What follows belongs to an exercise in optimizing a design on an open flow for small area and a short achievable clock period; a production flow would make more cautious choices. Only simulation tests tie the RTL to the original design; equivalence was not proved. Not every run is shown, and edits may drop behaviour that the tests do not exercise. No driver is modelled on the clock port, so clocking that relies on it looks cheaper here than on a real chip.

==> run_1/route_heat.png <==
The die is cut into 22 by 22 equal tiles; dark blue is low, red is high, scaled to the fullest tile. Values are wire area over tile area, all layers added.
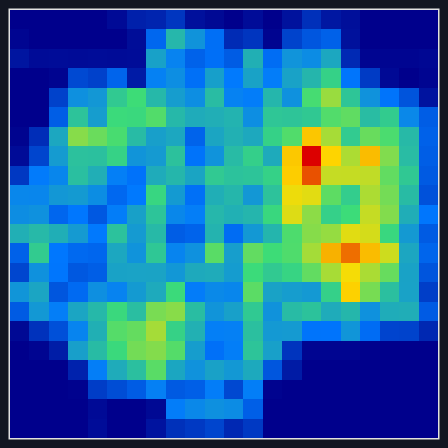
==> run_1/class_map.png <==
Drawn at 1 px/micron. Fill, decap, tap and diode cells in gray.
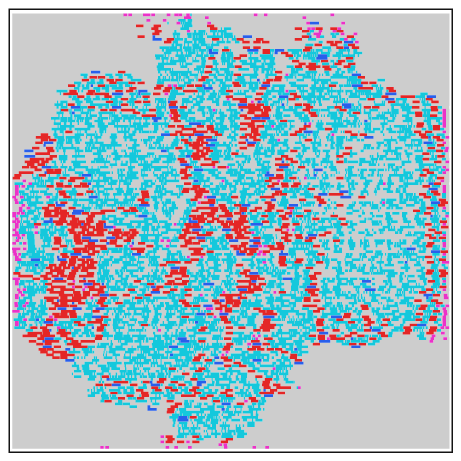
==> run_1/congestion_map.png <==
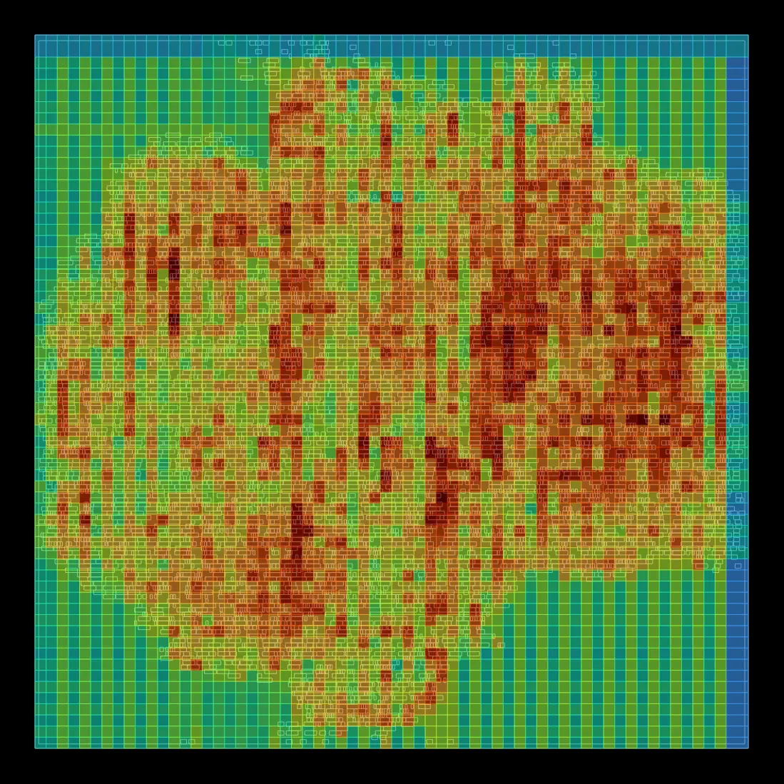
==> run_1/m2.png <==
Drawn at 1 px/micron.
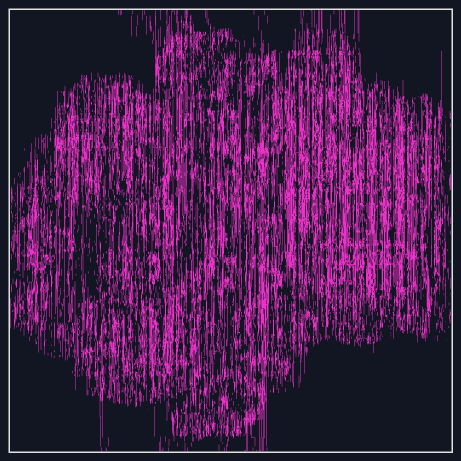
File: flow/run.sh
#!/bin/bash
# synth_recipe.tcl (not shown) runs the flow's synth.tcl, then flattens the netlist and writes it again
# the make line also repeats each setting of config.mk as NAME=value (left out here)
make -C /OpenROAD-flow-scripts/flow DESIGN_CONFIG=/design/flow/config.mk WORK_HOME=/design/flow/orfs CLKGATE_MAP_FILE= SYNTH_SCRIPT=/design/flow/synth_recipe.tcl finish
File: flow/config.mk
export PLATFORM = sky130hd
export DESIGN_NAME = FNTT_FINTT_8point
export DESIGN_NICKNAME = FNTT_FINTT_8point
export VERILOG_FILES = /design/flow/design.v
export SDC_FILE = /design/flow/constraint.sdc
export NUM_CORES = 4
export LEC_CHECK = 0
export CAP_MARGIN = 20
export CORE_MARGIN = 2
export CORE_UTILIZATION = 40
export SLEW_MARGIN = 20
File: flow/constraint.sdc
create_clock -name core_clock -period 36.0 [get_ports {clock}]
set_input_delay 7.2000 -clock core_clock [delete_from_list [all_inputs] [get_ports {clock}]]
set_output_delay 7.2000 -clock core_clock [all_outputs]
set_load 0.01 [all_outputs]
File: flow/design.v
module ntt_add(input [7:0] a, input [7:0] b, input [7:0] mn, output [7:0] r);
  wire n0;
  wire n1;
  wire n2;
  wire n3;
  wire n4;
  wire n5;
  wire n6;
  wire n7;
  wire n8;
  wire n9;
  wire n10;
  wire n11;
  wire n12;
  wire n13;
  wire n14;
  wire n15;
  wire n16;
  wire n17;
  wire n18;
  wire n19;
  wire n20;
  wire n21;
  wire n22;
  wire n23;
  wire n24;
  wire n25;
  wire n26;
  wire n27;
  wire n28;
  wire n29;
  wire n30;
  wire n31;
  wire n32;
  wire n33;
  wire n34;
  wire n35;
  wire n36;
  wire n37;
  wire n38;
  wire n39;
  wire n40;
  wire n41;
  wire n42;
  wire n43;
  wire n44;
  assign n0 = a[0] ^ b[0];
  assign n1 = a[0] & b[0];
  assign n2 = a[1] ^ b[1] ^ n1;
  assign n3 = (a[1] & b[1]) | (a[1] & n1) | (b[1] & n1);
  assign n4 = a[2] ^ b[2] ^ n3;
  assign n5 = (a[2] & b[2]) | (a[2] & n3) | (b[2] & n3);
  assign n6 = a[3] ^ b[3] ^ n5;
  assign n7 = (a[3] & b[3]) | (a[3] & n5) | (b[3] & n5);
  assign n8 = a[4] ^ b[4] ^ n7;
  assign n9 = (a[4] & b[4]) | (a[4] & n7) | (b[4] & n7);
  assign n10 = a[5] ^ b[5] ^ n9;
  assign n11 = (a[5] & b[5]) | (a[5] & n9) | (b[5] & n9);
  assign n12 = a[6] ^ b[6] ^ n11;
  assign n13 = (a[6] & b[6]) | (a[6] & n11) | (b[6] & n11);
  assign n14 = a[7] ^ b[7] ^ n13;
  assign n15 = (a[7] & b[7]) | (a[7] & n13) | (b[7] & n13);
  assign n16 = n0 ^ mn[0];
  assign n17 = ~n16;
  assign n18 = n0 | mn[0];
  assign n19 = n2 ^ mn[1] ^ n18;
  assign n20 = (n2 & mn[1]) | (n2 & n18) | (mn[1] & n18);
  assign n21 = n4 ^ mn[2] ^ n20;
  assign n22 = (n4 & mn[2]) | (n4 & n20) | (mn[2] & n20);
  assign n23 = n6 ^ mn[3] ^ n22;
  assign n24 = (n6 & mn[3]) | (n6 & n22) | (mn[3] & n22);
  assign n25 = n8 ^ mn[4] ^ n24;
  assign n26 = (n8 & mn[4]) | (n8 & n24) | (mn[4] & n24);
  assign n27 = n10 ^ mn[5] ^ n26;
  assign n28 = (n10 & mn[5]) | (n10 & n26) | (mn[5] & n26);
  assign n29 = n12 ^ mn[6] ^ n28;
  assign n30 = (n12 & mn[6]) | (n12 & n28) | (mn[6] & n28);
  assign n31 = n14 ^ mn[7] ^ n30;
  assign n32 = (n14 & mn[7]) | (n14 & n30) | (mn[7] & n30);
  assign n33 = n15 ^ n32;
  assign n34 = ~n33;
  assign n35 = n15 | n32;
  assign n36 = n35 ? n17 : n0;
  assign n37 = n35 ? n19 : n2;
  assign n38 = n35 ? n21 : n4;
  assign n39 = n35 ? n23 : n6;
  assign n40 = n35 ? n25 : n8;
  assign n41 = n35 ? n27 : n10;
  assign n42 = n35 ? n29 : n12;
  assign n43 = n35 ? n31 : n14;
  assign n44 = n35 ? n34 : n15;
  assign r = {n43, n42, n41, n40, n39, n38, n37, n36};
endmodule
module ntt_sub(input [7:0] a, input [7:0] b, input [7:0] m, output [7:0] r);
  wire n0;
  wire n1;
  wire n2;
  wire n3;
  wire n4;
  wire n5;
  wire n6;
  wire n7;
  wire n8;
  wire n9;
  wire n10;
  wire n11;
  wire n12;
  wire n13;
  wire n14;
  wire n15;
  wire n16;
  wire n17;
  wire n18;
  wire n19;
  wire n20;
  wire n21;
  wire n22;
  wire n23;
  wire n24;
  wire n25;
  wire n26;
  wire n27;
  wire n28;
  wire n29;
  wire n30;
  wire n31;
  wire n32;
  wire n33;
  wire n34;
  wire n35;
  wire n36;
  wire n37;
  wire n38;
  wire n39;
  wire n40;
  wire n41;
  wire n42;
  wire n43;
  wire n44;
  wire n45;
  wire n46;
  wire n47;
  wire n48;
  assign n0 = ~b[0];
  assign n1 = ~b[1];
  assign n2 = ~b[2];
  assign n3 = ~b[3];
  assign n4 = ~b[4];
  assign n5 = ~b[5];
  assign n6 = ~b[6];
  assign n7 = ~b[7];
  assign n8 = a[0] ^ n0;
  assign n9 = ~n8;
  assign n10 = a[0] | n0;
  assign n11 = a[1] ^ n1 ^ n10;
  assign n12 = (a[1] & n1) | (a[1] & n10) | (n1 & n10);
  assign n13 = a[2] ^ n2 ^ n12;
  assign n14 = (a[2] & n2) | (a[2] & n12) | (n2 & n12);
  assign n15 = a[3] ^ n3 ^ n14;
  assign n16 = (a[3] & n3) | (a[3] & n14) | (n3 & n14);
  assign n17 = a[4] ^ n4 ^ n16;
  assign n18 = (a[4] & n4) | (a[4] & n16) | (n4 & n16);
  assign n19 = a[5] ^ n5 ^ n18;
  assign n20 = (a[5] & n5) | (a[5] & n18) | (n5 & n18);
  assign n21 = a[6] ^ n6 ^ n20;
  assign n22 = (a[6] & n6) | (a[6] & n20) | (n6 & n20);
  assign n23 = a[7] ^ n7 ^ n22;
  assign n24 = (a[7] & n7) | (a[7] & n22) | (n7 & n22);
  assign n25 = n9 ^ m[0];
  assign n26 = n9 & m[0];
  assign n27 = n11 ^ m[1] ^ n26;
  assign n28 = (n11 & m[1]) | (n11 & n26) | (m[1] & n26);
  assign n29 = n13 ^ m[2] ^ n28;
  assign n30 = (n13 & m[2]) | (n13 & n28) | (m[2] & n28);
  assign n31 = n15 ^ m[3] ^ n30;
  assign n32 = (n15 & m[3]) | (n15 & n30) | (m[3] & n30);
  assign n33 = n17 ^ m[4] ^ n32;
  assign n34 = (n17 & m[4]) | (n17 & n32) | (m[4] & n32);
  assign n35 = n19 ^ m[5] ^ n34;
  assign n36 = (n19 & m[5]) | (n19 & n34) | (m[5] & n34);
  assign n37 = n21 ^ m[6] ^ n36;
  assign n38 = (n21 & m[6]) | (n21 & n36) | (m[6] & n36);
  assign n39 = n23 ^ m[7] ^ n38;
  assign n40 = (n23 & m[7]) | (n23 & n38) | (m[7] & n38);
  assign n41 = n24 ? n9 : n25;
  assign n42 = n24 ? n11 : n27;
  assign n43 = n24 ? n13 : n29;
  assign n44 = n24 ? n15 : n31;
  assign n45 = n24 ? n17 : n33;
  assign n46 = n24 ? n19 : n35;
  assign n47 = n24 ? n21 : n37;
  assign n48 = n24 ? n23 : n39;
  assign r = {n48, n47, n46, n45, n44, n43, n42, n41};
endmodule
module ntt_dbl(input [7:0] x, input [7:0] mn, output [7:0] r);
  wire n0;
  wire n1;
  wire n2;
  wire n3;
  wire n4;
  wire n5;
  wire n6;
  wire n7;
  wire n8;
  wire n9;
  wire n10;
  wire n11;
  wire n12;
  wire n13;
  wire n14;
  wire n15;
  wire n16;
  wire n17;
  wire n18;
  wire n19;
  wire n20;
  wire n21;
  wire n22;
  wire n23;
  wire n24;
  wire n25;
  wire n26;
  assign n0 = ~mn[0];
  assign n1 = x[0] ^ mn[1] ^ mn[0];
  assign n2 = (x[0] & mn[1]) | (x[0] & mn[0]) | (mn[1] & mn[0]);
  assign n3 = x[1] ^ mn[2] ^ n2;
  assign n4 = (x[1] & mn[2]) | (x[1] & n2) | (mn[2] & n2);
  assign n5 = x[2] ^ mn[3] ^ n4;
  assign n6 = (x[2] & mn[3]) | (x[2] & n4) | (mn[3] & n4);
  assign n7 = x[3] ^ mn[4] ^ n6;
  assign n8 = (x[3] & mn[4]) | (x[3] & n6) | (mn[4] & n6);
  assign n9 = x[4] ^ mn[5] ^ n8;
  assign n10 = (x[4] & mn[5]) | (x[4] & n8) | (mn[5] & n8);
  assign n11 = x[5] ^ mn[6] ^ n10;
  assign n12 = (x[5] & mn[6]) | (x[5] & n10) | (mn[6] & n10);
  assign n13 = x[6] ^ mn[7] ^ n12;
  assign n14 = (x[6] & mn[7]) | (x[6] & n12) | (mn[7] & n12);
  assign n15 = x[7] ^ n14;
  assign n16 = ~n15;
  assign n17 = x[7] | n14;
  assign n18 = n17 ? n0 : 1'b0;
  assign n19 = n17 ? n1 : x[0];
  assign n20 = n17 ? n3 : x[1];
  assign n21 = n17 ? n5 : x[2];
  assign n22 = n17 ? n7 : x[3];
  assign n23 = n17 ? n9 : x[4];
  assign n24 = n17 ? n11 : x[5];
  assign n25 = n17 ? n13 : x[6];
  assign n26 = n17 ? n16 : x[7];
  assign r = {n25, n24, n23, n22, n21, n20, n19, n18};
endmodule
module ntt_tmul1(input [7:0] f, input [63:0] w, input [7:0] mn, output [9:0] r);
  wire n0;
  wire n1;
  wire n2;
  wire n3;
  wire n4;
  wire n5;
  wire n6;
  wire n7;
  wire n8;
  wire n9;
  wire n10;
  wire n11;
  wire n12;
  wire n13;
  wire n14;
  wire n15;
  wire n16;
  wire n17;
  wire n18;
  wire n19;
  wire n20;
  wire n21;
  wire n22;
  wire n23;
  wire n24;
  wire n25;
  wire n26;
  wire n27;
  wire n28;
  wire n29;
  wire n30;
  wire n31;
  wire n32;
  wire n33;
  wire n34;
  wire n35;
  wire n36;
  wire n37;
  wire n38;
  wire n39;
  wire n40;
  wire n41;
  wire n42;
  wire n43;
  wire n44;
  wire n45;
  wire n46;
  wire n47;
  wire n48;
  wire n49;
  wire n50;
  wire n51;
  wire n52;
  wire n53;
  wire n54;
  wire n55;
  wire n56;
  wire n57;
  wire n58;
  wire n59;
  wire n60;
  wire n61;
  wire n62;
  wire n63;
  wire n64;
  wire n65;
  wire n66;
  wire n67;
  wire n68;
  wire n69;
  wire n70;
  wire n71;
  wire n72;
  wire n73;
  wire n74;
  wire n75;
  wire n76;
  wire n77;
  wire n78;
  wire n79;
  wire n80;
  wire n81;
  wire n82;
  wire n83;
  wire n84;
  wire n85;
  wire n86;
  wire n87;
  wire n88;
  wire n89;
  wire n90;
  wire n91;
  wire n92;
  wire n93;
  wire n94;
  wire n95;
  wire n96;
  wire n97;
  wire n98;
  wire n99;
  wire n100;
  wire n101;
  wire n102;
  wire n103;
  wire n104;
  wire n105;
  wire n106;
  wire n107;
  wire n108;
  wire n109;
  wire n110;
  wire n111;
  wire n112;
  wire n113;
  wire n114;
  wire n115;
  wire n116;
  wire n117;
  wire n118;
  wire n119;
  wire n120;
  wire n121;
  wire n122;
  wire n123;
  wire n124;
  wire n125;
  wire n126;
  wire n127;
  wire n128;
  wire n129;
  wire n130;
  wire n131;
  wire n132;
  wire n133;
  wire n134;
  wire n135;
  wire n136;
  wire n137;
  wire n138;
  wire n139;
  wire n140;
  wire n141;
  wire n142;
  wire n143;
  wire n144;
  wire n145;
  wire n146;
  wire n147;
  wire n148;
  wire n149;
  wire n150;
  wire n151;
  wire n152;
  wire n153;
  wire n154;
  wire n155;
  wire n156;
  wire n157;
  wire n158;
  wire n159;
  wire n160;
  wire n161;
  wire n162;
  wire n163;
  wire n164;
  wire n165;
  wire n166;
  wire n167;
  wire n168;
  wire n169;
  wire n170;
  wire n171;
  wire n172;
  wire n173;
  wire n174;
  wire n175;
  wire n176;
  wire n177;
  wire n178;
  wire n179;
  wire n180;
  wire n181;
  wire n182;
  wire n183;
  wire n184;
  wire n185;
  wire n186;
  wire n187;
  wire n188;
  wire n189;
  wire n190;
  wire n191;
  wire n192;
  wire n193;
  wire n194;
  wire n195;
  wire n196;
  wire n197;
  wire n198;
  wire n199;
  wire n200;
  wire n201;
  wire n202;
  wire n203;
  wire n204;
  assign n0 = f[0] & w[0];
  assign n1 = f[1] & w[8];
  assign n2 = f[2] & w[16];
  assign n3 = f[3] & w[24];
  assign n4 = f[4] & w[32];
  assign n5 = f[5] & w[40];
  assign n6 = f[6] & w[48];
  assign n7 = f[7] & w[56];
  assign n8 = f[0] & w[1];
  assign n9 = f[1] & w[9];
  assign n10 = f[2] & w[17];
  assign n11 = f[3] & w[25];
  assign n12 = f[4] & w[33];
  assign n13 = f[5] & w[41];
  assign n14 = f[6] & w[49];
  assign n15 = f[7] & w[57];
  assign n16 = f[0] & w[2];
  assign n17 = f[1] & w[10];
  assign n18 = f[2] & w[18];
  assign n19 = f[3] & w[26];
  assign n20 = f[4] & w[34];
  assign n21 = f[5] & w[42];
  assign n22 = f[6] & w[50];
  assign n23 = f[7] & w[58];
  assign n24 = f[0] & w[3];
  assign n25 = f[1] & w[11];
  assign n26 = f[2] & w[19];
  assign n27 = f[3] & w[27];
  assign n28 = f[4] & w[35];
  assign n29 = f[5] & w[43];
  assign n30 = f[6] & w[51];
  assign n31 = f[7] & w[59];
  assign n32 = f[0] & w[4];
  assign n33 = f[1] & w[12];
  assign n34 = f[2] & w[20];
  assign n35 = f[3] & w[28];
  assign n36 = f[4] & w[36];
  assign n37 = f[5] & w[44];
  assign n38 = f[6] & w[52];
  assign n39 = f[7] & w[60];
  assign n40 = f[0] & w[5];
  assign n41 = f[1] & w[13];
  assign n42 = f[2] & w[21];
  assign n43 = f[3] & w[29];
  assign n44 = f[4] & w[37];
  assign n45 = f[5] & w[45];
  assign n46 = f[6] & w[53];
  assign n47 = f[7] & w[61];
  assign n48 = f[0] & w[6];
  assign n49 = f[1] & w[14];
  assign n50 = f[2] & w[22];
  assign n51 = f[3] & w[30];
  assign n52 = f[4] & w[38];
  assign n53 = f[5] & w[46];
  assign n54 = f[6] & w[54];
  assign n55 = f[7] & w[62];
  assign n56 = f[0] & w[7];
  assign n57 = f[1] & w[15];
  assign n58 = f[2] & w[23];
  assign n59 = f[3] & w[31];
  assign n60 = f[4] & w[39];
  assign n61 = f[5] & w[47];
  assign n62 = f[6] & w[55];
  assign n63 = f[7] & w[63];
  assign n64 = n0 ^ n1 ^ n2;
  assign n65 = (n0 & n1) | (n0 & n2) | (n1 & n2);
  assign n66 = n3 ^ n4 ^ n5;
  assign n67 = (n3 & n4) | (n3 & n5) | (n4 & n5);
  assign n68 = n8 ^ n9 ^ n10;
  assign n69 = (n8 & n9) | (n8 & n10) | (n9 & n10);
  assign n70 = n11 ^ n12 ^ n13;
  assign n71 = (n11 & n12) | (n11 & n13) | (n12 & n13);
  assign n72 = n16 ^ n17 ^ n18;
  assign n73 = (n16 & n17) | (n16 & n18) | (n17 & n18);
  assign n74 = n19 ^ n20 ^ n21;
  assign n75 = (n19 & n20) | (n19 & n21) | (n20 & n21);
  assign n76 = n24 ^ n25 ^ n26;
  assign n77 = (n24 & n25) | (n24 & n26) | (n25 & n26);
  assign n78 = n27 ^ n28 ^ n29;
  assign n79 = (n27 & n28) | (n27 & n29) | (n28 & n29);
  assign n80 = n32 ^ n33 ^ n34;
  assign n81 = (n32 & n33) | (n32 & n34) | (n33 & n34);
  assign n82 = n35 ^ n36 ^ n37;
  assign n83 = (n35 & n36) | (n35 & n37) | (n36 & n37);
  assign n84 = n40 ^ n41 ^ n42;
  assign n85 = (n40 & n41) | (n40 & n42) | (n41 & n42);
  assign n86 = n43 ^ n44 ^ n45;
  assign n87 = (n43 & n44) | (n43 & n45) | (n44 & n45);
  assign n88 = n48 ^ n49 ^ n50;
  assign n89 = (n48 & n49) | (n48 & n50) | (n49 & n50);
  assign n90 = n51 ^ n52 ^ n53;
  assign n91 = (n51 & n52) | (n51 & n53) | (n52 & n53);
  assign n92 = n56 ^ n57 ^ n58;
  assign n93 = (n56 & n57) | (n56 & n58) | (n57 & n58);
  assign n94 = n59 ^ n60 ^ n61;
  assign n95 = (n59 & n60) | (n59 & n61) | (n60 & n61);
  assign n96 = n64 ^ n66 ^ n6;
  assign n97 = (n64 & n66) | (n64 & n6) | (n66 & n6);
  assign n98 = n65 ^ n67 ^ n68;
  assign n99 = (n65 & n67) | (n65 & n68) | (n67 & n68);
  assign n100 = n70 ^ n14 ^ n15;
  assign n101 = (n70 & n14) | (n70 & n15) | (n14 & n15);
  assign n102 = n69 ^ n71 ^ n72;
  assign n103 = (n69 & n71) | (n69 & n72) | (n71 & n72);
  assign n104 = n74 ^ n22 ^ n23;
  assign n105 = (n74 & n22) | (n74 & n23) | (n22 & n23);
  assign n106 = n73 ^ n75 ^ n76;
  assign n107 = (n73 & n75) | (n73 & n76) | (n75 & n76);
  assign n108 = n78 ^ n30 ^ n31;
  assign n109 = (n78 & n30) | (n78 & n31) | (n30 & n31);
  assign n110 = n77 ^ n79 ^ n80;
  assign n111 = (n77 & n79) | (n77 & n80) | (n79 & n80);
  assign n112 = n82 ^ n38 ^ n39;
  assign n113 = (n82 & n38) | (n82 & n39) | (n38 & n39);
  assign n114 = n81 ^ n83 ^ n84;
  assign n115 = (n81 & n83) | (n81 & n84) | (n83 & n84);
  assign n116 = n86 ^ n46 ^ n47;
  assign n117 = (n86 & n46) | (n86 & n47) | (n46 & n47);
  assign n118 = n85 ^ n87 ^ n88;
  assign n119 = (n85 & n87) | (n85 & n88) | (n87 & n88);
  assign n120 = n90 ^ n54 ^ n55;
  assign n121 = (n90 & n54) | (n90 & n55) | (n54 & n55);
  assign n122 = n89 ^ n91 ^ n92;
  assign n123 = (n89 & n91) | (n89 & n92) | (n91 & n92);
  assign n124 = n94 ^ n62 ^ n63;
  assign n125 = (n94 & n62) | (n94 & n63) | (n62 & n63);
  assign n126 = n97 ^ n98 ^ n100;
  assign n127 = (n97 & n98) | (n97 & n100) | (n98 & n100);
  assign n128 = n99 ^ n101 ^ n102;
  assign n129 = (n99 & n101) | (n99 & n102) | (n101 & n102);
  assign n130 = n103 ^ n105 ^ n106;
  assign n131 = (n103 & n105) | (n103 & n106) | (n105 & n106);
  assign n132 = n107 ^ n109 ^ n110;
  assign n133 = (n107 & n109) | (n107 & n110) | (n109 & n110);
  assign n134 = n111 ^ n113 ^ n114;
  assign n135 = (n111 & n113) | (n111 & n114) | (n113 & n114);
  assign n136 = n115 ^ n117 ^ n118;
  assign n137 = (n115 & n117) | (n115 & n118) | (n117 & n118);
  assign n138 = n119 ^ n121 ^ n122;
  assign n139 = (n119 & n121) | (n119 & n122) | (n121 & n122);
  assign n140 = n123 ^ n125 ^ n93;
  assign n141 = (n123 & n125) | (n123 & n93) | (n125 & n93);
  assign n142 = n127 ^ n128 ^ n104;
  assign n143 = (n127 & n128) | (n127 & n104) | (n128 & n104);
  assign n144 = n129 ^ n130 ^ n108;
  assign n145 = (n129 & n130) | (n129 & n108) | (n130 & n108);
  assign n146 = n131 ^ n132 ^ n112;
  assign n147 = (n131 & n132) | (n131 & n112) | (n132 & n112);
  assign n148 = n133 ^ n134 ^ n116;
  assign n149 = (n133 & n134) | (n133 & n116) | (n134 & n116);
  assign n150 = n135 ^ n136 ^ n120;
  assign n151 = (n135 & n136) | (n135 & n120) | (n136 & n120);
  assign n152 = n137 ^ n138 ^ n124;
  assign n153 = (n137 & n138) | (n137 & n124) | (n138 & n124);
  assign n154 = n139 ^ n140 ^ n95;
  assign n155 = (n139 & n140) | (n139 & n95) | (n140 & n95);
  assign n156 = n96 ^ n7;
  assign n157 = n96 & n7;
  assign n158 = n126 ^ n157;
  assign n159 = n126 & n157;
  assign n160 = n142 ^ n159;
  assign n161 = n142 & n159;
  assign n162 = n143 ^ n144 ^ n161;
  assign n163 = (n143 & n144) | (n143 & n161) | (n144 & n161);
  assign n164 = n145 ^ n146 ^ n163;
  assign n165 = (n145 & n146) | (n145 & n163) | (n146 & n163);
  assign n166 = n147 ^ n148 ^ n165;
  assign n167 = (n147 & n148) | (n147 & n165) | (n148 & n165);
  assign n168 = n149 ^ n150 ^ n167;
  assign n169 = (n149 & n150) | (n149 & n167) | (n150 & n167);
  assign n170 = n151 ^ n152 ^ n169;
  assign n171 = (n151 & n152) | (n151 & n169) | (n152 & n169);
  assign n172 = n153 ^ n154 ^ n171;
  assign n173 = (n153 & n154) | (n153 & n171) | (n154 & n171);
  assign n174 = n155 ^ n141 ^ n173;
  assign n175 = (n155 & n141) | (n155 & n173) | (n141 & n173);
  assign n176 = n160 ^ mn[0];
  assign n177 = ~n176;
  assign n178 = n160 | mn[0];
  assign n179 = n162 ^ mn[1] ^ n178;
  assign n180 = (n162 & mn[1]) | (n162 & n178) | (mn[1] & n178);
  assign n181 = n164 ^ mn[2] ^ n180;
  assign n182 = (n164 & mn[2]) | (n164 & n180) | (mn[2] & n180);
  assign n183 = n166 ^ mn[3] ^ n182;
  assign n184 = (n166 & mn[3]) | (n166 & n182) | (mn[3] & n182);
  assign n185 = n168 ^ mn[4] ^ n184;
  assign n186 = (n168 & mn[4]) | (n168 & n184) | (mn[4] & n184);
  assign n187 = n170 ^ mn[5] ^ n186;
  assign n188 = (n170 & mn[5]) | (n170 & n186) | (mn[5] & n186);
  assign n189 = n172 ^ mn[6] ^ n188;
  assign n190 = (n172 & mn[6]) | (n172 & n188) | (mn[6] & n188);
  assign n191 = n174 ^ mn[7] ^ n190;
  assign n192 = (n174 & mn[7]) | (n174 & n190) | (mn[7] & n190);
  assign n193 = n175 ^ n192;
  assign n194 = ~n193;
  assign n195 = n175 | n192;
  assign n196 = n195 ? n177 : n160;
  assign n197 = n195 ? n179 : n162;
  assign n198 = n195 ? n181 : n164;
  assign n199 = n195 ? n183 : n166;
  assign n200 = n195 ? n185 : n168;
  assign n201 = n195 ? n187 : n170;
  assign n202 = n195 ? n189 : n172;
  assign n203 = n195 ? n191 : n174;
  assign n204 = n195 ? n194 : n175;
  assign r = {n203, n202, n201, n200, n199, n198, n197, n196, n158, n156};
endmodule
module ntt_red21(input [9:0] v, input [7:0] mn, output [7:0] r);
  wire n0;
  wire n1;
  wire n2;
  wire n3;
  wire n4;
  wire n5;
  wire n6;
  wire n7;
  wire n8;
  wire n9;
  wire n10;
  wire n11;
  wire n12;
  wire n13;
  wire n14;
  wire n15;
  wire n16;
  wire n17;
  wire n18;
  wire n19;
  wire n20;
  wire n21;
  wire n22;
  wire n23;
  wire n24;
  wire n25;
  wire n26;
  wire n27;
  wire n28;
  wire n29;
  wire n30;
  wire n31;
  wire n32;
  wire n33;
  wire n34;
  wire n35;
  wire n36;
  wire n37;
  wire n38;
  wire n39;
  wire n40;
  wire n41;
  wire n42;
  wire n43;
  wire n44;
  wire n45;
  wire n46;
  wire n47;
  wire n48;
  wire n49;
  wire n50;
  wire n51;
  wire n52;
  wire n53;
  wire n54;
  wire n55;
  wire n56;
  wire n57;
  assign n0 = v[1] ^ mn[0];
  assign n1 = ~n0;
  assign n2 = v[1] | mn[0];
  assign n3 = v[2] ^ mn[1] ^ n2;
  assign n4 = (v[2] & mn[1]) | (v[2] & n2) | (mn[1] & n2);
  assign n5 = v[3] ^ mn[2] ^ n4;
  assign n6 = (v[3] & mn[2]) | (v[3] & n4) | (mn[2] & n4);
  assign n7 = v[4] ^ mn[3] ^ n6;
  assign n8 = (v[4] & mn[3]) | (v[4] & n6) | (mn[3] & n6);
  assign n9 = v[5] ^ mn[4] ^ n8;
  assign n10 = (v[5] & mn[4]) | (v[5] & n8) | (mn[4] & n8);
  assign n11 = v[6] ^ mn[5] ^ n10;
  assign n12 = (v[6] & mn[5]) | (v[6] & n10) | (mn[5] & n10);
  assign n13 = v[7] ^ mn[6] ^ n12;
  assign n14 = (v[7] & mn[6]) | (v[7] & n12) | (mn[6] & n12);
  assign n15 = v[8] ^ mn[7] ^ n14;
  assign n16 = (v[8] & mn[7]) | (v[8] & n14) | (mn[7] & n14);
  assign n17 = v[9] ^ n16;
  assign n18 = ~n17;
  assign n19 = v[9] | n16;
  assign n20 = n19 ? n1 : v[1];
  assign n21 = n19 ? n3 : v[2];
  assign n22 = n19 ? n5 : v[3];
  assign n23 = n19 ? n7 : v[4];
  assign n24 = n19 ? n9 : v[5];
  assign n25 = n19 ? n11 : v[6];
  assign n26 = n19 ? n13 : v[7];
  assign n27 = n19 ? n15 : v[8];
  assign n28 = n19 ? n18 : v[9];
  assign n29 = v[0] ^ mn[0];
  assign n30 = ~n29;
  assign n31 = v[0] | mn[0];
  assign n32 = n20 ^ mn[1] ^ n31;
  assign n33 = (n20 & mn[1]) | (n20 & n31) | (mn[1] & n31);
  assign n34 = n21 ^ mn[2] ^ n33;
  assign n35 = (n21 & mn[2]) | (n21 & n33) | (mn[2] & n33);
  assign n36 = n22 ^ mn[3] ^ n35;
  assign n37 = (n22 & mn[3]) | (n22 & n35) | (mn[3] & n35);
  assign n38 = n23 ^ mn[4] ^ n37;
  assign n39 = (n23 & mn[4]) | (n23 & n37) | (mn[4] & n37);
  assign n40 = n24 ^ mn[5] ^ n39;
  assign n41 = (n24 & mn[5]) | (n24 & n39) | (mn[5] & n39);
  assign n42 = n25 ^ mn[6] ^ n41;
  assign n43 = (n25 & mn[6]) | (n25 & n41) | (mn[6] & n41);
  assign n44 = n26 ^ mn[7] ^ n43;
  assign n45 = (n26 & mn[7]) | (n26 & n43) | (mn[7] & n43);
  assign n46 = n27 ^ n45;
  assign n47 = ~n46;
  assign n48 = n27 | n45;
  assign n49 = n48 ? n30 : v[0];
  assign n50 = n48 ? n32 : n20;
  assign n51 = n48 ? n34 : n21;
  assign n52 = n48 ? n36 : n22;
  assign n53 = n48 ? n38 : n23;
  assign n54 = n48 ? n40 : n24;
  assign n55 = n48 ? n42 : n25;
  assign n56 = n48 ? n44 : n26;
  assign n57 = n48 ? n47 : n27;
  assign r = {n56, n55, n54, n53, n52, n51, n50, n49};
endmodule
module ntt_tmul4(input [7:0] f, input [63:0] w, input [31:0] w3, input [7:0] mn, output [8:0] r);
  wire n0;
  wire n1;
  wire n2;
  wire n3;
  wire n4;
  wire n5;
  wire n6;
  wire n7;
  wire n8;
  wire n9;
  wire n10;
  wire n11;
  wire n12;
  wire n13;
  wire n14;
  wire n15;
  wire n16;
  wire n17;
  wire n18;
  wire n19;
  wire n20;
  wire n21;
  wire n22;
  wire n23;
  wire n24;
  wire n25;
  wire n26;
  wire n27;
  wire n28;
  wire n29;
  wire n30;
  wire n31;
  wire n32;
  wire n33;
  wire n34;
  wire n35;
  wire n36;
  wire n37;
  wire n38;
  wire n39;
  wire n40;
  wire n41;
  wire n42;
  wire n43;
  wire n44;
  wire n45;
  wire n46;
  wire n47;
  wire n48;
  wire n49;
  wire n50;
  wire n51;
  wire n52;
  wire n53;
  wire n54;
  wire n55;
  wire n56;
  wire n57;
  wire n58;
  wire n59;
  wire n60;
  wire n61;
  wire n62;
  wire n63;
  wire n64;
  wire n65;
  wire n66;
  wire n67;
  wire n68;
  wire n69;
  wire n70;
  wire n71;
  wire n72;
  wire n73;
  wire n74;
  wire n75;
  wire n76;
  wire n77;
  wire n78;
  wire n79;
  wire n80;
  wire n81;
  wire n82;
  wire n83;
  wire n84;
  wire n85;
  wire n86;
  wire n87;
  wire n88;
  wire n89;
  wire n90;
  wire n91;
  wire n92;
  wire n93;
  wire n94;
  wire n95;
  wire n96;
  wire n97;
  wire n98;
  wire n99;
  wire n100;
  wire n101;
  wire n102;
  wire n103;
  wire n104;
  wire n105;
  wire n106;
  wire n107;
  wire n108;
  assign n0 = f[1] ? (f[0] ? w3[0] : w[8]) : (f[0] & w[0]);
  assign n1 = f[1] ? (f[0] ? w3[1] : w[9]) : (f[0] & w[1]);
  assign n2 = f[1] ? (f[0] ? w3[2] : w[10]) : (f[0] & w[2]);
  assign n3 = f[1] ? (f[0] ? w3[3] : w[11]) : (f[0] & w[3]);
  assign n4 = f[1] ? (f[0] ? w3[4] : w[12]) : (f[0] & w[4]);
  assign n5 = f[1] ? (f[0] ? w3[5] : w[13]) : (f[0] & w[5]);
  assign n6 = f[1] ? (f[0] ? w3[6] : w[14]) : (f[0] & w[6]);
  assign n7 = f[1] ? (f[0] ? w3[7] : w[15]) : (f[0] & w[7]);
  assign n8 = f[3] ? (f[2] ? w3[8] : w[24]) : (f[2] & w[16]);
  assign n9 = f[3] ? (f[2] ? w3[9] : w[25]) : (f[2] & w[17]);
  assign n10 = f[3] ? (f[2] ? w3[10] : w[26]) : (f[2] & w[18]);
  assign n11 = f[3] ? (f[2] ? w3[11] : w[27]) : (f[2] & w[19]);
  assign n12 = f[3] ? (f[2] ? w3[12] : w[28]) : (f[2] & w[20]);
  assign n13 = f[3] ? (f[2] ? w3[13] : w[29]) : (f[2] & w[21]);
  assign n14 = f[3] ? (f[2] ? w3[14] : w[30]) : (f[2] & w[22]);
  assign n15 = f[3] ? (f[2] ? w3[15] : w[31]) : (f[2] & w[23]);
  assign n16 = f[5] ? (f[4] ? w3[16] : w[40]) : (f[4] & w[32]);
  assign n17 = f[5] ? (f[4] ? w3[17] : w[41]) : (f[4] & w[33]);
  assign n18 = f[5] ? (f[4] ? w3[18] : w[42]) : (f[4] & w[34]);
  assign n19 = f[5] ? (f[4] ? w3[19] : w[43]) : (f[4] & w[35]);
  assign n20 = f[5] ? (f[4] ? w3[20] : w[44]) : (f[4] & w[36]);
  assign n21 = f[5] ? (f[4] ? w3[21] : w[45]) : (f[4] & w[37]);
  assign n22 = f[5] ? (f[4] ? w3[22] : w[46]) : (f[4] & w[38]);
  assign n23 = f[5] ? (f[4] ? w3[23] : w[47]) : (f[4] & w[39]);
  assign n24 = f[7] ? (f[6] ? w3[24] : w[56]) : (f[6] & w[48]);
  assign n25 = f[7] ? (f[6] ? w3[25] : w[57]) : (f[6] & w[49]);
  assign n26 = f[7] ? (f[6] ? w3[26] : w[58]) : (f[6] & w[50]);
  assign n27 = f[7] ? (f[6] ? w3[27] : w[59]) : (f[6] & w[51]);
  assign n28 = f[7] ? (f[6] ? w3[28] : w[60]) : (f[6] & w[52]);
  assign n29 = f[7] ? (f[6] ? w3[29] : w[61]) : (f[6] & w[53]);
  assign n30 = f[7] ? (f[6] ? w3[30] : w[62]) : (f[6] & w[54]);
  assign n31 = f[7] ? (f[6] ? w3[31] : w[63]) : (f[6] & w[55]);
  assign n32 = n0 ^ n8 ^ n16;
  assign n33 = (n0 & n8) | (n0 & n16) | (n8 & n16);
  assign n34 = n1 ^ n9 ^ n17;
  assign n35 = (n1 & n9) | (n1 & n17) | (n9 & n17);
  assign n36 = n2 ^ n10 ^ n18;
  assign n37 = (n2 & n10) | (n2 & n18) | (n10 & n18);
  assign n38 = n3 ^ n11 ^ n19;
  assign n39 = (n3 & n11) | (n3 & n19) | (n11 & n19);
  assign n40 = n4 ^ n12 ^ n20;
  assign n41 = (n4 & n12) | (n4 & n20) | (n12 & n20);
  assign n42 = n5 ^ n13 ^ n21;
  assign n43 = (n5 & n13) | (n5 & n21) | (n13 & n21);
  assign n44 = n6 ^ n14 ^ n22;
  assign n45 = (n6 & n14) | (n6 & n22) | (n14 & n22);
  assign n46 = n7 ^ n15 ^ n23;
  assign n47 = (n7 & n15) | (n7 & n23) | (n15 & n23);
  assign n48 = n33 ^ n34 ^ n25;
  assign n49 = (n33 & n34) | (n33 & n25) | (n34 & n25);
  assign n50 = n35 ^ n36 ^ n26;
  assign n51 = (n35 & n36) | (n35 & n26) | (n36 & n26);
  assign n52 = n37 ^ n38 ^ n27;
  assign n53 = (n37 & n38) | (n37 & n27) | (n38 & n27);
  assign n54 = n39 ^ n40 ^ n28;
  assign n55 = (n39 & n40) | (n39 & n28) | (n40 & n28);
  assign n56 = n41 ^ n42 ^ n29;
  assign n57 = (n41 & n42) | (n41 & n29) | (n42 & n29);
  assign n58 = n43 ^ n44 ^ n30;
  assign n59 = (n43 & n44) | (n43 & n30) | (n44 & n30);
  assign n60 = n45 ^ n46 ^ n31;
  assign n61 = (n45 & n46) | (n45 & n31) | (n46 & n31);
  assign n62 = n32 ^ n24;
  assign n63 = n32 & n24;
  assign n64 = n48 ^ n63;
  assign n65 = n48 & n63;
  assign n66 = n49 ^ n50 ^ n65;
  assign n67 = (n49 & n50) | (n49 & n65) | (n50 & n65);
  assign n68 = n51 ^ n52 ^ n67;
  assign n69 = (n51 & n52) | (n51 & n67) | (n52 & n67);
  assign n70 = n53 ^ n54 ^ n69;
  assign n71 = (n53 & n54) | (n53 & n69) | (n54 & n69);
  assign n72 = n55 ^ n56 ^ n71;
  assign n73 = (n55 & n56) | (n55 & n71) | (n56 & n71);
  assign n74 = n57 ^ n58 ^ n73;
  assign n75 = (n57 & n58) | (n57 & n73) | (n58 & n73);
  assign n76 = n59 ^ n60 ^ n75;
  assign n77 = (n59 & n60) | (n59 & n75) | (n60 & n75);
  assign n78 = n61 ^ n47 ^ n77;
  assign n79 = (n61 & n47) | (n61 & n77) | (n47 & n77);
  assign n80 = n64 ^ mn[0];
  assign n81 = ~n80;
  assign n82 = n64 | mn[0];
  assign n83 = n66 ^ mn[1] ^ n82;
  assign n84 = (n66 & mn[1]) | (n66 & n82) | (mn[1] & n82);
  assign n85 = n68 ^ mn[2] ^ n84;
  assign n86 = (n68 & mn[2]) | (n68 & n84) | (mn[2] & n84);
  assign n87 = n70 ^ mn[3] ^ n86;
  assign n88 = (n70 & mn[3]) | (n70 & n86) | (mn[3] & n86);
  assign n89 = n72 ^ mn[4] ^ n88;
  assign n90 = (n72 & mn[4]) | (n72 & n88) | (mn[4] & n88);
  assign n91 = n74 ^ mn[5] ^ n90;
  assign n92 = (n74 & mn[5]) | (n74 & n90) | (mn[5] & n90);
  assign n93 = n76 ^ mn[6] ^ n92;
  assign n94 = (n76 & mn[6]) | (n76 & n92) | (mn[6] & n92);
  assign n95 = n78 ^ mn[7] ^ n94;
  assign n96 = (n78 & mn[7]) | (n78 & n94) | (mn[7] & n94);
  assign n97 = n79 ^ n96;
  assign n98 = ~n97;
  assign n99 = n79 | n96;
  assign n100 = n99 ? n81 : n64;
  assign n101 = n99 ? n83 : n66;
  assign n102 = n99 ? n85 : n68;
  assign n103 = n99 ? n87 : n70;
  assign n104 = n99 ? n89 : n72;
  assign n105 = n99 ? n91 : n74;
  assign n106 = n99 ? n93 : n76;
  assign n107 = n99 ? n95 : n78;
  assign n108 = n99 ? n98 : n79;
  assign r = {n107, n106, n105, n104, n103, n102, n101, n100, n62};
endmodule
module ntt_red1(input [8:0] v, input [7:0] mn, output [7:0] r);
  wire n0;
  wire n1;
  wire n2;
  wire n3;
  wire n4;
  wire n5;
  wire n6;
  wire n7;
  wire n8;
  wire n9;
  wire n10;
  wire n11;
  wire n12;
  wire n13;
  wire n14;
  wire n15;
  wire n16;
  wire n17;
  wire n18;
  wire n19;
  wire n20;
  wire n21;
  wire n22;
  wire n23;
  wire n24;
  wire n25;
  wire n26;
  wire n27;
  wire n28;
  assign n0 = v[0] ^ mn[0];
  assign n1 = ~n0;
  assign n2 = v[0] | mn[0];
  assign n3 = v[1] ^ mn[1] ^ n2;
  assign n4 = (v[1] & mn[1]) | (v[1] & n2) | (mn[1] & n2);
  assign n5 = v[2] ^ mn[2] ^ n4;
  assign n6 = (v[2] & mn[2]) | (v[2] & n4) | (mn[2] & n4);
  assign n7 = v[3] ^ mn[3] ^ n6;
  assign n8 = (v[3] & mn[3]) | (v[3] & n6) | (mn[3] & n6);
  assign n9 = v[4] ^ mn[4] ^ n8;
  assign n10 = (v[4] & mn[4]) | (v[4] & n8) | (mn[4] & n8);
  assign n11 = v[5] ^ mn[5] ^ n10;
  assign n12 = (v[5] & mn[5]) | (v[5] & n10) | (mn[5] & n10);
  assign n13 = v[6] ^ mn[6] ^ n12;
  assign n14 = (v[6] & mn[6]) | (v[6] & n12) | (mn[6] & n12);
  assign n15 = v[7] ^ mn[7] ^ n14;
  assign n16 = (v[7] & mn[7]) | (v[7] & n14) | (mn[7] & n14);
  assign n17 = v[8] ^ n16;
  assign n18 = ~n17;
  assign n19 = v[8] | n16;
  assign n20 = n19 ? n1 : v[0];
  assign n21 = n19 ? n3 : v[1];
  assign n22 = n19 ? n5 : v[2];
  assign n23 = n19 ? n7 : v[3];
  assign n24 = n19 ? n9 : v[4];
  assign n25 = n19 ? n11 : v[5];
  assign n26 = n19 ? n13 : v[6];
  assign n27 = n19 ? n15 : v[7];
  assign n28 = n19 ? n18 : v[8];
  assign r = {n27, n26, n25, n24, n23, n22, n21, n20};
endmodule
module ntt_gmul0(input [7:0] a, input [7:0] b, input [7:0] mn, output [14:0] r);
  wire n0;
  wire n1;
  wire n2;
  wire n3;
  wire n4;
  wire n5;
  wire n6;
  wire n7;
  wire n8;
  wire n9;
  wire n10;
  wire n11;
  wire n12;
  wire n13;
  wire n14;
  wire n15;
  wire n16;
  wire n17;
  wire n18;
  wire n19;
  wire n20;
  wire n21;
  wire n22;
  wire n23;
  wire n24;
  wire n25;
  wire n26;
  wire n27;
  wire n28;
  wire n29;
  wire n30;
  wire n31;
  wire n32;
  wire n33;
  wire n34;
  wire n35;
  wire n36;
  wire n37;
  wire n38;
  wire n39;
  wire n40;
  wire n41;
  wire n42;
  wire n43;
  wire n44;
  wire n45;
  wire n46;
  wire n47;
  wire n48;
  wire n49;
  wire n50;
  wire n51;
  wire n52;
  wire n53;
  wire n54;
  wire n55;
  wire n56;
  wire n57;
  wire n58;
  wire n59;
  wire n60;
  wire n61;
  wire n62;
  wire n63;
  wire n64;
  wire n65;
  wire n66;
  wire n67;
  wire n68;
  wire n69;
  wire n70;
  wire n71;
  wire n72;
  wire n73;
  wire n74;
  wire n75;
  wire n76;
  wire n77;
  wire n78;
  wire n79;
  wire n80;
  wire n81;
  wire n82;
  wire n83;
  wire n84;
  wire n85;
  wire n86;
  wire n87;
  wire n88;
  wire n89;
  wire n90;
  wire n91;
  wire n92;
  wire n93;
  wire n94;
  wire n95;
  wire n96;
  wire n97;
  wire n98;
  wire n99;
  wire n100;
  wire n101;
  wire n102;
  wire n103;
  wire n104;
  wire n105;
  wire n106;
  wire n107;
  wire n108;
  wire n109;
  wire n110;
  wire n111;
  wire n112;
  wire n113;
  wire n114;
  wire n115;
  wire n116;
  wire n117;
  wire n118;
  wire n119;
  wire n120;
  wire n121;
  wire n122;
  wire n123;
  wire n124;
  wire n125;
  wire n126;
  wire n127;
  wire n128;
  wire n129;
  wire n130;
  wire n131;
  wire n132;
  wire n133;
  wire n134;
  wire n135;
  wire n136;
  wire n137;
  wire n138;
  wire n139;
  wire n140;
  wire n141;
  wire n142;
  wire n143;
  wire n144;
  wire n145;
  wire n146;
  wire n147;
  wire n148;
  wire n149;
  wire n150;
  wire n151;
  wire n152;
  wire n153;
  wire n154;
  wire n155;
  wire n156;
  wire n157;
  wire n158;
  wire n159;
  wire n160;
  wire n161;
  wire n162;
  wire n163;
  wire n164;
  wire n165;
  wire n166;
  wire n167;
  wire n168;
  wire n169;
  wire n170;
  wire n171;
  wire n172;
  wire n173;
  wire n174;
  wire n175;
  wire n176;
  wire n177;
  wire n178;
  wire n179;
  wire n180;
  wire n181;
  wire n182;
  wire n183;
  wire n184;
  wire n185;
  wire n186;
  wire n187;
  wire n188;
  wire n189;
  wire n190;
  wire n191;
  wire n192;
  wire n193;
  wire n194;
  wire n195;
  wire n196;
  wire n197;
  wire n198;
  wire n199;
  wire n200;
  wire n201;
  wire n202;
  wire n203;
  wire n204;
  assign n0 = a[0] & b[0];
  assign n1 = a[0] & b[1];
  assign n2 = a[0] & b[2];
  assign n3 = a[0] & b[3];
  assign n4 = a[0] & b[4];
  assign n5 = a[0] & b[5];
  assign n6 = a[0] & b[6];
  assign n7 = a[0] & b[7];
  assign n8 = a[1] & b[0];
  assign n9 = a[1] & b[1];
  assign n10 = a[1] & b[2];
  assign n11 = a[1] & b[3];
  assign n12 = a[1] & b[4];
  assign n13 = a[1] & b[5];
  assign n14 = a[1] & b[6];
  assign n15 = a[1] & b[7];
  assign n16 = a[2] & b[0];
  assign n17 = a[2] & b[1];
  assign n18 = a[2] & b[2];
  assign n19 = a[2] & b[3];
  assign n20 = a[2] & b[4];
  assign n21 = a[2] & b[5];
  assign n22 = a[2] & b[6];
  assign n23 = a[2] & b[7];
  assign n24 = a[3] & b[0];
  assign n25 = a[3] & b[1];
  assign n26 = a[3] & b[2];
  assign n27 = a[3] & b[3];
  assign n28 = a[3] & b[4];
  assign n29 = a[3] & b[5];
  assign n30 = a[3] & b[6];
  assign n31 = a[3] & b[7];
  assign n32 = a[4] & b[0];
  assign n33 = a[4] & b[1];
  assign n34 = a[4] & b[2];
  assign n35 = a[4] & b[3];
  assign n36 = a[4] & b[4];
  assign n37 = a[4] & b[5];
  assign n38 = a[4] & b[6];
  assign n39 = a[4] & b[7];
  assign n40 = a[5] & b[0];
  assign n41 = a[5] & b[1];
  assign n42 = a[5] & b[2];
  assign n43 = a[5] & b[3];
  assign n44 = a[5] & b[4];
  assign n45 = a[5] & b[5];
  assign n46 = a[5] & b[6];
  assign n47 = a[5] & b[7];
  assign n48 = a[6] & b[0];
  assign n49 = a[6] & b[1];
  assign n50 = a[6] & b[2];
  assign n51 = a[6] & b[3];
  assign n52 = a[6] & b[4];
  assign n53 = a[6] & b[5];
  assign n54 = a[6] & b[6];
  assign n55 = a[6] & b[7];
  assign n56 = a[7] & b[0];
  assign n57 = a[7] & b[1];
  assign n58 = a[7] & b[2];
  assign n59 = a[7] & b[3];
  assign n60 = a[7] & b[4];
  assign n61 = a[7] & b[5];
  assign n62 = a[7] & b[6];
  assign n63 = a[7] & b[7];
  assign n64 = n2 ^ n9 ^ n16;
  assign n65 = (n2 & n9) | (n2 & n16) | (n9 & n16);
  assign n66 = n3 ^ n10 ^ n17;
  assign n67 = (n3 & n10) | (n3 & n17) | (n10 & n17);
  assign n68 = n4 ^ n11 ^ n18;
  assign n69 = (n4 & n11) | (n4 & n18) | (n11 & n18);
  assign n70 = n5 ^ n12 ^ n19;
  assign n71 = (n5 & n12) | (n5 & n19) | (n12 & n19);
  assign n72 = n26 ^ n33 ^ n40;
  assign n73 = (n26 & n33) | (n26 & n40) | (n33 & n40);
  assign n74 = n6 ^ n13 ^ n20;
  assign n75 = (n6 & n13) | (n6 & n20) | (n13 & n20);
  assign n76 = n27 ^ n34 ^ n41;
  assign n77 = (n27 & n34) | (n27 & n41) | (n34 & n41);
  assign n78 = n7 ^ n14 ^ n21;
  assign n79 = (n7 & n14) | (n7 & n21) | (n14 & n21);
  assign n80 = n28 ^ n35 ^ n42;
  assign n81 = (n28 & n35) | (n28 & n42) | (n35 & n42);
  assign n82 = n15 ^ n22 ^ n29;
  assign n83 = (n15 & n22) | (n15 & n29) | (n22 & n29);
  assign n84 = n36 ^ n43 ^ n50;
  assign n85 = (n36 & n43) | (n36 & n50) | (n43 & n50);
  assign n86 = n23 ^ n30 ^ n37;
  assign n87 = (n23 & n30) | (n23 & n37) | (n30 & n37);
  assign n88 = n44 ^ n51 ^ n58;
  assign n89 = (n44 & n51) | (n44 & n58) | (n51 & n58);
  assign n90 = n31 ^ n38 ^ n45;
  assign n91 = (n31 & n38) | (n31 & n45) | (n38 & n45);
  assign n92 = n39 ^ n46 ^ n53;
  assign n93 = (n39 & n46) | (n39 & n53) | (n46 & n53);
  assign n94 = n47 ^ n54 ^ n61;
  assign n95 = (n47 & n54) | (n47 & n61) | (n54 & n61);
  assign n96 = n65 ^ n66 ^ n24;
  assign n97 = (n65 & n66) | (n65 & n24) | (n66 & n24);
  assign n98 = n67 ^ n68 ^ n25;
  assign n99 = (n67 & n68) | (n67 & n25) | (n68 & n25);
  assign n100 = n69 ^ n70 ^ n72;
  assign n101 = (n69 & n70) | (n69 & n72) | (n70 & n72);
  assign n102 = n71 ^ n73 ^ n74;
  assign n103 = (n71 & n73) | (n71 & n74) | (n73 & n74);
  assign n104 = n75 ^ n77 ^ n78;
  assign n105 = (n75 & n77) | (n75 & n78) | (n77 & n78);
  assign n106 = n80 ^ n49 ^ n56;
  assign n107 = (n80 & n49) | (n80 & n56) | (n49 & n56);
  assign n108 = n79 ^ n81 ^ n82;
  assign n109 = (n79 & n81) | (n79 & n82) | (n81 & n82);
  assign n110 = n83 ^ n85 ^ n86;
  assign n111 = (n83 & n85) | (n83 & n86) | (n85 & n86);
  assign n112 = n87 ^ n89 ^ n90;
  assign n113 = (n87 & n89) | (n87 & n90) | (n89 & n90);
  assign n114 = n91 ^ n92 ^ n60;
  assign n115 = (n91 & n92) | (n91 & n60) | (n92 & n60);
  assign n116 = n95 ^ n55 ^ n62;
  assign n117 = (n95 & n55) | (n95 & n62) | (n55 & n62);
  assign n118 = n97 ^ n98 ^ n32;
  assign n119 = (n97 & n98) | (n97 & n32) | (n98 & n32);
  assign n120 = n101 ^ n102 ^ n76;
  assign n121 = (n101 & n102) | (n101 & n76) | (n102 & n76);
  assign n122 = n103 ^ n104 ^ n106;
  assign n123 = (n103 & n104) | (n103 & n106) | (n104 & n106);
  assign n124 = n105 ^ n107 ^ n108;
  assign n125 = (n105 & n107) | (n105 & n108) | (n107 & n108);
  assign n126 = n109 ^ n110 ^ n88;
  assign n127 = (n109 & n110) | (n109 & n88) | (n110 & n88);
  assign n128 = n111 ^ n112 ^ n52;
  assign n129 = (n111 & n112) | (n111 & n52) | (n112 & n52);
  assign n130 = n115 ^ n93 ^ n94;
  assign n131 = (n115 & n93) | (n115 & n94) | (n93 & n94);
  assign n132 = n119 ^ n99 ^ n100;
  assign n133 = (n119 & n99) | (n119 & n100) | (n99 & n100);
  assign n134 = n123 ^ n124 ^ n84;
  assign n135 = (n123 & n124) | (n123 & n84) | (n124 & n84);
  assign n136 = n127 ^ n128 ^ n59;
  assign n137 = (n127 & n128) | (n127 & n59) | (n128 & n59);
  assign n138 = n129 ^ n113 ^ n114;
  assign n139 = (n129 & n113) | (n129 & n114) | (n113 & n114);
  assign n140 = n133 ^ n120 ^ n48;
  assign n141 = (n133 & n120) | (n133 & n48) | (n120 & n48);
  assign n142 = n135 ^ n125 ^ n126;
  assign n143 = (n135 & n125) | (n135 & n126) | (n125 & n126);
  assign n144 = n141 ^ n121 ^ n122;
  assign n145 = (n141 & n121) | (n141 & n122) | (n121 & n122);
  assign n146 = n145 ^ n134 ^ n57;
  assign n147 = (n145 & n134) | (n145 & n57) | (n134 & n57);
  assign n148 = n1 ^ n8;
  assign n149 = n1 & n8;
  assign n150 = n64 ^ n149;
  assign n151 = n64 & n149;
  assign n152 = n96 ^ n151;
  assign n153 = n96 & n151;
  assign n154 = n118 ^ n153;
  assign n155 = n118 & n153;
  assign n156 = n132 ^ n155;
  assign n157 = n132 & n155;
  assign n158 = n140 ^ n157;
  assign n159 = n140 & n157;
  assign n160 = n144 ^ n159;
  assign n161 = n144 & n159;
  assign n162 = n146 ^ n161;
  assign n163 = n146 & n161;
  assign n164 = n147 ^ n142 ^ n163;
  assign n165 = (n147 & n142) | (n147 & n163) | (n142 & n163);
  assign n166 = n143 ^ n136 ^ n165;
  assign n167 = (n143 & n136) | (n143 & n165) | (n136 & n165);
  assign n168 = n137 ^ n138 ^ n167;
  assign n169 = (n137 & n138) | (n137 & n167) | (n138 & n167);
  assign n170 = n139 ^ n130 ^ n169;
  assign n171 = (n139 & n130) | (n139 & n169) | (n130 & n169);
  assign n172 = n131 ^ n116 ^ n171;
  assign n173 = (n131 & n116) | (n131 & n171) | (n116 & n171);
  assign n174 = n117 ^ n63 ^ n173;
  assign n175 = (n117 & n63) | (n117 & n173) | (n63 & n173);
  assign n176 = n160 ^ mn[0];
  assign n177 = ~n176;
  assign n178 = n160 | mn[0];
  assign n179 = n162 ^ mn[1] ^ n178;
  assign n180 = (n162 & mn[1]) | (n162 & n178) | (mn[1] & n178);
  assign n181 = n164 ^ mn[2] ^ n180;
  assign n182 = (n164 & mn[2]) | (n164 & n180) | (mn[2] & n180);
  assign n183 = n166 ^ mn[3] ^ n182;
  assign n184 = (n166 & mn[3]) | (n166 & n182) | (mn[3] & n182);
  assign n185 = n168 ^ mn[4] ^ n184;
  assign n186 = (n168 & mn[4]) | (n168 & n184) | (mn[4] & n184);
  assign n187 = n170 ^ mn[5] ^ n186;
  assign n188 = (n170 & mn[5]) | (n170 & n186) | (mn[5] & n186);
  assign n189 = n172 ^ mn[6] ^ n188;
  assign n190 = (n172 & mn[6]) | (n172 & n188) | (mn[6] & n188);
  assign n191 = n174 ^ mn[7] ^ n190;
  assign n192 = (n174 & mn[7]) | (n174 & n190) | (mn[7] & n190);
  assign n193 = n175 ^ n192;
  assign n194 = ~n193;
  assign n195 = n175 | n192;
  assign n196 = n195 ? n177 : n160;
  assign n197 = n195 ? n179 : n162;
  assign n198 = n195 ? n181 : n164;
  assign n199 = n195 ? n183 : n166;
  assign n200 = n195 ? n185 : n168;
  assign n201 = n195 ? n187 : n170;
  assign n202 = n195 ? n189 : n172;
  assign n203 = n195 ? n191 : n174;
  assign n204 = n195 ? n194 : n175;
  assign r = {n203, n202, n201, n200, n199, n198, n197, n196, n158, n156, n154, n152, n150, n148, n0};
endmodule
module ntt_gmul1(input [14:0] v, input [7:0] mn, output [11:0] r);
  wire n0;
  wire n1;
  wire n2;
  wire n3;
  wire n4;
  wire n5;
  wire n6;
  wire n7;
  wire n8;
  wire n9;
  wire n10;
  wire n11;
  wire n12;
  wire n13;
  wire n14;
  wire n15;
  wire n16;
  wire n17;
  wire n18;
  wire n19;
  wire n20;
  wire n21;
  wire n22;
  wire n23;
  wire n24;
  wire n25;
  wire n26;
  wire n27;
  wire n28;
  wire n29;
  wire n30;
  wire n31;
  wire n32;
  wire n33;
  wire n34;
  wire n35;
  wire n36;
  wire n37;
  wire n38;
  wire n39;
  wire n40;
  wire n41;
  wire n42;
  wire n43;
  wire n44;
  wire n45;
  wire n46;
  wire n47;
  wire n48;
  wire n49;
  wire n50;
  wire n51;
  wire n52;
  wire n53;
  wire n54;
  wire n55;
  wire n56;
  wire n57;
  wire n58;
  wire n59;
  wire n60;
  wire n61;
  wire n62;
  wire n63;
  wire n64;
  wire n65;
  wire n66;
  wire n67;
  wire n68;
  wire n69;
  wire n70;
  wire n71;
  wire n72;
  wire n73;
  wire n74;
  wire n75;
  wire n76;
  wire n77;
  wire n78;
  wire n79;
  wire n80;
  wire n81;
  wire n82;
  wire n83;
  wire n84;
  wire n85;
  wire n86;
  assign n0 = v[6] ^ mn[0];
  assign n1 = ~n0;
  assign n2 = v[6] | mn[0];
  assign n3 = v[7] ^ mn[1] ^ n2;
  assign n4 = (v[7] & mn[1]) | (v[7] & n2) | (mn[1] & n2);
  assign n5 = v[8] ^ mn[2] ^ n4;
  assign n6 = (v[8] & mn[2]) | (v[8] & n4) | (mn[2] & n4);
  assign n7 = v[9] ^ mn[3] ^ n6;
  assign n8 = (v[9] & mn[3]) | (v[9] & n6) | (mn[3] & n6);
  assign n9 = v[10] ^ mn[4] ^ n8;
  assign n10 = (v[10] & mn[4]) | (v[10] & n8) | (mn[4] & n8);
  assign n11 = v[11] ^ mn[5] ^ n10;
  assign n12 = (v[11] & mn[5]) | (v[11] & n10) | (mn[5] & n10);
  assign n13 = v[12] ^ mn[6] ^ n12;
  assign n14 = (v[12] & mn[6]) | (v[12] & n12) | (mn[6] & n12);
  assign n15 = v[13] ^ mn[7] ^ n14;
  assign n16 = (v[13] & mn[7]) | (v[13] & n14) | (mn[7] & n14);
  assign n17 = v[14] ^ n16;
  assign n18 = ~n17;
  assign n19 = v[14] | n16;
  assign n20 = n19 ? n1 : v[6];
  assign n21 = n19 ? n3 : v[7];
  assign n22 = n19 ? n5 : v[8];
  assign n23 = n19 ? n7 : v[9];
  assign n24 = n19 ? n9 : v[10];
  assign n25 = n19 ? n11 : v[11];
  assign n26 = n19 ? n13 : v[12];
  assign n27 = n19 ? n15 : v[13];
  assign n28 = n19 ? n18 : v[14];
  assign n29 = v[5] ^ mn[0];
  assign n30 = ~n29;
  assign n31 = v[5] | mn[0];
  assign n32 = n20 ^ mn[1] ^ n31;
  assign n33 = (n20 & mn[1]) | (n20 & n31) | (mn[1] & n31);
  assign n34 = n21 ^ mn[2] ^ n33;
  assign n35 = (n21 & mn[2]) | (n21 & n33) | (mn[2] & n33);
  assign n36 = n22 ^ mn[3] ^ n35;
  assign n37 = (n22 & mn[3]) | (n22 & n35) | (mn[3] & n35);
  assign n38 = n23 ^ mn[4] ^ n37;
  assign n39 = (n23 & mn[4]) | (n23 & n37) | (mn[4] & n37);
  assign n40 = n24 ^ mn[5] ^ n39;
  assign n41 = (n24 & mn[5]) | (n24 & n39) | (mn[5] & n39);
  assign n42 = n25 ^ mn[6] ^ n41;
  assign n43 = (n25 & mn[6]) | (n25 & n41) | (mn[6] & n41);
  assign n44 = n26 ^ mn[7] ^ n43;
  assign n45 = (n26 & mn[7]) | (n26 & n43) | (mn[7] & n43);
  assign n46 = n27 ^ n45;
  assign n47 = ~n46;
  assign n48 = n27 | n45;
  assign n49 = n48 ? n30 : v[5];
  assign n50 = n48 ? n32 : n20;
  assign n51 = n48 ? n34 : n21;
  assign n52 = n48 ? n36 : n22;
  assign n53 = n48 ? n38 : n23;
  assign n54 = n48 ? n40 : n24;
  assign n55 = n48 ? n42 : n25;
  assign n56 = n48 ? n44 : n26;
  assign n57 = n48 ? n47 : n27;
  assign n58 = v[4] ^ mn[0];
  assign n59 = ~n58;
  assign n60 = v[4] | mn[0];
  assign n61 = n49 ^ mn[1] ^ n60;
  assign n62 = (n49 & mn[1]) | (n49 & n60) | (mn[1] & n60);
  assign n63 = n50 ^ mn[2] ^ n62;
  assign n64 = (n50 & mn[2]) | (n50 & n62) | (mn[2] & n62);
  assign n65 = n51 ^ mn[3] ^ n64;
  assign n66 = (n51 & mn[3]) | (n51 & n64) | (mn[3] & n64);
  assign n67 = n52 ^ mn[4] ^ n66;
  assign n68 = (n52 & mn[4]) | (n52 & n66) | (mn[4] & n66);
  assign n69 = n53 ^ mn[5] ^ n68;
  assign n70 = (n53 & mn[5]) | (n53 & n68) | (mn[5] & n68);
  assign n71 = n54 ^ mn[6] ^ n70;
  assign n72 = (n54 & mn[6]) | (n54 & n70) | (mn[6] & n70);
  assign n73 = n55 ^ mn[7] ^ n72;
  assign n74 = (n55 & mn[7]) | (n55 & n72) | (mn[7] & n72);
  assign n75 = n56 ^ n74;
  assign n76 = ~n75;
  assign n77 = n56 | n74;
  assign n78 = n77 ? n59 : v[4];
  assign n79 = n77 ? n61 : n49;
  assign n80 = n77 ? n63 : n50;
  assign n81 = n77 ? n65 : n51;
  assign n82 = n77 ? n67 : n52;
  assign n83 = n77 ? n69 : n53;
  assign n84 = n77 ? n71 : n54;
  assign n85 = n77 ? n73 : n55;
  assign n86 = n77 ? n76 : n56;
  assign r = {n85, n84, n83, n82, n81, n80, n79, n78, v[3], v[2], v[1], v[0]};
endmodule
module ntt_gmul2(input [11:0] v, input [7:0] mn, output [8:0] r);
  wire n0;
  wire n1;
  wire n2;
  wire n3;
  wire n4;
  wire n5;
  wire n6;
  wire n7;
  wire n8;
  wire n9;
  wire n10;
  wire n11;
  wire n12;
  wire n13;
  wire n14;
  wire n15;
  wire n16;
  wire n17;
  wire n18;
  wire n19;
  wire n20;
  wire n21;
  wire n22;
  wire n23;
  wire n24;
  wire n25;
  wire n26;
  wire n27;
  wire n28;
  wire n29;
  wire n30;
  wire n31;
  wire n32;
  wire n33;
  wire n34;
  wire n35;
  wire n36;
  wire n37;
  wire n38;
  wire n39;
  wire n40;
  wire n41;
  wire n42;
  wire n43;
  wire n44;
  wire n45;
  wire n46;
  wire n47;
  wire n48;
  wire n49;
  wire n50;
  wire n51;
  wire n52;
  wire n53;
  wire n54;
  wire n55;
  wire n56;
  wire n57;
  wire n58;
  wire n59;
  wire n60;
  wire n61;
  wire n62;
  wire n63;
  wire n64;
  wire n65;
  wire n66;
  wire n67;
  wire n68;
  wire n69;
  wire n70;
  wire n71;
  wire n72;
  wire n73;
  wire n74;
  wire n75;
  wire n76;
  wire n77;
  wire n78;
  wire n79;
  wire n80;
  wire n81;
  wire n82;
  wire n83;
  wire n84;
  wire n85;
  wire n86;
  assign n0 = v[3] ^ mn[0];
  assign n1 = ~n0;
  assign n2 = v[3] | mn[0];
  assign n3 = v[4] ^ mn[1] ^ n2;
  assign n4 = (v[4] & mn[1]) | (v[4] & n2) | (mn[1] & n2);
  assign n5 = v[5] ^ mn[2] ^ n4;
  assign n6 = (v[5] & mn[2]) | (v[5] & n4) | (mn[2] & n4);
  assign n7 = v[6] ^ mn[3] ^ n6;
  assign n8 = (v[6] & mn[3]) | (v[6] & n6) | (mn[3] & n6);
  assign n9 = v[7] ^ mn[4] ^ n8;
  assign n10 = (v[7] & mn[4]) | (v[7] & n8) | (mn[4] & n8);
  assign n11 = v[8] ^ mn[5] ^ n10;
  assign n12 = (v[8] & mn[5]) | (v[8] & n10) | (mn[5] & n10);
  assign n13 = v[9] ^ mn[6] ^ n12;
  assign n14 = (v[9] & mn[6]) | (v[9] & n12) | (mn[6] & n12);
  assign n15 = v[10] ^ mn[7] ^ n14;
  assign n16 = (v[10] & mn[7]) | (v[10] & n14) | (mn[7] & n14);
  assign n17 = v[11] ^ n16;
  assign n18 = ~n17;
  assign n19 = v[11] | n16;
  assign n20 = n19 ? n1 : v[3];
  assign n21 = n19 ? n3 : v[4];
  assign n22 = n19 ? n5 : v[5];
  assign n23 = n19 ? n7 : v[6];
  assign n24 = n19 ? n9 : v[7];
  assign n25 = n19 ? n11 : v[8];
  assign n26 = n19 ? n13 : v[9];
  assign n27 = n19 ? n15 : v[10];
  assign n28 = n19 ? n18 : v[11];
  assign n29 = v[2] ^ mn[0];
  assign n30 = ~n29;
  assign n31 = v[2] | mn[0];
  assign n32 = n20 ^ mn[1] ^ n31;
  assign n33 = (n20 & mn[1]) | (n20 & n31) | (mn[1] & n31);
  assign n34 = n21 ^ mn[2] ^ n33;
  assign n35 = (n21 & mn[2]) | (n21 & n33) | (mn[2] & n33);
  assign n36 = n22 ^ mn[3] ^ n35;
  assign n37 = (n22 & mn[3]) | (n22 & n35) | (mn[3] & n35);
  assign n38 = n23 ^ mn[4] ^ n37;
  assign n39 = (n23 & mn[4]) | (n23 & n37) | (mn[4] & n37);
  assign n40 = n24 ^ mn[5] ^ n39;
  assign n41 = (n24 & mn[5]) | (n24 & n39) | (mn[5] & n39);
  assign n42 = n25 ^ mn[6] ^ n41;
  assign n43 = (n25 & mn[6]) | (n25 & n41) | (mn[6] & n41);
  assign n44 = n26 ^ mn[7] ^ n43;
  assign n45 = (n26 & mn[7]) | (n26 & n43) | (mn[7] & n43);
  assign n46 = n27 ^ n45;
  assign n47 = ~n46;
  assign n48 = n27 | n45;
  assign n49 = n48 ? n30 : v[2];
  assign n50 = n48 ? n32 : n20;
  assign n51 = n48 ? n34 : n21;
  assign n52 = n48 ? n36 : n22;
  assign n53 = n48 ? n38 : n23;
  assign n54 = n48 ? n40 : n24;
  assign n55 = n48 ? n42 : n25;
  assign n56 = n48 ? n44 : n26;
  assign n57 = n48 ? n47 : n27;
  assign n58 = v[1] ^ mn[0];
  assign n59 = ~n58;
  assign n60 = v[1] | mn[0];
  assign n61 = n49 ^ mn[1] ^ n60;
  assign n62 = (n49 & mn[1]) | (n49 & n60) | (mn[1] & n60);
  assign n63 = n50 ^ mn[2] ^ n62;
  assign n64 = (n50 & mn[2]) | (n50 & n62) | (mn[2] & n62);
  assign n65 = n51 ^ mn[3] ^ n64;
  assign n66 = (n51 & mn[3]) | (n51 & n64) | (mn[3] & n64);
  assign n67 = n52 ^ mn[4] ^ n66;
  assign n68 = (n52 & mn[4]) | (n52 & n66) | (mn[4] & n66);
  assign n69 = n53 ^ mn[5] ^ n68;
  assign n70 = (n53 & mn[5]) | (n53 & n68) | (mn[5] & n68);
  assign n71 = n54 ^ mn[6] ^ n70;
  assign n72 = (n54 & mn[6]) | (n54 & n70) | (mn[6] & n70);
  assign n73 = n55 ^ mn[7] ^ n72;
  assign n74 = (n55 & mn[7]) | (n55 & n72) | (mn[7] & n72);
  assign n75 = n56 ^ n74;
  assign n76 = ~n75;
  assign n77 = n56 | n74;
  assign n78 = n77 ? n59 : v[1];
  assign n79 = n77 ? n61 : n49;
  assign n80 = n77 ? n63 : n50;
  assign n81 = n77 ? n65 : n51;
  assign n82 = n77 ? n67 : n52;
  assign n83 = n77 ? n69 : n53;
  assign n84 = n77 ? n71 : n54;
  assign n85 = n77 ? n73 : n55;
  assign n86 = n77 ? n76 : n56;
  assign r = {n85, n84, n83, n82, n81, n80, n79, n78, v[0]};
endmodule
module ntt_table(input clock, input [7:0] u, input [7:0] mn_in, input [7:0] mn,
                 output [63:0] w);
  reg [7:0] t0, t1, t2, t3, t4, t5, t6, t7;
  wire [7:0] d1, d2, d3, d4, d5, d6, d7;
  ntt_dbl g1(.x(u),  .mn(mn_in), .r(d1));
  ntt_dbl g2(.x(d1), .mn(mn_in), .r(d2));
  ntt_dbl g3(.x(t2), .mn(mn), .r(d3));
  ntt_dbl g4(.x(d3), .mn(mn), .r(d4));
  ntt_dbl g5(.x(t4), .mn(mn), .r(d5));
  ntt_dbl g6(.x(d5), .mn(mn), .r(d6));
  ntt_dbl g7(.x(t6), .mn(mn), .r(d7));
  always @(posedge clock) begin
    t0 <= u; t1 <= d1; t2 <= d2; t3 <= d3; t4 <= d4; t5 <= d5; t6 <= d6; t7 <= d7;
  end
  assign w = {t7, t6, t5, t4, t3, t2, t1, t0};
endmodule
module FNTT_FINTT_8point(
  input        clock,
  input        reset,
  input  [7:0] io_inData_0,
  input  [7:0] io_inData_1,
  input  [7:0] io_inData_2,
  input  [7:0] io_inData_3,
  input  [7:0] io_inData_4,
  input  [7:0] io_inData_5,
  input  [7:0] io_inData_6,
  input  [7:0] io_inData_7,
  input  [7:0] io_omega_0,
  input  [7:0] io_omega_1,
  input  [7:0] io_omega_2,
  input  [7:0] io_omega_3,
  input  [7:0] io_mod,
  input  [7:0] io_invN,
  input        io_mode,
  output [7:0] io_outData_0,
  output [7:0] io_outData_1,
  output [7:0] io_outData_2,
  output [7:0] io_outData_3,
  output [7:0] io_outData_4,
  output [7:0] io_outData_5,
  output [7:0] io_outData_6,
  output [7:0] io_outData_7
);
  reg [7:0] m;
  always @(posedge clock) m <= io_mod;
  wire [7:0] mn = ~m;
  wire [7:0] mn_in = ~io_mod;
  wire [63:0] wo0, wo2, ws;
  ntt_table tb0(.clock(clock), .u(io_omega_0), .mn_in(mn_in), .mn(mn), .w(wo0));
  ntt_table tb2(.clock(clock), .u(io_omega_2), .mn_in(mn_in), .mn(mn), .w(wo2));
  ntt_table tbs(.clock(clock), .u(io_invN),    .mn_in(mn_in), .mn(mn), .w(ws));
  reg [7:0] o1, o3;
  always @(posedge clock) begin o1 <= io_omega_1; o3 <= io_omega_3; end
  wire [31:0] ws3w;
  reg  [31:0] ws3;
  ntt_add s30(.a(ws[7:0]),   .b(ws[15:8]),  .mn(mn), .r(ws3w[7:0]));
  ntt_add s31(.a(ws[23:16]), .b(ws[31:24]), .mn(mn), .r(ws3w[15:8]));
  ntt_add s32(.a(ws[39:32]), .b(ws[47:40]), .mn(mn), .r(ws3w[23:16]));
  ntt_add s33(.a(ws[55:48]), .b(ws[63:56]), .mn(mn), .r(ws3w[31:24]));
  always @(posedge clock) ws3 <= ws3w;
  wire [7:0] pe0a, pe1a, pf0a, pf1a, pe0b, pe1b, pf0b, pf1b;
  ntt_add p0(.a(io_inData_0), .b(io_inData_4), .mn(mn_in),  .r(pe0a));
  ntt_sub p1(.a(io_inData_0), .b(io_inData_4), .m(io_mod), .r(pe1a));
  ntt_add p2(.a(io_inData_2), .b(io_inData_6), .mn(mn_in),  .r(pf0a));
  ntt_sub p3(.a(io_inData_2), .b(io_inData_6), .m(io_mod), .r(pf1a));
  ntt_add p4(.a(io_inData_1), .b(io_inData_5), .mn(mn_in),  .r(pe0b));
  ntt_sub p5(.a(io_inData_1), .b(io_inData_5), .m(io_mod), .r(pe1b));
  ntt_add p6(.a(io_inData_3), .b(io_inData_7), .mn(mn_in),  .r(pf0b));
  ntt_sub p7(.a(io_inData_3), .b(io_inData_7), .m(io_mod), .r(pf1b));
  reg [63:0] d1, d2, d3, d4;
  always @(posedge clock) begin
    d1 <= {pf1b, pf0b, pe1b, pe0b, pf1a, pf0a, pe1a, pe0a};
    d2 <= d1; d3 <= d2; d4 <= d3;
  end
  wire [9:0] q2a, q3a, q2b, q3b;
  ntt_tmul1 qa2(.f(d4[23:16]), .w(wo0), .mn(mn), .r(q2a));
  ntt_tmul1 qa3(.f(d4[31:24]), .w(wo2), .mn(mn), .r(q3a));
  ntt_tmul1 qb2(.f(d4[55:48]), .w(wo0), .mn(mn), .r(q2b));
  ntt_tmul1 qb3(.f(d4[63:56]), .w(wo2), .mn(mn), .r(q3b));
  reg [7:0] qe0a, qe1a, qe0b, qe1b;
  reg [9:0] qt2a, qt3a, qt2b, qt3b;
  always @(posedge clock) begin
    qe0a <= d4[7:0];   qe1a <= d4[15:8];  qe0b <= d4[39:32]; qe1b <= d4[47:40];
    qt2a <= q2a; qt3a <= q3a; qt2b <= q2b; qt3b <= q3b;
  end
  wire [7:0] t2a, t3a, t2b, t3b;
  ntt_red21 ra2(.v(qt2a), .mn(mn), .r(t2a));
  ntt_red21 ra3(.v(qt3a), .mn(mn), .r(t3a));
  ntt_red21 rb2(.v(qt2b), .mn(mn), .r(t2b));
  ntt_red21 rb3(.v(qt3b), .mn(mn), .r(t3b));
  wire [7:0] a0, a1, a2, a3, b0, b1, b2, b3;
  ntt_add ua0(.a(qe0a), .b(t2a), .mn(mn), .r(a0));
  ntt_add ua1(.a(qe1a), .b(t3a), .mn(mn), .r(a1));
  ntt_sub ua2(.a(qe0a), .b(t2a), .m(m),   .r(a2));
  ntt_sub ua3(.a(qe1a), .b(t3a), .m(m),   .r(a3));
  ntt_add ub0(.a(qe0b), .b(t2b), .mn(mn), .r(b0));
  ntt_add ub1(.a(qe1b), .b(t3b), .mn(mn), .r(b1));
  ntt_sub ub2(.a(qe0b), .b(t2b), .m(m),   .r(b2));
  ntt_sub ub3(.a(qe1b), .b(t3b), .m(m),   .r(b3));
  reg [63:0] ab;
  always @(posedge clock) ab <= {b3, b2, b1, b0, a3, a2, a1, a0};
  reg [31:0] aa7, aa8, aa9;
  reg [15:0] bb7, bb8;
  always @(posedge clock) begin
    aa7 <= ab[31:0]; aa8 <= aa7; aa9 <= aa8;
    bb7 <= {ab[55:48], ab[39:32]}; bb8 <= bb7;
  end
  wire [9:0] f0w, f2w;
  ntt_tmul1 fm0(.f(bb8[7:0]),  .w(wo0), .mn(mn), .r(f0w));
  ntt_tmul1 fm2(.f(bb8[15:8]), .w(wo2), .mn(mn), .r(f2w));
  reg [9:0] fp0, fp2;
  always @(posedge clock) begin fp0 <= f0w; fp2 <= f2w; end
  wire [7:0] g0, g1, g2, g3;
  ntt_red21 rf0(.v(fp0), .mn(mn), .r(g0));
  ntt_red21 rf2(.v(fp2), .mn(mn), .r(g2));
  wire [14:0] h1a, h3a;
  wire [11:0] h1b, h3b;
  wire [8:0]  h1c, h3c;
  reg  [14:0] k1a, k3a;
  reg  [11:0] k1b, k3b;
  reg  [8:0]  k1c, k3c;
  ntt_gmul0 gm1(.a(ab[47:40]), .b(o1), .mn(mn), .r(h1a));
  ntt_gmul0 gm3(.a(ab[63:56]), .b(o3), .mn(mn), .r(h3a));
  ntt_gmul1 gn1(.v(k1a), .mn(mn), .r(h1b));
  ntt_gmul1 gn3(.v(k3a), .mn(mn), .r(h3b));
  ntt_gmul2 go1(.v(k1b), .mn(mn), .r(h1c));
  ntt_gmul2 go3(.v(k3b), .mn(mn), .r(h3c));
  always @(posedge clock) begin
    k1a <= h1a; k3a <= h3a; k1b <= h1b; k3b <= h3b; k1c <= h1c; k3c <= h3c;
  end
  ntt_red1 rf1(.v(k1c), .mn(mn), .r(g1));
  ntt_red1 rf3(.v(k3c), .mn(mn), .r(g3));
  wire [7:0] y0, y1, y2, y3, y4, y5, y6, y7;
  ntt_add v0(.a(aa9[7:0]),   .b(g0), .mn(mn), .r(y0));
  ntt_add v1(.a(aa9[15:8]),  .b(g1), .mn(mn), .r(y1));
  ntt_add v2(.a(aa9[23:16]), .b(g2), .mn(mn), .r(y2));
  ntt_add v3(.a(aa9[31:24]), .b(g3), .mn(mn), .r(y3));
  ntt_sub v4(.a(aa9[7:0]),   .b(g0), .m(m),   .r(y4));
  ntt_sub v5(.a(aa9[15:8]),  .b(g1), .m(m),   .r(y5));
  ntt_sub v6(.a(aa9[23:16]), .b(g2), .m(m),   .r(y6));
  ntt_sub v7(.a(aa9[31:24]), .b(g3), .m(m),   .r(y7));
  reg [63:0] tr;    
  always @(posedge clock) tr <= {y7, y6, y5, y4, y3, y2, y1, y0};
  genvar k;
  wire [71:0] sp;
  reg  [71:0] sr;
  generate for (k = 0; k < 8; k = k + 1) begin : sc
    ntt_tmul4 sm(.f(tr[8*k+7:8*k]), .w(ws), .w3(ws3), .mn(mn), .r(sp[9*k+8:9*k]));
  end endgenerate
  always @(posedge clock) sr <= sp;
  wire [63:0] sv;
  generate for (k = 0; k < 8; k = k + 1) begin : sd
    ntt_red1 sr1(.v(sr[9*k+8:9*k]), .mn(mn), .r(sv[8*k+7:8*k]));
  end endgenerate
  reg [63:0] so;    
  always @(posedge clock) so <= sv;
  wire [63:0] y = io_mode ? tr : so;
  assign io_outData_0 = y[7:0];
  assign io_outData_1 = y[15:8];
  assign io_outData_2 = y[23:16];
  assign io_outData_3 = y[31:24];
  assign io_outData_4 = y[39:32];
  assign io_outData_5 = y[47:40];
  assign io_outData_6 = y[55:48];
  assign io_outData_7 = y[63:56];
endmodule
==> metrics.md, run 1 <==
| Metric | Value |
|---|---|
| Signal buffers share of area | 2.545% |
| Post-synth EDFFs | 0 |
| Number of global-route vias before repair | 53040 |
| Slowest stage delay, CP | 630 ps |
| Top cell category | multi-input combinational cells |
| Vias per std cell | 5.036 |
| Yosys cell types | 59 |
| Number of well taps | 2511 |
| # DRC | 0 |
| Critical Path Sink Type | output port |
| Synth cell count leaders | 1419 x fa_1, 1250 x inv_1, 1060 x dfxtp_1 |
| Rows | 160 |
| HPWL Detailed | 168.9 mm |
| Fraction of area in multi-input gates | 58.31% |
| Fraction of area in registers | 25.07% |
| CTS clk-pin slew, worst paths | 60 ps |
| Syn_nets | 8910 |
| Setup repair bufs after CTS | 0 |
| FMAX | 62.13 MHz |
| Hold Vio Cnt, Final | 0 |
| CTS root buffer | clkbuf_16 |
| Gr ovfl total | 0 |
| Port Buf Inserts | 177 |
| Crit path max-delay family | buffers and inverters |
| TritonCTS clock tree | built |
| Diode count | 10 |
| Synth Area in Simple Gates | 8.509% |
| Final setup vio count | 0 |
| Maxcap violations | 0 |
| Slowest cell on the critical path | buf_4 |
| Clock Sinks | 1060 |
| Register area share after synthesis | 27.72% |
| Commonest cells after routing, fill and taps aside | 1419 x fa_1, 1241 x inv_1, 1052 x dfxtp_1 |
| Compound-Gate Fraction of Synth Area | 7.564% |
| Share of layout cells above drive strength 1 | 7.921% |
| WP buf/inv | 3 |
| Area delta synth->final | 10.71% |
| Top post-synthesis cells by area | fa_1 37%, dfxtp_1 28%, inv_1 6.1% |
| Adder-cell share of the synthesized area | 40.54% |
| Yosys top cell area share | 37.11% |
| Wire length of the first global-routing pass | 331.3 mm |
| Worst path required time | 28800 ps |
| Inverters excl. clock | 1255 |
| Initial Util | 40.25% |
| Largest family of logic cells by synthesized area | adder cells |
| Cts repair resizes | 0 |
| Detailed Routing Iterations Pass 1 | 6 |
| Nonclk buf count | 228 |
| Warnings, synthesis | 2 |
| Placer congestion estimate | 0.9650 |
| Die Height | 441.5 microns |
| Clock buffer count | 146 |
| Largest net degree at the start of global routing | 65 |
| Iteration-0 DRC Markers | 3608 |
| Worst Tran Pin Value | 1044 ps |
| Period minus WS final | 16090 ps |
| XOR/XNOR Fraction of Synth Area | 0.6864% |
| Longest Clk Path Bufs | 3 |
| Most common cell after layout, fill and taps aside | fa_1 |
| Area leader, netlist | fa_1 |
| Async S/R FF share, synth | 0% |
| Register area | 0.02125 sq mm |
| Clk Latency, worst-skew pair | 770 ps |
| H-tree lvl count | 3 |
| Setup TNS | 0 ps |
| ANT nets after route | 0 |
| Mux cell area share after synthesis | 7.263% |
| Count of multi-input gates | 4564 |
| Most frequent cell after synthesis | fa_1 |
| Synth Register Bits | 1060 |
| Final net count | 8967 |
| Status | no timing/DRC/antenna violations |
| Setup CP Type | in -> out |
| Slew Viols, Final | 0 |
| Worst hold path type | reg -> reg |
| Crit-path max FO | 64 |
| Crit path arrival time | 8890 ps |
| Core area | 0.1902 sq mm |
| Worst rel slew slack | 30.33% |
| Mapped Area | 0.07655 sq mm |
| Die area | 0.1949 sq mm |
| Die Span X | 441.5 microns |
| Fill count | 17930 |
| Number of top-level pins | 179 |
| Main flop type after synthesis | dfxtp_1 |
| Num sequential | 1060 |
| Synthesized instance count | 7166 |
| Startpoint Class | input port |
| Area of the multi-input gates | 0.04942 sq mm |
| Critical path, cell by cell | buf_2, buf_4, mux2_2, clkdlybuf4s50_1 |
| Initial antenna violation count | 13 |
| Count of hold-fix buffers inserted at cts | 0 |
| Clock-cell share | 4.740% |
| Cts bufs inserted | 114 |
| Post-Syn Area per Cell | 10.68 sq um |
| Final worst-path cycle share | 44.71% |
| RSZ-0062 raised after global routing | false |
About route_heat.png:
densest ninth of the die	right middle
fullest tile	0.67
emptiest ninth of the die	bottom right
tiles over half the peak	14%
nearly empty tiles	21%
DRT Wirelength: 218.9 mm
DR vias: 49570
Total GRT Usage: 23.09%
detailed-route wire length per cell: 22.24 microns

About class_map.png:
color	class	cells	share of their area
cyan	remaining logic cells	5819	66%
blue	clock drivers and dummy loads	215	4.9%
red	registers	1060	26%
magenta	remaining buffers and delay cells	228	2.6%

About congestion_map.png:
met3 GRT Util: 3.947%
busiest grt layer: met2
Util after Layout: 44.57%

About m2.png:
wire length on this layer	105 mm
main direction	vertical

-- run 1: layer usage --
metal / share of wire (%) / vias to the layer above / GRT usage (%)
met2: 48 / 1622 / 38.61
met3: 6.6 / 487 / 3.947
met1: 40 / 25130 / 28.71
li1: - / 22330 / -
met5: 0.012 / - / 0
met4: 5.8 / 4 / 11.87
-- run 1: worst paths after layout --
check             depth (start not counted)               to  startpoint  slack [ps]
hold / removal                            0            d2[1]       d1[1]         280
setup / recovery                          4  io_outData_2[0]     io_mode       19910
hold reg to reg                           0            d2[1]       d1[1]         280
setup reg to reg                         41           ab[34]        m[1]       22530
-- run 1: through the flow --
stage | setup slack [ps] | std cells | cell area [sq um] | util, % | hold WS (ps)
floorplan | 20560 | 7166 | 76550 | - | 309.6
global placement | 19900 | 9618 | 80710 | 42.44 | 310.2
detailed placement | 19880 | 9618 | 80710 | 42.44 | 312.1
CTS | 19870 | 9833 | 84730 | 44.55 | 280.1
global route | 19790 | 9839 | 84750 | 44.56 | 309.7
finish | 19910 | 9843 | 84760 | 44.57 | 282.0
-- run 1: flip-flops by register name (all words and copies together) (netlist names), 64 cells and up --
signal,count
tr,64
d4,64
d3,64
d1,64
d2,64
sr,72
so,64
ab,64
==> run 2, diff against run 1 <==
--- a/flow/config.mk
+++ b/flow/config.mk
@@ -7,5 +7,7 @@
 export LEC_CHECK = 0
 export CAP_MARGIN = 20
 export CORE_MARGIN = 2
-export CORE_UTILIZATION = 40
+export CORE_UTILIZATION = 65
+export CTS_CLUSTER_SIZE = 30
+export PLACE_DENSITY = 0.75
 export SLEW_MARGIN = 20
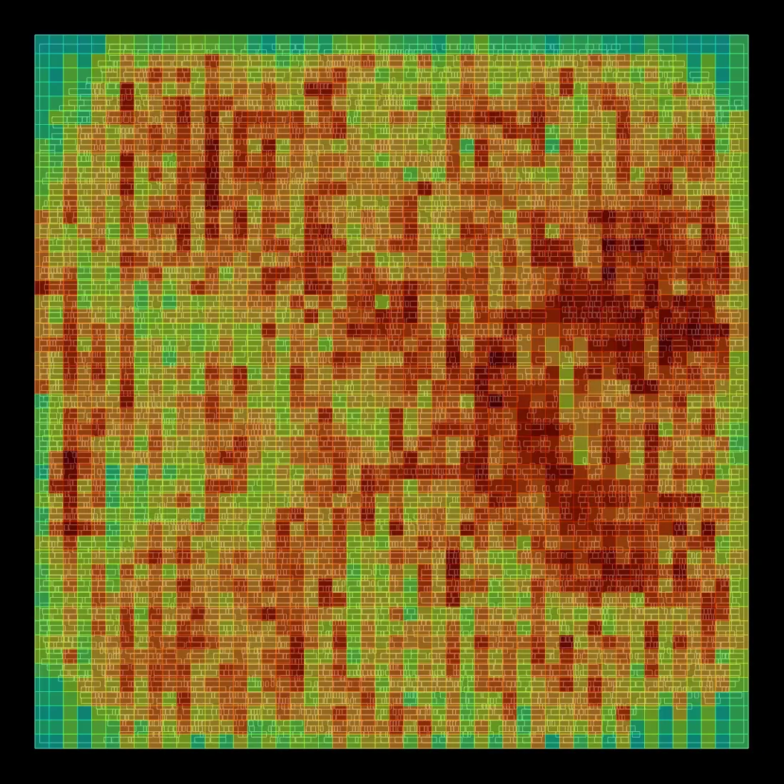
(run_2/congestion_map.png)
detailed-route wire length per cell: 24.33 microns
Total GRT Usage: 36.96%
met3 GRT Util: 8.754%
met2 usage: 59.39%
met1 Usage GRT: 46.21%

==> run 2 against run 1 <==
  * Clock skew shrank 25 ps
  * Maximum frequency shrank 2.9%
  * Die area shrank 38%
  * Global-route usage grew 14 points
  * Wire length shrank 1.8%
  * Cell area shrank 1.6%
  * Sequential cell count is the same
  * Critical path type unchanged
==> metrics.md, run 2 <==
| Metric | Value |
|---|---|
| Mux cell area share after synthesis | 7.263% (unchanged) |
| Top post-synthesis cells by area | fa_1 37%, dfxtp_1 28%, inv_1 6.1% (unchanged) |
| Final WS setup | 19420 ps (was 19910 ps) |
| RSZ-0062 raised after global routing | false (unchanged) |
| Mapped Area | 0.07655 sq mm (unchanged) |
| Longest Clk Path Bufs | 3 (unchanged) |
| Hold Path Depth | 0 (unchanged) |
| Initial antenna violation count | 8 (was 13) |
| Critical path, cell by cell | buf_2, buf_4, mux2_2, clkdlybuf4s50_1 (unchanged) |
| Die Span X | 347.2 microns (was 441.5 microns) |
| Yosys top cell area share | 37.11% (unchanged) |
| Number of global-route vias before repair | 54820 (was 53040) |
| Area delta synth->final | 8.903% (was 10.71%) |
| Die Height | 347.2 microns (was 441.5 microns) |
| Setup repair bufs after CTS | 0 (unchanged) |
| Detailed Routing Iterations Pass 1 | 9 (was 6) |
| Worst Tran Pin Value | 1142 ps (was 1044 ps) |
| Largest family of logic cells by synthesized area | adder cells (unchanged) |
| Critical Path Sink Type | output port (unchanged) |
| Crit path arrival time | 9380 ps (was 8890 ps) |
| Final setup vio count | 0 (unchanged) |
| Status | no timing/DRC/antenna violations (unchanged) |
| Wire length of the first global-routing pass | 328.2 mm (was 331.3 mm) |
| Period minus WS final | 16580 ps (was 16090 ps) |
| Slew Viols, Final | 0 (unchanged) |
| Slowest cell on the critical path | buf_4 (unchanged) |
| Crit-path max FO | 35 (was 64) |
| Final net count | 8955 (was 8967) |
| Syn_nets | 8910 (unchanged) |
| Startpoint Class | input port (unchanged) |
| Worst r2r dst | ab[13] (was ab[34]) |
| Wire length on met3 | 19.32 mm (was 14.39 mm) |
| FMAX | 60.33 MHz (was 62.13 MHz) |
| XOR/XNOR Fraction of Synth Area | 0.6864% (unchanged) |
| Slowest stage delay, CP | 570 ps (was 630 ps) |
| Worst hold path type | reg -> reg (unchanged) |
| Rows | 125 (was 160) |
| Initial Util | 65.70% (was 40.25%) |
| Commonest cells after routing, fill and taps aside | 1419 x fa_1, 1244 x inv_1, 1052 x dfxtp_1 (was 1419 x fa_1, 1241 x inv_1, 1052 x dfxtp_1) |
| Highest Signal Layer | met5 (unchanged) |
| CTS clk-pin slew, worst paths | 60 ps (about the same) |
| Async S/R FF share, synth | 0% (unchanged) |
| Synthesized instance count | 7166 (unchanged) |
| Post-synth EDFFs | 0 (unchanged) |
| R2R cell count | 42 (was 41) |
| Clk Latency, worst-skew pair | 750 ps (was 770 ps) |
| Register area | 0.02125 sq mm (unchanged) |
| Number of top-level pins | 179 (unchanged) |
| CTS root buffer | clkbuf_16 (unchanged) |
| Design area | 0.08337 sq mm (was 0.08476 sq mm) |
| Vias per std cell | 5.788 (was 5.036) |
| Core area | 0.1165 sq mm (was 0.1902 sq mm) |
| Maxcap violations | 0 (unchanged) |
| Worst path required time | 28800 ps (about the same) |
| Register area share after synthesis | 27.72% (unchanged) |
| Crit path max-delay family | buffers and inverters (unchanged) |
| Largest net degree at the start of global routing | 49 (was 65) |
| ANT nets after route | 0 (unchanged) |
| Synth Area in Simple Gates | 8.509% (unchanged) |
| Start of the worst register-to-register path | m[1] (unchanged) |
| Compound-Gate Fraction of Synth Area | 7.564% (unchanged) |
| Util after Layout | 71.55% (was 44.57%) |
| Share of layout cells above drive strength 1 | 7.749% (was 7.921%) |
| Final worst-path cycle share | 46.04% (was 44.71%) |
| Area of the multi-input gates | 0.04942 sq mm (unchanged) |
| Yosys cell types | 59 (unchanged) |
| WP buf/inv | 3 (unchanged) |
| Iteration-0 DRC Markers | 4665 (was 3608) |
| Post-Syn Area per Cell | 10.68 sq um (unchanged) |
| Busiest grt layer | met2 (unchanged) |
| Most frequent cell after synthesis | fa_1 (unchanged) |
| HPWL Detailed | 161.2 mm (was 168.9 mm) |
| H-tree lvl count | 3 (unchanged) |
| Synth Register Bits | 1060 (unchanged) |
| Area leader, netlist | fa_1 (unchanged) |
| Setup slack, reg-to-reg | 22400 ps (was 22530 ps) |
| DR vias | 51120 (was 49570) |
| TritonCTS clock tree | built (unchanged) |
| Count of hold-fix buffers inserted at cts | 0 (unchanged) |
| Pre-CTS setup slack | 19420 ps (was 19880 ps) |
| Hold Vio Cnt, Final | 0 (unchanged) |
| Setup CP Type | in -> out (unchanged) |
| DP Area | 0.07942 sq mm (was 0.08071 sq mm) |
| Cts bufs inserted | 110 (was 114) |
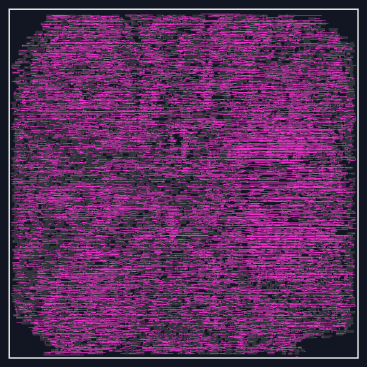
(run_2/m1.png)
Drawn at 1 px/micron. Cells faint in the background.
share of all routed wire	37%
nets with wire on the layer	8377
main direction	horizontal

run 2: cell counts after synthesis:
Identical to the previous run, type by type.
run 2: worst max path at each step:
stage                        from               to  slack, ps  depth (start not counted)
after floorplan           io_mode  io_outData_0[3]      20560                          3
after global placement    io_mode  io_outData_2[7]      19490                          4
after detailed placement  io_mode  io_outData_2[7]      19420                          4
after CTS                 io_mode  io_outData_2[7]      19420                          4
after global routing      io_mode  io_outData_2[7]      19350                          4
final                     io_mode  io_outData_2[7]      19420                          4
run 2: stage by stage:
stage | hold slack, ps | std cells
CTS | 319.0 | 8828
detailed placement | 312.1 | 8623
floorplan | 309.6 | 7166
global route | 319.3 | 8828
finish | 316.9 | 8833
global placement | 310.0 | 8623
run 2: cell type report:
type | count | area share (%)
flip-flops and latches | 1060 | 25.49
inverters | 1255 | 5.686
clock inverters | 69 | 1.097
diodes | 5 | 0.01501
clock buffers | 136 | 3.626
repair buffers | 220 | 2.515
well taps | 1524 | 2.287
multi-input cells | 4564 | 59.28
## Run 3: files that changed since run 2, shown whole
==> flow/design.v <==
module ntt_add(input [7:0] a, input [7:0] b, input [7:0] mn, output [7:0] r);
  wire n0;
  wire n1;
  wire n2;
  wire n3;
  wire n4;
  wire n5;
  wire n6;
  wire n7;
  wire n8;
  wire n9;
  wire n10;
  wire n11;
  wire n12;
  wire n13;
  wire n14;
  wire n15;
  wire n16;
  wire n17;
  wire n18;
  wire n19;
  wire n20;
  wire n21;
  wire n22;
  wire n23;
  wire n24;
  wire n25;
  wire n26;
  wire n27;
  wire n28;
  wire n29;
  wire n30;
  wire n31;
  wire n32;
  wire n33;
  wire n34;
  wire n35;
  wire n36;
  wire n37;
  wire n38;
  wire n39;
  wire n40;
  wire n41;
  wire n42;
  wire n43;
  wire n44;
  assign n0 = a[0] ^ b[0];
  assign n1 = a[0] & b[0];
  assign n2 = a[1] ^ b[1] ^ n1;
  assign n3 = (a[1] & b[1]) | (a[1] & n1) | (b[1] & n1);
  assign n4 = a[2] ^ b[2] ^ n3;
  assign n5 = (a[2] & b[2]) | (a[2] & n3) | (b[2] & n3);
  assign n6 = a[3] ^ b[3] ^ n5;
  assign n7 = (a[3] & b[3]) | (a[3] & n5) | (b[3] & n5);
  assign n8 = a[4] ^ b[4] ^ n7;
  assign n9 = (a[4] & b[4]) | (a[4] & n7) | (b[4] & n7);
  assign n10 = a[5] ^ b[5] ^ n9;
  assign n11 = (a[5] & b[5]) | (a[5] & n9) | (b[5] & n9);
  assign n12 = a[6] ^ b[6] ^ n11;
  assign n13 = (a[6] & b[6]) | (a[6] & n11) | (b[6] & n11);
  assign n14 = a[7] ^ b[7] ^ n13;
  assign n15 = (a[7] & b[7]) | (a[7] & n13) | (b[7] & n13);
  assign n16 = n0 ^ mn[0];
  assign n17 = ~n16;
  assign n18 = n0 | mn[0];
  assign n19 = n2 ^ mn[1] ^ n18;
  assign n20 = (n2 & mn[1]) | (n2 & n18) | (mn[1] & n18);
  assign n21 = n4 ^ mn[2] ^ n20;
  assign n22 = (n4 & mn[2]) | (n4 & n20) | (mn[2] & n20);
  assign n23 = n6 ^ mn[3] ^ n22;
  assign n24 = (n6 & mn[3]) | (n6 & n22) | (mn[3] & n22);
  assign n25 = n8 ^ mn[4] ^ n24;
  assign n26 = (n8 & mn[4]) | (n8 & n24) | (mn[4] & n24);
  assign n27 = n10 ^ mn[5] ^ n26;
  assign n28 = (n10 & mn[5]) | (n10 & n26) | (mn[5] & n26);
  assign n29 = n12 ^ mn[6] ^ n28;
  assign n30 = (n12 & mn[6]) | (n12 & n28) | (mn[6] & n28);
  assign n31 = n14 ^ mn[7] ^ n30;
  assign n32 = (n14 & mn[7]) | (n14 & n30) | (mn[7] & n30);
  assign n33 = n15 ^ n32;
  assign n34 = ~n33;
  assign n35 = n15 | n32;
  assign n36 = n35 ? n17 : n0;
  assign n37 = n35 ? n19 : n2;
  assign n38 = n35 ? n21 : n4;
  assign n39 = n35 ? n23 : n6;
  assign n40 = n35 ? n25 : n8;
  assign n41 = n35 ? n27 : n10;
  assign n42 = n35 ? n29 : n12;
  assign n43 = n35 ? n31 : n14;
  assign n44 = n35 ? n34 : n15;
  assign r = {n43, n42, n41, n40, n39, n38, n37, n36};
endmodule
module ntt_sub(input [7:0] a, input [7:0] b, input [7:0] m, output [7:0] r);
  wire n0;
  wire n1;
  wire n2;
  wire n3;
  wire n4;
  wire n5;
  wire n6;
  wire n7;
  wire n8;
  wire n9;
  wire n10;
  wire n11;
  wire n12;
  wire n13;
  wire n14;
  wire n15;
  wire n16;
  wire n17;
  wire n18;
  wire n19;
  wire n20;
  wire n21;
  wire n22;
  wire n23;
  wire n24;
  wire n25;
  wire n26;
  wire n27;
  wire n28;
  wire n29;
  wire n30;
  wire n31;
  wire n32;
  wire n33;
  wire n34;
  wire n35;
  wire n36;
  wire n37;
  wire n38;
  wire n39;
  wire n40;
  wire n41;
  wire n42;
  wire n43;
  wire n44;
  wire n45;
  wire n46;
  wire n47;
  wire n48;
  assign n0 = ~b[0];
  assign n1 = ~b[1];
  assign n2 = ~b[2];
  assign n3 = ~b[3];
  assign n4 = ~b[4];
  assign n5 = ~b[5];
  assign n6 = ~b[6];
  assign n7 = ~b[7];
  assign n8 = a[0] ^ n0;
  assign n9 = ~n8;
  assign n10 = a[0] | n0;
  assign n11 = a[1] ^ n1 ^ n10;
  assign n12 = (a[1] & n1) | (a[1] & n10) | (n1 & n10);
  assign n13 = a[2] ^ n2 ^ n12;
  assign n14 = (a[2] & n2) | (a[2] & n12) | (n2 & n12);
  assign n15 = a[3] ^ n3 ^ n14;
  assign n16 = (a[3] & n3) | (a[3] & n14) | (n3 & n14);
  assign n17 = a[4] ^ n4 ^ n16;
  assign n18 = (a[4] & n4) | (a[4] & n16) | (n4 & n16);
  assign n19 = a[5] ^ n5 ^ n18;
  assign n20 = (a[5] & n5) | (a[5] & n18) | (n5 & n18);
  assign n21 = a[6] ^ n6 ^ n20;
  assign n22 = (a[6] & n6) | (a[6] & n20) | (n6 & n20);
  assign n23 = a[7] ^ n7 ^ n22;
  assign n24 = (a[7] & n7) | (a[7] & n22) | (n7 & n22);
  assign n25 = n9 ^ m[0];
  assign n26 = n9 & m[0];
  assign n27 = n11 ^ m[1] ^ n26;
  assign n28 = (n11 & m[1]) | (n11 & n26) | (m[1] & n26);
  assign n29 = n13 ^ m[2] ^ n28;
  assign n30 = (n13 & m[2]) | (n13 & n28) | (m[2] & n28);
  assign n31 = n15 ^ m[3] ^ n30;
  assign n32 = (n15 & m[3]) | (n15 & n30) | (m[3] & n30);
  assign n33 = n17 ^ m[4] ^ n32;
  assign n34 = (n17 & m[4]) | (n17 & n32) | (m[4] & n32);
  assign n35 = n19 ^ m[5] ^ n34;
  assign n36 = (n19 & m[5]) | (n19 & n34) | (m[5] & n34);
  assign n37 = n21 ^ m[6] ^ n36;
  assign n38 = (n21 & m[6]) | (n21 & n36) | (m[6] & n36);
  assign n39 = n23 ^ m[7] ^ n38;
  assign n40 = (n23 & m[7]) | (n23 & n38) | (m[7] & n38);
  assign n41 = n24 ? n9 : n25;
  assign n42 = n24 ? n11 : n27;
  assign n43 = n24 ? n13 : n29;
  assign n44 = n24 ? n15 : n31;
  assign n45 = n24 ? n17 : n33;
  assign n46 = n24 ? n19 : n35;
  assign n47 = n24 ? n21 : n37;
  assign n48 = n24 ? n23 : n39;
  assign r = {n48, n47, n46, n45, n44, n43, n42, n41};
endmodule
module ntt_dbl(input [7:0] x, input [7:0] mn, output [7:0] r);
  wire n0;
  wire n1;
  wire n2;
  wire n3;
  wire n4;
  wire n5;
  wire n6;
  wire n7;
  wire n8;
  wire n9;
  wire n10;
  wire n11;
  wire n12;
  wire n13;
  wire n14;
  wire n15;
  wire n16;
  wire n17;
  wire n18;
  wire n19;
  wire n20;
  wire n21;
  wire n22;
  wire n23;
  wire n24;
  wire n25;
  wire n26;
  assign n0 = ~mn[0];
  assign n1 = x[0] ^ mn[1] ^ mn[0];
  assign n2 = (x[0] & mn[1]) | (x[0] & mn[0]) | (mn[1] & mn[0]);
  assign n3 = x[1] ^ mn[2] ^ n2;
  assign n4 = (x[1] & mn[2]) | (x[1] & n2) | (mn[2] & n2);
  assign n5 = x[2] ^ mn[3] ^ n4;
  assign n6 = (x[2] & mn[3]) | (x[2] & n4) | (mn[3] & n4);
  assign n7 = x[3] ^ mn[4] ^ n6;
  assign n8 = (x[3] & mn[4]) | (x[3] & n6) | (mn[4] & n6);
  assign n9 = x[4] ^ mn[5] ^ n8;
  assign n10 = (x[4] & mn[5]) | (x[4] & n8) | (mn[5] & n8);
  assign n11 = x[5] ^ mn[6] ^ n10;
  assign n12 = (x[5] & mn[6]) | (x[5] & n10) | (mn[6] & n10);
  assign n13 = x[6] ^ mn[7] ^ n12;
  assign n14 = (x[6] & mn[7]) | (x[6] & n12) | (mn[7] & n12);
  assign n15 = x[7] ^ n14;
  assign n16 = ~n15;
  assign n17 = x[7] | n14;
  assign n18 = n17 ? n0 : 1'b0;
  assign n19 = n17 ? n1 : x[0];
  assign n20 = n17 ? n3 : x[1];
  assign n21 = n17 ? n5 : x[2];
  assign n22 = n17 ? n7 : x[3];
  assign n23 = n17 ? n9 : x[4];
  assign n24 = n17 ? n11 : x[5];
  assign n25 = n17 ? n13 : x[6];
  assign n26 = n17 ? n16 : x[7];
  assign r = {n25, n24, n23, n22, n21, n20, n19, n18};
endmodule
module ntt_tmul1(input [7:0] f, input [63:0] w, input [7:0] mn, output [9:0] r);
  wire n0;
  wire n1;
  wire n2;
  wire n3;
  wire n4;
  wire n5;
  wire n6;
  wire n7;
  wire n8;
  wire n9;
  wire n10;
  wire n11;
  wire n12;
  wire n13;
  wire n14;
  wire n15;
  wire n16;
  wire n17;
  wire n18;
  wire n19;
  wire n20;
  wire n21;
  wire n22;
  wire n23;
  wire n24;
  wire n25;
  wire n26;
  wire n27;
  wire n28;
  wire n29;
  wire n30;
  wire n31;
  wire n32;
  wire n33;
  wire n34;
  wire n35;
  wire n36;
  wire n37;
  wire n38;
  wire n39;
  wire n40;
  wire n41;
  wire n42;
  wire n43;
  wire n44;
  wire n45;
  wire n46;
  wire n47;
  wire n48;
  wire n49;
  wire n50;
  wire n51;
  wire n52;
  wire n53;
  wire n54;
  wire n55;
  wire n56;
  wire n57;
  wire n58;
  wire n59;
  wire n60;
  wire n61;
  wire n62;
  wire n63;
  wire n64;
  wire n65;
  wire n66;
  wire n67;
  wire n68;
  wire n69;
  wire n70;
  wire n71;
  wire n72;
  wire n73;
  wire n74;
  wire n75;
  wire n76;
  wire n77;
  wire n78;
  wire n79;
  wire n80;
  wire n81;
  wire n82;
  wire n83;
  wire n84;
  wire n85;
  wire n86;
  wire n87;
  wire n88;
  wire n89;
  wire n90;
  wire n91;
  wire n92;
  wire n93;
  wire n94;
  wire n95;
  wire n96;
  wire n97;
  wire n98;
  wire n99;
  wire n100;
  wire n101;
  wire n102;
  wire n103;
  wire n104;
  wire n105;
  wire n106;
  wire n107;
  wire n108;
  wire n109;
  wire n110;
  wire n111;
  wire n112;
  wire n113;
  wire n114;
  wire n115;
  wire n116;
  wire n117;
  wire n118;
  wire n119;
  wire n120;
  wire n121;
  wire n122;
  wire n123;
  wire n124;
  wire n125;
  wire n126;
  wire n127;
  wire n128;
  wire n129;
  wire n130;
  wire n131;
  wire n132;
  wire n133;
  wire n134;
  wire n135;
  wire n136;
  wire n137;
  wire n138;
  wire n139;
  wire n140;
  wire n141;
  wire n142;
  wire n143;
  wire n144;
  wire n145;
  wire n146;
  wire n147;
  wire n148;
  wire n149;
  wire n150;
  wire n151;
  wire n152;
  wire n153;
  wire n154;
  wire n155;
  wire n156;
  wire n157;
  wire n158;
  wire n159;
  wire n160;
  wire n161;
  wire n162;
  wire n163;
  wire n164;
  wire n165;
  wire n166;
  wire n167;
  wire n168;
  wire n169;
  wire n170;
  wire n171;
  wire n172;
  wire n173;
  wire n174;
  wire n175;
  wire n176;
  wire n177;
  wire n178;
  wire n179;
  wire n180;
  wire n181;
  wire n182;
  wire n183;
  wire n184;
  wire n185;
  wire n186;
  wire n187;
  wire n188;
  wire n189;
  wire n190;
  wire n191;
  wire n192;
  wire n193;
  wire n194;
  wire n195;
  wire n196;
  wire n197;
  wire n198;
  wire n199;
  wire n200;
  wire n201;
  wire n202;
  wire n203;
  wire n204;
  assign n0 = f[0] & w[0];
  assign n1 = f[1] & w[8];
  assign n2 = f[2] & w[16];
  assign n3 = f[3] & w[24];
  assign n4 = f[4] & w[32];
  assign n5 = f[5] & w[40];
  assign n6 = f[6] & w[48];
  assign n7 = f[7] & w[56];
  assign n8 = f[0] & w[1];
  assign n9 = f[1] & w[9];
  assign n10 = f[2] & w[17];
  assign n11 = f[3] & w[25];
  assign n12 = f[4] & w[33];
  assign n13 = f[5] & w[41];
  assign n14 = f[6] & w[49];
  assign n15 = f[7] & w[57];
  assign n16 = f[0] & w[2];
  assign n17 = f[1] & w[10];
  assign n18 = f[2] & w[18];
  assign n19 = f[3] & w[26];
  assign n20 = f[4] & w[34];
  assign n21 = f[5] & w[42];
  assign n22 = f[6] & w[50];
  assign n23 = f[7] & w[58];
  assign n24 = f[0] & w[3];
  assign n25 = f[1] & w[11];
  assign n26 = f[2] & w[19];
  assign n27 = f[3] & w[27];
  assign n28 = f[4] & w[35];
  assign n29 = f[5] & w[43];
  assign n30 = f[6] & w[51];
  assign n31 = f[7] & w[59];
  assign n32 = f[0] & w[4];
  assign n33 = f[1] & w[12];
  assign n34 = f[2] & w[20];
  assign n35 = f[3] & w[28];
  assign n36 = f[4] & w[36];
  assign n37 = f[5] & w[44];
  assign n38 = f[6] & w[52];
  assign n39 = f[7] & w[60];
  assign n40 = f[0] & w[5];
  assign n41 = f[1] & w[13];
  assign n42 = f[2] & w[21];
  assign n43 = f[3] & w[29];
  assign n44 = f[4] & w[37];
  assign n45 = f[5] & w[45];
  assign n46 = f[6] & w[53];
  assign n47 = f[7] & w[61];
  assign n48 = f[0] & w[6];
  assign n49 = f[1] & w[14];
  assign n50 = f[2] & w[22];
  assign n51 = f[3] & w[30];
  assign n52 = f[4] & w[38];
  assign n53 = f[5] & w[46];
  assign n54 = f[6] & w[54];
  assign n55 = f[7] & w[62];
  assign n56 = f[0] & w[7];
  assign n57 = f[1] & w[15];
  assign n58 = f[2] & w[23];
  assign n59 = f[3] & w[31];
  assign n60 = f[4] & w[39];
  assign n61 = f[5] & w[47];
  assign n62 = f[6] & w[55];
  assign n63 = f[7] & w[63];
  assign n64 = n0 ^ n2 ^ n4;
  assign n65 = (n0 & n2) | (n0 & n4) | (n2 & n4);
  assign n66 = n6 ^ n64 ^ n1;
  assign n67 = (n6 & n64) | (n6 & n1) | (n64 & n1);
  assign n68 = n3 ^ n5 ^ n7;
  assign n69 = (n3 & n5) | (n3 & n7) | (n5 & n7);
  assign n70 = n8 ^ n10 ^ n12;
  assign n71 = (n8 & n10) | (n8 & n12) | (n10 & n12);
  assign n72 = n14 ^ n65 ^ n70;
  assign n73 = (n14 & n65) | (n14 & n70) | (n65 & n70);
  assign n74 = n72 ^ n9 ^ n11;
  assign n75 = (n72 & n9) | (n72 & n11) | (n9 & n11);
  assign n76 = n13 ^ n15 ^ n67;
  assign n77 = (n13 & n15) | (n13 & n67) | (n15 & n67);
  assign n78 = n69 ^ n74 ^ n76;
  assign n79 = (n69 & n74) | (n69 & n76) | (n74 & n76);
  assign n80 = n16 ^ n18 ^ n20;
  assign n81 = (n16 & n18) | (n16 & n20) | (n18 & n20);
  assign n82 = n22 ^ n71 ^ n80;
  assign n83 = (n22 & n71) | (n22 & n80) | (n71 & n80);
  assign n84 = n73 ^ n82 ^ n17;
  assign n85 = (n73 & n82) | (n73 & n17) | (n82 & n17);
  assign n86 = n19 ^ n21 ^ n23;
  assign n87 = (n19 & n21) | (n19 & n23) | (n21 & n23);
  assign n88 = n75 ^ n84 ^ n86;
  assign n89 = (n75 & n84) | (n75 & n86) | (n84 & n86);
  assign n90 = n77 ^ n88 ^ n79;
  assign n91 = (n77 & n88) | (n77 & n79) | (n88 & n79);
  assign n92 = n24 ^ n26 ^ n28;
  assign n93 = (n24 & n26) | (n24 & n28) | (n26 & n28);
  assign n94 = n30 ^ n81 ^ n92;
  assign n95 = (n30 & n81) | (n30 & n92) | (n81 & n92);
  assign n96 = n83 ^ n94 ^ n25;
  assign n97 = (n83 & n94) | (n83 & n25) | (n94 & n25);
  assign n98 = n27 ^ n29 ^ n31;
  assign n99 = (n27 & n29) | (n27 & n31) | (n29 & n31);
  assign n100 = n85 ^ n87 ^ n96;
  assign n101 = (n85 & n87) | (n85 & n96) | (n87 & n96);
  assign n102 = n98 ^ n89 ^ n100;
  assign n103 = (n98 & n89) | (n98 & n100) | (n89 & n100);
  assign n104 = n32 ^ n34 ^ n36;
  assign n105 = (n32 & n34) | (n32 & n36) | (n34 & n36);
  assign n106 = n38 ^ n93 ^ n104;
  assign n107 = (n38 & n93) | (n38 & n104) | (n93 & n104);
  assign n108 = n95 ^ n106 ^ n33;
  assign n109 = (n95 & n106) | (n95 & n33) | (n106 & n33);
  assign n110 = n35 ^ n37 ^ n39;
  assign n111 = (n35 & n37) | (n35 & n39) | (n37 & n39);
  assign n112 = n97 ^ n99 ^ n108;
  assign n113 = (n97 & n99) | (n97 & n108) | (n99 & n108);
  assign n114 = n110 ^ n101 ^ n112;
  assign n115 = (n110 & n101) | (n110 & n112) | (n101 & n112);
  assign n116 = n40 ^ n42 ^ n44;
  assign n117 = (n40 & n42) | (n40 & n44) | (n42 & n44);
  assign n118 = n46 ^ n105 ^ n116;
  assign n119 = (n46 & n105) | (n46 & n116) | (n105 & n116);
  assign n120 = n107 ^ n118 ^ n41;
  assign n121 = (n107 & n118) | (n107 & n41) | (n118 & n41);
  assign n122 = n43 ^ n45 ^ n47;
  assign n123 = (n43 & n45) | (n43 & n47) | (n45 & n47);
  assign n124 = n109 ^ n111 ^ n120;
  assign n125 = (n109 & n111) | (n109 & n120) | (n111 & n120);
  assign n126 = n122 ^ n113 ^ n124;
  assign n127 = (n122 & n113) | (n122 & n124) | (n113 & n124);
  assign n128 = n48 ^ n50 ^ n52;
  assign n129 = (n48 & n50) | (n48 & n52) | (n50 & n52);
  assign n130 = n54 ^ n117 ^ n128;
  assign n131 = (n54 & n117) | (n54 & n128) | (n117 & n128);
  assign n132 = n119 ^ n130 ^ n49;
  assign n133 = (n119 & n130) | (n119 & n49) | (n130 & n49);
  assign n134 = n51 ^ n53 ^ n55;
  assign n135 = (n51 & n53) | (n51 & n55) | (n53 & n55);
  assign n136 = n121 ^ n123 ^ n132;
  assign n137 = (n121 & n123) | (n121 & n132) | (n123 & n132);
  assign n138 = n134 ^ n125 ^ n136;
  assign n139 = (n134 & n125) | (n134 & n136) | (n125 & n136);
  assign n140 = n56 ^ n58 ^ n60;
  assign n141 = (n56 & n58) | (n56 & n60) | (n58 & n60);
  assign n142 = n62 ^ n129 ^ n140;
  assign n143 = (n62 & n129) | (n62 & n140) | (n129 & n140);
  assign n144 = n131 ^ n142 ^ n57;
  assign n145 = (n131 & n142) | (n131 & n57) | (n142 & n57);
  assign n146 = n59 ^ n61 ^ n63;
  assign n147 = (n59 & n61) | (n59 & n63) | (n61 & n63);
  assign n148 = n133 ^ n135 ^ n144;
  assign n149 = (n133 & n135) | (n133 & n144) | (n135 & n144);
  assign n150 = n146 ^ n137 ^ n148;
  assign n151 = (n146 & n137) | (n146 & n148) | (n137 & n148);
  assign n152 = n141 ^ n143 ^ n145;
  assign n153 = (n141 & n143) | (n141 & n145) | (n143 & n145);
  assign n154 = n147 ^ n149 ^ n152;
  assign n155 = (n147 & n149) | (n147 & n152) | (n149 & n152);
  assign n156 = n66 ^ n68;
  assign n157 = n66 & n68;
  assign n158 = n78 ^ n157;
  assign n159 = n78 & n157;
  assign n160 = n90 ^ n159;
  assign n161 = n90 & n159;
  assign n162 = n91 ^ n102 ^ n161;
  assign n163 = (n91 & n102) | (n91 & n161) | (n102 & n161);
  assign n164 = n103 ^ n114 ^ n163;
  assign n165 = (n103 & n114) | (n103 & n163) | (n114 & n163);
  assign n166 = n115 ^ n126 ^ n165;
  assign n167 = (n115 & n126) | (n115 & n165) | (n126 & n165);
  assign n168 = n127 ^ n138 ^ n167;
  assign n169 = (n127 & n138) | (n127 & n167) | (n138 & n167);
  assign n170 = n139 ^ n150 ^ n169;
  assign n171 = (n139 & n150) | (n139 & n169) | (n150 & n169);
  assign n172 = n151 ^ n154 ^ n171;
  assign n173 = (n151 & n154) | (n151 & n171) | (n154 & n171);
  assign n174 = n153 ^ n155 ^ n173;
  assign n175 = (n153 & n155) | (n153 & n173) | (n155 & n173);
  assign n176 = n160 ^ mn[0];
  assign n177 = ~n176;
  assign n178 = n160 | mn[0];
  assign n179 = n162 ^ mn[1] ^ n178;
  assign n180 = (n162 & mn[1]) | (n162 & n178) | (mn[1] & n178);
  assign n181 = n164 ^ mn[2] ^ n180;
  assign n182 = (n164 & mn[2]) | (n164 & n180) | (mn[2] & n180);
  assign n183 = n166 ^ mn[3] ^ n182;
  assign n184 = (n166 & mn[3]) | (n166 & n182) | (mn[3] & n182);
  assign n185 = n168 ^ mn[4] ^ n184;
  assign n186 = (n168 & mn[4]) | (n168 & n184) | (mn[4] & n184);
  assign n187 = n170 ^ mn[5] ^ n186;
  assign n188 = (n170 & mn[5]) | (n170 & n186) | (mn[5] & n186);
  assign n189 = n172 ^ mn[6] ^ n188;
  assign n190 = (n172 & mn[6]) | (n172 & n188) | (mn[6] & n188);
  assign n191 = n174 ^ mn[7] ^ n190;
  assign n192 = (n174 & mn[7]) | (n174 & n190) | (mn[7] & n190);
  assign n193 = n175 ^ n192;
  assign n194 = ~n193;
  assign n195 = n175 | n192;
  assign n196 = n195 ? n177 : n160;
  assign n197 = n195 ? n179 : n162;
  assign n198 = n195 ? n181 : n164;
  assign n199 = n195 ? n183 : n166;
  assign n200 = n195 ? n185 : n168;
  assign n201 = n195 ? n187 : n170;
  assign n202 = n195 ? n189 : n172;
  assign n203 = n195 ? n191 : n174;
  assign n204 = n195 ? n194 : n175;
  assign r = {n203, n202, n201, n200, n199, n198, n197, n196, n158, n156};
endmodule
module ntt_red21(input [9:0] v, input [7:0] mn, output [7:0] r);
  wire n0;
  wire n1;
  wire n2;
  wire n3;
  wire n4;
  wire n5;
  wire n6;
  wire n7;
  wire n8;
  wire n9;
  wire n10;
  wire n11;
  wire n12;
  wire n13;
  wire n14;
  wire n15;
  wire n16;
  wire n17;
  wire n18;
  wire n19;
  wire n20;
  wire n21;
  wire n22;
  wire n23;
  wire n24;
  wire n25;
  wire n26;
  wire n27;
  wire n28;
  wire n29;
  wire n30;
  wire n31;
  wire n32;
  wire n33;
  wire n34;
  wire n35;
  wire n36;
  wire n37;
  wire n38;
  wire n39;
  wire n40;
  wire n41;
  wire n42;
  wire n43;
  wire n44;
  wire n45;
  wire n46;
  wire n47;
  wire n48;
  wire n49;
  wire n50;
  wire n51;
  wire n52;
  wire n53;
  wire n54;
  wire n55;
  wire n56;
  wire n57;
  assign n0 = v[1] ^ mn[0];
  assign n1 = ~n0;
  assign n2 = v[1] | mn[0];
  assign n3 = v[2] ^ mn[1] ^ n2;
  assign n4 = (v[2] & mn[1]) | (v[2] & n2) | (mn[1] & n2);
  assign n5 = v[3] ^ mn[2] ^ n4;
  assign n6 = (v[3] & mn[2]) | (v[3] & n4) | (mn[2] & n4);
  assign n7 = v[4] ^ mn[3] ^ n6;
  assign n8 = (v[4] & mn[3]) | (v[4] & n6) | (mn[3] & n6);
  assign n9 = v[5] ^ mn[4] ^ n8;
  assign n10 = (v[5] & mn[4]) | (v[5] & n8) | (mn[4] & n8);
  assign n11 = v[6] ^ mn[5] ^ n10;
  assign n12 = (v[6] & mn[5]) | (v[6] & n10) | (mn[5] & n10);
  assign n13 = v[7] ^ mn[6] ^ n12;
  assign n14 = (v[7] & mn[6]) | (v[7] & n12) | (mn[6] & n12);
  assign n15 = v[8] ^ mn[7] ^ n14;
  assign n16 = (v[8] & mn[7]) | (v[8] & n14) | (mn[7] & n14);
  assign n17 = v[9] ^ n16;
  assign n18 = ~n17;
  assign n19 = v[9] | n16;
  assign n20 = n19 ? n1 : v[1];
  assign n21 = n19 ? n3 : v[2];
  assign n22 = n19 ? n5 : v[3];
  assign n23 = n19 ? n7 : v[4];
  assign n24 = n19 ? n9 : v[5];
  assign n25 = n19 ? n11 : v[6];
  assign n26 = n19 ? n13 : v[7];
  assign n27 = n19 ? n15 : v[8];
  assign n28 = n19 ? n18 : v[9];
  assign n29 = v[0] ^ mn[0];
  assign n30 = ~n29;
  assign n31 = v[0] | mn[0];
  assign n32 = n20 ^ mn[1] ^ n31;
  assign n33 = (n20 & mn[1]) | (n20 & n31) | (mn[1] & n31);
  assign n34 = n21 ^ mn[2] ^ n33;
  assign n35 = (n21 & mn[2]) | (n21 & n33) | (mn[2] & n33);
  assign n36 = n22 ^ mn[3] ^ n35;
  assign n37 = (n22 & mn[3]) | (n22 & n35) | (mn[3] & n35);
  assign n38 = n23 ^ mn[4] ^ n37;
  assign n39 = (n23 & mn[4]) | (n23 & n37) | (mn[4] & n37);
  assign n40 = n24 ^ mn[5] ^ n39;
  assign n41 = (n24 & mn[5]) | (n24 & n39) | (mn[5] & n39);
  assign n42 = n25 ^ mn[6] ^ n41;
  assign n43 = (n25 & mn[6]) | (n25 & n41) | (mn[6] & n41);
  assign n44 = n26 ^ mn[7] ^ n43;
  assign n45 = (n26 & mn[7]) | (n26 & n43) | (mn[7] & n43);
  assign n46 = n27 ^ n45;
  assign n47 = ~n46;
  assign n48 = n27 | n45;
  assign n49 = n48 ? n30 : v[0];
  assign n50 = n48 ? n32 : n20;
  assign n51 = n48 ? n34 : n21;
  assign n52 = n48 ? n36 : n22;
  assign n53 = n48 ? n38 : n23;
  assign n54 = n48 ? n40 : n24;
  assign n55 = n48 ? n42 : n25;
  assign n56 = n48 ? n44 : n26;
  assign n57 = n48 ? n47 : n27;
  assign r = {n56, n55, n54, n53, n52, n51, n50, n49};
endmodule
module ntt_tmul4(input [7:0] f, input [63:0] w, input [31:0] w3, input [7:0] mn, output [8:0] r);
  wire n0;
  wire n1;
  wire n2;
  wire n3;
  wire n4;
  wire n5;
  wire n6;
  wire n7;
  wire n8;
  wire n9;
  wire n10;
  wire n11;
  wire n12;
  wire n13;
  wire n14;
  wire n15;
  wire n16;
  wire n17;
  wire n18;
  wire n19;
  wire n20;
  wire n21;
  wire n22;
  wire n23;
  wire n24;
  wire n25;
  wire n26;
  wire n27;
  wire n28;
  wire n29;
  wire n30;
  wire n31;
  wire n32;
  wire n33;
  wire n34;
  wire n35;
  wire n36;
  wire n37;
  wire n38;
  wire n39;
  wire n40;
  wire n41;
  wire n42;
  wire n43;
  wire n44;
  wire n45;
  wire n46;
  wire n47;
  wire n48;
  wire n49;
  wire n50;
  wire n51;
  wire n52;
  wire n53;
  wire n54;
  wire n55;
  wire n56;
  wire n57;
  wire n58;
  wire n59;
  wire n60;
  wire n61;
  wire n62;
  wire n63;
  wire n64;
  wire n65;
  wire n66;
  wire n67;
  wire n68;
  wire n69;
  wire n70;
  wire n71;
  wire n72;
  wire n73;
  wire n74;
  wire n75;
  wire n76;
  wire n77;
  wire n78;
  wire n79;
  wire n80;
  wire n81;
  wire n82;
  wire n83;
  wire n84;
  wire n85;
  wire n86;
  wire n87;
  wire n88;
  wire n89;
  wire n90;
  wire n91;
  wire n92;
  wire n93;
  wire n94;
  wire n95;
  wire n96;
  wire n97;
  wire n98;
  wire n99;
  wire n100;
  wire n101;
  wire n102;
  wire n103;
  wire n104;
  wire n105;
  wire n106;
  wire n107;
  wire n108;
  assign n0 = f[1] ? (f[0] ? w3[0] : w[8]) : (f[0] & w[0]);
  assign n1 = f[1] ? (f[0] ? w3[1] : w[9]) : (f[0] & w[1]);
  assign n2 = f[1] ? (f[0] ? w3[2] : w[10]) : (f[0] & w[2]);
  assign n3 = f[1] ? (f[0] ? w3[3] : w[11]) : (f[0] & w[3]);
  assign n4 = f[1] ? (f[0] ? w3[4] : w[12]) : (f[0] & w[4]);
  assign n5 = f[1] ? (f[0] ? w3[5] : w[13]) : (f[0] & w[5]);
  assign n6 = f[1] ? (f[0] ? w3[6] : w[14]) : (f[0] & w[6]);
  assign n7 = f[1] ? (f[0] ? w3[7] : w[15]) : (f[0] & w[7]);
  assign n8 = f[3] ? (f[2] ? w3[8] : w[24]) : (f[2] & w[16]);
  assign n9 = f[3] ? (f[2] ? w3[9] : w[25]) : (f[2] & w[17]);
  assign n10 = f[3] ? (f[2] ? w3[10] : w[26]) : (f[2] & w[18]);
  assign n11 = f[3] ? (f[2] ? w3[11] : w[27]) : (f[2] & w[19]);
  assign n12 = f[3] ? (f[2] ? w3[12] : w[28]) : (f[2] & w[20]);
  assign n13 = f[3] ? (f[2] ? w3[13] : w[29]) : (f[2] & w[21]);
  assign n14 = f[3] ? (f[2] ? w3[14] : w[30]) : (f[2] & w[22]);
  assign n15 = f[3] ? (f[2] ? w3[15] : w[31]) : (f[2] & w[23]);
  assign n16 = f[5] ? (f[4] ? w3[16] : w[40]) : (f[4] & w[32]);
  assign n17 = f[5] ? (f[4] ? w3[17] : w[41]) : (f[4] & w[33]);
  assign n18 = f[5] ? (f[4] ? w3[18] : w[42]) : (f[4] & w[34]);
  assign n19 = f[5] ? (f[4] ? w3[19] : w[43]) : (f[4] & w[35]);
  assign n20 = f[5] ? (f[4] ? w3[20] : w[44]) : (f[4] & w[36]);
  assign n21 = f[5] ? (f[4] ? w3[21] : w[45]) : (f[4] & w[37]);
  assign n22 = f[5] ? (f[4] ? w3[22] : w[46]) : (f[4] & w[38]);
  assign n23 = f[5] ? (f[4] ? w3[23] : w[47]) : (f[4] & w[39]);
  assign n24 = f[7] ? (f[6] ? w3[24] : w[56]) : (f[6] & w[48]);
  assign n25 = f[7] ? (f[6] ? w3[25] : w[57]) : (f[6] & w[49]);
  assign n26 = f[7] ? (f[6] ? w3[26] : w[58]) : (f[6] & w[50]);
  assign n27 = f[7] ? (f[6] ? w3[27] : w[59]) : (f[6] & w[51]);
  assign n28 = f[7] ? (f[6] ? w3[28] : w[60]) : (f[6] & w[52]);
  assign n29 = f[7] ? (f[6] ? w3[29] : w[61]) : (f[6] & w[53]);
  assign n30 = f[7] ? (f[6] ? w3[30] : w[62]) : (f[6] & w[54]);
  assign n31 = f[7] ? (f[6] ? w3[31] : w[63]) : (f[6] & w[55]);
  assign n32 = n0 ^ n8 ^ n16;
  assign n33 = (n0 & n8) | (n0 & n16) | (n8 & n16);
  assign n34 = n1 ^ n9 ^ n17;
  assign n35 = (n1 & n9) | (n1 & n17) | (n9 & n17);
  assign n36 = n25 ^ n33 ^ n34;
  assign n37 = (n25 & n33) | (n25 & n34) | (n33 & n34);
  assign n38 = n2 ^ n10 ^ n18;
  assign n39 = (n2 & n10) | (n2 & n18) | (n10 & n18);
  assign n40 = n26 ^ n35 ^ n38;
  assign n41 = (n26 & n35) | (n26 & n38) | (n35 & n38);
  assign n42 = n3 ^ n11 ^ n19;
  assign n43 = (n3 & n11) | (n3 & n19) | (n11 & n19);
  assign n44 = n27 ^ n39 ^ n42;
  assign n45 = (n27 & n39) | (n27 & n42) | (n39 & n42);
  assign n46 = n4 ^ n12 ^ n20;
  assign n47 = (n4 & n12) | (n4 & n20) | (n12 & n20);
  assign n48 = n28 ^ n43 ^ n46;
  assign n49 = (n28 & n43) | (n28 & n46) | (n43 & n46);
  assign n50 = n5 ^ n13 ^ n21;
  assign n51 = (n5 & n13) | (n5 & n21) | (n13 & n21);
  assign n52 = n29 ^ n47 ^ n50;
  assign n53 = (n29 & n47) | (n29 & n50) | (n47 & n50);
  assign n54 = n6 ^ n14 ^ n22;
  assign n55 = (n6 & n14) | (n6 & n22) | (n14 & n22);
  assign n56 = n30 ^ n51 ^ n54;
  assign n57 = (n30 & n51) | (n30 & n54) | (n51 & n54);
  assign n58 = n7 ^ n15 ^ n23;
  assign n59 = (n7 & n15) | (n7 & n23) | (n15 & n23);
  assign n60 = n31 ^ n55 ^ n58;
  assign n61 = (n31 & n55) | (n31 & n58) | (n55 & n58);
  assign n62 = n24 ^ n32;
  assign n63 = n24 & n32;
  assign n64 = n36 ^ n63;
  assign n65 = n36 & n63;
  assign n66 = n37 ^ n40 ^ n65;
  assign n67 = (n37 & n40) | (n37 & n65) | (n40 & n65);
  assign n68 = n41 ^ n44 ^ n67;
  assign n69 = (n41 & n44) | (n41 & n67) | (n44 & n67);
  assign n70 = n45 ^ n48 ^ n69;
  assign n71 = (n45 & n48) | (n45 & n69) | (n48 & n69);
  assign n72 = n49 ^ n52 ^ n71;
  assign n73 = (n49 & n52) | (n49 & n71) | (n52 & n71);
  assign n74 = n53 ^ n56 ^ n73;
  assign n75 = (n53 & n56) | (n53 & n73) | (n56 & n73);
  assign n76 = n57 ^ n60 ^ n75;
  assign n77 = (n57 & n60) | (n57 & n75) | (n60 & n75);
  assign n78 = n59 ^ n61 ^ n77;
  assign n79 = (n59 & n61) | (n59 & n77) | (n61 & n77);
  assign n80 = n64 ^ mn[0];
  assign n81 = ~n80;
  assign n82 = n64 | mn[0];
  assign n83 = n66 ^ mn[1] ^ n82;
  assign n84 = (n66 & mn[1]) | (n66 & n82) | (mn[1] & n82);
  assign n85 = n68 ^ mn[2] ^ n84;
  assign n86 = (n68 & mn[2]) | (n68 & n84) | (mn[2] & n84);
  assign n87 = n70 ^ mn[3] ^ n86;
  assign n88 = (n70 & mn[3]) | (n70 & n86) | (mn[3] & n86);
  assign n89 = n72 ^ mn[4] ^ n88;
  assign n90 = (n72 & mn[4]) | (n72 & n88) | (mn[4] & n88);
  assign n91 = n74 ^ mn[5] ^ n90;
  assign n92 = (n74 & mn[5]) | (n74 & n90) | (mn[5] & n90);
  assign n93 = n76 ^ mn[6] ^ n92;
  assign n94 = (n76 & mn[6]) | (n76 & n92) | (mn[6] & n92);
  assign n95 = n78 ^ mn[7] ^ n94;
  assign n96 = (n78 & mn[7]) | (n78 & n94) | (mn[7] & n94);
  assign n97 = n79 ^ n96;
  assign n98 = ~n97;
  assign n99 = n79 | n96;
  assign n100 = n99 ? n81 : n64;
  assign n101 = n99 ? n83 : n66;
  assign n102 = n99 ? n85 : n68;
  assign n103 = n99 ? n87 : n70;
  assign n104 = n99 ? n89 : n72;
  assign n105 = n99 ? n91 : n74;
  assign n106 = n99 ? n93 : n76;
  assign n107 = n99 ? n95 : n78;
  assign n108 = n99 ? n98 : n79;
  assign r = {n107, n106, n105, n104, n103, n102, n101, n100, n62};
endmodule
module ntt_red1(input [8:0] v, input [7:0] mn, output [7:0] r);
  wire n0;
  wire n1;
  wire n2;
  wire n3;
  wire n4;
  wire n5;
  wire n6;
  wire n7;
  wire n8;
  wire n9;
  wire n10;
  wire n11;
  wire n12;
  wire n13;
  wire n14;
  wire n15;
  wire n16;
  wire n17;
  wire n18;
  wire n19;
  wire n20;
  wire n21;
  wire n22;
  wire n23;
  wire n24;
  wire n25;
  wire n26;
  wire n27;
  wire n28;
  assign n0 = v[0] ^ mn[0];
  assign n1 = ~n0;
  assign n2 = v[0] | mn[0];
  assign n3 = v[1] ^ mn[1] ^ n2;
  assign n4 = (v[1] & mn[1]) | (v[1] & n2) | (mn[1] & n2);
  assign n5 = v[2] ^ mn[2] ^ n4;
  assign n6 = (v[2] & mn[2]) | (v[2] & n4) | (mn[2] & n4);
  assign n7 = v[3] ^ mn[3] ^ n6;
  assign n8 = (v[3] & mn[3]) | (v[3] & n6) | (mn[3] & n6);
  assign n9 = v[4] ^ mn[4] ^ n8;
  assign n10 = (v[4] & mn[4]) | (v[4] & n8) | (mn[4] & n8);
  assign n11 = v[5] ^ mn[5] ^ n10;
  assign n12 = (v[5] & mn[5]) | (v[5] & n10) | (mn[5] & n10);
  assign n13 = v[6] ^ mn[6] ^ n12;
  assign n14 = (v[6] & mn[6]) | (v[6] & n12) | (mn[6] & n12);
  assign n15 = v[7] ^ mn[7] ^ n14;
  assign n16 = (v[7] & mn[7]) | (v[7] & n14) | (mn[7] & n14);
  assign n17 = v[8] ^ n16;
  assign n18 = ~n17;
  assign n19 = v[8] | n16;
  assign n20 = n19 ? n1 : v[0];
  assign n21 = n19 ? n3 : v[1];
  assign n22 = n19 ? n5 : v[2];
  assign n23 = n19 ? n7 : v[3];
  assign n24 = n19 ? n9 : v[4];
  assign n25 = n19 ? n11 : v[5];
  assign n26 = n19 ? n13 : v[6];
  assign n27 = n19 ? n15 : v[7];
  assign n28 = n19 ? n18 : v[8];
  assign r = {n27, n26, n25, n24, n23, n22, n21, n20};
endmodule
module ntt_gmul0(input [7:0] a, input [7:0] b, input [7:0] mn, output [12:0] r);
  wire n0;
  wire n1;
  wire n2;
  wire n3;
  wire n4;
  wire n5;
  wire n6;
  wire n7;
  wire n8;
  wire n9;
  wire n10;
  wire n11;
  wire n12;
  wire n13;
  wire n14;
  wire n15;
  wire n16;
  wire n17;
  wire n18;
  wire n19;
  wire n20;
  wire n21;
  wire n22;
  wire n23;
  wire n24;
  wire n25;
  wire n26;
  wire n27;
  wire n28;
  wire n29;
  wire n30;
  wire n31;
  wire n32;
  wire n33;
  wire n34;
  wire n35;
  wire n36;
  wire n37;
  wire n38;
  wire n39;
  wire n40;
  wire n41;
  wire n42;
  wire n43;
  wire n44;
  wire n45;
  wire n46;
  wire n47;
  wire n48;
  wire n49;
  wire n50;
  wire n51;
  wire n52;
  wire n53;
  wire n54;
  wire n55;
  wire n56;
  wire n57;
  wire n58;
  wire n59;
  wire n60;
  wire n61;
  wire n62;
  wire n63;
  wire n64;
  wire n65;
  wire n66;
  wire n67;
  wire n68;
  wire n69;
  wire n70;
  wire n71;
  wire n72;
  wire n73;
  wire n74;
  wire n75;
  wire n76;
  wire n77;
  wire n78;
  wire n79;
  wire n80;
  wire n81;
  wire n82;
  wire n83;
  wire n84;
  wire n85;
  wire n86;
  wire n87;
  wire n88;
  wire n89;
  wire n90;
  wire n91;
  wire n92;
  wire n93;
  wire n94;
  wire n95;
  wire n96;
  wire n97;
  wire n98;
  wire n99;
  wire n100;
  wire n101;
  wire n102;
  wire n103;
  wire n104;
  wire n105;
  wire n106;
  wire n107;
  wire n108;
  wire n109;
  wire n110;
  wire n111;
  wire n112;
  wire n113;
  wire n114;
  wire n115;
  wire n116;
  wire n117;
  wire n118;
  wire n119;
  wire n120;
  wire n121;
  wire n122;
  wire n123;
  wire n124;
  wire n125;
  wire n126;
  wire n127;
  wire n128;
  wire n129;
  wire n130;
  wire n131;
  wire n132;
  wire n133;
  wire n134;
  wire n135;
  wire n136;
  wire n137;
  wire n138;
  wire n139;
  wire n140;
  wire n141;
  wire n142;
  wire n143;
  wire n144;
  wire n145;
  wire n146;
  wire n147;
  wire n148;
  wire n149;
  wire n150;
  wire n151;
  wire n152;
  wire n153;
  wire n154;
  wire n155;
  wire n156;
  wire n157;
  wire n158;
  wire n159;
  wire n160;
  wire n161;
  wire n162;
  wire n163;
  wire n164;
  wire n165;
  wire n166;
  wire n167;
  wire n168;
  wire n169;
  wire n170;
  wire n171;
  wire n172;
  wire n173;
  wire n174;
  wire n175;
  wire n176;
  wire n177;
  wire n178;
  wire n179;
  wire n180;
  wire n181;
  wire n182;
  wire n183;
  wire n184;
  wire n185;
  wire n186;
  wire n187;
  wire n188;
  wire n189;
  wire n190;
  wire n191;
  wire n192;
  wire n193;
  wire n194;
  wire n195;
  wire n196;
  wire n197;
  wire n198;
  wire n199;
  wire n200;
  wire n201;
  wire n202;
  wire n203;
  wire n204;
  wire n205;
  wire n206;
  wire n207;
  wire n208;
  wire n209;
  wire n210;
  wire n211;
  wire n212;
  wire n213;
  wire n214;
  wire n215;
  wire n216;
  wire n217;
  wire n218;
  wire n219;
  wire n220;
  wire n221;
  wire n222;
  wire n223;
  wire n224;
  wire n225;
  wire n226;
  wire n227;
  wire n228;
  wire n229;
  wire n230;
  wire n231;
  wire n232;
  wire n233;
  wire n234;
  wire n235;
  wire n236;
  wire n237;
  wire n238;
  wire n239;
  wire n240;
  wire n241;
  wire n242;
  wire n243;
  wire n244;
  wire n245;
  wire n246;
  wire n247;
  wire n248;
  wire n249;
  wire n250;
  wire n251;
  wire n252;
  wire n253;
  wire n254;
  wire n255;
  wire n256;
  wire n257;
  wire n258;
  wire n259;
  wire n260;
  wire n261;
  wire n262;
  assign n0 = a[0] & b[0];
  assign n1 = a[0] & b[1];
  assign n2 = a[0] & b[2];
  assign n3 = a[0] & b[3];
  assign n4 = a[0] & b[4];
  assign n5 = a[0] & b[5];
  assign n6 = a[0] & b[6];
  assign n7 = a[0] & b[7];
  assign n8 = a[1] & b[0];
  assign n9 = a[1] & b[1];
  assign n10 = a[1] & b[2];
  assign n11 = a[1] & b[3];
  assign n12 = a[1] & b[4];
  assign n13 = a[1] & b[5];
  assign n14 = a[1] & b[6];
  assign n15 = a[1] & b[7];
  assign n16 = a[2] & b[0];
  assign n17 = a[2] & b[1];
  assign n18 = a[2] & b[2];
  assign n19 = a[2] & b[3];
  assign n20 = a[2] & b[4];
  assign n21 = a[2] & b[5];
  assign n22 = a[2] & b[6];
  assign n23 = a[2] & b[7];
  assign n24 = a[3] & b[0];
  assign n25 = a[3] & b[1];
  assign n26 = a[3] & b[2];
  assign n27 = a[3] & b[3];
  assign n28 = a[3] & b[4];
  assign n29 = a[3] & b[5];
  assign n30 = a[3] & b[6];
  assign n31 = a[3] & b[7];
  assign n32 = a[4] & b[0];
  assign n33 = a[4] & b[1];
  assign n34 = a[4] & b[2];
  assign n35 = a[4] & b[3];
  assign n36 = a[4] & b[4];
  assign n37 = a[4] & b[5];
  assign n38 = a[4] & b[6];
  assign n39 = a[4] & b[7];
  assign n40 = a[5] & b[0];
  assign n41 = a[5] & b[1];
  assign n42 = a[5] & b[2];
  assign n43 = a[5] & b[3];
  assign n44 = a[5] & b[4];
  assign n45 = a[5] & b[5];
  assign n46 = a[5] & b[6];
  assign n47 = a[5] & b[7];
  assign n48 = a[6] & b[0];
  assign n49 = a[6] & b[1];
  assign n50 = a[6] & b[2];
  assign n51 = a[6] & b[3];
  assign n52 = a[6] & b[4];
  assign n53 = a[6] & b[5];
  assign n54 = a[6] & b[6];
  assign n55 = a[6] & b[7];
  assign n56 = a[7] & b[0];
  assign n57 = a[7] & b[1];
  assign n58 = a[7] & b[2];
  assign n59 = a[7] & b[3];
  assign n60 = a[7] & b[4];
  assign n61 = a[7] & b[5];
  assign n62 = a[7] & b[6];
  assign n63 = a[7] & b[7];
  assign n64 = n2 ^ n9 ^ n16;
  assign n65 = (n2 & n9) | (n2 & n16) | (n9 & n16);
  assign n66 = n3 ^ n10 ^ n17;
  assign n67 = (n3 & n10) | (n3 & n17) | (n10 & n17);
  assign n68 = n24 ^ n65 ^ n66;
  assign n69 = (n24 & n65) | (n24 & n66) | (n65 & n66);
  assign n70 = n4 ^ n11 ^ n18;
  assign n71 = (n4 & n11) | (n4 & n18) | (n11 & n18);
  assign n72 = n25 ^ n32 ^ n67;
  assign n73 = (n25 & n32) | (n25 & n67) | (n32 & n67);
  assign n74 = n70 ^ n69 ^ n72;
  assign n75 = (n70 & n69) | (n70 & n72) | (n69 & n72);
  assign n76 = n5 ^ n12 ^ n19;
  assign n77 = (n5 & n12) | (n5 & n19) | (n12 & n19);
  assign n78 = n26 ^ n33 ^ n40;
  assign n79 = (n26 & n33) | (n26 & n40) | (n33 & n40);
  assign n80 = n71 ^ n76 ^ n78;
  assign n81 = (n71 & n76) | (n71 & n78) | (n76 & n78);
  assign n82 = n73 ^ n80 ^ n75;
  assign n83 = (n73 & n80) | (n73 & n75) | (n80 & n75);
  assign n84 = n6 ^ n13 ^ n20;
  assign n85 = (n6 & n13) | (n6 & n20) | (n13 & n20);
  assign n86 = n27 ^ n34 ^ n41;
  assign n87 = (n27 & n34) | (n27 & n41) | (n34 & n41);
  assign n88 = n48 ^ n77 ^ n79;
  assign n89 = (n48 & n77) | (n48 & n79) | (n77 & n79);
  assign n90 = n84 ^ n86 ^ n81;
  assign n91 = (n84 & n86) | (n84 & n81) | (n86 & n81);
  assign n92 = n88 ^ n90 ^ n83;
  assign n93 = (n88 & n90) | (n88 & n83) | (n90 & n83);
  assign n94 = n7 ^ n14 ^ n21;
  assign n95 = (n7 & n14) | (n7 & n21) | (n14 & n21);
  assign n96 = n28 ^ n35 ^ n42;
  assign n97 = (n28 & n35) | (n28 & n42) | (n35 & n42);
  assign n98 = n49 ^ n56 ^ n85;
  assign n99 = (n49 & n56) | (n49 & n85) | (n56 & n85);
  assign n100 = n87 ^ n94 ^ n96;
  assign n101 = (n87 & n94) | (n87 & n96) | (n94 & n96);
  assign n102 = n89 ^ n98 ^ n100;
  assign n103 = (n89 & n98) | (n89 & n100) | (n98 & n100);
  assign n104 = n91 ^ n102 ^ n93;
  assign n105 = (n91 & n102) | (n91 & n93) | (n102 & n93);
  assign n106 = n15 ^ n22 ^ n29;
  assign n107 = (n15 & n22) | (n15 & n29) | (n22 & n29);
  assign n108 = n36 ^ n43 ^ n50;
  assign n109 = (n36 & n43) | (n36 & n50) | (n43 & n50);
  assign n110 = n57 ^ n95 ^ n97;
  assign n111 = (n57 & n95) | (n57 & n97) | (n95 & n97);
  assign n112 = n106 ^ n108 ^ n99;
  assign n113 = (n106 & n108) | (n106 & n99) | (n108 & n99);
  assign n114 = n101 ^ n110 ^ n103;
  assign n115 = (n101 & n110) | (n101 & n103) | (n110 & n103);
  assign n116 = n112 ^ n114 ^ n105;
  assign n117 = (n112 & n114) | (n112 & n105) | (n114 & n105);
  assign n118 = n23 ^ n30 ^ n37;
  assign n119 = (n23 & n30) | (n23 & n37) | (n30 & n37);
  assign n120 = n44 ^ n51 ^ n58;
  assign n121 = (n44 & n51) | (n44 & n58) | (n51 & n58);
  assign n122 = n107 ^ n109 ^ n118;
  assign n123 = (n107 & n109) | (n107 & n118) | (n109 & n118);
  assign n124 = n120 ^ n111 ^ n122;
  assign n125 = (n120 & n111) | (n120 & n122) | (n111 & n122);
  assign n126 = n113 ^ n124 ^ n115;
  assign n127 = (n113 & n124) | (n113 & n115) | (n124 & n115);
  assign n128 = n31 ^ n38 ^ n45;
  assign n129 = (n31 & n38) | (n31 & n45) | (n38 & n45);
  assign n130 = n52 ^ n59 ^ n119;
  assign n131 = (n52 & n59) | (n52 & n119) | (n59 & n119);
  assign n132 = n121 ^ n128 ^ n123;
  assign n133 = (n121 & n128) | (n121 & n123) | (n128 & n123);
  assign n134 = n130 ^ n125 ^ n132;
  assign n135 = (n130 & n125) | (n130 & n132) | (n125 & n132);
  assign n136 = n39 ^ n46 ^ n53;
  assign n137 = (n39 & n46) | (n39 & n53) | (n46 & n53);
  assign n138 = n60 ^ n129 ^ n136;
  assign n139 = (n60 & n129) | (n60 & n136) | (n129 & n136);
  assign n140 = n131 ^ n138 ^ n133;
  assign n141 = (n131 & n138) | (n131 & n133) | (n138 & n133);
  assign n142 = n47 ^ n54 ^ n61;
  assign n143 = (n47 & n54) | (n47 & n61) | (n54 & n61);
  assign n144 = n137 ^ n142 ^ n139;
  assign n145 = (n137 & n142) | (n137 & n139) | (n142 & n139);
  assign n146 = n55 ^ n62 ^ n143;
  assign n147 = (n55 & n62) | (n55 & n143) | (n62 & n143);
  assign n148 = n1 ^ n8;
  assign n149 = n1 & n8;
  assign n150 = n64 ^ n149;
  assign n151 = n64 & n149;
  assign n152 = n68 ^ n151;
  assign n153 = n68 & n151;
  assign n154 = n74 ^ n153;
  assign n155 = n74 & n153;
  assign n156 = n82 ^ n155;
  assign n157 = n82 & n155;
  assign n158 = n92 ^ n157;
  assign n159 = n92 & n157;
  assign n160 = n104 ^ n159;
  assign n161 = n104 & n159;
  assign n162 = n116 ^ n161;
  assign n163 = n116 & n161;
  assign n164 = n117 ^ n126 ^ n163;
  assign n165 = (n117 & n126) | (n117 & n163) | (n126 & n163);
  assign n166 = n127 ^ n134 ^ n165;
  assign n167 = (n127 & n134) | (n127 & n165) | (n134 & n165);
  assign n168 = n135 ^ n140 ^ n167;
  assign n169 = (n135 & n140) | (n135 & n167) | (n140 & n167);
  assign n170 = n141 ^ n144 ^ n169;
  assign n171 = (n141 & n144) | (n141 & n169) | (n144 & n169);
  assign n172 = n145 ^ n146 ^ n171;
  assign n173 = (n145 & n146) | (n145 & n171) | (n146 & n171);
  assign n174 = n63 ^ n147 ^ n173;
  assign n175 = (n63 & n147) | (n63 & n173) | (n147 & n173);
  assign n176 = n160 ^ mn[0];
  assign n177 = ~n176;
  assign n178 = n160 | mn[0];
  assign n179 = n162 ^ mn[1] ^ n178;
  assign n180 = (n162 & mn[1]) | (n162 & n178) | (mn[1] & n178);
  assign n181 = n164 ^ mn[2] ^ n180;
  assign n182 = (n164 & mn[2]) | (n164 & n180) | (mn[2] & n180);
  assign n183 = n166 ^ mn[3] ^ n182;
  assign n184 = (n166 & mn[3]) | (n166 & n182) | (mn[3] & n182);
  assign n185 = n168 ^ mn[4] ^ n184;
  assign n186 = (n168 & mn[4]) | (n168 & n184) | (mn[4] & n184);
  assign n187 = n170 ^ mn[5] ^ n186;
  assign n188 = (n170 & mn[5]) | (n170 & n186) | (mn[5] & n186);
  assign n189 = n172 ^ mn[6] ^ n188;
  assign n190 = (n172 & mn[6]) | (n172 & n188) | (mn[6] & n188);
  assign n191 = n174 ^ mn[7] ^ n190;
  assign n192 = (n174 & mn[7]) | (n174 & n190) | (mn[7] & n190);
  assign n193 = n175 ^ n192;
  assign n194 = ~n193;
  assign n195 = n175 | n192;
  assign n196 = n195 ? n177 : n160;
  assign n197 = n195 ? n179 : n162;
  assign n198 = n195 ? n181 : n164;
  assign n199 = n195 ? n183 : n166;
  assign n200 = n195 ? n185 : n168;
  assign n201 = n195 ? n187 : n170;
  assign n202 = n195 ? n189 : n172;
  assign n203 = n195 ? n191 : n174;
  assign n204 = n195 ? n194 : n175;
  assign n205 = n158 ^ mn[0];
  assign n206 = ~n205;
  assign n207 = n158 | mn[0];
  assign n208 = n196 ^ mn[1] ^ n207;
  assign n209 = (n196 & mn[1]) | (n196 & n207) | (mn[1] & n207);
  assign n210 = n197 ^ mn[2] ^ n209;
  assign n211 = (n197 & mn[2]) | (n197 & n209) | (mn[2] & n209);
  assign n212 = n198 ^ mn[3] ^ n211;
  assign n213 = (n198 & mn[3]) | (n198 & n211) | (mn[3] & n211);
  assign n214 = n199 ^ mn[4] ^ n213;
  assign n215 = (n199 & mn[4]) | (n199 & n213) | (mn[4] & n213);
  assign n216 = n200 ^ mn[5] ^ n215;
  assign n217 = (n200 & mn[5]) | (n200 & n215) | (mn[5] & n215);
  assign n218 = n201 ^ mn[6] ^ n217;
  assign n219 = (n201 & mn[6]) | (n201 & n217) | (mn[6] & n217);
  assign n220 = n202 ^ mn[7] ^ n219;
  assign n221 = (n202 & mn[7]) | (n202 & n219) | (mn[7] & n219);
  assign n222 = n203 ^ n221;
  assign n223 = ~n222;
  assign n224 = n203 | n221;
  assign n225 = n224 ? n206 : n158;
  assign n226 = n224 ? n208 : n196;
  assign n227 = n224 ? n210 : n197;
  assign n228 = n224 ? n212 : n198;
  assign n229 = n224 ? n214 : n199;
  assign n230 = n224 ? n216 : n200;
  assign n231 = n224 ? n218 : n201;
  assign n232 = n224 ? n220 : n202;
  assign n233 = n224 ? n223 : n203;
  assign n234 = n156 ^ mn[0];
  assign n235 = ~n234;
  assign n236 = n156 | mn[0];
  assign n237 = n225 ^ mn[1] ^ n236;
  assign n238 = (n225 & mn[1]) | (n225 & n236) | (mn[1] & n236);
  assign n239 = n226 ^ mn[2] ^ n238;
  assign n240 = (n226 & mn[2]) | (n226 & n238) | (mn[2] & n238);
  assign n241 = n227 ^ mn[3] ^ n240;
  assign n242 = (n227 & mn[3]) | (n227 & n240) | (mn[3] & n240);
  assign n243 = n228 ^ mn[4] ^ n242;
  assign n244 = (n228 & mn[4]) | (n228 & n242) | (mn[4] & n242);
  assign n245 = n229 ^ mn[5] ^ n244;
  assign n246 = (n229 & mn[5]) | (n229 & n244) | (mn[5] & n244);
  assign n247 = n230 ^ mn[6] ^ n246;
  assign n248 = (n230 & mn[6]) | (n230 & n246) | (mn[6] & n246);
  assign n249 = n231 ^ mn[7] ^ n248;
  assign n250 = (n231 & mn[7]) | (n231 & n248) | (mn[7] & n248);
  assign n251 = n232 ^ n250;
  assign n252 = ~n251;
  assign n253 = n232 | n250;
  assign n254 = n253 ? n235 : n156;
  assign n255 = n253 ? n237 : n225;
  assign n256 = n253 ? n239 : n226;
  assign n257 = n253 ? n241 : n227;
  assign n258 = n253 ? n243 : n228;
  assign n259 = n253 ? n245 : n229;
  assign n260 = n253 ? n247 : n230;
  assign n261 = n253 ? n249 : n231;
  assign n262 = n253 ? n252 : n232;
  assign r = {n261, n260, n259, n258, n257, n256, n255, n254, n154, n152, n150, n148, n0};
endmodule
module ntt_gmul1(input [12:0] v, input [7:0] mn, output [9:0] r);
  wire n0;
  wire n1;
  wire n2;
  wire n3;
  wire n4;
  wire n5;
  wire n6;
  wire n7;
  wire n8;
  wire n9;
  wire n10;
  wire n11;
  wire n12;
  wire n13;
  wire n14;
  wire n15;
  wire n16;
  wire n17;
  wire n18;
  wire n19;
  wire n20;
  wire n21;
  wire n22;
  wire n23;
  wire n24;
  wire n25;
  wire n26;
  wire n27;
  wire n28;
  wire n29;
  wire n30;
  wire n31;
  wire n32;
  wire n33;
  wire n34;
  wire n35;
  wire n36;
  wire n37;
  wire n38;
  wire n39;
  wire n40;
  wire n41;
  wire n42;
  wire n43;
  wire n44;
  wire n45;
  wire n46;
  wire n47;
  wire n48;
  wire n49;
  wire n50;
  wire n51;
  wire n52;
  wire n53;
  wire n54;
  wire n55;
  wire n56;
  wire n57;
  wire n58;
  wire n59;
  wire n60;
  wire n61;
  wire n62;
  wire n63;
  wire n64;
  wire n65;
  wire n66;
  wire n67;
  wire n68;
  wire n69;
  wire n70;
  wire n71;
  wire n72;
  wire n73;
  wire n74;
  wire n75;
  wire n76;
  wire n77;
  wire n78;
  wire n79;
  wire n80;
  wire n81;
  wire n82;
  wire n83;
  wire n84;
  wire n85;
  wire n86;
  assign n0 = v[4] ^ mn[0];
  assign n1 = ~n0;
  assign n2 = v[4] | mn[0];
  assign n3 = v[5] ^ mn[1] ^ n2;
  assign n4 = (v[5] & mn[1]) | (v[5] & n2) | (mn[1] & n2);
  assign n5 = v[6] ^ mn[2] ^ n4;
  assign n6 = (v[6] & mn[2]) | (v[6] & n4) | (mn[2] & n4);
  assign n7 = v[7] ^ mn[3] ^ n6;
  assign n8 = (v[7] & mn[3]) | (v[7] & n6) | (mn[3] & n6);
  assign n9 = v[8] ^ mn[4] ^ n8;
  assign n10 = (v[8] & mn[4]) | (v[8] & n8) | (mn[4] & n8);
  assign n11 = v[9] ^ mn[5] ^ n10;
  assign n12 = (v[9] & mn[5]) | (v[9] & n10) | (mn[5] & n10);
  assign n13 = v[10] ^ mn[6] ^ n12;
  assign n14 = (v[10] & mn[6]) | (v[10] & n12) | (mn[6] & n12);
  assign n15 = v[11] ^ mn[7] ^ n14;
  assign n16 = (v[11] & mn[7]) | (v[11] & n14) | (mn[7] & n14);
  assign n17 = v[12] ^ n16;
  assign n18 = ~n17;
  assign n19 = v[12] | n16;
  assign n20 = n19 ? n1 : v[4];
  assign n21 = n19 ? n3 : v[5];
  assign n22 = n19 ? n5 : v[6];
  assign n23 = n19 ? n7 : v[7];
  assign n24 = n19 ? n9 : v[8];
  assign n25 = n19 ? n11 : v[9];
  assign n26 = n19 ? n13 : v[10];
  assign n27 = n19 ? n15 : v[11];
  assign n28 = n19 ? n18 : v[12];
  assign n29 = v[3] ^ mn[0];
  assign n30 = ~n29;
  assign n31 = v[3] | mn[0];
  assign n32 = n20 ^ mn[1] ^ n31;
  assign n33 = (n20 & mn[1]) | (n20 & n31) | (mn[1] & n31);
  assign n34 = n21 ^ mn[2] ^ n33;
  assign n35 = (n21 & mn[2]) | (n21 & n33) | (mn[2] & n33);
  assign n36 = n22 ^ mn[3] ^ n35;
  assign n37 = (n22 & mn[3]) | (n22 & n35) | (mn[3] & n35);
  assign n38 = n23 ^ mn[4] ^ n37;
  assign n39 = (n23 & mn[4]) | (n23 & n37) | (mn[4] & n37);
  assign n40 = n24 ^ mn[5] ^ n39;
  assign n41 = (n24 & mn[5]) | (n24 & n39) | (mn[5] & n39);
  assign n42 = n25 ^ mn[6] ^ n41;
  assign n43 = (n25 & mn[6]) | (n25 & n41) | (mn[6] & n41);
  assign n44 = n26 ^ mn[7] ^ n43;
  assign n45 = (n26 & mn[7]) | (n26 & n43) | (mn[7] & n43);
  assign n46 = n27 ^ n45;
  assign n47 = ~n46;
  assign n48 = n27 | n45;
  assign n49 = n48 ? n30 : v[3];
  assign n50 = n48 ? n32 : n20;
  assign n51 = n48 ? n34 : n21;
  assign n52 = n48 ? n36 : n22;
  assign n53 = n48 ? n38 : n23;
  assign n54 = n48 ? n40 : n24;
  assign n55 = n48 ? n42 : n25;
  assign n56 = n48 ? n44 : n26;
  assign n57 = n48 ? n47 : n27;
  assign n58 = v[2] ^ mn[0];
  assign n59 = ~n58;
  assign n60 = v[2] | mn[0];
  assign n61 = n49 ^ mn[1] ^ n60;
  assign n62 = (n49 & mn[1]) | (n49 & n60) | (mn[1] & n60);
  assign n63 = n50 ^ mn[2] ^ n62;
  assign n64 = (n50 & mn[2]) | (n50 & n62) | (mn[2] & n62);
  assign n65 = n51 ^ mn[3] ^ n64;
  assign n66 = (n51 & mn[3]) | (n51 & n64) | (mn[3] & n64);
  assign n67 = n52 ^ mn[4] ^ n66;
  assign n68 = (n52 & mn[4]) | (n52 & n66) | (mn[4] & n66);
  assign n69 = n53 ^ mn[5] ^ n68;
  assign n70 = (n53 & mn[5]) | (n53 & n68) | (mn[5] & n68);
  assign n71 = n54 ^ mn[6] ^ n70;
  assign n72 = (n54 & mn[6]) | (n54 & n70) | (mn[6] & n70);
  assign n73 = n55 ^ mn[7] ^ n72;
  assign n74 = (n55 & mn[7]) | (n55 & n72) | (mn[7] & n72);
  assign n75 = n56 ^ n74;
  assign n76 = ~n75;
  assign n77 = n56 | n74;
  assign n78 = n77 ? n59 : v[2];
  assign n79 = n77 ? n61 : n49;
  assign n80 = n77 ? n63 : n50;
  assign n81 = n77 ? n65 : n51;
  assign n82 = n77 ? n67 : n52;
  assign n83 = n77 ? n69 : n53;
  assign n84 = n77 ? n71 : n54;
  assign n85 = n77 ? n73 : n55;
  assign n86 = n77 ? n76 : n56;
  assign r = {n85, n84, n83, n82, n81, n80, n79, n78, v[1], v[0]};
endmodule
module ntt_gmul2(input [9:0] v, input [7:0] mn, output [7:0] r);
  wire n0;
  wire n1;
  wire n2;
  wire n3;
  wire n4;
  wire n5;
  wire n6;
  wire n7;
  wire n8;
  wire n9;
  wire n10;
  wire n11;
  wire n12;
  wire n13;
  wire n14;
  wire n15;
  wire n16;
  wire n17;
  wire n18;
  wire n19;
  wire n20;
  wire n21;
  wire n22;
  wire n23;
  wire n24;
  wire n25;
  wire n26;
  wire n27;
  wire n28;
  wire n29;
  wire n30;
  wire n31;
  wire n32;
  wire n33;
  wire n34;
  wire n35;
  wire n36;
  wire n37;
  wire n38;
  wire n39;
  wire n40;
  wire n41;
  wire n42;
  wire n43;
  wire n44;
  wire n45;
  wire n46;
  wire n47;
  wire n48;
  wire n49;
  wire n50;
  wire n51;
  wire n52;
  wire n53;
  wire n54;
  wire n55;
  wire n56;
  wire n57;
  assign n0 = v[1] ^ mn[0];
  assign n1 = ~n0;
  assign n2 = v[1] | mn[0];
  assign n3 = v[2] ^ mn[1] ^ n2;
  assign n4 = (v[2] & mn[1]) | (v[2] & n2) | (mn[1] & n2);
  assign n5 = v[3] ^ mn[2] ^ n4;
  assign n6 = (v[3] & mn[2]) | (v[3] & n4) | (mn[2] & n4);
  assign n7 = v[4] ^ mn[3] ^ n6;
  assign n8 = (v[4] & mn[3]) | (v[4] & n6) | (mn[3] & n6);
  assign n9 = v[5] ^ mn[4] ^ n8;
  assign n10 = (v[5] & mn[4]) | (v[5] & n8) | (mn[4] & n8);
  assign n11 = v[6] ^ mn[5] ^ n10;
  assign n12 = (v[6] & mn[5]) | (v[6] & n10) | (mn[5] & n10);
  assign n13 = v[7] ^ mn[6] ^ n12;
  assign n14 = (v[7] & mn[6]) | (v[7] & n12) | (mn[6] & n12);
  assign n15 = v[8] ^ mn[7] ^ n14;
  assign n16 = (v[8] & mn[7]) | (v[8] & n14) | (mn[7] & n14);
  assign n17 = v[9] ^ n16;
  assign n18 = ~n17;
  assign n19 = v[9] | n16;
  assign n20 = n19 ? n1 : v[1];
  assign n21 = n19 ? n3 : v[2];
  assign n22 = n19 ? n5 : v[3];
  assign n23 = n19 ? n7 : v[4];
  assign n24 = n19 ? n9 : v[5];
  assign n25 = n19 ? n11 : v[6];
  assign n26 = n19 ? n13 : v[7];
  assign n27 = n19 ? n15 : v[8];
  assign n28 = n19 ? n18 : v[9];
  assign n29 = v[0] ^ mn[0];
  assign n30 = ~n29;
  assign n31 = v[0] | mn[0];
  assign n32 = n20 ^ mn[1] ^ n31;
  assign n33 = (n20 & mn[1]) | (n20 & n31) | (mn[1] & n31);
  assign n34 = n21 ^ mn[2] ^ n33;
  assign n35 = (n21 & mn[2]) | (n21 & n33) | (mn[2] & n33);
  assign n36 = n22 ^ mn[3] ^ n35;
  assign n37 = (n22 & mn[3]) | (n22 & n35) | (mn[3] & n35);
  assign n38 = n23 ^ mn[4] ^ n37;
  assign n39 = (n23 & mn[4]) | (n23 & n37) | (mn[4] & n37);
  assign n40 = n24 ^ mn[5] ^ n39;
  assign n41 = (n24 & mn[5]) | (n24 & n39) | (mn[5] & n39);
  assign n42 = n25 ^ mn[6] ^ n41;
  assign n43 = (n25 & mn[6]) | (n25 & n41) | (mn[6] & n41);
  assign n44 = n26 ^ mn[7] ^ n43;
  assign n45 = (n26 & mn[7]) | (n26 & n43) | (mn[7] & n43);
  assign n46 = n27 ^ n45;
  assign n47 = ~n46;
  assign n48 = n27 | n45;
  assign n49 = n48 ? n30 : v[0];
  assign n50 = n48 ? n32 : n20;
  assign n51 = n48 ? n34 : n21;
  assign n52 = n48 ? n36 : n22;
  assign n53 = n48 ? n38 : n23;
  assign n54 = n48 ? n40 : n24;
  assign n55 = n48 ? n42 : n25;
  assign n56 = n48 ? n44 : n26;
  assign n57 = n48 ? n47 : n27;
  assign r = {n56, n55, n54, n53, n52, n51, n50, n49};
endmodule
module ntt_table(input clock, input [7:0] u, input [7:0] mn, output [63:0] w);
  reg [7:0] t0, t2, t4, t6;
  wire [7:0] d1, d2, d3, d4, d5, d6, d7;
  ntt_dbl g1(.x(t0), .mn(mn), .r(d1));
  ntt_dbl g2(.x(d1), .mn(mn), .r(d2));
  ntt_dbl g3(.x(t2), .mn(mn), .r(d3));
  ntt_dbl g4(.x(d3), .mn(mn), .r(d4));
  ntt_dbl g5(.x(t4), .mn(mn), .r(d5));
  ntt_dbl g6(.x(d5), .mn(mn), .r(d6));
  ntt_dbl g7(.x(t6), .mn(mn), .r(d7));
  always @(posedge clock) begin
    t0 <= u; t2 <= d2; t4 <= d4; t6 <= d6;
  end
  assign w = {d7, t6, d5, t4, d3, t2, d1, t0};
endmodule
module FNTT_FINTT_8point(
  input        clock,
  input        reset,
  input  [7:0] io_inData_0,
  input  [7:0] io_inData_1,
  input  [7:0] io_inData_2,
  input  [7:0] io_inData_3,
  input  [7:0] io_inData_4,
  input  [7:0] io_inData_5,
  input  [7:0] io_inData_6,
  input  [7:0] io_inData_7,
  input  [7:0] io_omega_0,
  input  [7:0] io_omega_1,
  input  [7:0] io_omega_2,
  input  [7:0] io_omega_3,
  input  [7:0] io_mod,
  input  [7:0] io_invN,
  input        io_mode,
  output [7:0] io_outData_0,
  output [7:0] io_outData_1,
  output [7:0] io_outData_2,
  output [7:0] io_outData_3,
  output [7:0] io_outData_4,
  output [7:0] io_outData_5,
  output [7:0] io_outData_6,
  output [7:0] io_outData_7
);
  reg [7:0] m;
  always @(posedge clock) m <= io_mod;
  wire [7:0] mn = ~m;
  wire [7:0] mn_in = ~io_mod;
  wire [63:0] wo0, wo2, ws;
  ntt_table tb0(.clock(clock), .u(io_omega_0), .mn(mn), .w(wo0));
  ntt_table tb2(.clock(clock), .u(io_omega_2), .mn(mn), .w(wo2));
  ntt_table tbs(.clock(clock), .u(io_invN),    .mn(mn), .w(ws));
  reg [7:0] o1, o3;
  always @(posedge clock) begin o1 <= io_omega_1; o3 <= io_omega_3; end
  wire [31:0] ws3w;
  reg  [31:0] ws3;
  ntt_add s30(.a(ws[7:0]),   .b(ws[15:8]),  .mn(mn), .r(ws3w[7:0]));
  ntt_add s31(.a(ws[23:16]), .b(ws[31:24]), .mn(mn), .r(ws3w[15:8]));
  ntt_add s32(.a(ws[39:32]), .b(ws[47:40]), .mn(mn), .r(ws3w[23:16]));
  ntt_add s33(.a(ws[55:48]), .b(ws[63:56]), .mn(mn), .r(ws3w[31:24]));
  always @(posedge clock) ws3 <= ws3w;
  wire [7:0] pe0a, pe1a, pf0a, pf1a, pe0b, pe1b, pf0b, pf1b;
  ntt_add p0(.a(io_inData_0), .b(io_inData_4), .mn(mn_in),  .r(pe0a));
  ntt_sub p1(.a(io_inData_0), .b(io_inData_4), .m(io_mod), .r(pe1a));
  ntt_add p2(.a(io_inData_2), .b(io_inData_6), .mn(mn_in),  .r(pf0a));
  ntt_sub p3(.a(io_inData_2), .b(io_inData_6), .m(io_mod), .r(pf1a));
  ntt_add p4(.a(io_inData_1), .b(io_inData_5), .mn(mn_in),  .r(pe0b));
  ntt_sub p5(.a(io_inData_1), .b(io_inData_5), .m(io_mod), .r(pe1b));
  ntt_add p6(.a(io_inData_3), .b(io_inData_7), .mn(mn_in),  .r(pf0b));
  ntt_sub p7(.a(io_inData_3), .b(io_inData_7), .m(io_mod), .r(pf1b));
  reg [63:0] d1, d2, d3, d4;
  always @(posedge clock) begin
    d1 <= {pf1b, pf0b, pe1b, pe0b, pf1a, pf0a, pe1a, pe0a};
    d2 <= d1; d3 <= d2; d4 <= d3;
  end
  wire [9:0] q2a, q3a, q2b, q3b;
  ntt_tmul1 qa2(.f(d4[23:16]), .w(wo0), .mn(mn), .r(q2a));
  ntt_tmul1 qa3(.f(d4[31:24]), .w(wo2), .mn(mn), .r(q3a));
  ntt_tmul1 qb2(.f(d4[55:48]), .w(wo0), .mn(mn), .r(q2b));
  ntt_tmul1 qb3(.f(d4[63:56]), .w(wo2), .mn(mn), .r(q3b));
  reg [7:0] qe0a, qe1a, qe0b, qe1b;
  reg [9:0] qt2a, qt3a, qt2b, qt3b;
  always @(posedge clock) begin
    qe0a <= d4[7:0];   qe1a <= d4[15:8];  qe0b <= d4[39:32]; qe1b <= d4[47:40];
    qt2a <= q2a; qt3a <= q3a; qt2b <= q2b; qt3b <= q3b;
  end
  wire [7:0] t2a, t3a, t2b, t3b;
  ntt_red21 ra2(.v(qt2a), .mn(mn), .r(t2a));
  ntt_red21 ra3(.v(qt3a), .mn(mn), .r(t3a));
  ntt_red21 rb2(.v(qt2b), .mn(mn), .r(t2b));
  ntt_red21 rb3(.v(qt3b), .mn(mn), .r(t3b));
  wire [7:0] a0, a1, a2, a3, b0, b1, b2, b3;
  ntt_add ua0(.a(qe0a), .b(t2a), .mn(mn), .r(a0));
  ntt_add ua1(.a(qe1a), .b(t3a), .mn(mn), .r(a1));
  ntt_sub ua2(.a(qe0a), .b(t2a), .m(m),   .r(a2));
  ntt_sub ua3(.a(qe1a), .b(t3a), .m(m),   .r(a3));
  ntt_add ub0(.a(qe0b), .b(t2b), .mn(mn), .r(b0));
  ntt_add ub1(.a(qe1b), .b(t3b), .mn(mn), .r(b1));
  ntt_sub ub2(.a(qe0b), .b(t2b), .m(m),   .r(b2));
  ntt_sub ub3(.a(qe1b), .b(t3b), .m(m),   .r(b3));
  reg [63:0] ab;
  always @(posedge clock) ab <= {b3, b2, b1, b0, a3, a2, a1, a0};
  reg [31:0] aa7, aa8, aa9;
  reg [15:0] bb7, bb8;
  always @(posedge clock) begin
    aa7 <= ab[31:0]; aa8 <= aa7; aa9 <= aa8;
    bb7 <= {ab[55:48], ab[39:32]}; bb8 <= bb7;
  end
  wire [9:0] f0w, f2w;
  ntt_tmul1 fm0(.f(bb8[7:0]),  .w(wo0), .mn(mn), .r(f0w));
  ntt_tmul1 fm2(.f(bb8[15:8]), .w(wo2), .mn(mn), .r(f2w));
  reg [9:0] fp0, fp2;
  always @(posedge clock) begin fp0 <= f0w; fp2 <= f2w; end
  wire [7:0] g0, g2;
  ntt_red21 rf0(.v(fp0), .mn(mn), .r(g0));
  ntt_red21 rf2(.v(fp2), .mn(mn), .r(g2));
  wire [12:0] h1a, h3a;
  wire [9:0]  h1b, h3b;
  wire [7:0]  h1c, h3c;
  reg  [12:0] k1a, k3a;
  reg  [9:0]  k1b, k3b;
  reg  [7:0]  g1, g3;
  ntt_gmul0 gm1(.a(ab[47:40]), .b(o1), .mn(mn), .r(h1a));
  ntt_gmul0 gm3(.a(ab[63:56]), .b(o3), .mn(mn), .r(h3a));
  ntt_gmul1 gn1(.v(k1a), .mn(mn), .r(h1b));
  ntt_gmul1 gn3(.v(k3a), .mn(mn), .r(h3b));
  ntt_gmul2 go1(.v(k1b), .mn(mn), .r(h1c));
  ntt_gmul2 go3(.v(k3b), .mn(mn), .r(h3c));
  always @(posedge clock) begin
    k1a <= h1a; k3a <= h3a; k1b <= h1b; k3b <= h3b; g1 <= h1c; g3 <= h3c;
  end
  wire [7:0] y0, y1, y2, y3, y4, y5, y6, y7;
  ntt_add v0(.a(aa9[7:0]),   .b(g0), .mn(mn), .r(y0));
  ntt_add v1(.a(aa9[15:8]),  .b(g1), .mn(mn), .r(y1));
  ntt_add v2(.a(aa9[23:16]), .b(g2), .mn(mn), .r(y2));
  ntt_add v3(.a(aa9[31:24]), .b(g3), .mn(mn), .r(y3));
  ntt_sub v4(.a(aa9[7:0]),   .b(g0), .m(m),   .r(y4));
  ntt_sub v5(.a(aa9[15:8]),  .b(g1), .m(m),   .r(y5));
  ntt_sub v6(.a(aa9[23:16]), .b(g2), .m(m),   .r(y6));
  ntt_sub v7(.a(aa9[31:24]), .b(g3), .m(m),   .r(y7));
  reg [63:0] tr;    
  always @(posedge clock) tr <= {y7, y6, y5, y4, y3, y2, y1, y0};
  genvar k;
  wire [71:0] sp;
  reg  [71:0] sr;
  generate for (k = 0; k < 8; k = k + 1) begin : sc
    ntt_tmul4 sm(.f(tr[8*k+7:8*k]), .w(ws), .w3(ws3), .mn(mn), .r(sp[9*k+8:9*k]));
  end endgenerate
  always @(posedge clock) sr <= sp;
  wire [63:0] sv;
  generate for (k = 0; k < 8; k = k + 1) begin : sd
    ntt_red1 sr1(.v(sr[9*k+8:9*k]), .mn(mn), .r(sv[8*k+7:8*k]));
  end endgenerate
  reg [63:0] so;    
  always @(posedge clock) so <= sv;
  wire [63:0] y = io_mode ? tr : so;
  assign io_outData_0 = y[7:0];
  assign io_outData_1 = y[15:8];
  assign io_outData_2 = y[23:16];
  assign io_outData_3 = y[31:24];
  assign io_outData_4 = y[39:32];
  assign io_outData_5 = y[47:40];
  assign io_outData_6 = y[55:48];
  assign io_outData_7 = y[63:56];
endmodule
==> flow/config.mk <==
export PLATFORM = sky130hd
export DESIGN_NAME = FNTT_FINTT_8point
export DESIGN_NICKNAME = FNTT_FINTT_8point
export VERILOG_FILES = /design/flow/design.v
export SDC_FILE = /design/flow/constraint.sdc
export NUM_CORES = 4
export LEC_CHECK = 0
export CAP_MARGIN = 20
export CORE_MARGIN = 2
export CORE_UTILIZATION = 40
export SLEW_MARGIN = 20
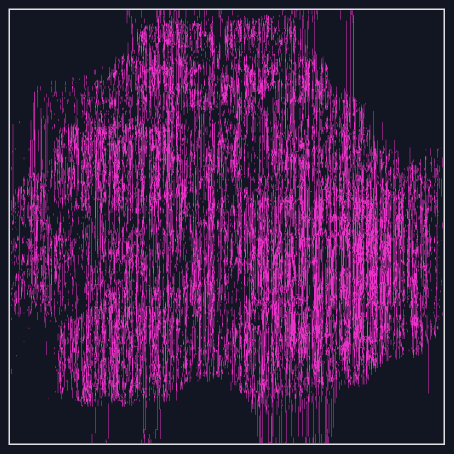
(run_3/m2.png)
Drawn at 1 px/micron.
nets with wire on the layer	7149
longest straight run	180 microns
share of all routed wire	49%
main direction	vertical
wire length on this layer	101 mm
met2 usage: 38.39%
DRT Wirelength: 203.3 mm
DR vias: 46160

==> run 3 against run 2 <==
  * Still clean
  * Core utilization decreased by 27 points
  * Cell count increased by 5.0%
  * Die area increased by 56%
  * First-iteration DRC count decreased by 32%
  * Cell area decreased by 1.7%
==> metrics.md, run 3 <==
| Metric | Value |
|---|---|
| Post-Syn Area per Cell | 11.17 sq um (was 10.68 sq um) |
| Fill count | 17010 (was 8439) |
| # DRC | 0 (unchanged) |
| Gr ovfl total | 0 (unchanged) |
| Register area share after synthesis | 25.88% (was 27.72%) |
| Setup TNS | 0 ps (unchanged) |
| Crit path max-delay family | buffers and inverters (unchanged) |
| Busiest grt layer | met2 (unchanged) |
| Detailed Routing Iterations Pass 1 | 6 (was 9) |
| Mapped Area | 0.07380 sq mm (was 0.07655 sq mm) |
| Maxcap violations | 0 (unchanged) |
| Worst path required time | 28800 ps (about the same) |
| Period minus WS final | 16170 ps (was 16580 ps) |
| Setup CP Type | in -> out (unchanged) |
| Final worst-path cycle share | 44.92% (was 46.04%) |
| Wire length on met2 | 100.5 mm (was 99.80 mm) |
| Number of top-level pins | 179 (unchanged) |
| FMAX | 61.84 MHz (was 60.33 MHz) |
| Met1 Wirelength | 82.10 mm (was 80.52 mm) |
| Hold Path Depth | 0 (unchanged) |
| Vias per std cell | 4.975 (was 5.788) |
| Post-synth EDFFs | 0 (unchanged) |
| Wire length on met3 | 11.58 mm (was 19.32 mm) |
| Non-filler cells, final | 9279 (was 8833) |
| ANT nets after route | 0 (unchanged) |
| Register area | 0.01912 sq mm (was 0.02125 sq mm) |
| Number of global-route vias before repair | 50200 (was 54820) |
| Most flops, register | sr (unchanged) |
| Die Height | 433.5 microns (was 347.2 microns) |
| Port Buf Inserts | 177 (unchanged) |
| Cts bufs inserted | 105 (was 110) |
| Synth cell count leaders | 1463 x fa_1, 1255 x inv_1, 954 x dfxtp_1 (was 1419 x fa_1, 1250 x inv_1, 1060 x dfxtp_1) |
| Hold Vio Cnt, Final | 0 (unchanged) |
| Start of the worst register-to-register path | ab[58] (was m[1]) |
| Yosys cell types | 59 (unchanged) |
| Yosys top cell area share | 39.69% (was 37.11%) |
| Crit path arrival time | 8970 ps (was 9380 ps) |
| Slowest cell on the critical path | buf_4 (unchanged) |
| Dpl cells | 9079 (was 8623) |
| Syn_nets | 8346 (was 8910) |
| Wire length of the first global-routing pass | 310.8 mm (was 328.2 mm) |
| DP Area | 0.07820 sq mm (was 0.07942 sq mm) |
| Initial antenna violation count | 3 (was 8) |
| Util after Layout | 44.69% (was 71.55%) |
| Die Span X | 433.5 microns (was 347.2 microns) |
| Slowest stage delay, CP | 660 ps (was 570 ps) |
| Hold slack final | 298.6 ps (was 316.9 ps) |
| Worst Hold Path EP | d2[37] (was aa8[5]) |
| RSZ-0062 raised after global routing | false (unchanged) |
| CTS clk-pin slew, worst paths | 60 ps (about the same) |
| Worst Tran Pin Value | 1063 ps (was 1142 ps) |
| Startpoint Class | input port (unchanged) |
| Iteration-0 DRC Markers | 3182 (was 4665) |
| TritonCTS clock tree | built (unchanged) |
| Max reg flops | 72 (unchanged) |
| Die area | 0.1879 sq mm (was 0.1205 sq mm) |
| R2R cell count | 49 (was 42) |
| Final net count | 8460 (was 8955) |
| Area of the multi-input gates | 0.04907 sq mm (was 0.04942 sq mm) |
| Count of hold-fix buffers inserted at cts | 0 (unchanged) |
| Commonest cells after routing, fill and taps aside | 1463 x fa_1, 1249 x inv_1, 946 x dfxtp_1 (was 1419 x fa_1, 1244 x inv_1, 1052 x dfxtp_1) |
| Design area | 0.08191 sq mm (was 0.08337 sq mm) |
| Synth Register Bits | 954 (was 1060) |
| Final setup vio count | 0 (unchanged) |
| Slew Viols, Final | 0 (unchanged) |
| Final WS setup | 19830 ps (was 19420 ps) |
| Most common cell after layout, fill and taps aside | fa_1 (unchanged) |
| Warnings, synthesis | 2 (unchanged) |
| WP buf/inv | 3 (unchanged) |
| Most frequent cell after synthesis | fa_1 (unchanged) |
| Synthesized instance count | 6608 (was 7166) |
| Initial Util | 40.27% (was 65.70%) |
| Largest net degree at the start of global routing | 65 (was 49) |
| HPWL Detailed | 156.9 mm (was 161.2 mm) |
| Status | no timing/DRC/antenna violations (unchanged) |
| Setup slack, reg-to-reg | 20590 ps (was 22400 ps) |
| Placer congestion estimate | 0.9438 (was 1.032) |
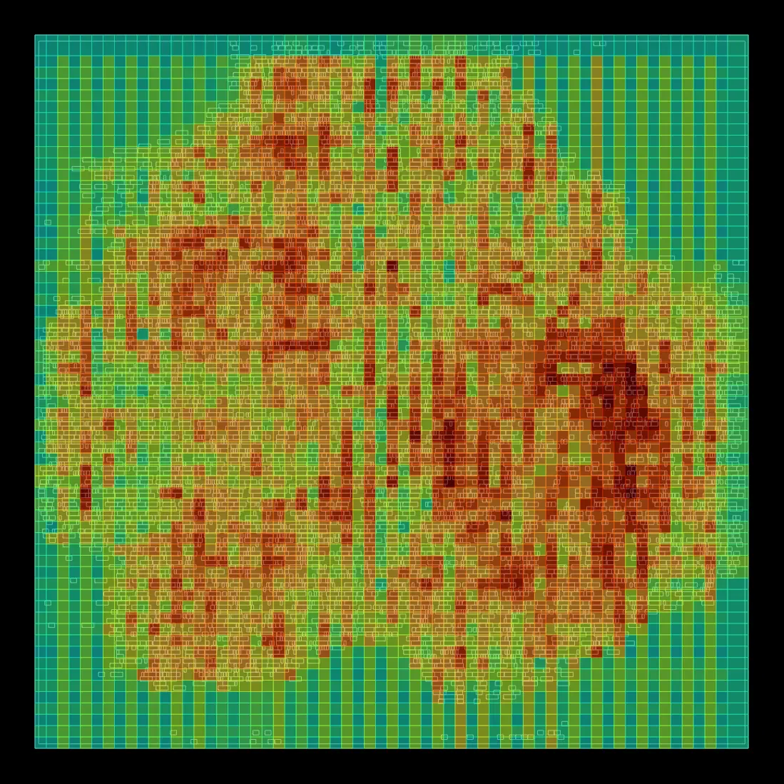
(run_3/congestion_map.png)
met1 Usage GRT: 28.14%
detailed-route wire length per cell: 21.91 microns
Total GRT Usage: 22.40%
met3 GRT Util: 3.806%

## run 3: cell types whose count changed after synthesis, moves of 53 or more
cell / change
mux2_2: +202
nand2_1: -310
o21ai_0: -171
a22oi_1: +162
clkbuf_1: -100
a22o_1: -188
dfxtp_1: -106
a21oi_1: -53
## run 3: how the worst max path moves through the flow
stage | startpoint | endpoint | slack, ps | cells after the start
2_1_floorplan | io_mode | io_outData_0[0] | 20560 | 3
3_3_place_gp | io_mode | io_outData_6[2] | 19800 | 4
3_5_place_dp | io_mode | io_outData_6[2] | 19780 | 4
4_1_cts | io_mode | io_outData_6[2] | 19780 | 4
5_1_grt | io_mode | io_outData_6[2] | 19730 | 4
6_report | io_mode | io_outData_6[2] | 19830 | 4
## run 3: layout make-up
type,instances,share of cell area (%)
clock buffers,133,3.583
flip-flops and latches,954,23.34
diodes,2,0.006110
multi-input cells,4172,59.91
clock inverters,65,0.9379
repair buffers,226,2.636
well taps,2464,3.764
inverters,1263,5.824
## run 3: logic make-up after synthesis
group	after synthesis	synth area share, %
compound gates	616	5.285
xor+xnor	28	0.3323
fa+ha+maj	1623	42.40
buf+inv	1482	7.667
flops	954	25.88
mux	712	10.61
simple gates	1193	7.831
==> run 4, diff against run 3 <==
==> flow/flow/run.sh (new file) <==
#!/bin/bash
# Layout flow: the standard synthesis; then the inverters that Yosys left
# around full-adder cells are folded into the adders' polarity (flow/invopt.py,
# a full adder is self-dual); then the standard ORFS steps, with buf_2 port
# buffers.  Each tool's output goes to its own log file in this folder.
set -euo pipefail
R=orfs/results/${FLOW_PLATFORM}/FNTT_FINTT_8point/base
bash standard.sh synth > synth.log 2>&1
cp "$R/1_2_yosys.v" 1_2_yosys_standard.v
if ! python3 flow/invopt.py 1_2_yosys_standard.v 1_2_yosys_invopt.v > invopt.log 2>&1; then
  cp 1_2_yosys_standard.v 1_2_yosys_invopt.v
fi
cp 1_2_yosys_invopt.v "$R/1_2_yosys.v"
touch "$R/1_2_yosys.v"
bash standard.sh 'BUFFER_PORTS_ARGS=-buffer_cell sky130_fd_sc_hd__buf_2' finish > layout.log 2>&1
==> flow/flow/invopt.py (new file) <==
#!/usr/bin/env python3
"""Remove inverters around full-adder cells by flipping the adders' polarity.

A full adder is self-dual: FA(~a, ~b, ~c) = (~s, ~co).  The script collapses the
inverters of a flat gate-level netlist into (root net, polarity) requirements,
picks for each sky130 fa cell whether it computes on complemented values so that
as few roots as possible are needed in both polarities, and writes the netlist
back with one inverter per root that still needs its complement.
usage: invopt.py in.v out.v
"""
import re, sys, random

src = open(sys.argv[1]).read()
m = re.search(r'\bmodule\s+(\w+)', src)
head_end = src.index(';', m.end()) + 1
body = src[head_end:src.rindex('endmodule')]

inst_re = re.compile(r'(sky130_fd_sc_hd__\w+)\s+(\\?\S+)\s*\((.*?)\);', re.S)
pin_re = re.compile(r'\.(\w+)\(\s*(.*?)\s*\)\s*(?:,|$)', re.S)
decls, insts, assigns = [], [], []
pos = 0
for stmt in re.split(r';', body):
    s = stmt.strip()
    if not s:
        continue
    if s.startswith(('wire', 'input', 'output', 'reg')):
        decls.append(s + ' ;')
    elif s.startswith('assign'):
        assigns.append(s + ' ;')
    else:
        mm = re.match(r'(sky130_fd_sc_hd__\w+)\s+(\\?\S+)\s*\((.*)\)\s*$', s, re.S)
        if not mm:
            raise SystemExit('cannot parse: ' + s[:200])
        pins = dict((p, n.strip()) for p, n in re.findall(r'\.(\w+)\(\s*([^()]*?)\s*\)', mm.group(3)))
        insts.append([mm.group(1), mm.group(2), pins])

OUTPINS = {'X', 'Y', 'Q', 'Q_N', 'SUM', 'COUT', 'HI', 'LO'}
isinv = lambda t: re.match(r'sky130_fd_sc_hd__(inv|clkinv)_\d+$', t) is not None
isfa = lambda t: re.match(r'sky130_fd_sc_hd__fa_\d+$', t) is not None

inv_of = {}          # inverter output net -> input net
for t, n, p in insts:
    if isinv(t):
        inv_of[p['Y']] = p['A']
keep = set()
for a in assigns:
    keep.update(re.findall(r'[\\\w\[\]\.$]+', a.split('=', 1)[1]))
    keep.update(re.findall(r'[\\\w\[\]\.$]+', a.split('=', 1)[0].replace('assign', '')))
ports = set()
for d in decls:
    if d.startswith(('input', 'output')):
        mm = re.match(r'(input|output)\s*(\[(\d+):(\d+)\])?\s*(\S+)\s*;', d)
        nm = mm.group(5)
        if mm.group(2):
            hi, lo = int(mm.group(3)), int(mm.group(4))
            for i in range(min(hi, lo), max(hi, lo) + 1):
                ports.add('%s[%d]' % (nm, i))
        else:
            ports.add(nm)

def root(net):
    pol = 0
    while net in inv_of and net not in ports:
        net = inv_of[net]; pol ^= 1
    return net, pol

# consumers: (root, pol, fa_index or None)
fa_idx = [i for i, (t, n, p) in enumerate(insts) if isfa(t)]
fa_pos = {i: k for k, i in enumerate(fa_idx)}
uses = {}            # root -> list of (pol, fa k or -1)
drv_fa = {}          # root net -> fa k
for i, (t, n, p) in enumerate(insts):
    if isinv(t):
        continue
    for pin, net in p.items():
        if pin in OUTPINS:
            if isfa(t):
                drv_fa[net] = fa_pos[i]
            continue
        r, pol = root(net)
        uses.setdefault(r, []).append((pol, fa_pos[i] if isfa(t) else -1))
# ports and assign reads that are inverter outputs need their polarity too
for net in set(ports) | set(keep):
    r, pol = root(net)
    uses.setdefault(r, []).append((pol, -1))

flip = [0] * len(fa_idx)
fa_roots = [[] for _ in fa_idx]
for r, lst in uses.items():
    for pol, k in lst:
        if k >= 0 and r not in fa_roots[k]:
            fa_roots[k].append(r)
for r, k in drv_fa.items():
    if r not in fa_roots[k]:
        fa_roots[k].append(r)

def cost(r):
    have = flip[drv_fa[r]] if r in drv_fa else 0
    need = set((pol ^ (flip[k] if k >= 0 else 0)) for pol, k in uses.get(r, []))
    return 1 if (1 - have) in need else 0

total = sum(cost(r) for r in uses)
print('inverters before: %d, needed with no flips: %d' % (len(inv_of), total))
random.seed(1)
improved = True
it = 0
while improved and it < 50:
    improved = False; it += 1
    order = list(range(len(fa_idx))); random.shuffle(order)
    for k in order:
        rs = fa_roots[k]
        before = sum(cost(r) for r in rs)
        flip[k] ^= 1
        after = sum(cost(r) for r in rs)
        if after < before:
            improved = True
        elif after == before and random.random() < 0.3:
            pass
        else:
            flip[k] ^= 1
total = sum(cost(r) for r in uses)
print('needed after flips: %d (%d flipped)' % (total, sum(flip)))

# rebuild
comp = {}
newinsts = []
cnt = [0]
def complement(r):
    if r not in comp:
        cnt[0] += 1
        comp[r] = 'ipo_n%d' % cnt[0]
        newinsts.append(('sky130_fd_sc_hd__inv_1', 'ipo_i%d' % cnt[0], {'A': r, 'Y': comp[r]}))
    return comp[r]

def source(r, want):
    """net carrying root r's true value xor want"""
    have = flip[drv_fa[r]] if r in drv_fa else 0
    return r if have == want else complement(r)

def esc(x):
    return x + ' ' if x.startswith('\\') else x

out = []
for i, (t, n, p) in enumerate(insts):
    if isinv(t):
        y = p['Y']
        if y in ports or y in keep:
            r, pol = root(y)
            # drive the kept net from the right polarity with a buffer-free inverter
            have = flip[drv_fa[r]] if r in drv_fa else 0
            if have == pol:
                raise SystemExit('kept inverter output would need a buffer: %s' % y)
            out.append((t, n, {'A': r, 'Y': y}))
        continue
    q = dict(p)
    f = flip[fa_pos[i]] if isfa(t) else 0
    for pin, net in p.items():
        if pin in OUTPINS:
            continue
        r, pol = root(net)
        q[pin] = source(r, pol ^ f)
    out.append((t, n, q))
out += newinsts
used = set()
for t, n, p in out:
    used.update(p.values())
L = [src[:head_end]]
for d in decls:
    L.append('  ' + d)
for nm in sorted(comp.values()):
    L.append('  wire %s;' % nm)
for t, n, p in out:
    L.append('  %s %s (%s);' % (t, esc(n), ', '.join('.%s(%s)' % (a, esc(b)) for a, b in p.items())))
for a in assigns:
    L.append('  ' + a)
L.append('endmodule')
open(sys.argv[2], 'w').write('\n'.join(L) + '\n')
print('inverters after: %d' % sum(1 for t, n, p in out if isinv(t)))
==> flow/standard.sh (new file) <==
#!/bin/bash
# synth_recipe.tcl (not shown) runs the flow's synth.tcl, then flattens the netlist and writes it again
# the make line also repeats each setting of config.mk as NAME=value (left out here)
make -C /OpenROAD-flow-scripts/flow DESIGN_CONFIG=/design/flow/config.mk WORK_HOME=/design/flow/orfs CLKGATE_MAP_FILE= SYNTH_SCRIPT=/design/flow/synth_recipe.tcl "${@:-finish}"
--- a/flow/config.mk
+++ b/flow/config.mk
@@ -8,4 +8,6 @@
 export CAP_MARGIN = 20
 export CORE_MARGIN = 2
 export CORE_UTILIZATION = 40
+export CTS_CLUSTER_DIAMETER = 120
+export CTS_CLUSTER_SIZE = 20
 export SLEW_MARGIN = 20
removed: flow/run.sh
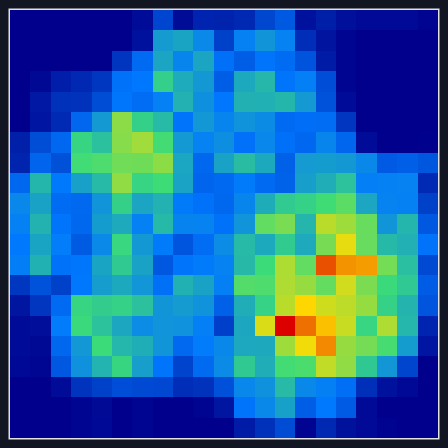
(run_4/route_heat.png)
The die is cut into 21 by 21 equal tiles; dark blue is low, red is high, scaled to the fullest tile. Values are wire area over tile area, all layers added.
tiles over half the peak	13%
nearly empty tiles	19%
densest ninth of the die	right middle
DR vias: 44410
detailed-route wire length per cell: 23.43 microns
DRT Wirelength: 200.4 mm
Total GRT Usage: 22.21%

==> run 4 against run 3 <==
  * First-iteration DRC count up 9.0%
  * Highest routed layer unchanged
  * Still clean on timing, DRC and antenna
  * Die area down 2.4%
  * Sequential share of layout area up 1.5 points
  * Critical path depth down 1
==> metrics.md, run 4 <==
| Metric | Value |
|---|---|
| Util after Layout | 43.09% (was 44.69%) |
| Synthesized instance count | 6125 (was 6608) |
| Cts repair resizes | 0 (unchanged) |
| Die area | 0.1834 sq mm (was 0.1879 sq mm) |
| Slowest cell on the critical path | buf_4 (unchanged) |
| Status | no timing/DRC/antenna violations (unchanged) |
| Fill count | 16670 (was 17010) |
| Worst path required time | 28800 ps (about the same) |
| Clock Sinks | 954 (unchanged) |
| Die Span X | 428.2 microns (was 433.5 microns) |
| Die Height | 428.2 microns (was 433.5 microns) |
| Number of global-route vias before repair | 47860 (was 50200) |
| # DRC | 0 (unchanged) |
| FMAX | 63.03 MHz (was 61.84 MHz) |
| Largest net degree at the start of global routing | 65 (unchanged) |
| Worst Hold Path EP | d4[1] (was d2[37]) |
| Crit path arrival time | 8670 ps (was 8970 ps) |
| Clk Latency, worst-skew pair | 730 ps (was 760 ps) |
| Slew Viols, Final | 0 (unchanged) |
| Start of the worst register-to-register path | ab[58] (unchanged) |
| Commonest cells after routing, fill and taps aside | 1463 x fa_1, 946 x dfxtp_1, 774 x inv_1 (was 1463 x fa_1, 1249 x inv_1, 946 x dfxtp_1) |
| Critical path capture point | io_outData_2[6] (was io_outData_6[2]) |
| Share of layout cells above drive strength 1 | 13.22% (was 11.32%) |
| Maxcap violations | 0 (unchanged) |
| Detailed Routing Iterations Pass 1 | 6 (unchanged) |
| Min-delay src | d3[1] (was d1[37]) |
| WP buf/inv | 2 (was 3) |
| Vias per std cell | 5.193 (was 4.975) |
| Worst rel slew slack | 18.27% (was 28.88%) |
| H-tree lvl count | 2 (was 3) |
| Hold slack final | 303.3 ps (was 298.6 ps) |
| Port Buf Inserts | 177 (unchanged) |
| CTS clk-pin slew, worst paths | 90 ps (was 60 ps) |
| Iteration-0 DRC Markers | 3469 (was 3182) |
| Final worst-path cycle share | 44.07% (was 44.92%) |
| Most common cell after layout, fill and taps aside | fa_1 (unchanged) |
| Crit. Startpoint | io_mode (unchanged) |
| TritonCTS clock tree | built (unchanged) |
| Rows | 155 (was 157) |
| Setup CP Type | in -> out (unchanged) |
| Area of the multi-input gates | 0.04907 sq mm (unchanged) |
| Gr ovfl total | 0 (unchanged) |
| Crit path max-delay family | buffers and inverters (unchanged) |
| Wire length of the first global-routing pass | 302.5 mm (was 310.8 mm) |
| Setup slack, reg-to-reg | 20490 ps (was 20590 ps) |
| Final net count | 7917 (was 8460) |
| CTS root buffer | clkbuf_16 (unchanged) |
| Critical Path Sink Type | output port (unchanged) |
| Non-filler cells, final | 8553 (was 9279) |
| RSZ-0062 raised after global routing | false (unchanged) |
| Count of hold-fix buffers inserted at cts | 0 (unchanged) |
| Max reg flops | 72 (unchanged) |
| ANT nets after route | 0 (unchanged) |
| Syn_nets | 7863 (was 8346) |
| Worst Tran Pin Value | 1226 ps (was 1063 ps) |
| Initial antenna violation count | 10 (was 3) |
| Worst hold path type | reg -> reg (unchanged) |
| Startpoint Class | input port (unchanged) |
| Post-Syn Area per Cell | 11.75 sq um (was 11.17 sq um) |
| HPWL Detailed | 153.5 mm (was 156.9 mm) |
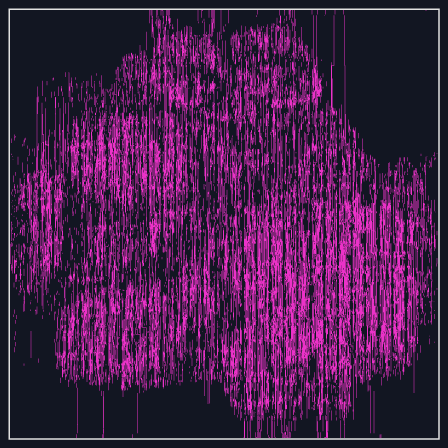
(run_4/m2.png)
Drawn at 1 px/micron.
main direction	vertical
nets with wire on the layer	6812
wire length on this layer	97.4 mm
longest straight run	214 microns

-- run 4: layout make-up --
| type | count | share of cell area, % |
|---|---|---|
| clock inverters | 14 | 0.2146 |
| inverters | 780 | 3.843 |
| multi-input cells | 4172 | 63.76 |
| flip-flops and latches | 954 | 24.84 |
| well taps | 2355 | 3.829 |
| clock buffers | 61 | 1.900 |
| diodes | 3 | 0.009754 |
| repair buffers | 214 | 1.596 |
-- run 4: per-stage QoR --
stage                     setup slack, ps  cell area (sq um)
final                               20130              76960
after global routing                19610              76960
after CTS                           20100              76950
after detailed placement            20110              75320
after global placement              20120              75310
after floorplan                     20470              71980
-- run 4: metal layers --
layer / global-route usage, % / part of all wire (%) / vias to the layer above
met5: 0 / 0.038 / -
met4: 7.842 / 4.0 / 12
met3: 3.781 / 6.5 / 345
met2: 37.27 / 49 / 1433
met1: 28.96 / 41 / 23150
li1: - / - / 19480
==> run 5, diff against run 4 <==
==> flow/flow/run.sh (replaced) <==
#!/bin/bash
# Layout flow: the standard synthesis; then the inverters that Yosys left
# around full-adder cells are folded into the adders' polarity (flow/invopt.py,
# a full adder is self-dual); then the standard ORFS steps, with buf_2 port
# buffers and a buf_16 on the io_mode port (flow/mode_buf.tcl, before CTS).
# Each tool's output goes to its own log file in this folder.
set -euo pipefail
R=orfs/results/${FLOW_PLATFORM}/FNTT_FINTT_8point/base
bash standard.sh synth > synth.log 2>&1
cp "$R/1_2_yosys.v" 1_2_yosys_standard.v
if ! python3 flow/invopt.py 1_2_yosys_standard.v 1_2_yosys_invopt.v > invopt.log 2>&1; then
  cp 1_2_yosys_standard.v 1_2_yosys_invopt.v
fi
cp 1_2_yosys_invopt.v "$R/1_2_yosys.v"
touch "$R/1_2_yosys.v"
bash standard.sh 'BUFFER_PORTS_ARGS=-buffer_cell sky130_fd_sc_hd__buf_2' "PRE_CTS_TCL=$PWD/flow/mode_buf.tcl" finish > layout.log 2>&1
==> flow/flow/mode_buf.tcl (new file) <==
# io_mode selects all 64 output multiplexers in the same cycle; drive that net
# from a strong port buffer instead of the small one buffer_ports put there.
set block [ord::get_db_block]
set net [[$block findBTerm io_mode] getNet]
foreach it [$net getITerms] {
  set inst [$it getInst]
  if {[string match sky130_fd_sc_hd__buf_* [[$inst getMaster] getName]]} {
    puts "mode_buf.tcl: [$inst getName] -> sky130_fd_sc_hd__buf_16"
    replace_cell [$inst getName] sky130_fd_sc_hd__buf_16
  }
}
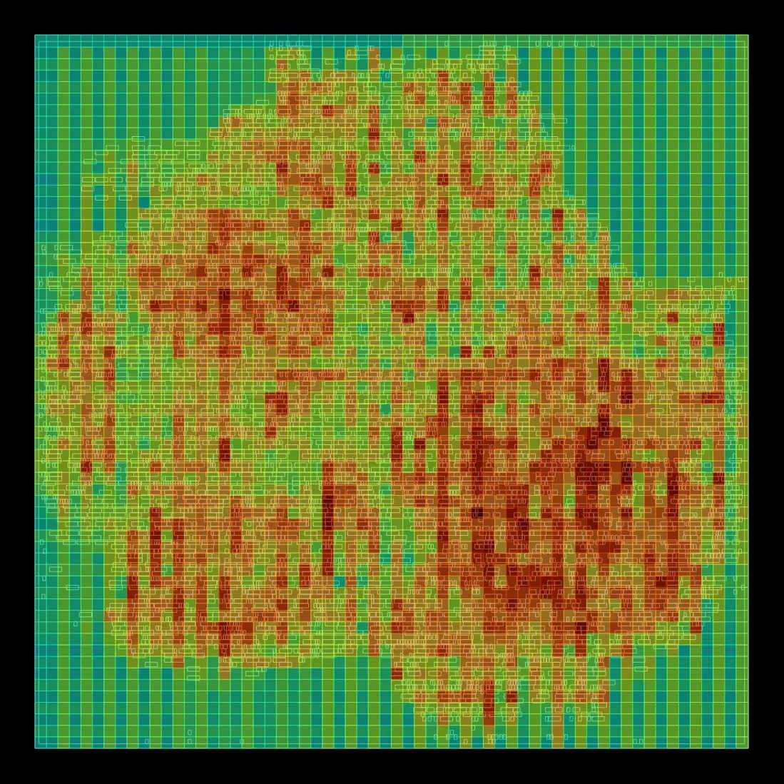
(run_5/congestion_map.png)
met3 GRT Util: 3.781%
detailed-route wire length per cell: 23.42 microns
Total GRT Usage: 22.21%

==> run 5 against run 4 <==
  * Still clean
  * Maximum frequency grew 2.3%
  * Core utilization is essentially flat
  * Wire length is essentially flat
==> metrics.md, run 5 <==
| Metric | Value |
|---|---|
| Rows | 155 (unchanged) |
| Mapped Area | 0.07198 sq mm (unchanged) |
| RSZ-0062 raised after global routing | false (unchanged) |
| Cts repair resizes | 0 (unchanged) |
| Util after Layout | 43.10% (was 43.09%) |
| Hold slack final | 301.0 ps (was 303.3 ps) |
| Syn_nets | 7863 (unchanged) |
| Final WS setup | 20480 ps (was 20130 ps) |
| Largest net degree at the start of global routing | 65 (unchanged) |
| Max reg flops | 72 (unchanged) |
| Met1 Usage GRT | 28.96% (about the same) |
| Area delta synth->final | 6.939% (was 6.918%) |
| Critical path capture point | k3a[12] (was io_outData_2[6]) |
| Worst rel slew slack | 19.13% (was 18.27%) |
| Number of global-route vias before repair | 47860 (about the same) |
| TritonCTS clock tree | built (unchanged) |
| CTS clk-pin slew, worst paths | 90 ps (about the same) |
| Hold Path Depth | 0 (unchanged) |
| Commonest cells after routing, fill and taps aside | 1463 x fa_1, 946 x dfxtp_1, 774 x inv_1 (unchanged) |
| Synthesized instance count | 6125 (unchanged) |
| Most flops, register | sr (unchanged) |
| DP Area | 0.07532 sq mm (unchanged) |
| Wire length of the first global-routing pass | 302.5 mm (about the same) |
| DRT Wirelength | 200.3 mm (was 200.4 mm) |
| # DRC | 0 (unchanged) |
| Number of top-level pins | 179 (unchanged) |
| Setup slack, reg-to-reg | 20480 ps (was 20490 ps) |
| Detailed Routing Iterations Pass 1 | 7 (was 6) |
| Setup TNS | 0 ps (unchanged) |
| Cts bufs inserted | 57 (unchanged) |
| Hold Vio Cnt, Final | 0 (unchanged) |
| Met2 usage | 37.27% (about the same) |
| Non-filler cells, final | 8551 (was 8553) |
| Status | no timing/DRC/antenna violations (unchanged) |
| Design area | 0.07698 sq mm (was 0.07696 sq mm) |
| ANT nets after route | 0 (unchanged) |
| Clock Sinks | 954 (unchanged) |
| Crit-path max FO | 16 (was 64) |
| Dpl cells | 8475 (unchanged) |
| Die Span X | 428.2 microns (unchanged) |
| R2R cell count | 43 (unchanged) |
| Initial antenna violation count | 10 (unchanged) |
| Placer congestion estimate | 0.9380 (unchanged) |
| Final worst-path cycle share | 43.10% (was 44.07%) |
| Crit path arrival time | 16100 ps (was 8670 ps) |
| Maxcap violations | 0 (unchanged) |
| Slowest stage delay, CP | 590 ps (was 720 ps) |
| Start of the worst register-to-register path | ab[58] (unchanged) |
| Initial Util | 40.30% (unchanged) |
| Busiest grt layer | met2 (unchanged) |
| Min-delay src | aa7[20] (was d3[1]) |
| Critical Path Sink Type | flop (was output port) |
| Worst path required time | 36580 ps (was 28800 ps) |
| Gr ovfl total | 0 (unchanged) |
| DR vias | 44360 (was 44410) |
| Share of layout cells above drive strength 1 | 13.22% (unchanged) |
| Die area | 0.1834 sq mm (unchanged) |
| Setup repair bufs after CTS | 0 (unchanged) |
| Most common cell after layout, fill and taps aside | fa_1 (unchanged) |
| Period minus WS final | 15520 ps (was 15870 ps) |
| Worst hold path type | reg -> reg (unchanged) |
| Final setup vio count | 0 (unchanged) |
| Worst r2r dst | k3a[12] (unchanged) |
| Post-Syn Area per Cell | 11.75 sq um (unchanged) |
| Slowest cell on the critical path | fa_1 (was buf_4) |
| Clk Latency, worst-skew pair | 730 ps (about the same) |
| Worst Hold Path EP | aa8[20] (was d4[1]) |
| Iteration-0 DRC Markers | 3423 (was 3469) |
| Vias per std cell | 5.188 (was 5.193) |
| Fill count | 16670 (about the same) |
| Core area | 0.1786 sq mm (unchanged) |
| HPWL Detailed | 153.5 mm (unchanged) |
| Slew Viols, Final | 0 (unchanged) |
| Worst Tran Pin Value | 1213 ps (was 1226 ps) |
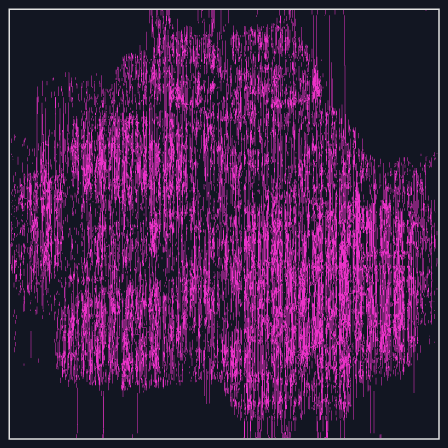
(run_5/m2.png)
Drawn at 1 px/micron.
share of all routed wire	49%
nets with wire on the layer	6810
wire length on this layer	97.5 mm
longest straight run	214 microns
main direction	vertical

## run 5: layer usage
metal / part of all wire (%) / up-vias
met5: 0.038 / -
met3: 6.7 / 324
li1: - / 19480
met4: 3.9 / 12
met1: 41 / 23150
met2: 49 / 1392
## run 5: cell type report
type / count / area, sq um / share of cell area, %
multi-input cells: 4172 / 49070 / 63.75
flip-flops and latches: 954 / 19120 / 24.84
inverters: 780 / 2958 / 3.842
well taps: 2355 / 2947 / 3.828
clock buffers: 61 / 1463 / 1.900
repair buffers: 214 / 1249 / 1.622
clock inverters: 14 / 165.2 / 0.2145
diodes: 1 / 2.502 / 0.003251
## run 5: worst max-delay path, delay by kind of cell (launching register included)
family,cells,cell delay [ps]
compound gates,5,1270
simple gates,5,1450
buf+inv,3,300
fa+ha+maj,29,11770
flops,1,410
mux,1,170
==> run 6, diff against run 5 <==
--- a/flow/flow/run.sh
+++ b/flow/flow/run.sh
@@ -2,7 +2,7 @@
 # Layout flow: the standard synthesis; then the inverters that Yosys left
 # around full-adder cells are folded into the adders' polarity (flow/invopt.py,
 # a full adder is self-dual); then the standard ORFS steps, with buf_2 port
-# buffers and a buf_16 on the io_mode port (flow/mode_buf.tcl, before CTS).
+# buffers and buf_16 buffers on the io_mode net (flow/mode_buf.tcl, before CTS).
 # Each tool's output goes to its own log file in this folder.
 set -euo pipefail
 R=orfs/results/${FLOW_PLATFORM}/FNTT_FINTT_8point/base
==> flow/flow/mode_buf.tcl (replaced) <==
# io_mode selects all 64 output multiplexers in the same cycle; drive that net
# from strong buffers: every buffer between the io_mode port and the
# multiplexers becomes a buf_16.
set block [ord::get_db_block]
set nets [list [[$block findBTerm io_mode] getNet]]
set seen {}
while {[llength $nets]} {
  set net [lindex $nets 0]
  set nets [lrange $nets 1 end]
  foreach it [$net getITerms] {
    if {![$it isInputSignal]} continue
    set inst [$it getInst]
    set name [$inst getName]
    set m [[$inst getMaster] getName]
    if {![regexp {^sky130_fd_sc_hd__(clk)?buf_[0-9]+$} $m] || [lsearch $seen $name] >= 0} continue
    lappend seen $name
    if {$m ne "sky130_fd_sc_hd__buf_16"} {
      puts "mode_buf.tcl: $name $m -> sky130_fd_sc_hd__buf_16"
      replace_cell $name sky130_fd_sc_hd__buf_16
    }
    foreach ot [$inst getITerms] {
      if {[$ot isOutputSignal] && [$ot getNet] ne "NULL"} { lappend nets [$ot getNet] }
    }
  }
}
--- a/flow/config.mk
+++ b/flow/config.mk
@@ -8,6 +8,7 @@
 export CAP_MARGIN = 20
 export CORE_MARGIN = 2
 export CORE_UTILIZATION = 40
-export CTS_CLUSTER_DIAMETER = 120
-export CTS_CLUSTER_SIZE = 20
+export CTS_BUF_LIST = sky130_fd_sc_hd__clkbuf_8
+export CTS_CLUSTER_DIAMETER = 100
+export CTS_CLUSTER_SIZE = 16
 export SLEW_MARGIN = 20
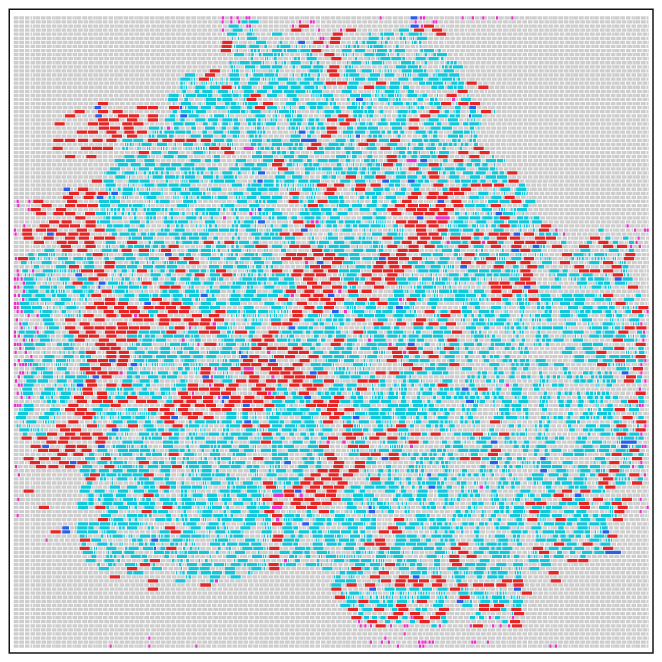
(run_6/class_map.png)
Drawn at 1.5 px/micron. Fill, decap, tap and diode cells in gray.
color	class	cells	share of their area
cyan	remaining logic cells	4952	71%
magenta	remaining buffers and delay cells	214	1.7%
red	registers	954	26%
blue	clock drivers and dummy loads	95	1.7%

==> run 6 against run 5 <==
  * Setup slack improved by 21 ps
  * Core utilization fell by 0.18 points
  * Sequential share of layout area rose by 0.11 points
  * Critical endpoint unchanged
  * Area after synthesis did not move
==> metrics.md, run 6 <==
| Metric | Value |
|---|---|
| Status | no timing/DRC/antenna violations (unchanged) |
| Final net count | 7934 (was 7917) |
| Wire length of the first global-routing pass | 303.4 mm (was 302.5 mm) |
| Syn_nets | 7863 (unchanged) |
| Mapped Area | 0.07198 sq mm (unchanged) |
| Design area | 0.07665 sq mm (was 0.07698 sq mm) |
| Die Span X | 428.2 microns (unchanged) |
| Util after Layout | 42.91% (was 43.10%) |
| Worst hold path type | reg -> reg (unchanged) |
| Initial antenna violation count | 13 (was 10) |
| Post-Syn Area per Cell | 11.75 sq um (unchanged) |
| Crit path max-delay family | adder cells (unchanged) |
| Start of the worst register-to-register path | ab[58] (unchanged) |
| Critical Path Sink Type | flop (unchanged) |
| DRT Wirelength | 200.8 mm (was 200.3 mm) |
| Hold Vio Cnt, Final | 0 (unchanged) |
| Iteration-0 DRC Markers | 3531 (was 3423) |
| Total GRT Usage | 22.34% (was 22.21%) |
| Detailed Routing Iterations Pass 1 | 9 (was 7) |
| Commonest cells after routing, fill and taps aside | 1463 x fa_1, 946 x dfxtp_1, 778 x inv_1 (was 1463 x fa_1, 946 x dfxtp_1, 774 x inv_1) |
| Crit path arrival time | 16190 ps (was 16100 ps) |
| Worst path required time | 36690 ps (was 36580 ps) |
| Placer congestion estimate | 0.9380 (unchanged) |
| Slew Viols, Final | 0 (unchanged) |
| Non-filler cells, final | 8578 (was 8551) |
| Slowest cell on the critical path | fa_1 (unchanged) |
| Number of global-route vias before repair | 47980 (was 47860) |
| Die area | 0.1834 sq mm (unchanged) |
| DP Area | 0.07532 sq mm (unchanged) |
| Gr ovfl total | 0 (unchanged) |
| Met3 GRT Util | 4.039% (was 3.781%) |
| Clock Sinks | 954 (unchanged) |
| Largest net degree at the start of global routing | 65 (unchanged) |
| Core area | 0.1786 sq mm (unchanged) |
| Cts repair resizes | 0 (unchanged) |
| Worst rel slew slack | 26.57% (was 19.13%) |
| Detailed-route wire length per cell | 23.41 microns (was 23.42 microns) |
| Initial Util | 40.30% (unchanged) |
| Rows | 155 (unchanged) |
| Crit-path max FO | 16 (unchanged) |
| Hold slack final | 286.8 ps (was 301.0 ps) |
| Wire length on met3 | 13.96 mm (was 13.33 mm) |
| Most flops, register | sr (unchanged) |
| Die Height | 428.2 microns (unchanged) |
| Pre-CTS setup slack | 20110 ps (unchanged) |
| Cts bufs inserted | 74 (was 57) |
| Setup TNS | 0 ps (unchanged) |
| HPWL Detailed | 153.5 mm (unchanged) |
| Synthesized instance count | 6125 (unchanged) |
| RSZ-0062 raised after global routing | false (unchanged) |
| Period minus WS final | 15500 ps (was 15520 ps) |
| ANT nets after route | 0 (unchanged) |
| Count of hold-fix buffers inserted at cts | 0 (unchanged) |
| Met1 Usage GRT | 29.10% (was 28.96%) |
| Port Buf Inserts | 177 (unchanged) |
| Clk Latency, worst-skew pair | 850 ps (was 730 ps) |
| Warnings, synthesis | 2 (unchanged) |
| Area delta synth->final | 6.485% (was 6.939%) |
| Share of layout cells above drive strength 1 | 13.48% (was 13.22%) |
| Wire length on met2 | 97.98 mm (was 97.52 mm) |
| Maxcap violations | 0 (unchanged) |
| Max reg flops | 72 (unchanged) |
| Number of top-level pins | 179 (unchanged) |
| Final setup vio count | 0 (unchanged) |
| Startpoint Class | flop (unchanged) |
| FMAX | 64.53 MHz (was 64.44 MHz) |
| Highest Signal Layer | met5 (unchanged) |
| DR vias | 44460 (was 44360) |
| Busiest grt layer | met2 (unchanged) |
| Slowest stage delay, CP | 590 ps (about the same) |
| Final WS setup | 20500 ps (was 20480 ps) |
| Setup CP Type | reg -> reg (unchanged) |
| CTS clk-pin slew, worst paths | 120 ps (was 90 ps) |
| Worst Tran Pin Value | 1101 ps (was 1213 ps) |
| # DRC | 0 (unchanged) |
| TritonCTS clock tree | built (unchanged) |
| Min-delay src | bb7[9] (was aa7[20]) |
| Fill count | 16700 (was 16670) |
| Met2 usage | 37.48% (was 37.27%) |
| Crit. Startpoint | ab[58] (unchanged) |
| Final worst-path cycle share | 43.04% (was 43.10%) |
| Dpl cells | 8475 (unchanged) |
| WP buf/inv | 3 (unchanged) |
| Met1 Wirelength | 81.00 mm (was 81.53 mm) |
| Vias per std cell | 5.183 (was 5.188) |
| Most common cell after layout, fill and taps aside | fa_1 (unchanged) |
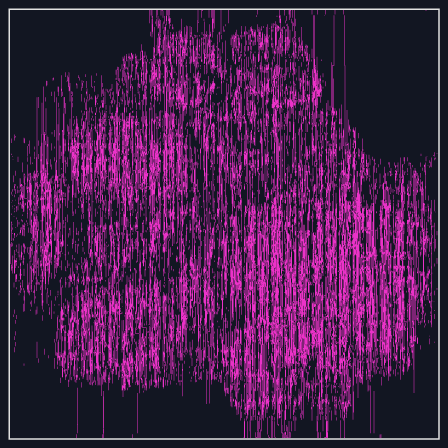
(run_6/m2.png)
Drawn at 1 px/micron.
nets with wire on the layer	6849
main direction	vertical

[run 6: cell types whose count changed in the layout (fill, tap and decap cells not counted), sizes merged]
| cell | before | now |
|---|---|---|
| clkbuf | 61 | 75 |
| diode | 1 | 8 |
| clkinv | 3 | 7 |
| bufinv | 1 | 3 |
[run 6: layout make-up]
class / count / area (sq um) / share of cell area, %
clock inverter: 20 / 251.5 / 0.3281
multi-input combinational: 4172 / 49070 / 64.02
antenna: 8 / 20.02 / 0.02612
inverter: 780 / 2958 / 3.859
sequential: 954 / 19120 / 24.94
tap: 2355 / 2947 / 3.844
timing repair buffer: 214 / 1249 / 1.629
clock buffer: 75 / 1032 / 1.347
[run 6: worst paths after layout]
path,endpoint,slack [ps],cells after the start
setup / recovery,k3a[12],20500,43
hold / removal,bb8[9],290,0
setup reg to reg,k3a[12],20500,43
hold reg to reg,bb8[9],290,0
==> run 7, diff against run 6 <==
--- a/flow/design.v
+++ b/flow/design.v
@@ -1063,7 +1063,7 @@
   assign n28 = n19 ? n18 : v[8];
   assign r = {n27, n26, n25, n24, n23, n22, n21, n20};
 endmodule
-module ntt_gmul0(input [7:0] a, input [7:0] b, input [7:0] mn, output [12:0] r);
+module ntt_gmul0(input [7:0] a, input [7:0] b, input [7:0] mn, output [13:0] r);
   wire n0;
   wire n1;
   wire n2;
@@ -1298,35 +1298,6 @@
   wire n231;
   wire n232;
   wire n233;
-  wire n234;
-  wire n235;
-  wire n236;
-  wire n237;
-  wire n238;
-  wire n239;
-  wire n240;
-  wire n241;
-  wire n242;
-  wire n243;
-  wire n244;
-  wire n245;
-  wire n246;
-  wire n247;
-  wire n248;
-  wire n249;
-  wire n250;
-  wire n251;
-  wire n252;
-  wire n253;
-  wire n254;
-  wire n255;
-  wire n256;
-  wire n257;
-  wire n258;
-  wire n259;
-  wire n260;
-  wire n261;
-  wire n262;
   assign n0 = a[0] & b[0];
   assign n1 = a[0] & b[1];
   assign n2 = a[0] & b[2];
@@ -1561,38 +1532,9 @@
   assign n231 = n224 ? n218 : n201;
   assign n232 = n224 ? n220 : n202;
   assign n233 = n224 ? n223 : n203;
-  assign n234 = n156 ^ mn[0];
-  assign n235 = ~n234;
-  assign n236 = n156 | mn[0];
-  assign n237 = n225 ^ mn[1] ^ n236;
-  assign n238 = (n225 & mn[1]) | (n225 & n236) | (mn[1] & n236);
-  assign n239 = n226 ^ mn[2] ^ n238;
-  assign n240 = (n226 & mn[2]) | (n226 & n238) | (mn[2] & n238);
-  assign n241 = n227 ^ mn[3] ^ n240;
-  assign n242 = (n227 & mn[3]) | (n227 & n240) | (mn[3] & n240);
-  assign n243 = n228 ^ mn[4] ^ n242;
-  assign n244 = (n228 & mn[4]) | (n228 & n242) | (mn[4] & n242);
-  assign n245 = n229 ^ mn[5] ^ n244;
-  assign n246 = (n229 & mn[5]) | (n229 & n244) | (mn[5] & n244);
-  assign n247 = n230 ^ mn[6] ^ n246;
-  assign n248 = (n230 & mn[6]) | (n230 & n246) | (mn[6] & n246);
-  assign n249 = n231 ^ mn[7] ^ n248;
-  assign n250 = (n231 & mn[7]) | (n231 & n248) | (mn[7] & n248);
-  assign n251 = n232 ^ n250;
-  assign n252 = ~n251;
-  assign n253 = n232 | n250;
-  assign n254 = n253 ? n235 : n156;
-  assign n255 = n253 ? n237 : n225;
-  assign n256 = n253 ? n239 : n226;
-  assign n257 = n253 ? n241 : n227;
-  assign n258 = n253 ? n243 : n228;
-  assign n259 = n253 ? n245 : n229;
-  assign n260 = n253 ? n247 : n230;
-  assign n261 = n253 ? n249 : n231;
-  assign n262 = n253 ? n252 : n232;
-  assign r = {n261, n260, n259, n258, n257, n256, n255, n254, n154, n152, n150, n148, n0};
+  assign r = {n232, n231, n230, n229, n228, n227, n226, n225, n156, n154, n152, n150, n148, n0};
 endmodule
-module ntt_gmul1(input [12:0] v, input [7:0] mn, output [9:0] r);
+module ntt_gmul1(input [13:0] v, input [7:0] mn, output [10:0] r);
   wire n0;
   wire n1;
   wire n2;
@@ -1680,38 +1622,38 @@
   wire n84;
   wire n85;
   wire n86;
-  assign n0 = v[4] ^ mn[0];
+  assign n0 = v[5] ^ mn[0];
   assign n1 = ~n0;
-  assign n2 = v[4] | mn[0];
-  assign n3 = v[5] ^ mn[1] ^ n2;
-  assign n4 = (v[5] & mn[1]) | (v[5] & n2) | (mn[1] & n2);
-  assign n5 = v[6] ^ mn[2] ^ n4;
-  assign n6 = (v[6] & mn[2]) | (v[6] & n4) | (mn[2] & n4);
-  assign n7 = v[7] ^ mn[3] ^ n6;
-  assign n8 = (v[7] & mn[3]) | (v[7] & n6) | (mn[3] & n6);
-  assign n9 = v[8] ^ mn[4] ^ n8;
-  assign n10 = (v[8] & mn[4]) | (v[8] & n8) | (mn[4] & n8);
-  assign n11 = v[9] ^ mn[5] ^ n10;
-  assign n12 = (v[9] & mn[5]) | (v[9] & n10) | (mn[5] & n10);
-  assign n13 = v[10] ^ mn[6] ^ n12;
-  assign n14 = (v[10] & mn[6]) | (v[10] & n12) | (mn[6] & n12);
-  assign n15 = v[11] ^ mn[7] ^ n14;
-  assign n16 = (v[11] & mn[7]) | (v[11] & n14) | (mn[7] & n14);
-  assign n17 = v[12] ^ n16;
+  assign n2 = v[5] | mn[0];
+  assign n3 = v[6] ^ mn[1] ^ n2;
+  assign n4 = (v[6] & mn[1]) | (v[6] & n2) | (mn[1] & n2);
+  assign n5 = v[7] ^ mn[2] ^ n4;
+  assign n6 = (v[7] & mn[2]) | (v[7] & n4) | (mn[2] & n4);
+  assign n7 = v[8] ^ mn[3] ^ n6;
+  assign n8 = (v[8] & mn[3]) | (v[8] & n6) | (mn[3] & n6);
+  assign n9 = v[9] ^ mn[4] ^ n8;
+  assign n10 = (v[9] & mn[4]) | (v[9] & n8) | (mn[4] & n8);
+  assign n11 = v[10] ^ mn[5] ^ n10;
+  assign n12 = (v[10] & mn[5]) | (v[10] & n10) | (mn[5] & n10);
+  assign n13 = v[11] ^ mn[6] ^ n12;
+  assign n14 = (v[11] & mn[6]) | (v[11] & n12) | (mn[6] & n12);
+  assign n15 = v[12] ^ mn[7] ^ n14;
+  assign n16 = (v[12] & mn[7]) | (v[12] & n14) | (mn[7] & n14);
+  assign n17 = v[13] ^ n16;
   assign n18 = ~n17;
-  assign n19 = v[12] | n16;
-  assign n20 = n19 ? n1 : v[4];
-  assign n21 = n19 ? n3 : v[5];
-  assign n22 = n19 ? n5 : v[6];
-  assign n23 = n19 ? n7 : v[7];
-  assign n24 = n19 ? n9 : v[8];
-  assign n25 = n19 ? n11 : v[9];
-  assign n26 = n19 ? n13 : v[10];
-  assign n27 = n19 ? n15 : v[11];
-  assign n28 = n19 ? n18 : v[12];
-  assign n29 = v[3] ^ mn[0];
+  assign n19 = v[13] | n16;
+  assign n20 = n19 ? n1 : v[5];
+  assign n21 = n19 ? n3 : v[6];
+  assign n22 = n19 ? n5 : v[7];
+  assign n23 = n19 ? n7 : v[8];
+  assign n24 = n19 ? n9 : v[9];
+  assign n25 = n19 ? n11 : v[10];
+  assign n26 = n19 ? n13 : v[11];
+  assign n27 = n19 ? n15 : v[12];
+  assign n28 = n19 ? n18 : v[13];
+  assign n29 = v[4] ^ mn[0];
   assign n30 = ~n29;
-  assign n31 = v[3] | mn[0];
+  assign n31 = v[4] | mn[0];
   assign n32 = n20 ^ mn[1] ^ n31;
   assign n33 = (n20 & mn[1]) | (n20 & n31) | (mn[1] & n31);
   assign n34 = n21 ^ mn[2] ^ n33;
@@ -1729,7 +1671,7 @@
   assign n46 = n27 ^ n45;
   assign n47 = ~n46;
   assign n48 = n27 | n45;
-  assign n49 = n48 ? n30 : v[3];
+  assign n49 = n48 ? n30 : v[4];
   assign n50 = n48 ? n32 : n20;
   assign n51 = n48 ? n34 : n21;
   assign n52 = n48 ? n36 : n22;
@@ -1738,9 +1680,9 @@
   assign n55 = n48 ? n42 : n25;
   assign n56 = n48 ? n44 : n26;
   assign n57 = n48 ? n47 : n27;
-  assign n58 = v[2] ^ mn[0];
+  assign n58 = v[3] ^ mn[0];
   assign n59 = ~n58;
-  assign n60 = v[2] | mn[0];
+  assign n60 = v[3] | mn[0];
   assign n61 = n49 ^ mn[1] ^ n60;
   assign n62 = (n49 & mn[1]) | (n49 & n60) | (mn[1] & n60);
   assign n63 = n50 ^ mn[2] ^ n62;
@@ -1758,7 +1700,7 @@
   assign n75 = n56 ^ n74;
   assign n76 = ~n75;
   assign n77 = n56 | n74;
-  assign n78 = n77 ? n59 : v[2];
+  assign n78 = n77 ? n59 : v[3];
   assign n79 = n77 ? n61 : n49;
   assign n80 = n77 ? n63 : n50;
   assign n81 = n77 ? n65 : n51;
@@ -1767,9 +1709,9 @@
   assign n84 = n77 ? n71 : n54;
   assign n85 = n77 ? n73 : n55;
   assign n86 = n77 ? n76 : n56;
-  assign r = {n85, n84, n83, n82, n81, n80, n79, n78, v[1], v[0]};
+  assign r = {n85, n84, n83, n82, n81, n80, n79, n78, v[2], v[1], v[0]};
 endmodule
-module ntt_gmul2(input [9:0] v, input [7:0] mn, output [7:0] r);
+module ntt_gmul2(input [10:0] v, input [7:0] mn, output [7:0] r);
   wire n0;
   wire n1;
   wire n2;
@@ -1828,38 +1770,67 @@
   wire n55;
   wire n56;
   wire n57;
-  assign n0 = v[1] ^ mn[0];
+  wire n58;
+  wire n59;
+  wire n60;
+  wire n61;
+  wire n62;
+  wire n63;
+  wire n64;
+  wire n65;
+  wire n66;
+  wire n67;
+  wire n68;
+  wire n69;
+  wire n70;
+  wire n71;
+  wire n72;
+  wire n73;
+  wire n74;
+  wire n75;
+  wire n76;
+  wire n77;
+  wire n78;
+  wire n79;
+  wire n80;
+  wire n81;
+  wire n82;
+  wire n83;
+  wire n84;
+  wire n85;
+  wire n86;
+  assign n0 = v[2] ^ mn[0];
   assign n1 = ~n0;
-  assign n2 = v[1] | mn[0];
-  assign n3 = v[2] ^ mn[1] ^ n2;
-  assign n4 = (v[2] & mn[1]) | (v[2] & n2) | (mn[1] & n2);
-  assign n5 = v[3] ^ mn[2] ^ n4;
-  assign n6 = (v[3] & mn[2]) | (v[3] & n4) | (mn[2] & n4);
-  assign n7 = v[4] ^ mn[3] ^ n6;
-  assign n8 = (v[4] & mn[3]) | (v[4] & n6) | (mn[3] & n6);
-  assign n9 = v[5] ^ mn[4] ^ n8;
-  assign n10 = (v[5] & mn[4]) | (v[5] & n8) | (mn[4] & n8);
-  assign n11 = v[6] ^ mn[5] ^ n10;
-  assign n12 = (v[6] & mn[5]) | (v[6] & n10) | (mn[5] & n10);
-  assign n13 = v[7] ^ mn[6] ^ n12;
-  assign n14 = (v[7] & mn[6]) | (v[7] & n12) | (mn[6] & n12);
-  assign n15 = v[8] ^ mn[7] ^ n14;
-  assign n16 = (v[8] & mn[7]) | (v[8] & n14) | (mn[7] & n14);
-  assign n17 = v[9] ^ n16;
+  assign n2 = v[2] | mn[0];
+  assign n3 = v[3] ^ mn[1] ^ n2;
+  assign n4 = (v[3] & mn[1]) | (v[3] & n2) | (mn[1] & n2);
+  assign n5 = v[4] ^ mn[2] ^ n4;
+  assign n6 = (v[4] & mn[2]) | (v[4] & n4) | (mn[2] & n4);
+  assign n7 = v[5] ^ mn[3] ^ n6;
+  assign n8 = (v[5] & mn[3]) | (v[5] & n6) | (mn[3] & n6);
+  assign n9 = v[6] ^ mn[4] ^ n8;
+  assign n10 = (v[6] & mn[4]) | (v[6] & n8) | (mn[4] & n8);
+  assign n11 = v[7] ^ mn[5] ^ n10;
+  assign n12 = (v[7] & mn[5]) | (v[7] & n10) | (mn[5] & n10);
+  assign n13 = v[8] ^ mn[6] ^ n12;
+  assign n14 = (v[8] & mn[6]) | (v[8] & n12) | (mn[6] & n12);
+  assign n15 = v[9] ^ mn[7] ^ n14;
+  assign n16 = (v[9] & mn[7]) | (v[9] & n14) | (mn[7] & n14);
+  assign n17 = v[10] ^ n16;
   assign n18 = ~n17;
-  assign n19 = v[9] | n16;
-  assign n20 = n19 ? n1 : v[1];
-  assign n21 = n19 ? n3 : v[2];
-  assign n22 = n19 ? n5 : v[3];
-  assign n23 = n19 ? n7 : v[4];
-  assign n24 = n19 ? n9 : v[5];
-  assign n25 = n19 ? n11 : v[6];
-  assign n26 = n19 ? n13 : v[7];
-  assign n27 = n19 ? n15 : v[8];
-  assign n28 = n19 ? n18 : v[9];
-  assign n29 = v[0] ^ mn[0];
+  assign n19 = v[10] | n16;
+  assign n20 = n19 ? n1 : v[2];
+  assign n21 = n19 ? n3 : v[3];
+  assign n22 = n19 ? n5 : v[4];
+  assign n23 = n19 ? n7 : v[5];
+  assign n24 = n19 ? n9 : v[6];
+  assign n25 = n19 ? n11 : v[7];
+  assign n26 = n19 ? n13 : v[8];
+  assign n27 = n19 ? n15 : v[9];
+  assign n28 = n19 ? n18 : v[10];
+  assign n29 = v[1] ^ mn[0];
   assign n30 = ~n29;
-  assign n31 = v[0] | mn[0];
+  assign n31 = v[1] | mn[0];
   assign n32 = n20 ^ mn[1] ^ n31;
   assign n33 = (n20 & mn[1]) | (n20 & n31) | (mn[1] & n31);
   assign n34 = n21 ^ mn[2] ^ n33;
@@ -1877,7 +1848,7 @@
   assign n46 = n27 ^ n45;
   assign n47 = ~n46;
   assign n48 = n27 | n45;
-  assign n49 = n48 ? n30 : v[0];
+  assign n49 = n48 ? n30 : v[1];
   assign n50 = n48 ? n32 : n20;
   assign n51 = n48 ? n34 : n21;
   assign n52 = n48 ? n36 : n22;
@@ -1886,7 +1857,36 @@
   assign n55 = n48 ? n42 : n25;
   assign n56 = n48 ? n44 : n26;
   assign n57 = n48 ? n47 : n27;
-  assign r = {n56, n55, n54, n53, n52, n51, n50, n49};
+  assign n58 = v[0] ^ mn[0];
+  assign n59 = ~n58;
+  assign n60 = v[0] | mn[0];
+  assign n61 = n49 ^ mn[1] ^ n60;
+  assign n62 = (n49 & mn[1]) | (n49 & n60) | (mn[1] & n60);
+  assign n63 = n50 ^ mn[2] ^ n62;
+  assign n64 = (n50 & mn[2]) | (n50 & n62) | (mn[2] & n62);
+  assign n65 = n51 ^ mn[3] ^ n64;
+  assign n66 = (n51 & mn[3]) | (n51 & n64) | (mn[3] & n64);
+  assign n67 = n52 ^ mn[4] ^ n66;
+  assign n68 = (n52 & mn[4]) | (n52 & n66) | (mn[4] & n66);
+  assign n69 = n53 ^ mn[5] ^ n68;
+  assign n70 = (n53 & mn[5]) | (n53 & n68) | (mn[5] & n68);
+  assign n71 = n54 ^ mn[6] ^ n70;
+  assign n72 = (n54 & mn[6]) | (n54 & n70) | (mn[6] & n70);
+  assign n73 = n55 ^ mn[7] ^ n72;
+  assign n74 = (n55 & mn[7]) | (n55 & n72) | (mn[7] & n72);
+  assign n75 = n56 ^ n74;
+  assign n76 = ~n75;
+  assign n77 = n56 | n74;
+  assign n78 = n77 ? n59 : v[0];
+  assign n79 = n77 ? n61 : n49;
+  assign n80 = n77 ? n63 : n50;
+  assign n81 = n77 ? n65 : n51;
+  assign n82 = n77 ? n67 : n52;
+  assign n83 = n77 ? n69 : n53;
+  assign n84 = n77 ? n71 : n54;
+  assign n85 = n77 ? n73 : n55;
+  assign n86 = n77 ? n76 : n56;
+  assign r = {n85, n84, n83, n82, n81, n80, n79, n78};
 endmodule
 module ntt_table(input clock, input [7:0] u, input [7:0] mn, output [63:0] w);
   reg [7:0] t0, t2, t4, t6;
@@ -2002,11 +2002,11 @@
   wire [7:0] g0, g2;
   ntt_red21 rf0(.v(fp0), .mn(mn), .r(g0));
   ntt_red21 rf2(.v(fp2), .mn(mn), .r(g2));
-  wire [12:0] h1a, h3a;
-  wire [9:0]  h1b, h3b;
+  wire [13:0] h1a, h3a;
+  wire [10:0] h1b, h3b;
   wire [7:0]  h1c, h3c;
-  reg  [12:0] k1a, k3a;
-  reg  [9:0]  k1b, k3b;
+  reg  [13:0] k1a, k3a;
+  reg  [10:0] k1b, k3b;
   reg  [7:0]  g1, g3;
   ntt_gmul0 gm1(.a(ab[47:40]), .b(o1), .mn(mn), .r(h1a));
   ntt_gmul0 gm3(.a(ab[63:56]), .b(o3), .mn(mn), .r(h3a));
--- a/flow/flow/run.sh
+++ b/flow/flow/run.sh
@@ -2,7 +2,7 @@
 # Layout flow: the standard synthesis; then the inverters that Yosys left
 # around full-adder cells are folded into the adders' polarity (flow/invopt.py,
 # a full adder is self-dual); then the standard ORFS steps, with buf_2 port
-# buffers and buf_16 buffers on the io_mode net (flow/mode_buf.tcl, before CTS).
+# buffers and a buf_16 on the io_mode port (flow/mode_buf.tcl, before CTS).
 # Each tool's output goes to its own log file in this folder.
 set -euo pipefail
 R=orfs/results/${FLOW_PLATFORM}/FNTT_FINTT_8point/base
==> flow/flow/mode_buf.tcl (replaced) <==
# io_mode selects all 64 output multiplexers in the same cycle; drive that net
# from a strong port buffer instead of the small one buffer_ports put there.
set block [ord::get_db_block]
set net [[$block findBTerm io_mode] getNet]
foreach it [$net getITerms] {
  set inst [$it getInst]
  if {[string match sky130_fd_sc_hd__buf_* [[$inst getMaster] getName]]} {
    puts "mode_buf.tcl: [$inst getName] -> sky130_fd_sc_hd__buf_16"
    replace_cell [$inst getName] sky130_fd_sc_hd__buf_16
  }
}
--- a/flow/config.mk
+++ b/flow/config.mk
@@ -8,7 +8,6 @@
 export CAP_MARGIN = 20
 export CORE_MARGIN = 2
 export CORE_UTILIZATION = 40
-export CTS_BUF_LIST = sky130_fd_sc_hd__clkbuf_8
-export CTS_CLUSTER_DIAMETER = 100
-export CTS_CLUSTER_SIZE = 16
+export CTS_CLUSTER_DIAMETER = 120
+export CTS_CLUSTER_SIZE = 20
 export SLEW_MARGIN = 20
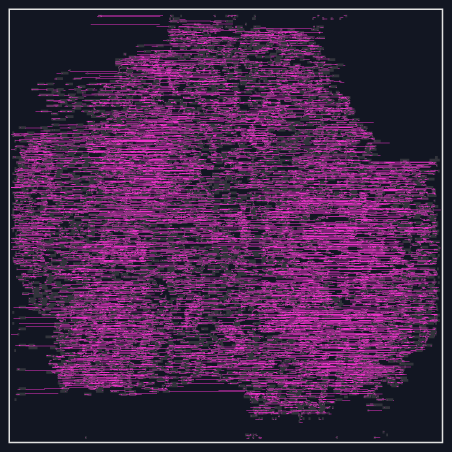
(run_7/m1.png)
Drawn at 1 px/micron. Cells faint in the background.
longest straight run	75.9 microns
share of all routed wire	41%
nets with wire on the layer	7580

==> run 7 against run 6 <==
  * Count of clock-buffer cells in the layout fell by 11
  * Cell area rose by 2.0%
==> metrics.md, run 7 <==
| Metric | Value |
|---|---|
| Core area | 0.1813 sq mm (was 0.1786 sq mm) |
| Clk_skew | 37.52 ps (was 79.82 ps) |
| Die Span X | 431.7 microns (was 428.2 microns) |
| Worst hold path type | reg -> reg (unchanged) |
| Most common cell after layout, fill and taps aside | fa_1 (unchanged) |
| Final worst-path cycle share | 44.27% (was 43.04%) |
| Number of global-route vias before repair | 49300 (was 47980) |
| Met1 Usage GRT | 29.71% (was 29.10%) |
| FMAX | 62.74 MHz (was 64.53 MHz) |
| Design area | 0.07820 sq mm (was 0.07665 sq mm) |
| Setup CP Type | in -> out (was reg -> reg) |
| Worst rel slew slack | 28.70% (was 26.57%) |
| Setup slack, reg-to-reg | 23010 ps (was 20500 ps) |
| Synthesized instance count | 6439 (was 6125) |
| Port Buf Inserts | 177 (unchanged) |
| Worst path required time | 28800 ps (was 36690 ps) |
| Start of the worst register-to-register path | m[1] (was ab[58]) |
| Maxcap violations | 0 (unchanged) |
| Max reg flops | 72 (unchanged) |
| Placer congestion estimate | 0.9351 (was 0.9380) |
| Slew Viols, Final | 0 (unchanged) |
| Number of top-level pins | 179 (unchanged) |
| Busiest grt layer | met2 (unchanged) |
| Worst r2r dst | ab[40] (was k3a[12]) |
| Wire length of the first global-routing pass | 310.7 mm (was 303.4 mm) |
| Count of hold-fix buffers inserted at cts | 0 (unchanged) |
| Initial antenna violation count | 9 (was 13) |
| Startpoint Class | input port (was flop) |
| Initial Util | 40.35% (was 40.30%) |
| Final net count | 8237 (was 7934) |
| TritonCTS clock tree | built (unchanged) |
| Wire length on met2 | 98.14 mm (was 97.98 mm) |
| Vias per std cell | 5.220 (was 5.183) |
| RSZ-0062 raised after global routing | false (unchanged) |
| Area delta synth->final | 6.880% (was 6.485%) |
| Detailed-route wire length per cell | 23.13 microns (was 23.41 microns) |
| Cts bufs inserted | 58 (was 74) |
| Most flops, register | sr (unchanged) |
| R2R cell count | 42 (was 43) |
| DP Area | 0.07647 sq mm (was 0.07532 sq mm) |
| Mapped Area | 0.07316 sq mm (was 0.07198 sq mm) |
| Hold slack final | 308.4 ps (was 286.8 ps) |
| Clock Sinks | 958 (was 954) |
| Rows | 156 (was 155) |
| ANT nets after route | 0 (unchanged) |
| Crit path arrival time | 8740 ps (was 16190 ps) |
| Largest net degree at the start of global routing | 66 (was 65) |
| Setup repair bufs after CTS | 0 (unchanged) |
| Critical path capture point | io_outData_6[2] (was k3a[12]) |
| Die Height | 431.7 microns (was 428.2 microns) |
| Commonest cells after routing, fill and taps aside | 1419 x fa_1, 950 x dfxtp_1, 841 x inv_1 (was 1463 x fa_1, 946 x dfxtp_1, 778 x inv_1) |
| Post-Syn Area per Cell | 11.36 sq um (was 11.75 sq um) |
| Util after Layout | 43.12% (was 42.91%) |
| Detailed Routing Iterations Pass 1 | 8 (was 9) |
| Die area | 0.1863 sq mm (was 0.1834 sq mm) |
| Clk Latency, worst-skew pair | 730 ps (was 850 ps) |
| HPWL Detailed | 155.1 mm (was 153.5 mm) |
| Status | no timing/DRC/antenna violations (unchanged) |
| Met1 Wirelength | 85.15 mm (was 81.00 mm) |
| Total GRT Usage | 22.53% (was 22.34%) |
| Hold Vio Cnt, Final | 0 (unchanged) |
| Critical Path Sink Type | output port (was flop) |
| Fill count | 17010 (was 16700) |
| Cts repair resizes | 0 (unchanged) |
| Worst Tran Pin Value | 1040 ps (was 1101 ps) |
| Period minus WS final | 15940 ps (was 15500 ps) |
| Iteration-0 DRC Markers | 3543 (was 3531) |
| Crit. Startpoint | io_mode (was ab[58]) |
| Met3 GRT Util | 3.411% (was 4.039%) |
| Wire length on met3 | 13.05 mm (was 13.96 mm) |
| Warnings, synthesis | 2 (unchanged) |
| Share of layout cells above drive strength 1 | 11.33% (was 13.48%) |
| CTS clk-pin slew, worst paths | 90 ps (was 120 ps) |
| Highest Signal Layer | met5 (unchanged) |
| Crit-path max FO | 64 (was 16) |
| Setup TNS | 0 ps (unchanged) |
| Gr ovfl total | 0 (unchanged) |
| Final setup vio count | 0 (unchanged) |
| Syn_nets | 8183 (was 7863) |
| # DRC | 0 (unchanged) |
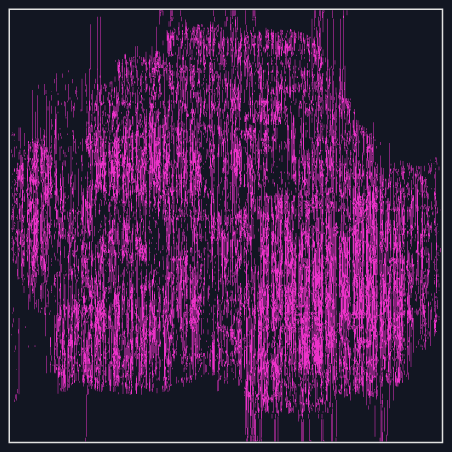
(run_7/m2.png)
Drawn at 1 px/micron.
wire length on this layer	98.1 mm
main direction	vertical
DRT Wirelength: 205.6 mm
DR vias: 46390
met2 usage: 37.34%

-- run 7: cell type report --
cell class	count	area [sq um]	share of cell area (%)
multi-input combinational	4405	49840	63.73
inverter	848	3213	4.109
antenna	6	15.01	0.01920
clock inverter	14	186.4	0.2384
timing repair buffer	222	1275	1.630
tap	2370	2965	3.792
sequential	958	19210	24.56
clock buffer	64	1495	1.912
-- run 7: worst min-delay path by stage --
| stage | to | depth (start not counted) | start |
|---|---|---|---|
| floorplan | aa7[0] | 0 | ab[0] |
| global placement | d4[50] | 0 | d3[50] |
| detailed placement | aa7[1] | 0 | ab[1] |
| CTS | qe0a[1] | 0 | d4[1] |
| global route | bb8[13] | 0 | bb7[13] |
| finish | qe0a[1] | 0 | d4[1] |
-- run 7: per-stage QoR --
| step | cells | setup slack [ps] |
|---|---|---|
| 2_1_floorplan | 6439 | 20560 |
| 3_3_place_gp | 8802 | 20040 |
| 3_5_place_dp | 8802 | 20030 |
| 4_1_cts | 8880 | 20040 |
| 5_1_grt | 8883 | 20010 |
| 6_report | 8887 | 20060 |
-- run 7: critical path, stage by stage --
cell    delay (ps)
buf_16          70
buf_4          680
mux2_2         540
buf_2          180
==> run 8, diff against run 7 <==
--- a/flow/design.v
+++ b/flow/design.v
@@ -1298,6 +1298,25 @@
   wire n231;
   wire n232;
   wire n233;
+  wire n234;
+  wire n235;
+  wire n236;
+  wire n237;
+  wire n238;
+  wire n239;
+  wire n240;
+  wire n241;
+  wire n242;
+  wire n243;
+  wire n244;
+  wire n245;
+  wire n246;
+  wire n247;
+  wire n248;
+  wire n249;
+  wire n250;
+  wire n251;
+  wire n252;
   assign n0 = a[0] & b[0];
   assign n1 = a[0] & b[1];
   assign n2 = a[0] & b[2];
@@ -1460,79 +1479,98 @@
   assign n159 = n92 & n157;
   assign n160 = n104 ^ n159;
   assign n161 = n104 & n159;
-  assign n162 = n116 ^ n161;
-  assign n163 = n116 & n161;
-  assign n164 = n117 ^ n126 ^ n163;
-  assign n165 = (n117 & n126) | (n117 & n163) | (n126 & n163);
-  assign n166 = n127 ^ n134 ^ n165;
-  assign n167 = (n127 & n134) | (n127 & n165) | (n134 & n165);
-  assign n168 = n135 ^ n140 ^ n167;
-  assign n169 = (n135 & n140) | (n135 & n167) | (n140 & n167);
-  assign n170 = n141 ^ n144 ^ n169;
-  assign n171 = (n141 & n144) | (n141 & n169) | (n144 & n169);
-  assign n172 = n145 ^ n146 ^ n171;
-  assign n173 = (n145 & n146) | (n145 & n171) | (n146 & n171);
-  assign n174 = n63 ^ n147 ^ n173;
-  assign n175 = (n63 & n147) | (n63 & n173) | (n147 & n173);
-  assign n176 = n160 ^ mn[0];
-  assign n177 = ~n176;
-  assign n178 = n160 | mn[0];
-  assign n179 = n162 ^ mn[1] ^ n178;
-  assign n180 = (n162 & mn[1]) | (n162 & n178) | (mn[1] & n178);
-  assign n181 = n164 ^ mn[2] ^ n180;
-  assign n182 = (n164 & mn[2]) | (n164 & n180) | (mn[2] & n180);
-  assign n183 = n166 ^ mn[3] ^ n182;
-  assign n184 = (n166 & mn[3]) | (n166 & n182) | (mn[3] & n182);
-  assign n185 = n168 ^ mn[4] ^ n184;
-  assign n186 = (n168 & mn[4]) | (n168 & n184) | (mn[4] & n184);
-  assign n187 = n170 ^ mn[5] ^ n186;
-  assign n188 = (n170 & mn[5]) | (n170 & n186) | (mn[5] & n186);
-  assign n189 = n172 ^ mn[6] ^ n188;
-  assign n190 = (n172 & mn[6]) | (n172 & n188) | (mn[6] & n188);
-  assign n191 = n174 ^ mn[7] ^ n190;
-  assign n192 = (n174 & mn[7]) | (n174 & n190) | (mn[7] & n190);
-  assign n193 = n175 ^ n192;
-  assign n194 = ~n193;
-  assign n195 = n175 | n192;
-  assign n196 = n195 ? n177 : n160;
-  assign n197 = n195 ? n179 : n162;
-  assign n198 = n195 ? n181 : n164;
-  assign n199 = n195 ? n183 : n166;
-  assign n200 = n195 ? n185 : n168;
-  assign n201 = n195 ? n187 : n170;
-  assign n202 = n195 ? n189 : n172;
-  assign n203 = n195 ? n191 : n174;
-  assign n204 = n195 ? n194 : n175;
-  assign n205 = n158 ^ mn[0];
-  assign n206 = ~n205;
-  assign n207 = n158 | mn[0];
-  assign n208 = n196 ^ mn[1] ^ n207;
-  assign n209 = (n196 & mn[1]) | (n196 & n207) | (mn[1] & n207);
-  assign n210 = n197 ^ mn[2] ^ n209;
-  assign n211 = (n197 & mn[2]) | (n197 & n209) | (mn[2] & n209);
-  assign n212 = n198 ^ mn[3] ^ n211;
-  assign n213 = (n198 & mn[3]) | (n198 & n211) | (mn[3] & n211);
-  assign n214 = n199 ^ mn[4] ^ n213;
-  assign n215 = (n199 & mn[4]) | (n199 & n213) | (mn[4] & n213);
-  assign n216 = n200 ^ mn[5] ^ n215;
-  assign n217 = (n200 & mn[5]) | (n200 & n215) | (mn[5] & n215);
-  assign n218 = n201 ^ mn[6] ^ n217;
-  assign n219 = (n201 & mn[6]) | (n201 & n217) | (mn[6] & n217);
-  assign n220 = n202 ^ mn[7] ^ n219;
-  assign n221 = (n202 & mn[7]) | (n202 & n219) | (mn[7] & n219);
-  assign n222 = n203 ^ n221;
-  assign n223 = ~n222;
-  assign n224 = n203 | n221;
-  assign n225 = n224 ? n206 : n158;
-  assign n226 = n224 ? n208 : n196;
-  assign n227 = n224 ? n210 : n197;
-  assign n228 = n224 ? n212 : n198;
-  assign n229 = n224 ? n214 : n199;
-  assign n230 = n224 ? n216 : n200;
-  assign n231 = n224 ? n218 : n201;
-  assign n232 = n224 ? n220 : n202;
-  assign n233 = n224 ? n223 : n203;
-  assign r = {n232, n231, n230, n229, n228, n227, n226, n225, n156, n154, n152, n150, n148, n0};
+  assign n162 = n117 ^ n126;
+  assign n163 = n117 & n126;
+  assign n164 = n127 ^ n134 ^ n163;
+  assign n165 = (n127 & n134) | (n127 & n163) | (n134 & n163);
+  assign n166 = n135 ^ n140 ^ n165;
+  assign n167 = (n135 & n140) | (n135 & n165) | (n140 & n165);
+  assign n168 = n141 ^ n144 ^ n167;
+  assign n169 = (n141 & n144) | (n141 & n167) | (n144 & n167);
+  assign n170 = n145 ^ n146 ^ n169;
+  assign n171 = (n145 & n146) | (n145 & n169) | (n146 & n169);
+  assign n172 = n63 ^ n147 ^ n171;
+  assign n173 = (n63 & n147) | (n63 & n171) | (n147 & n171);
+  assign n174 = ~n116;
+  assign n175 = n117 ^ n126 ^ n116;
+  assign n176 = (n117 & n126) | (n117 & n116) | (n126 & n116);
+  assign n177 = n127 ^ n134 ^ n176;
+  assign n178 = (n127 & n134) | (n127 & n176) | (n134 & n176);
+  assign n179 = n135 ^ n140 ^ n178;
+  assign n180 = (n135 & n140) | (n135 & n178) | (n140 & n178);
+  assign n181 = n141 ^ n144 ^ n180;
+  assign n182 = (n141 & n144) | (n141 & n180) | (n144 & n180);
+  assign n183 = n145 ^ n146 ^ n182;
+  assign n184 = (n145 & n146) | (n145 & n182) | (n146 & n182);
+  assign n185 = n63 ^ n147 ^ n184;
+  assign n186 = (n63 & n147) | (n63 & n184) | (n147 & n184);
+  assign n187 = n161 ? n174 : n116;
+  assign n188 = n161 ? n175 : n162;
+  assign n189 = n161 ? n177 : n164;
+  assign n190 = n161 ? n179 : n166;
+  assign n191 = n161 ? n181 : n168;
+  assign n192 = n161 ? n183 : n170;
+  assign n193 = n161 ? n185 : n172;
+  assign n194 = n161 ? n186 : n173;
+  assign n195 = n160 ^ mn[0];
+  assign n196 = ~n195;
+  assign n197 = n160 | mn[0];
+  assign n198 = n187 ^ mn[1] ^ n197;
+  assign n199 = (n187 & mn[1]) | (n187 & n197) | (mn[1] & n197);
+  assign n200 = n188 ^ mn[2] ^ n199;
+  assign n201 = (n188 & mn[2]) | (n188 & n199) | (mn[2] & n199);
+  assign n202 = n189 ^ mn[3] ^ n201;
+  assign n203 = (n189 & mn[3]) | (n189 & n201) | (mn[3] & n201);
+  assign n204 = n190 ^ mn[4] ^ n203;
+  assign n205 = (n190 & mn[4]) | (n190 & n203) | (mn[4] & n203);
+  assign n206 = n191 ^ mn[5] ^ n205;
+  assign n207 = (n191 & mn[5]) | (n191 & n205) | (mn[5] & n205);
+  assign n208 = n192 ^ mn[6] ^ n207;
+  assign n209 = (n192 & mn[6]) | (n192 & n207) | (mn[6] & n207);
+  assign n210 = n193 ^ mn[7] ^ n209;
+  assign n211 = (n193 & mn[7]) | (n193 & n209) | (mn[7] & n209);
+  assign n212 = n194 ^ n211;
+  assign n213 = ~n212;
+  assign n214 = n194 | n211;
+  assign n215 = n214 ? n196 : n160;
+  assign n216 = n214 ? n198 : n187;
+  assign n217 = n214 ? n200 : n188;
+  assign n218 = n214 ? n202 : n189;
+  assign n219 = n214 ? n204 : n190;
+  assign n220 = n214 ? n206 : n191;
+  assign n221 = n214 ? n208 : n192;
+  assign n222 = n214 ? n210 : n193;
+  assign n223 = n214 ? n213 : n194;
+  assign n224 = n158 ^ mn[0];
+  assign n225 = ~n224;
+  assign n226 = n158 | mn[0];
+  assign n227 = n215 ^ mn[1] ^ n226;
+  assign n228 = (n215 & mn[1]) | (n215 & n226) | (mn[1] & n226);
+  assign n229 = n216 ^ mn[2] ^ n228;
+  assign n230 = (n216 & mn[2]) | (n216 & n228) | (mn[2] & n228);
+  assign n231 = n217 ^ mn[3] ^ n230;
+  assign n232 = (n217 & mn[3]) | (n217 & n230) | (mn[3] & n230);
+  assign n233 = n218 ^ mn[4] ^ n232;
+  assign n234 = (n218 & mn[4]) | (n218 & n232) | (mn[4] & n232);
+  assign n235 = n219 ^ mn[5] ^ n234;
+  assign n236 = (n219 & mn[5]) | (n219 & n234) | (mn[5] & n234);
+  assign n237 = n220 ^ mn[6] ^ n236;
+  assign n238 = (n220 & mn[6]) | (n220 & n236) | (mn[6] & n236);
+  assign n239 = n221 ^ mn[7] ^ n238;
+  assign n240 = (n221 & mn[7]) | (n221 & n238) | (mn[7] & n238);
+  assign n241 = n222 ^ n240;
+  assign n242 = ~n241;
+  assign n243 = n222 | n240;
+  assign n244 = n243 ? n225 : n158;
+  assign n245 = n243 ? n227 : n215;
+  assign n246 = n243 ? n229 : n216;
+  assign n247 = n243 ? n231 : n217;
+  assign n248 = n243 ? n233 : n218;
+  assign n249 = n243 ? n235 : n219;
+  assign n250 = n243 ? n237 : n220;
+  assign n251 = n243 ? n239 : n221;
+  assign n252 = n243 ? n242 : n222;
+  assign r = {n251, n250, n249, n248, n247, n246, n245, n244, n156, n154, n152, n150, n148, n0};
 endmodule
 module ntt_gmul1(input [13:0] v, input [7:0] mn, output [10:0] r);
   wire n0;
@@ -1903,6 +1941,30 @@
   end
   assign w = {d7, t6, d5, t4, d3, t2, d1, t0};
 endmodule
+module ntt_table4(input clock, input [7:0] u, input [7:0] mn_in, input [7:0] mn,
+                  output [63:0] w, output [31:0] w3);
+  reg [7:0] t0, t2, t4, t6;
+  reg [31:0] r3;
+  wire [7:0] e1, e2, d1, d3, d4, d5, d6, d7;
+  wire [31:0] s3;
+  ntt_dbl g0(.x(u),  .mn(mn_in), .r(e1));
+  ntt_dbl g1(.x(e1), .mn(mn_in), .r(e2));
+  ntt_dbl g2(.x(t0), .mn(mn), .r(d1));
+  ntt_dbl g3(.x(t2), .mn(mn), .r(d3));
+  ntt_dbl g4(.x(d3), .mn(mn), .r(d4));
+  ntt_dbl g5(.x(t4), .mn(mn), .r(d5));
+  ntt_dbl g6(.x(d5), .mn(mn), .r(d6));
+  ntt_dbl g7(.x(t6), .mn(mn), .r(d7));
+  ntt_add a0(.a(t0), .b(d1), .mn(mn), .r(s3[7:0]));
+  ntt_add a1(.a(t2), .b(d3), .mn(mn), .r(s3[15:8]));
+  ntt_add a2(.a(t4), .b(d5), .mn(mn), .r(s3[23:16]));
+  ntt_add a3(.a(t6), .b(d7), .mn(mn), .r(s3[31:24]));
+  always @(posedge clock) begin
+    t0 <= u; t2 <= e2; t4 <= d4; t6 <= d6; r3 <= s3;
+  end
+  assign w = {d7, t6, d5, t4, d3, t2, d1, t0};
+  assign w3 = r3;
+endmodule
 module FNTT_FINTT_8point(
   input        clock,
   input        reset,
@@ -1966,8 +2028,8 @@
   ntt_tmul1 qa3(.f(d4[31:24]), .w(wo2), .mn(mn), .r(q3a));
   ntt_tmul1 qb2(.f(d4[55:48]), .w(wo0), .mn(mn), .r(q2b));
   ntt_tmul1 qb3(.f(d4[63:56]), .w(wo2), .mn(mn), .r(q3b));
-  reg [7:0] qe0a, qe1a, qe0b, qe1b;
   reg [9:0] qt2a, qt3a, qt2b, qt3b;
+  reg [7:0] qe0a, qe1a, qe0b, qe1b;
   always @(posedge clock) begin
     qe0a <= d4[7:0];   qe1a <= d4[15:8];  qe0b <= d4[39:32]; qe1b <= d4[47:40];
     qt2a <= q2a; qt3a <= q3a; qt2b <= q2b; qt3b <= q3b;
--- a/flow/flow/run.sh
+++ b/flow/flow/run.sh
@@ -2,7 +2,7 @@
 # Layout flow: the standard synthesis; then the inverters that Yosys left
 # around full-adder cells are folded into the adders' polarity (flow/invopt.py,
 # a full adder is self-dual); then the standard ORFS steps, with buf_2 port
-# buffers and a buf_16 on the io_mode port (flow/mode_buf.tcl, before CTS).
+# buffers and buf_16 buffers on the io_mode net (flow/mode_buf.tcl, before CTS).
 # Each tool's output goes to its own log file in this folder.
 set -euo pipefail
 R=orfs/results/${FLOW_PLATFORM}/FNTT_FINTT_8point/base
==> flow/flow/mode_buf.tcl (replaced) <==
# io_mode selects all 64 output multiplexers in the same cycle; drive that net
# from strong buffers: every buffer between the io_mode port and the
# multiplexers becomes a buf_16.
set block [ord::get_db_block]
set nets [list [[$block findBTerm io_mode] getNet]]
set seen {}
while {[llength $nets]} {
  set net [lindex $nets 0]
  set nets [lrange $nets 1 end]
  foreach it [$net getITerms] {
    if {![$it isInputSignal]} continue
    set inst [$it getInst]
    set name [$inst getName]
    set m [[$inst getMaster] getName]
    if {![regexp {^sky130_fd_sc_hd__(clk)?buf_[0-9]+$} $m] || [lsearch $seen $name] >= 0} continue
    lappend seen $name
    if {$m ne "sky130_fd_sc_hd__buf_16"} {
      puts "mode_buf.tcl: $name $m -> sky130_fd_sc_hd__buf_16"
      replace_cell $name sky130_fd_sc_hd__buf_16
    }
    foreach ot [$inst getITerms] {
      if {[$ot isOutputSignal] && [$ot getNet] ne "NULL"} { lappend nets [$ot getNet] }
    }
  }
}
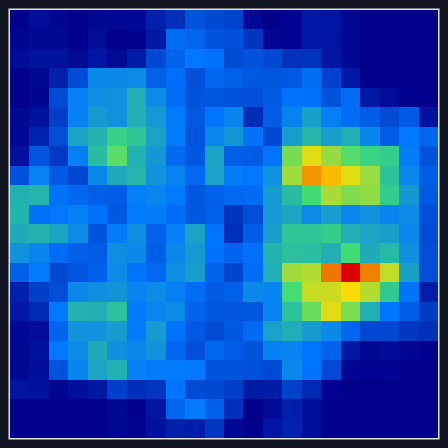
(run_8/route_heat.png)
The die is cut into 22 by 22 equal tiles; dark blue is low, red is high, scaled to the fullest tile. Values are wire area over tile area, all layers added.
nearly empty tiles	19%
mean over tiles	0.18
densest ninth of the die	right middle
fullest tile	0.87

==> run 8 against run 7 <==
  * Via count shrank 0.91%
  * Count of clock-buffer cells in the layout grew 2
==> metrics.md, run 8 <==
| Metric | Value |
|---|---|
| Status | no timing/DRC/antenna violations (unchanged) |
| Synthesized instance count | 6423 (was 6439) |
| Area of the multi-input gates | 0.04966 sq mm (was 0.04984 sq mm) |
| R2R cell count | 41 (was 42) |
| Nonclk buf count | 213 (was 222) |
| Core area | 0.1809 sq mm (was 0.1813 sq mm) |
| Cts bufs inserted | 58 (unchanged) |
| Wire length on met3 | 15.20 mm (was 13.05 mm) |
| Number of global-route vias before repair | 48750 (was 49300) |
| Warnings, synthesis | 2 (unchanged) |
| Setup repair bufs after CTS | 0 (unchanged) |
| Worst Tran Pin Value | 1250 ps (was 1040 ps) |
| Fill count | 16850 (was 17010) |
| Placer congestion estimate | 0.9335 (was 0.9351) |
| Critical path, cell by cell | buf_16, buf_16, mux2_2, buf_2 (was buf_16, buf_4, mux2_2, buf_2) |
| RSZ-0062 raised after global routing | false (unchanged) |
| Register area | 0.01921 sq mm (unchanged) |
| Number of well taps | 2370 (unchanged) |
| Clock Sinks | 958 (unchanged) |
| Period minus WS final | 15460 ps (was 15940 ps) |
| Final net count | 8219 (was 8237) |
| Highest Signal Layer | met5 (unchanged) |
| DRT Wirelength | 206.7 mm (was 205.6 mm) |
| Diode count | 5 (was 6) |
| Count of multi-input gates | 4403 (was 4405) |
| Clk_skew | 24.62 ps (was 37.52 ps) |
| # DRC | 0 (unchanged) |
| FMAX | 64.68 MHz (was 62.74 MHz) |
| Detailed Routing Iterations Pass 1 | 6 (was 8) |
| Critical Path Sink Type | output port (unchanged) |
| Die Height | 430.8 microns (was 431.7 microns) |
| Slowest stage delay, CP | 460 ps (was 680 ps) |
| Hold Path Depth | 0 (unchanged) |
| Detailed-route wire length per cell | 23.31 microns (was 23.13 microns) |
| Start of the worst register-to-register path | m[1] (unchanged) |
| Setup CP Type | in -> out (unchanged) |
| HPWL Detailed | 157.2 mm (was 155.1 mm) |
| TritonCTS clock tree | built (unchanged) |
| Initial antenna violation count | 16 (was 9) |
| Wire length of the first global-routing pass | 311.7 mm (was 310.7 mm) |
| Slowest cell on the critical path | mux2_2 (was buf_4) |
| Worst r2r dst | ab[42] (was ab[40]) |
| Fraction of area in multi-input gates | 63.64% (was 63.73%) |
| Worst hold path type | reg -> reg (unchanged) |
| DR vias | 45970 (was 46390) |
| Fraction of area in registers | 24.62% (was 24.56%) |
| Gr ovfl total | 0 (unchanged) |
| Setup slack, reg-to-reg | 23010 ps (about the same) |
| Initial Util | 40.27% (was 40.35%) |
| Clock buffer count | 66 (was 64) |
| Worst rel slew slack | 16.70% (was 28.70%) |
| CTS clk-pin slew, worst paths | 90 ps (about the same) |
| Post-Syn Area per Cell | 11.35 sq um (was 11.36 sq um) |
| Share of layout cells above drive strength 1 | 11.63% (was 11.33%) |
| Setup TNS | 0 ps (unchanged) |
| Num sequential | 958 (unchanged) |
| Signal buffers share of area | 1.584% (was 1.630%) |
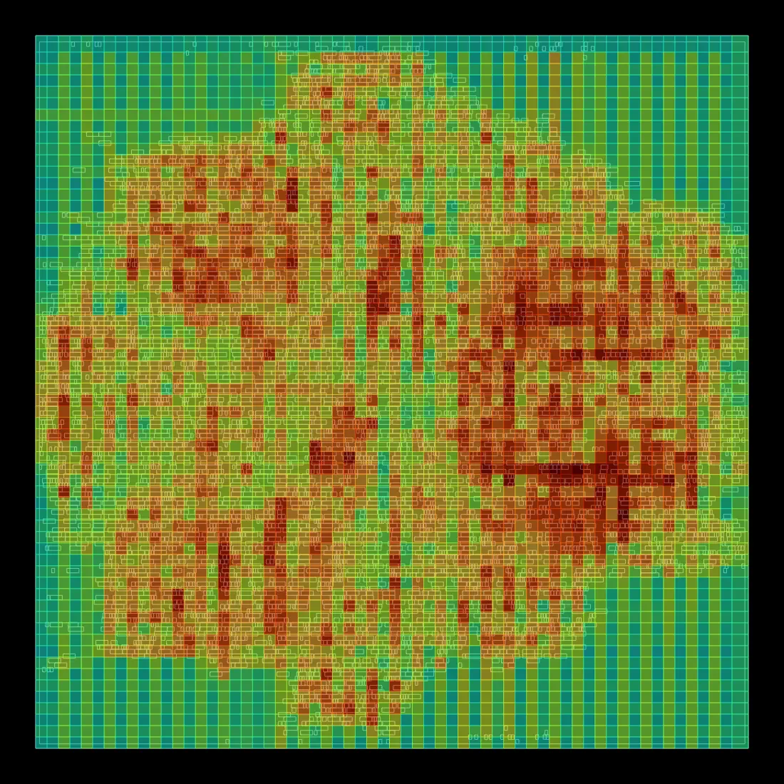
(run_8/congestion_map.png)
met2 usage: 37.38%
Util after Layout: 43.12%
Total GRT Usage: 22.74%

[run 8: per-stage QoR]
stage / instance area [sq um] / worst slack [ps] / hold slack (ps)
floorplan: 72870 / 20560 / 309.6
global placement: 76210 / 20130 / 310.1
detailed placement: 76210 / 20110 / 312.1
CTS: 78010 / 20550 / 309.6
global route: 78020 / 20520 / 315.5
finish: 78030 / 20540 / 309.1
[run 8: worst max-delay path by stage]
| stage | start | to | slack [ps] | cells after the start |
|---|---|---|---|---|
| 2_1_floorplan | io_mode | io_outData_0[0] | 20560 | 3 |
| 3_3_place_gp | io_mode | io_outData_7[1] | 20130 | 4 |
| 4_1_cts | io_mode | io_outData_7[1] | 20550 | 4 |
| 6_report | io_mode | io_outData_7[1] | 20540 | 4 |
| 5_1_grt | io_mode | io_outData_7[1] | 20520 | 4 |
| 3_5_place_dp | io_mode | io_outData_7[1] | 20110 | 4 |
[run 8: worst max-delay path, delay by kind of cell]
| family | cells | cell delay [ps] |
|---|---|---|
| buf+inv | 3 | 530 |
| mux | 1 | 460 |

==> layout pictures side by side <==
Signal wires on met1.
Drawn at 1 px/micron. Cells faint in the background.
shot_01.png
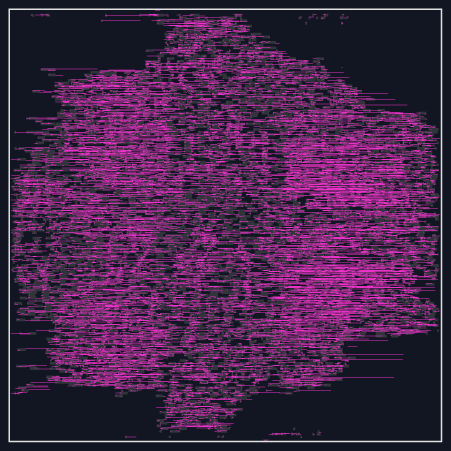
shot_02.png
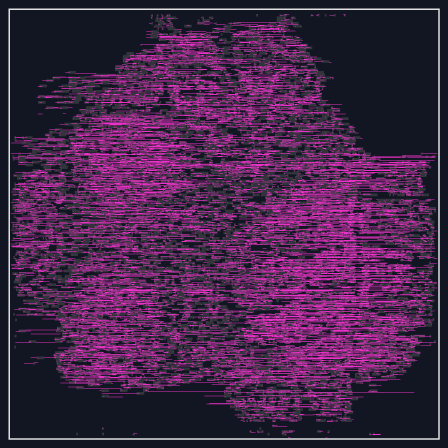
shot_03.png
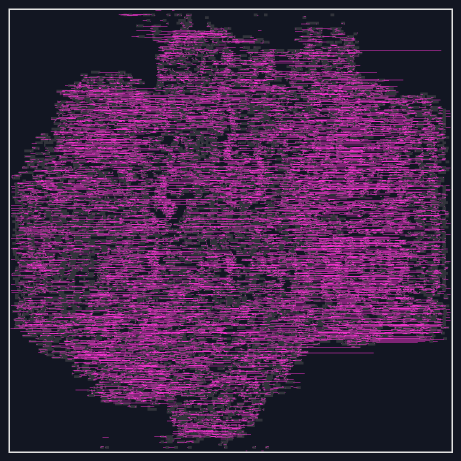
run 5 -> shot_02.png
run 8 -> shot_01.png
run 1 -> shot_03.png

Key to shot_03.png:
longest straight run	87.9 microns
share of all routed wire	40%
wire length on this layer	86.7 mm
nets with wire on the layer	8355

==> what the ideal ports hide <==
How much do the figures lean on ideal ports? The routed layouts below were timed once more, with nothing changed but the port constraints.
Step 1 assumes that a clkbuf_16 drives the clock port and a buf_2 every other input.
Step 2 adds t to the input delays and takes it off the output delays; t is the mean of the earliest and latest rising clock arrival at the registers after step 1. Input paths then give back, and output paths get back, about the clock's delay inside the block.
a / b / c = no drivers / after step 1 / after step 2; a / b = the first two.
run | t, ns | slack for setup (ns) | pins driven straight from the clock port
run 1 | 0.833 | 19.905 / 19.884 / 19.884 | 1
run 2 | 0.814 | 19.425 / 19.403 / 19.403 | 1
run 3 | 0.813 | 19.830 / 19.804 / 19.804 | 1
run 4 | 0.792 | 20.133 / 20.017 / 20.017 | 1
run 5 | 0.791 | 20.483 / 20.447 / 20.447 | 1
run 6 | 0.887 | 20.504 / 20.439 / 20.439 | 1
run 7 | 0.793 | 20.062 / 19.974 / 19.974 | 1
run 8 | 0.812 | 20.539 / 20.450 / 20.450 | 1
After both steps every run listed still meets setup and hold. For run 4, which loses most, drivers alone change the setup slack by -0.116 ns; drivers and shift together by -0.116 ns.
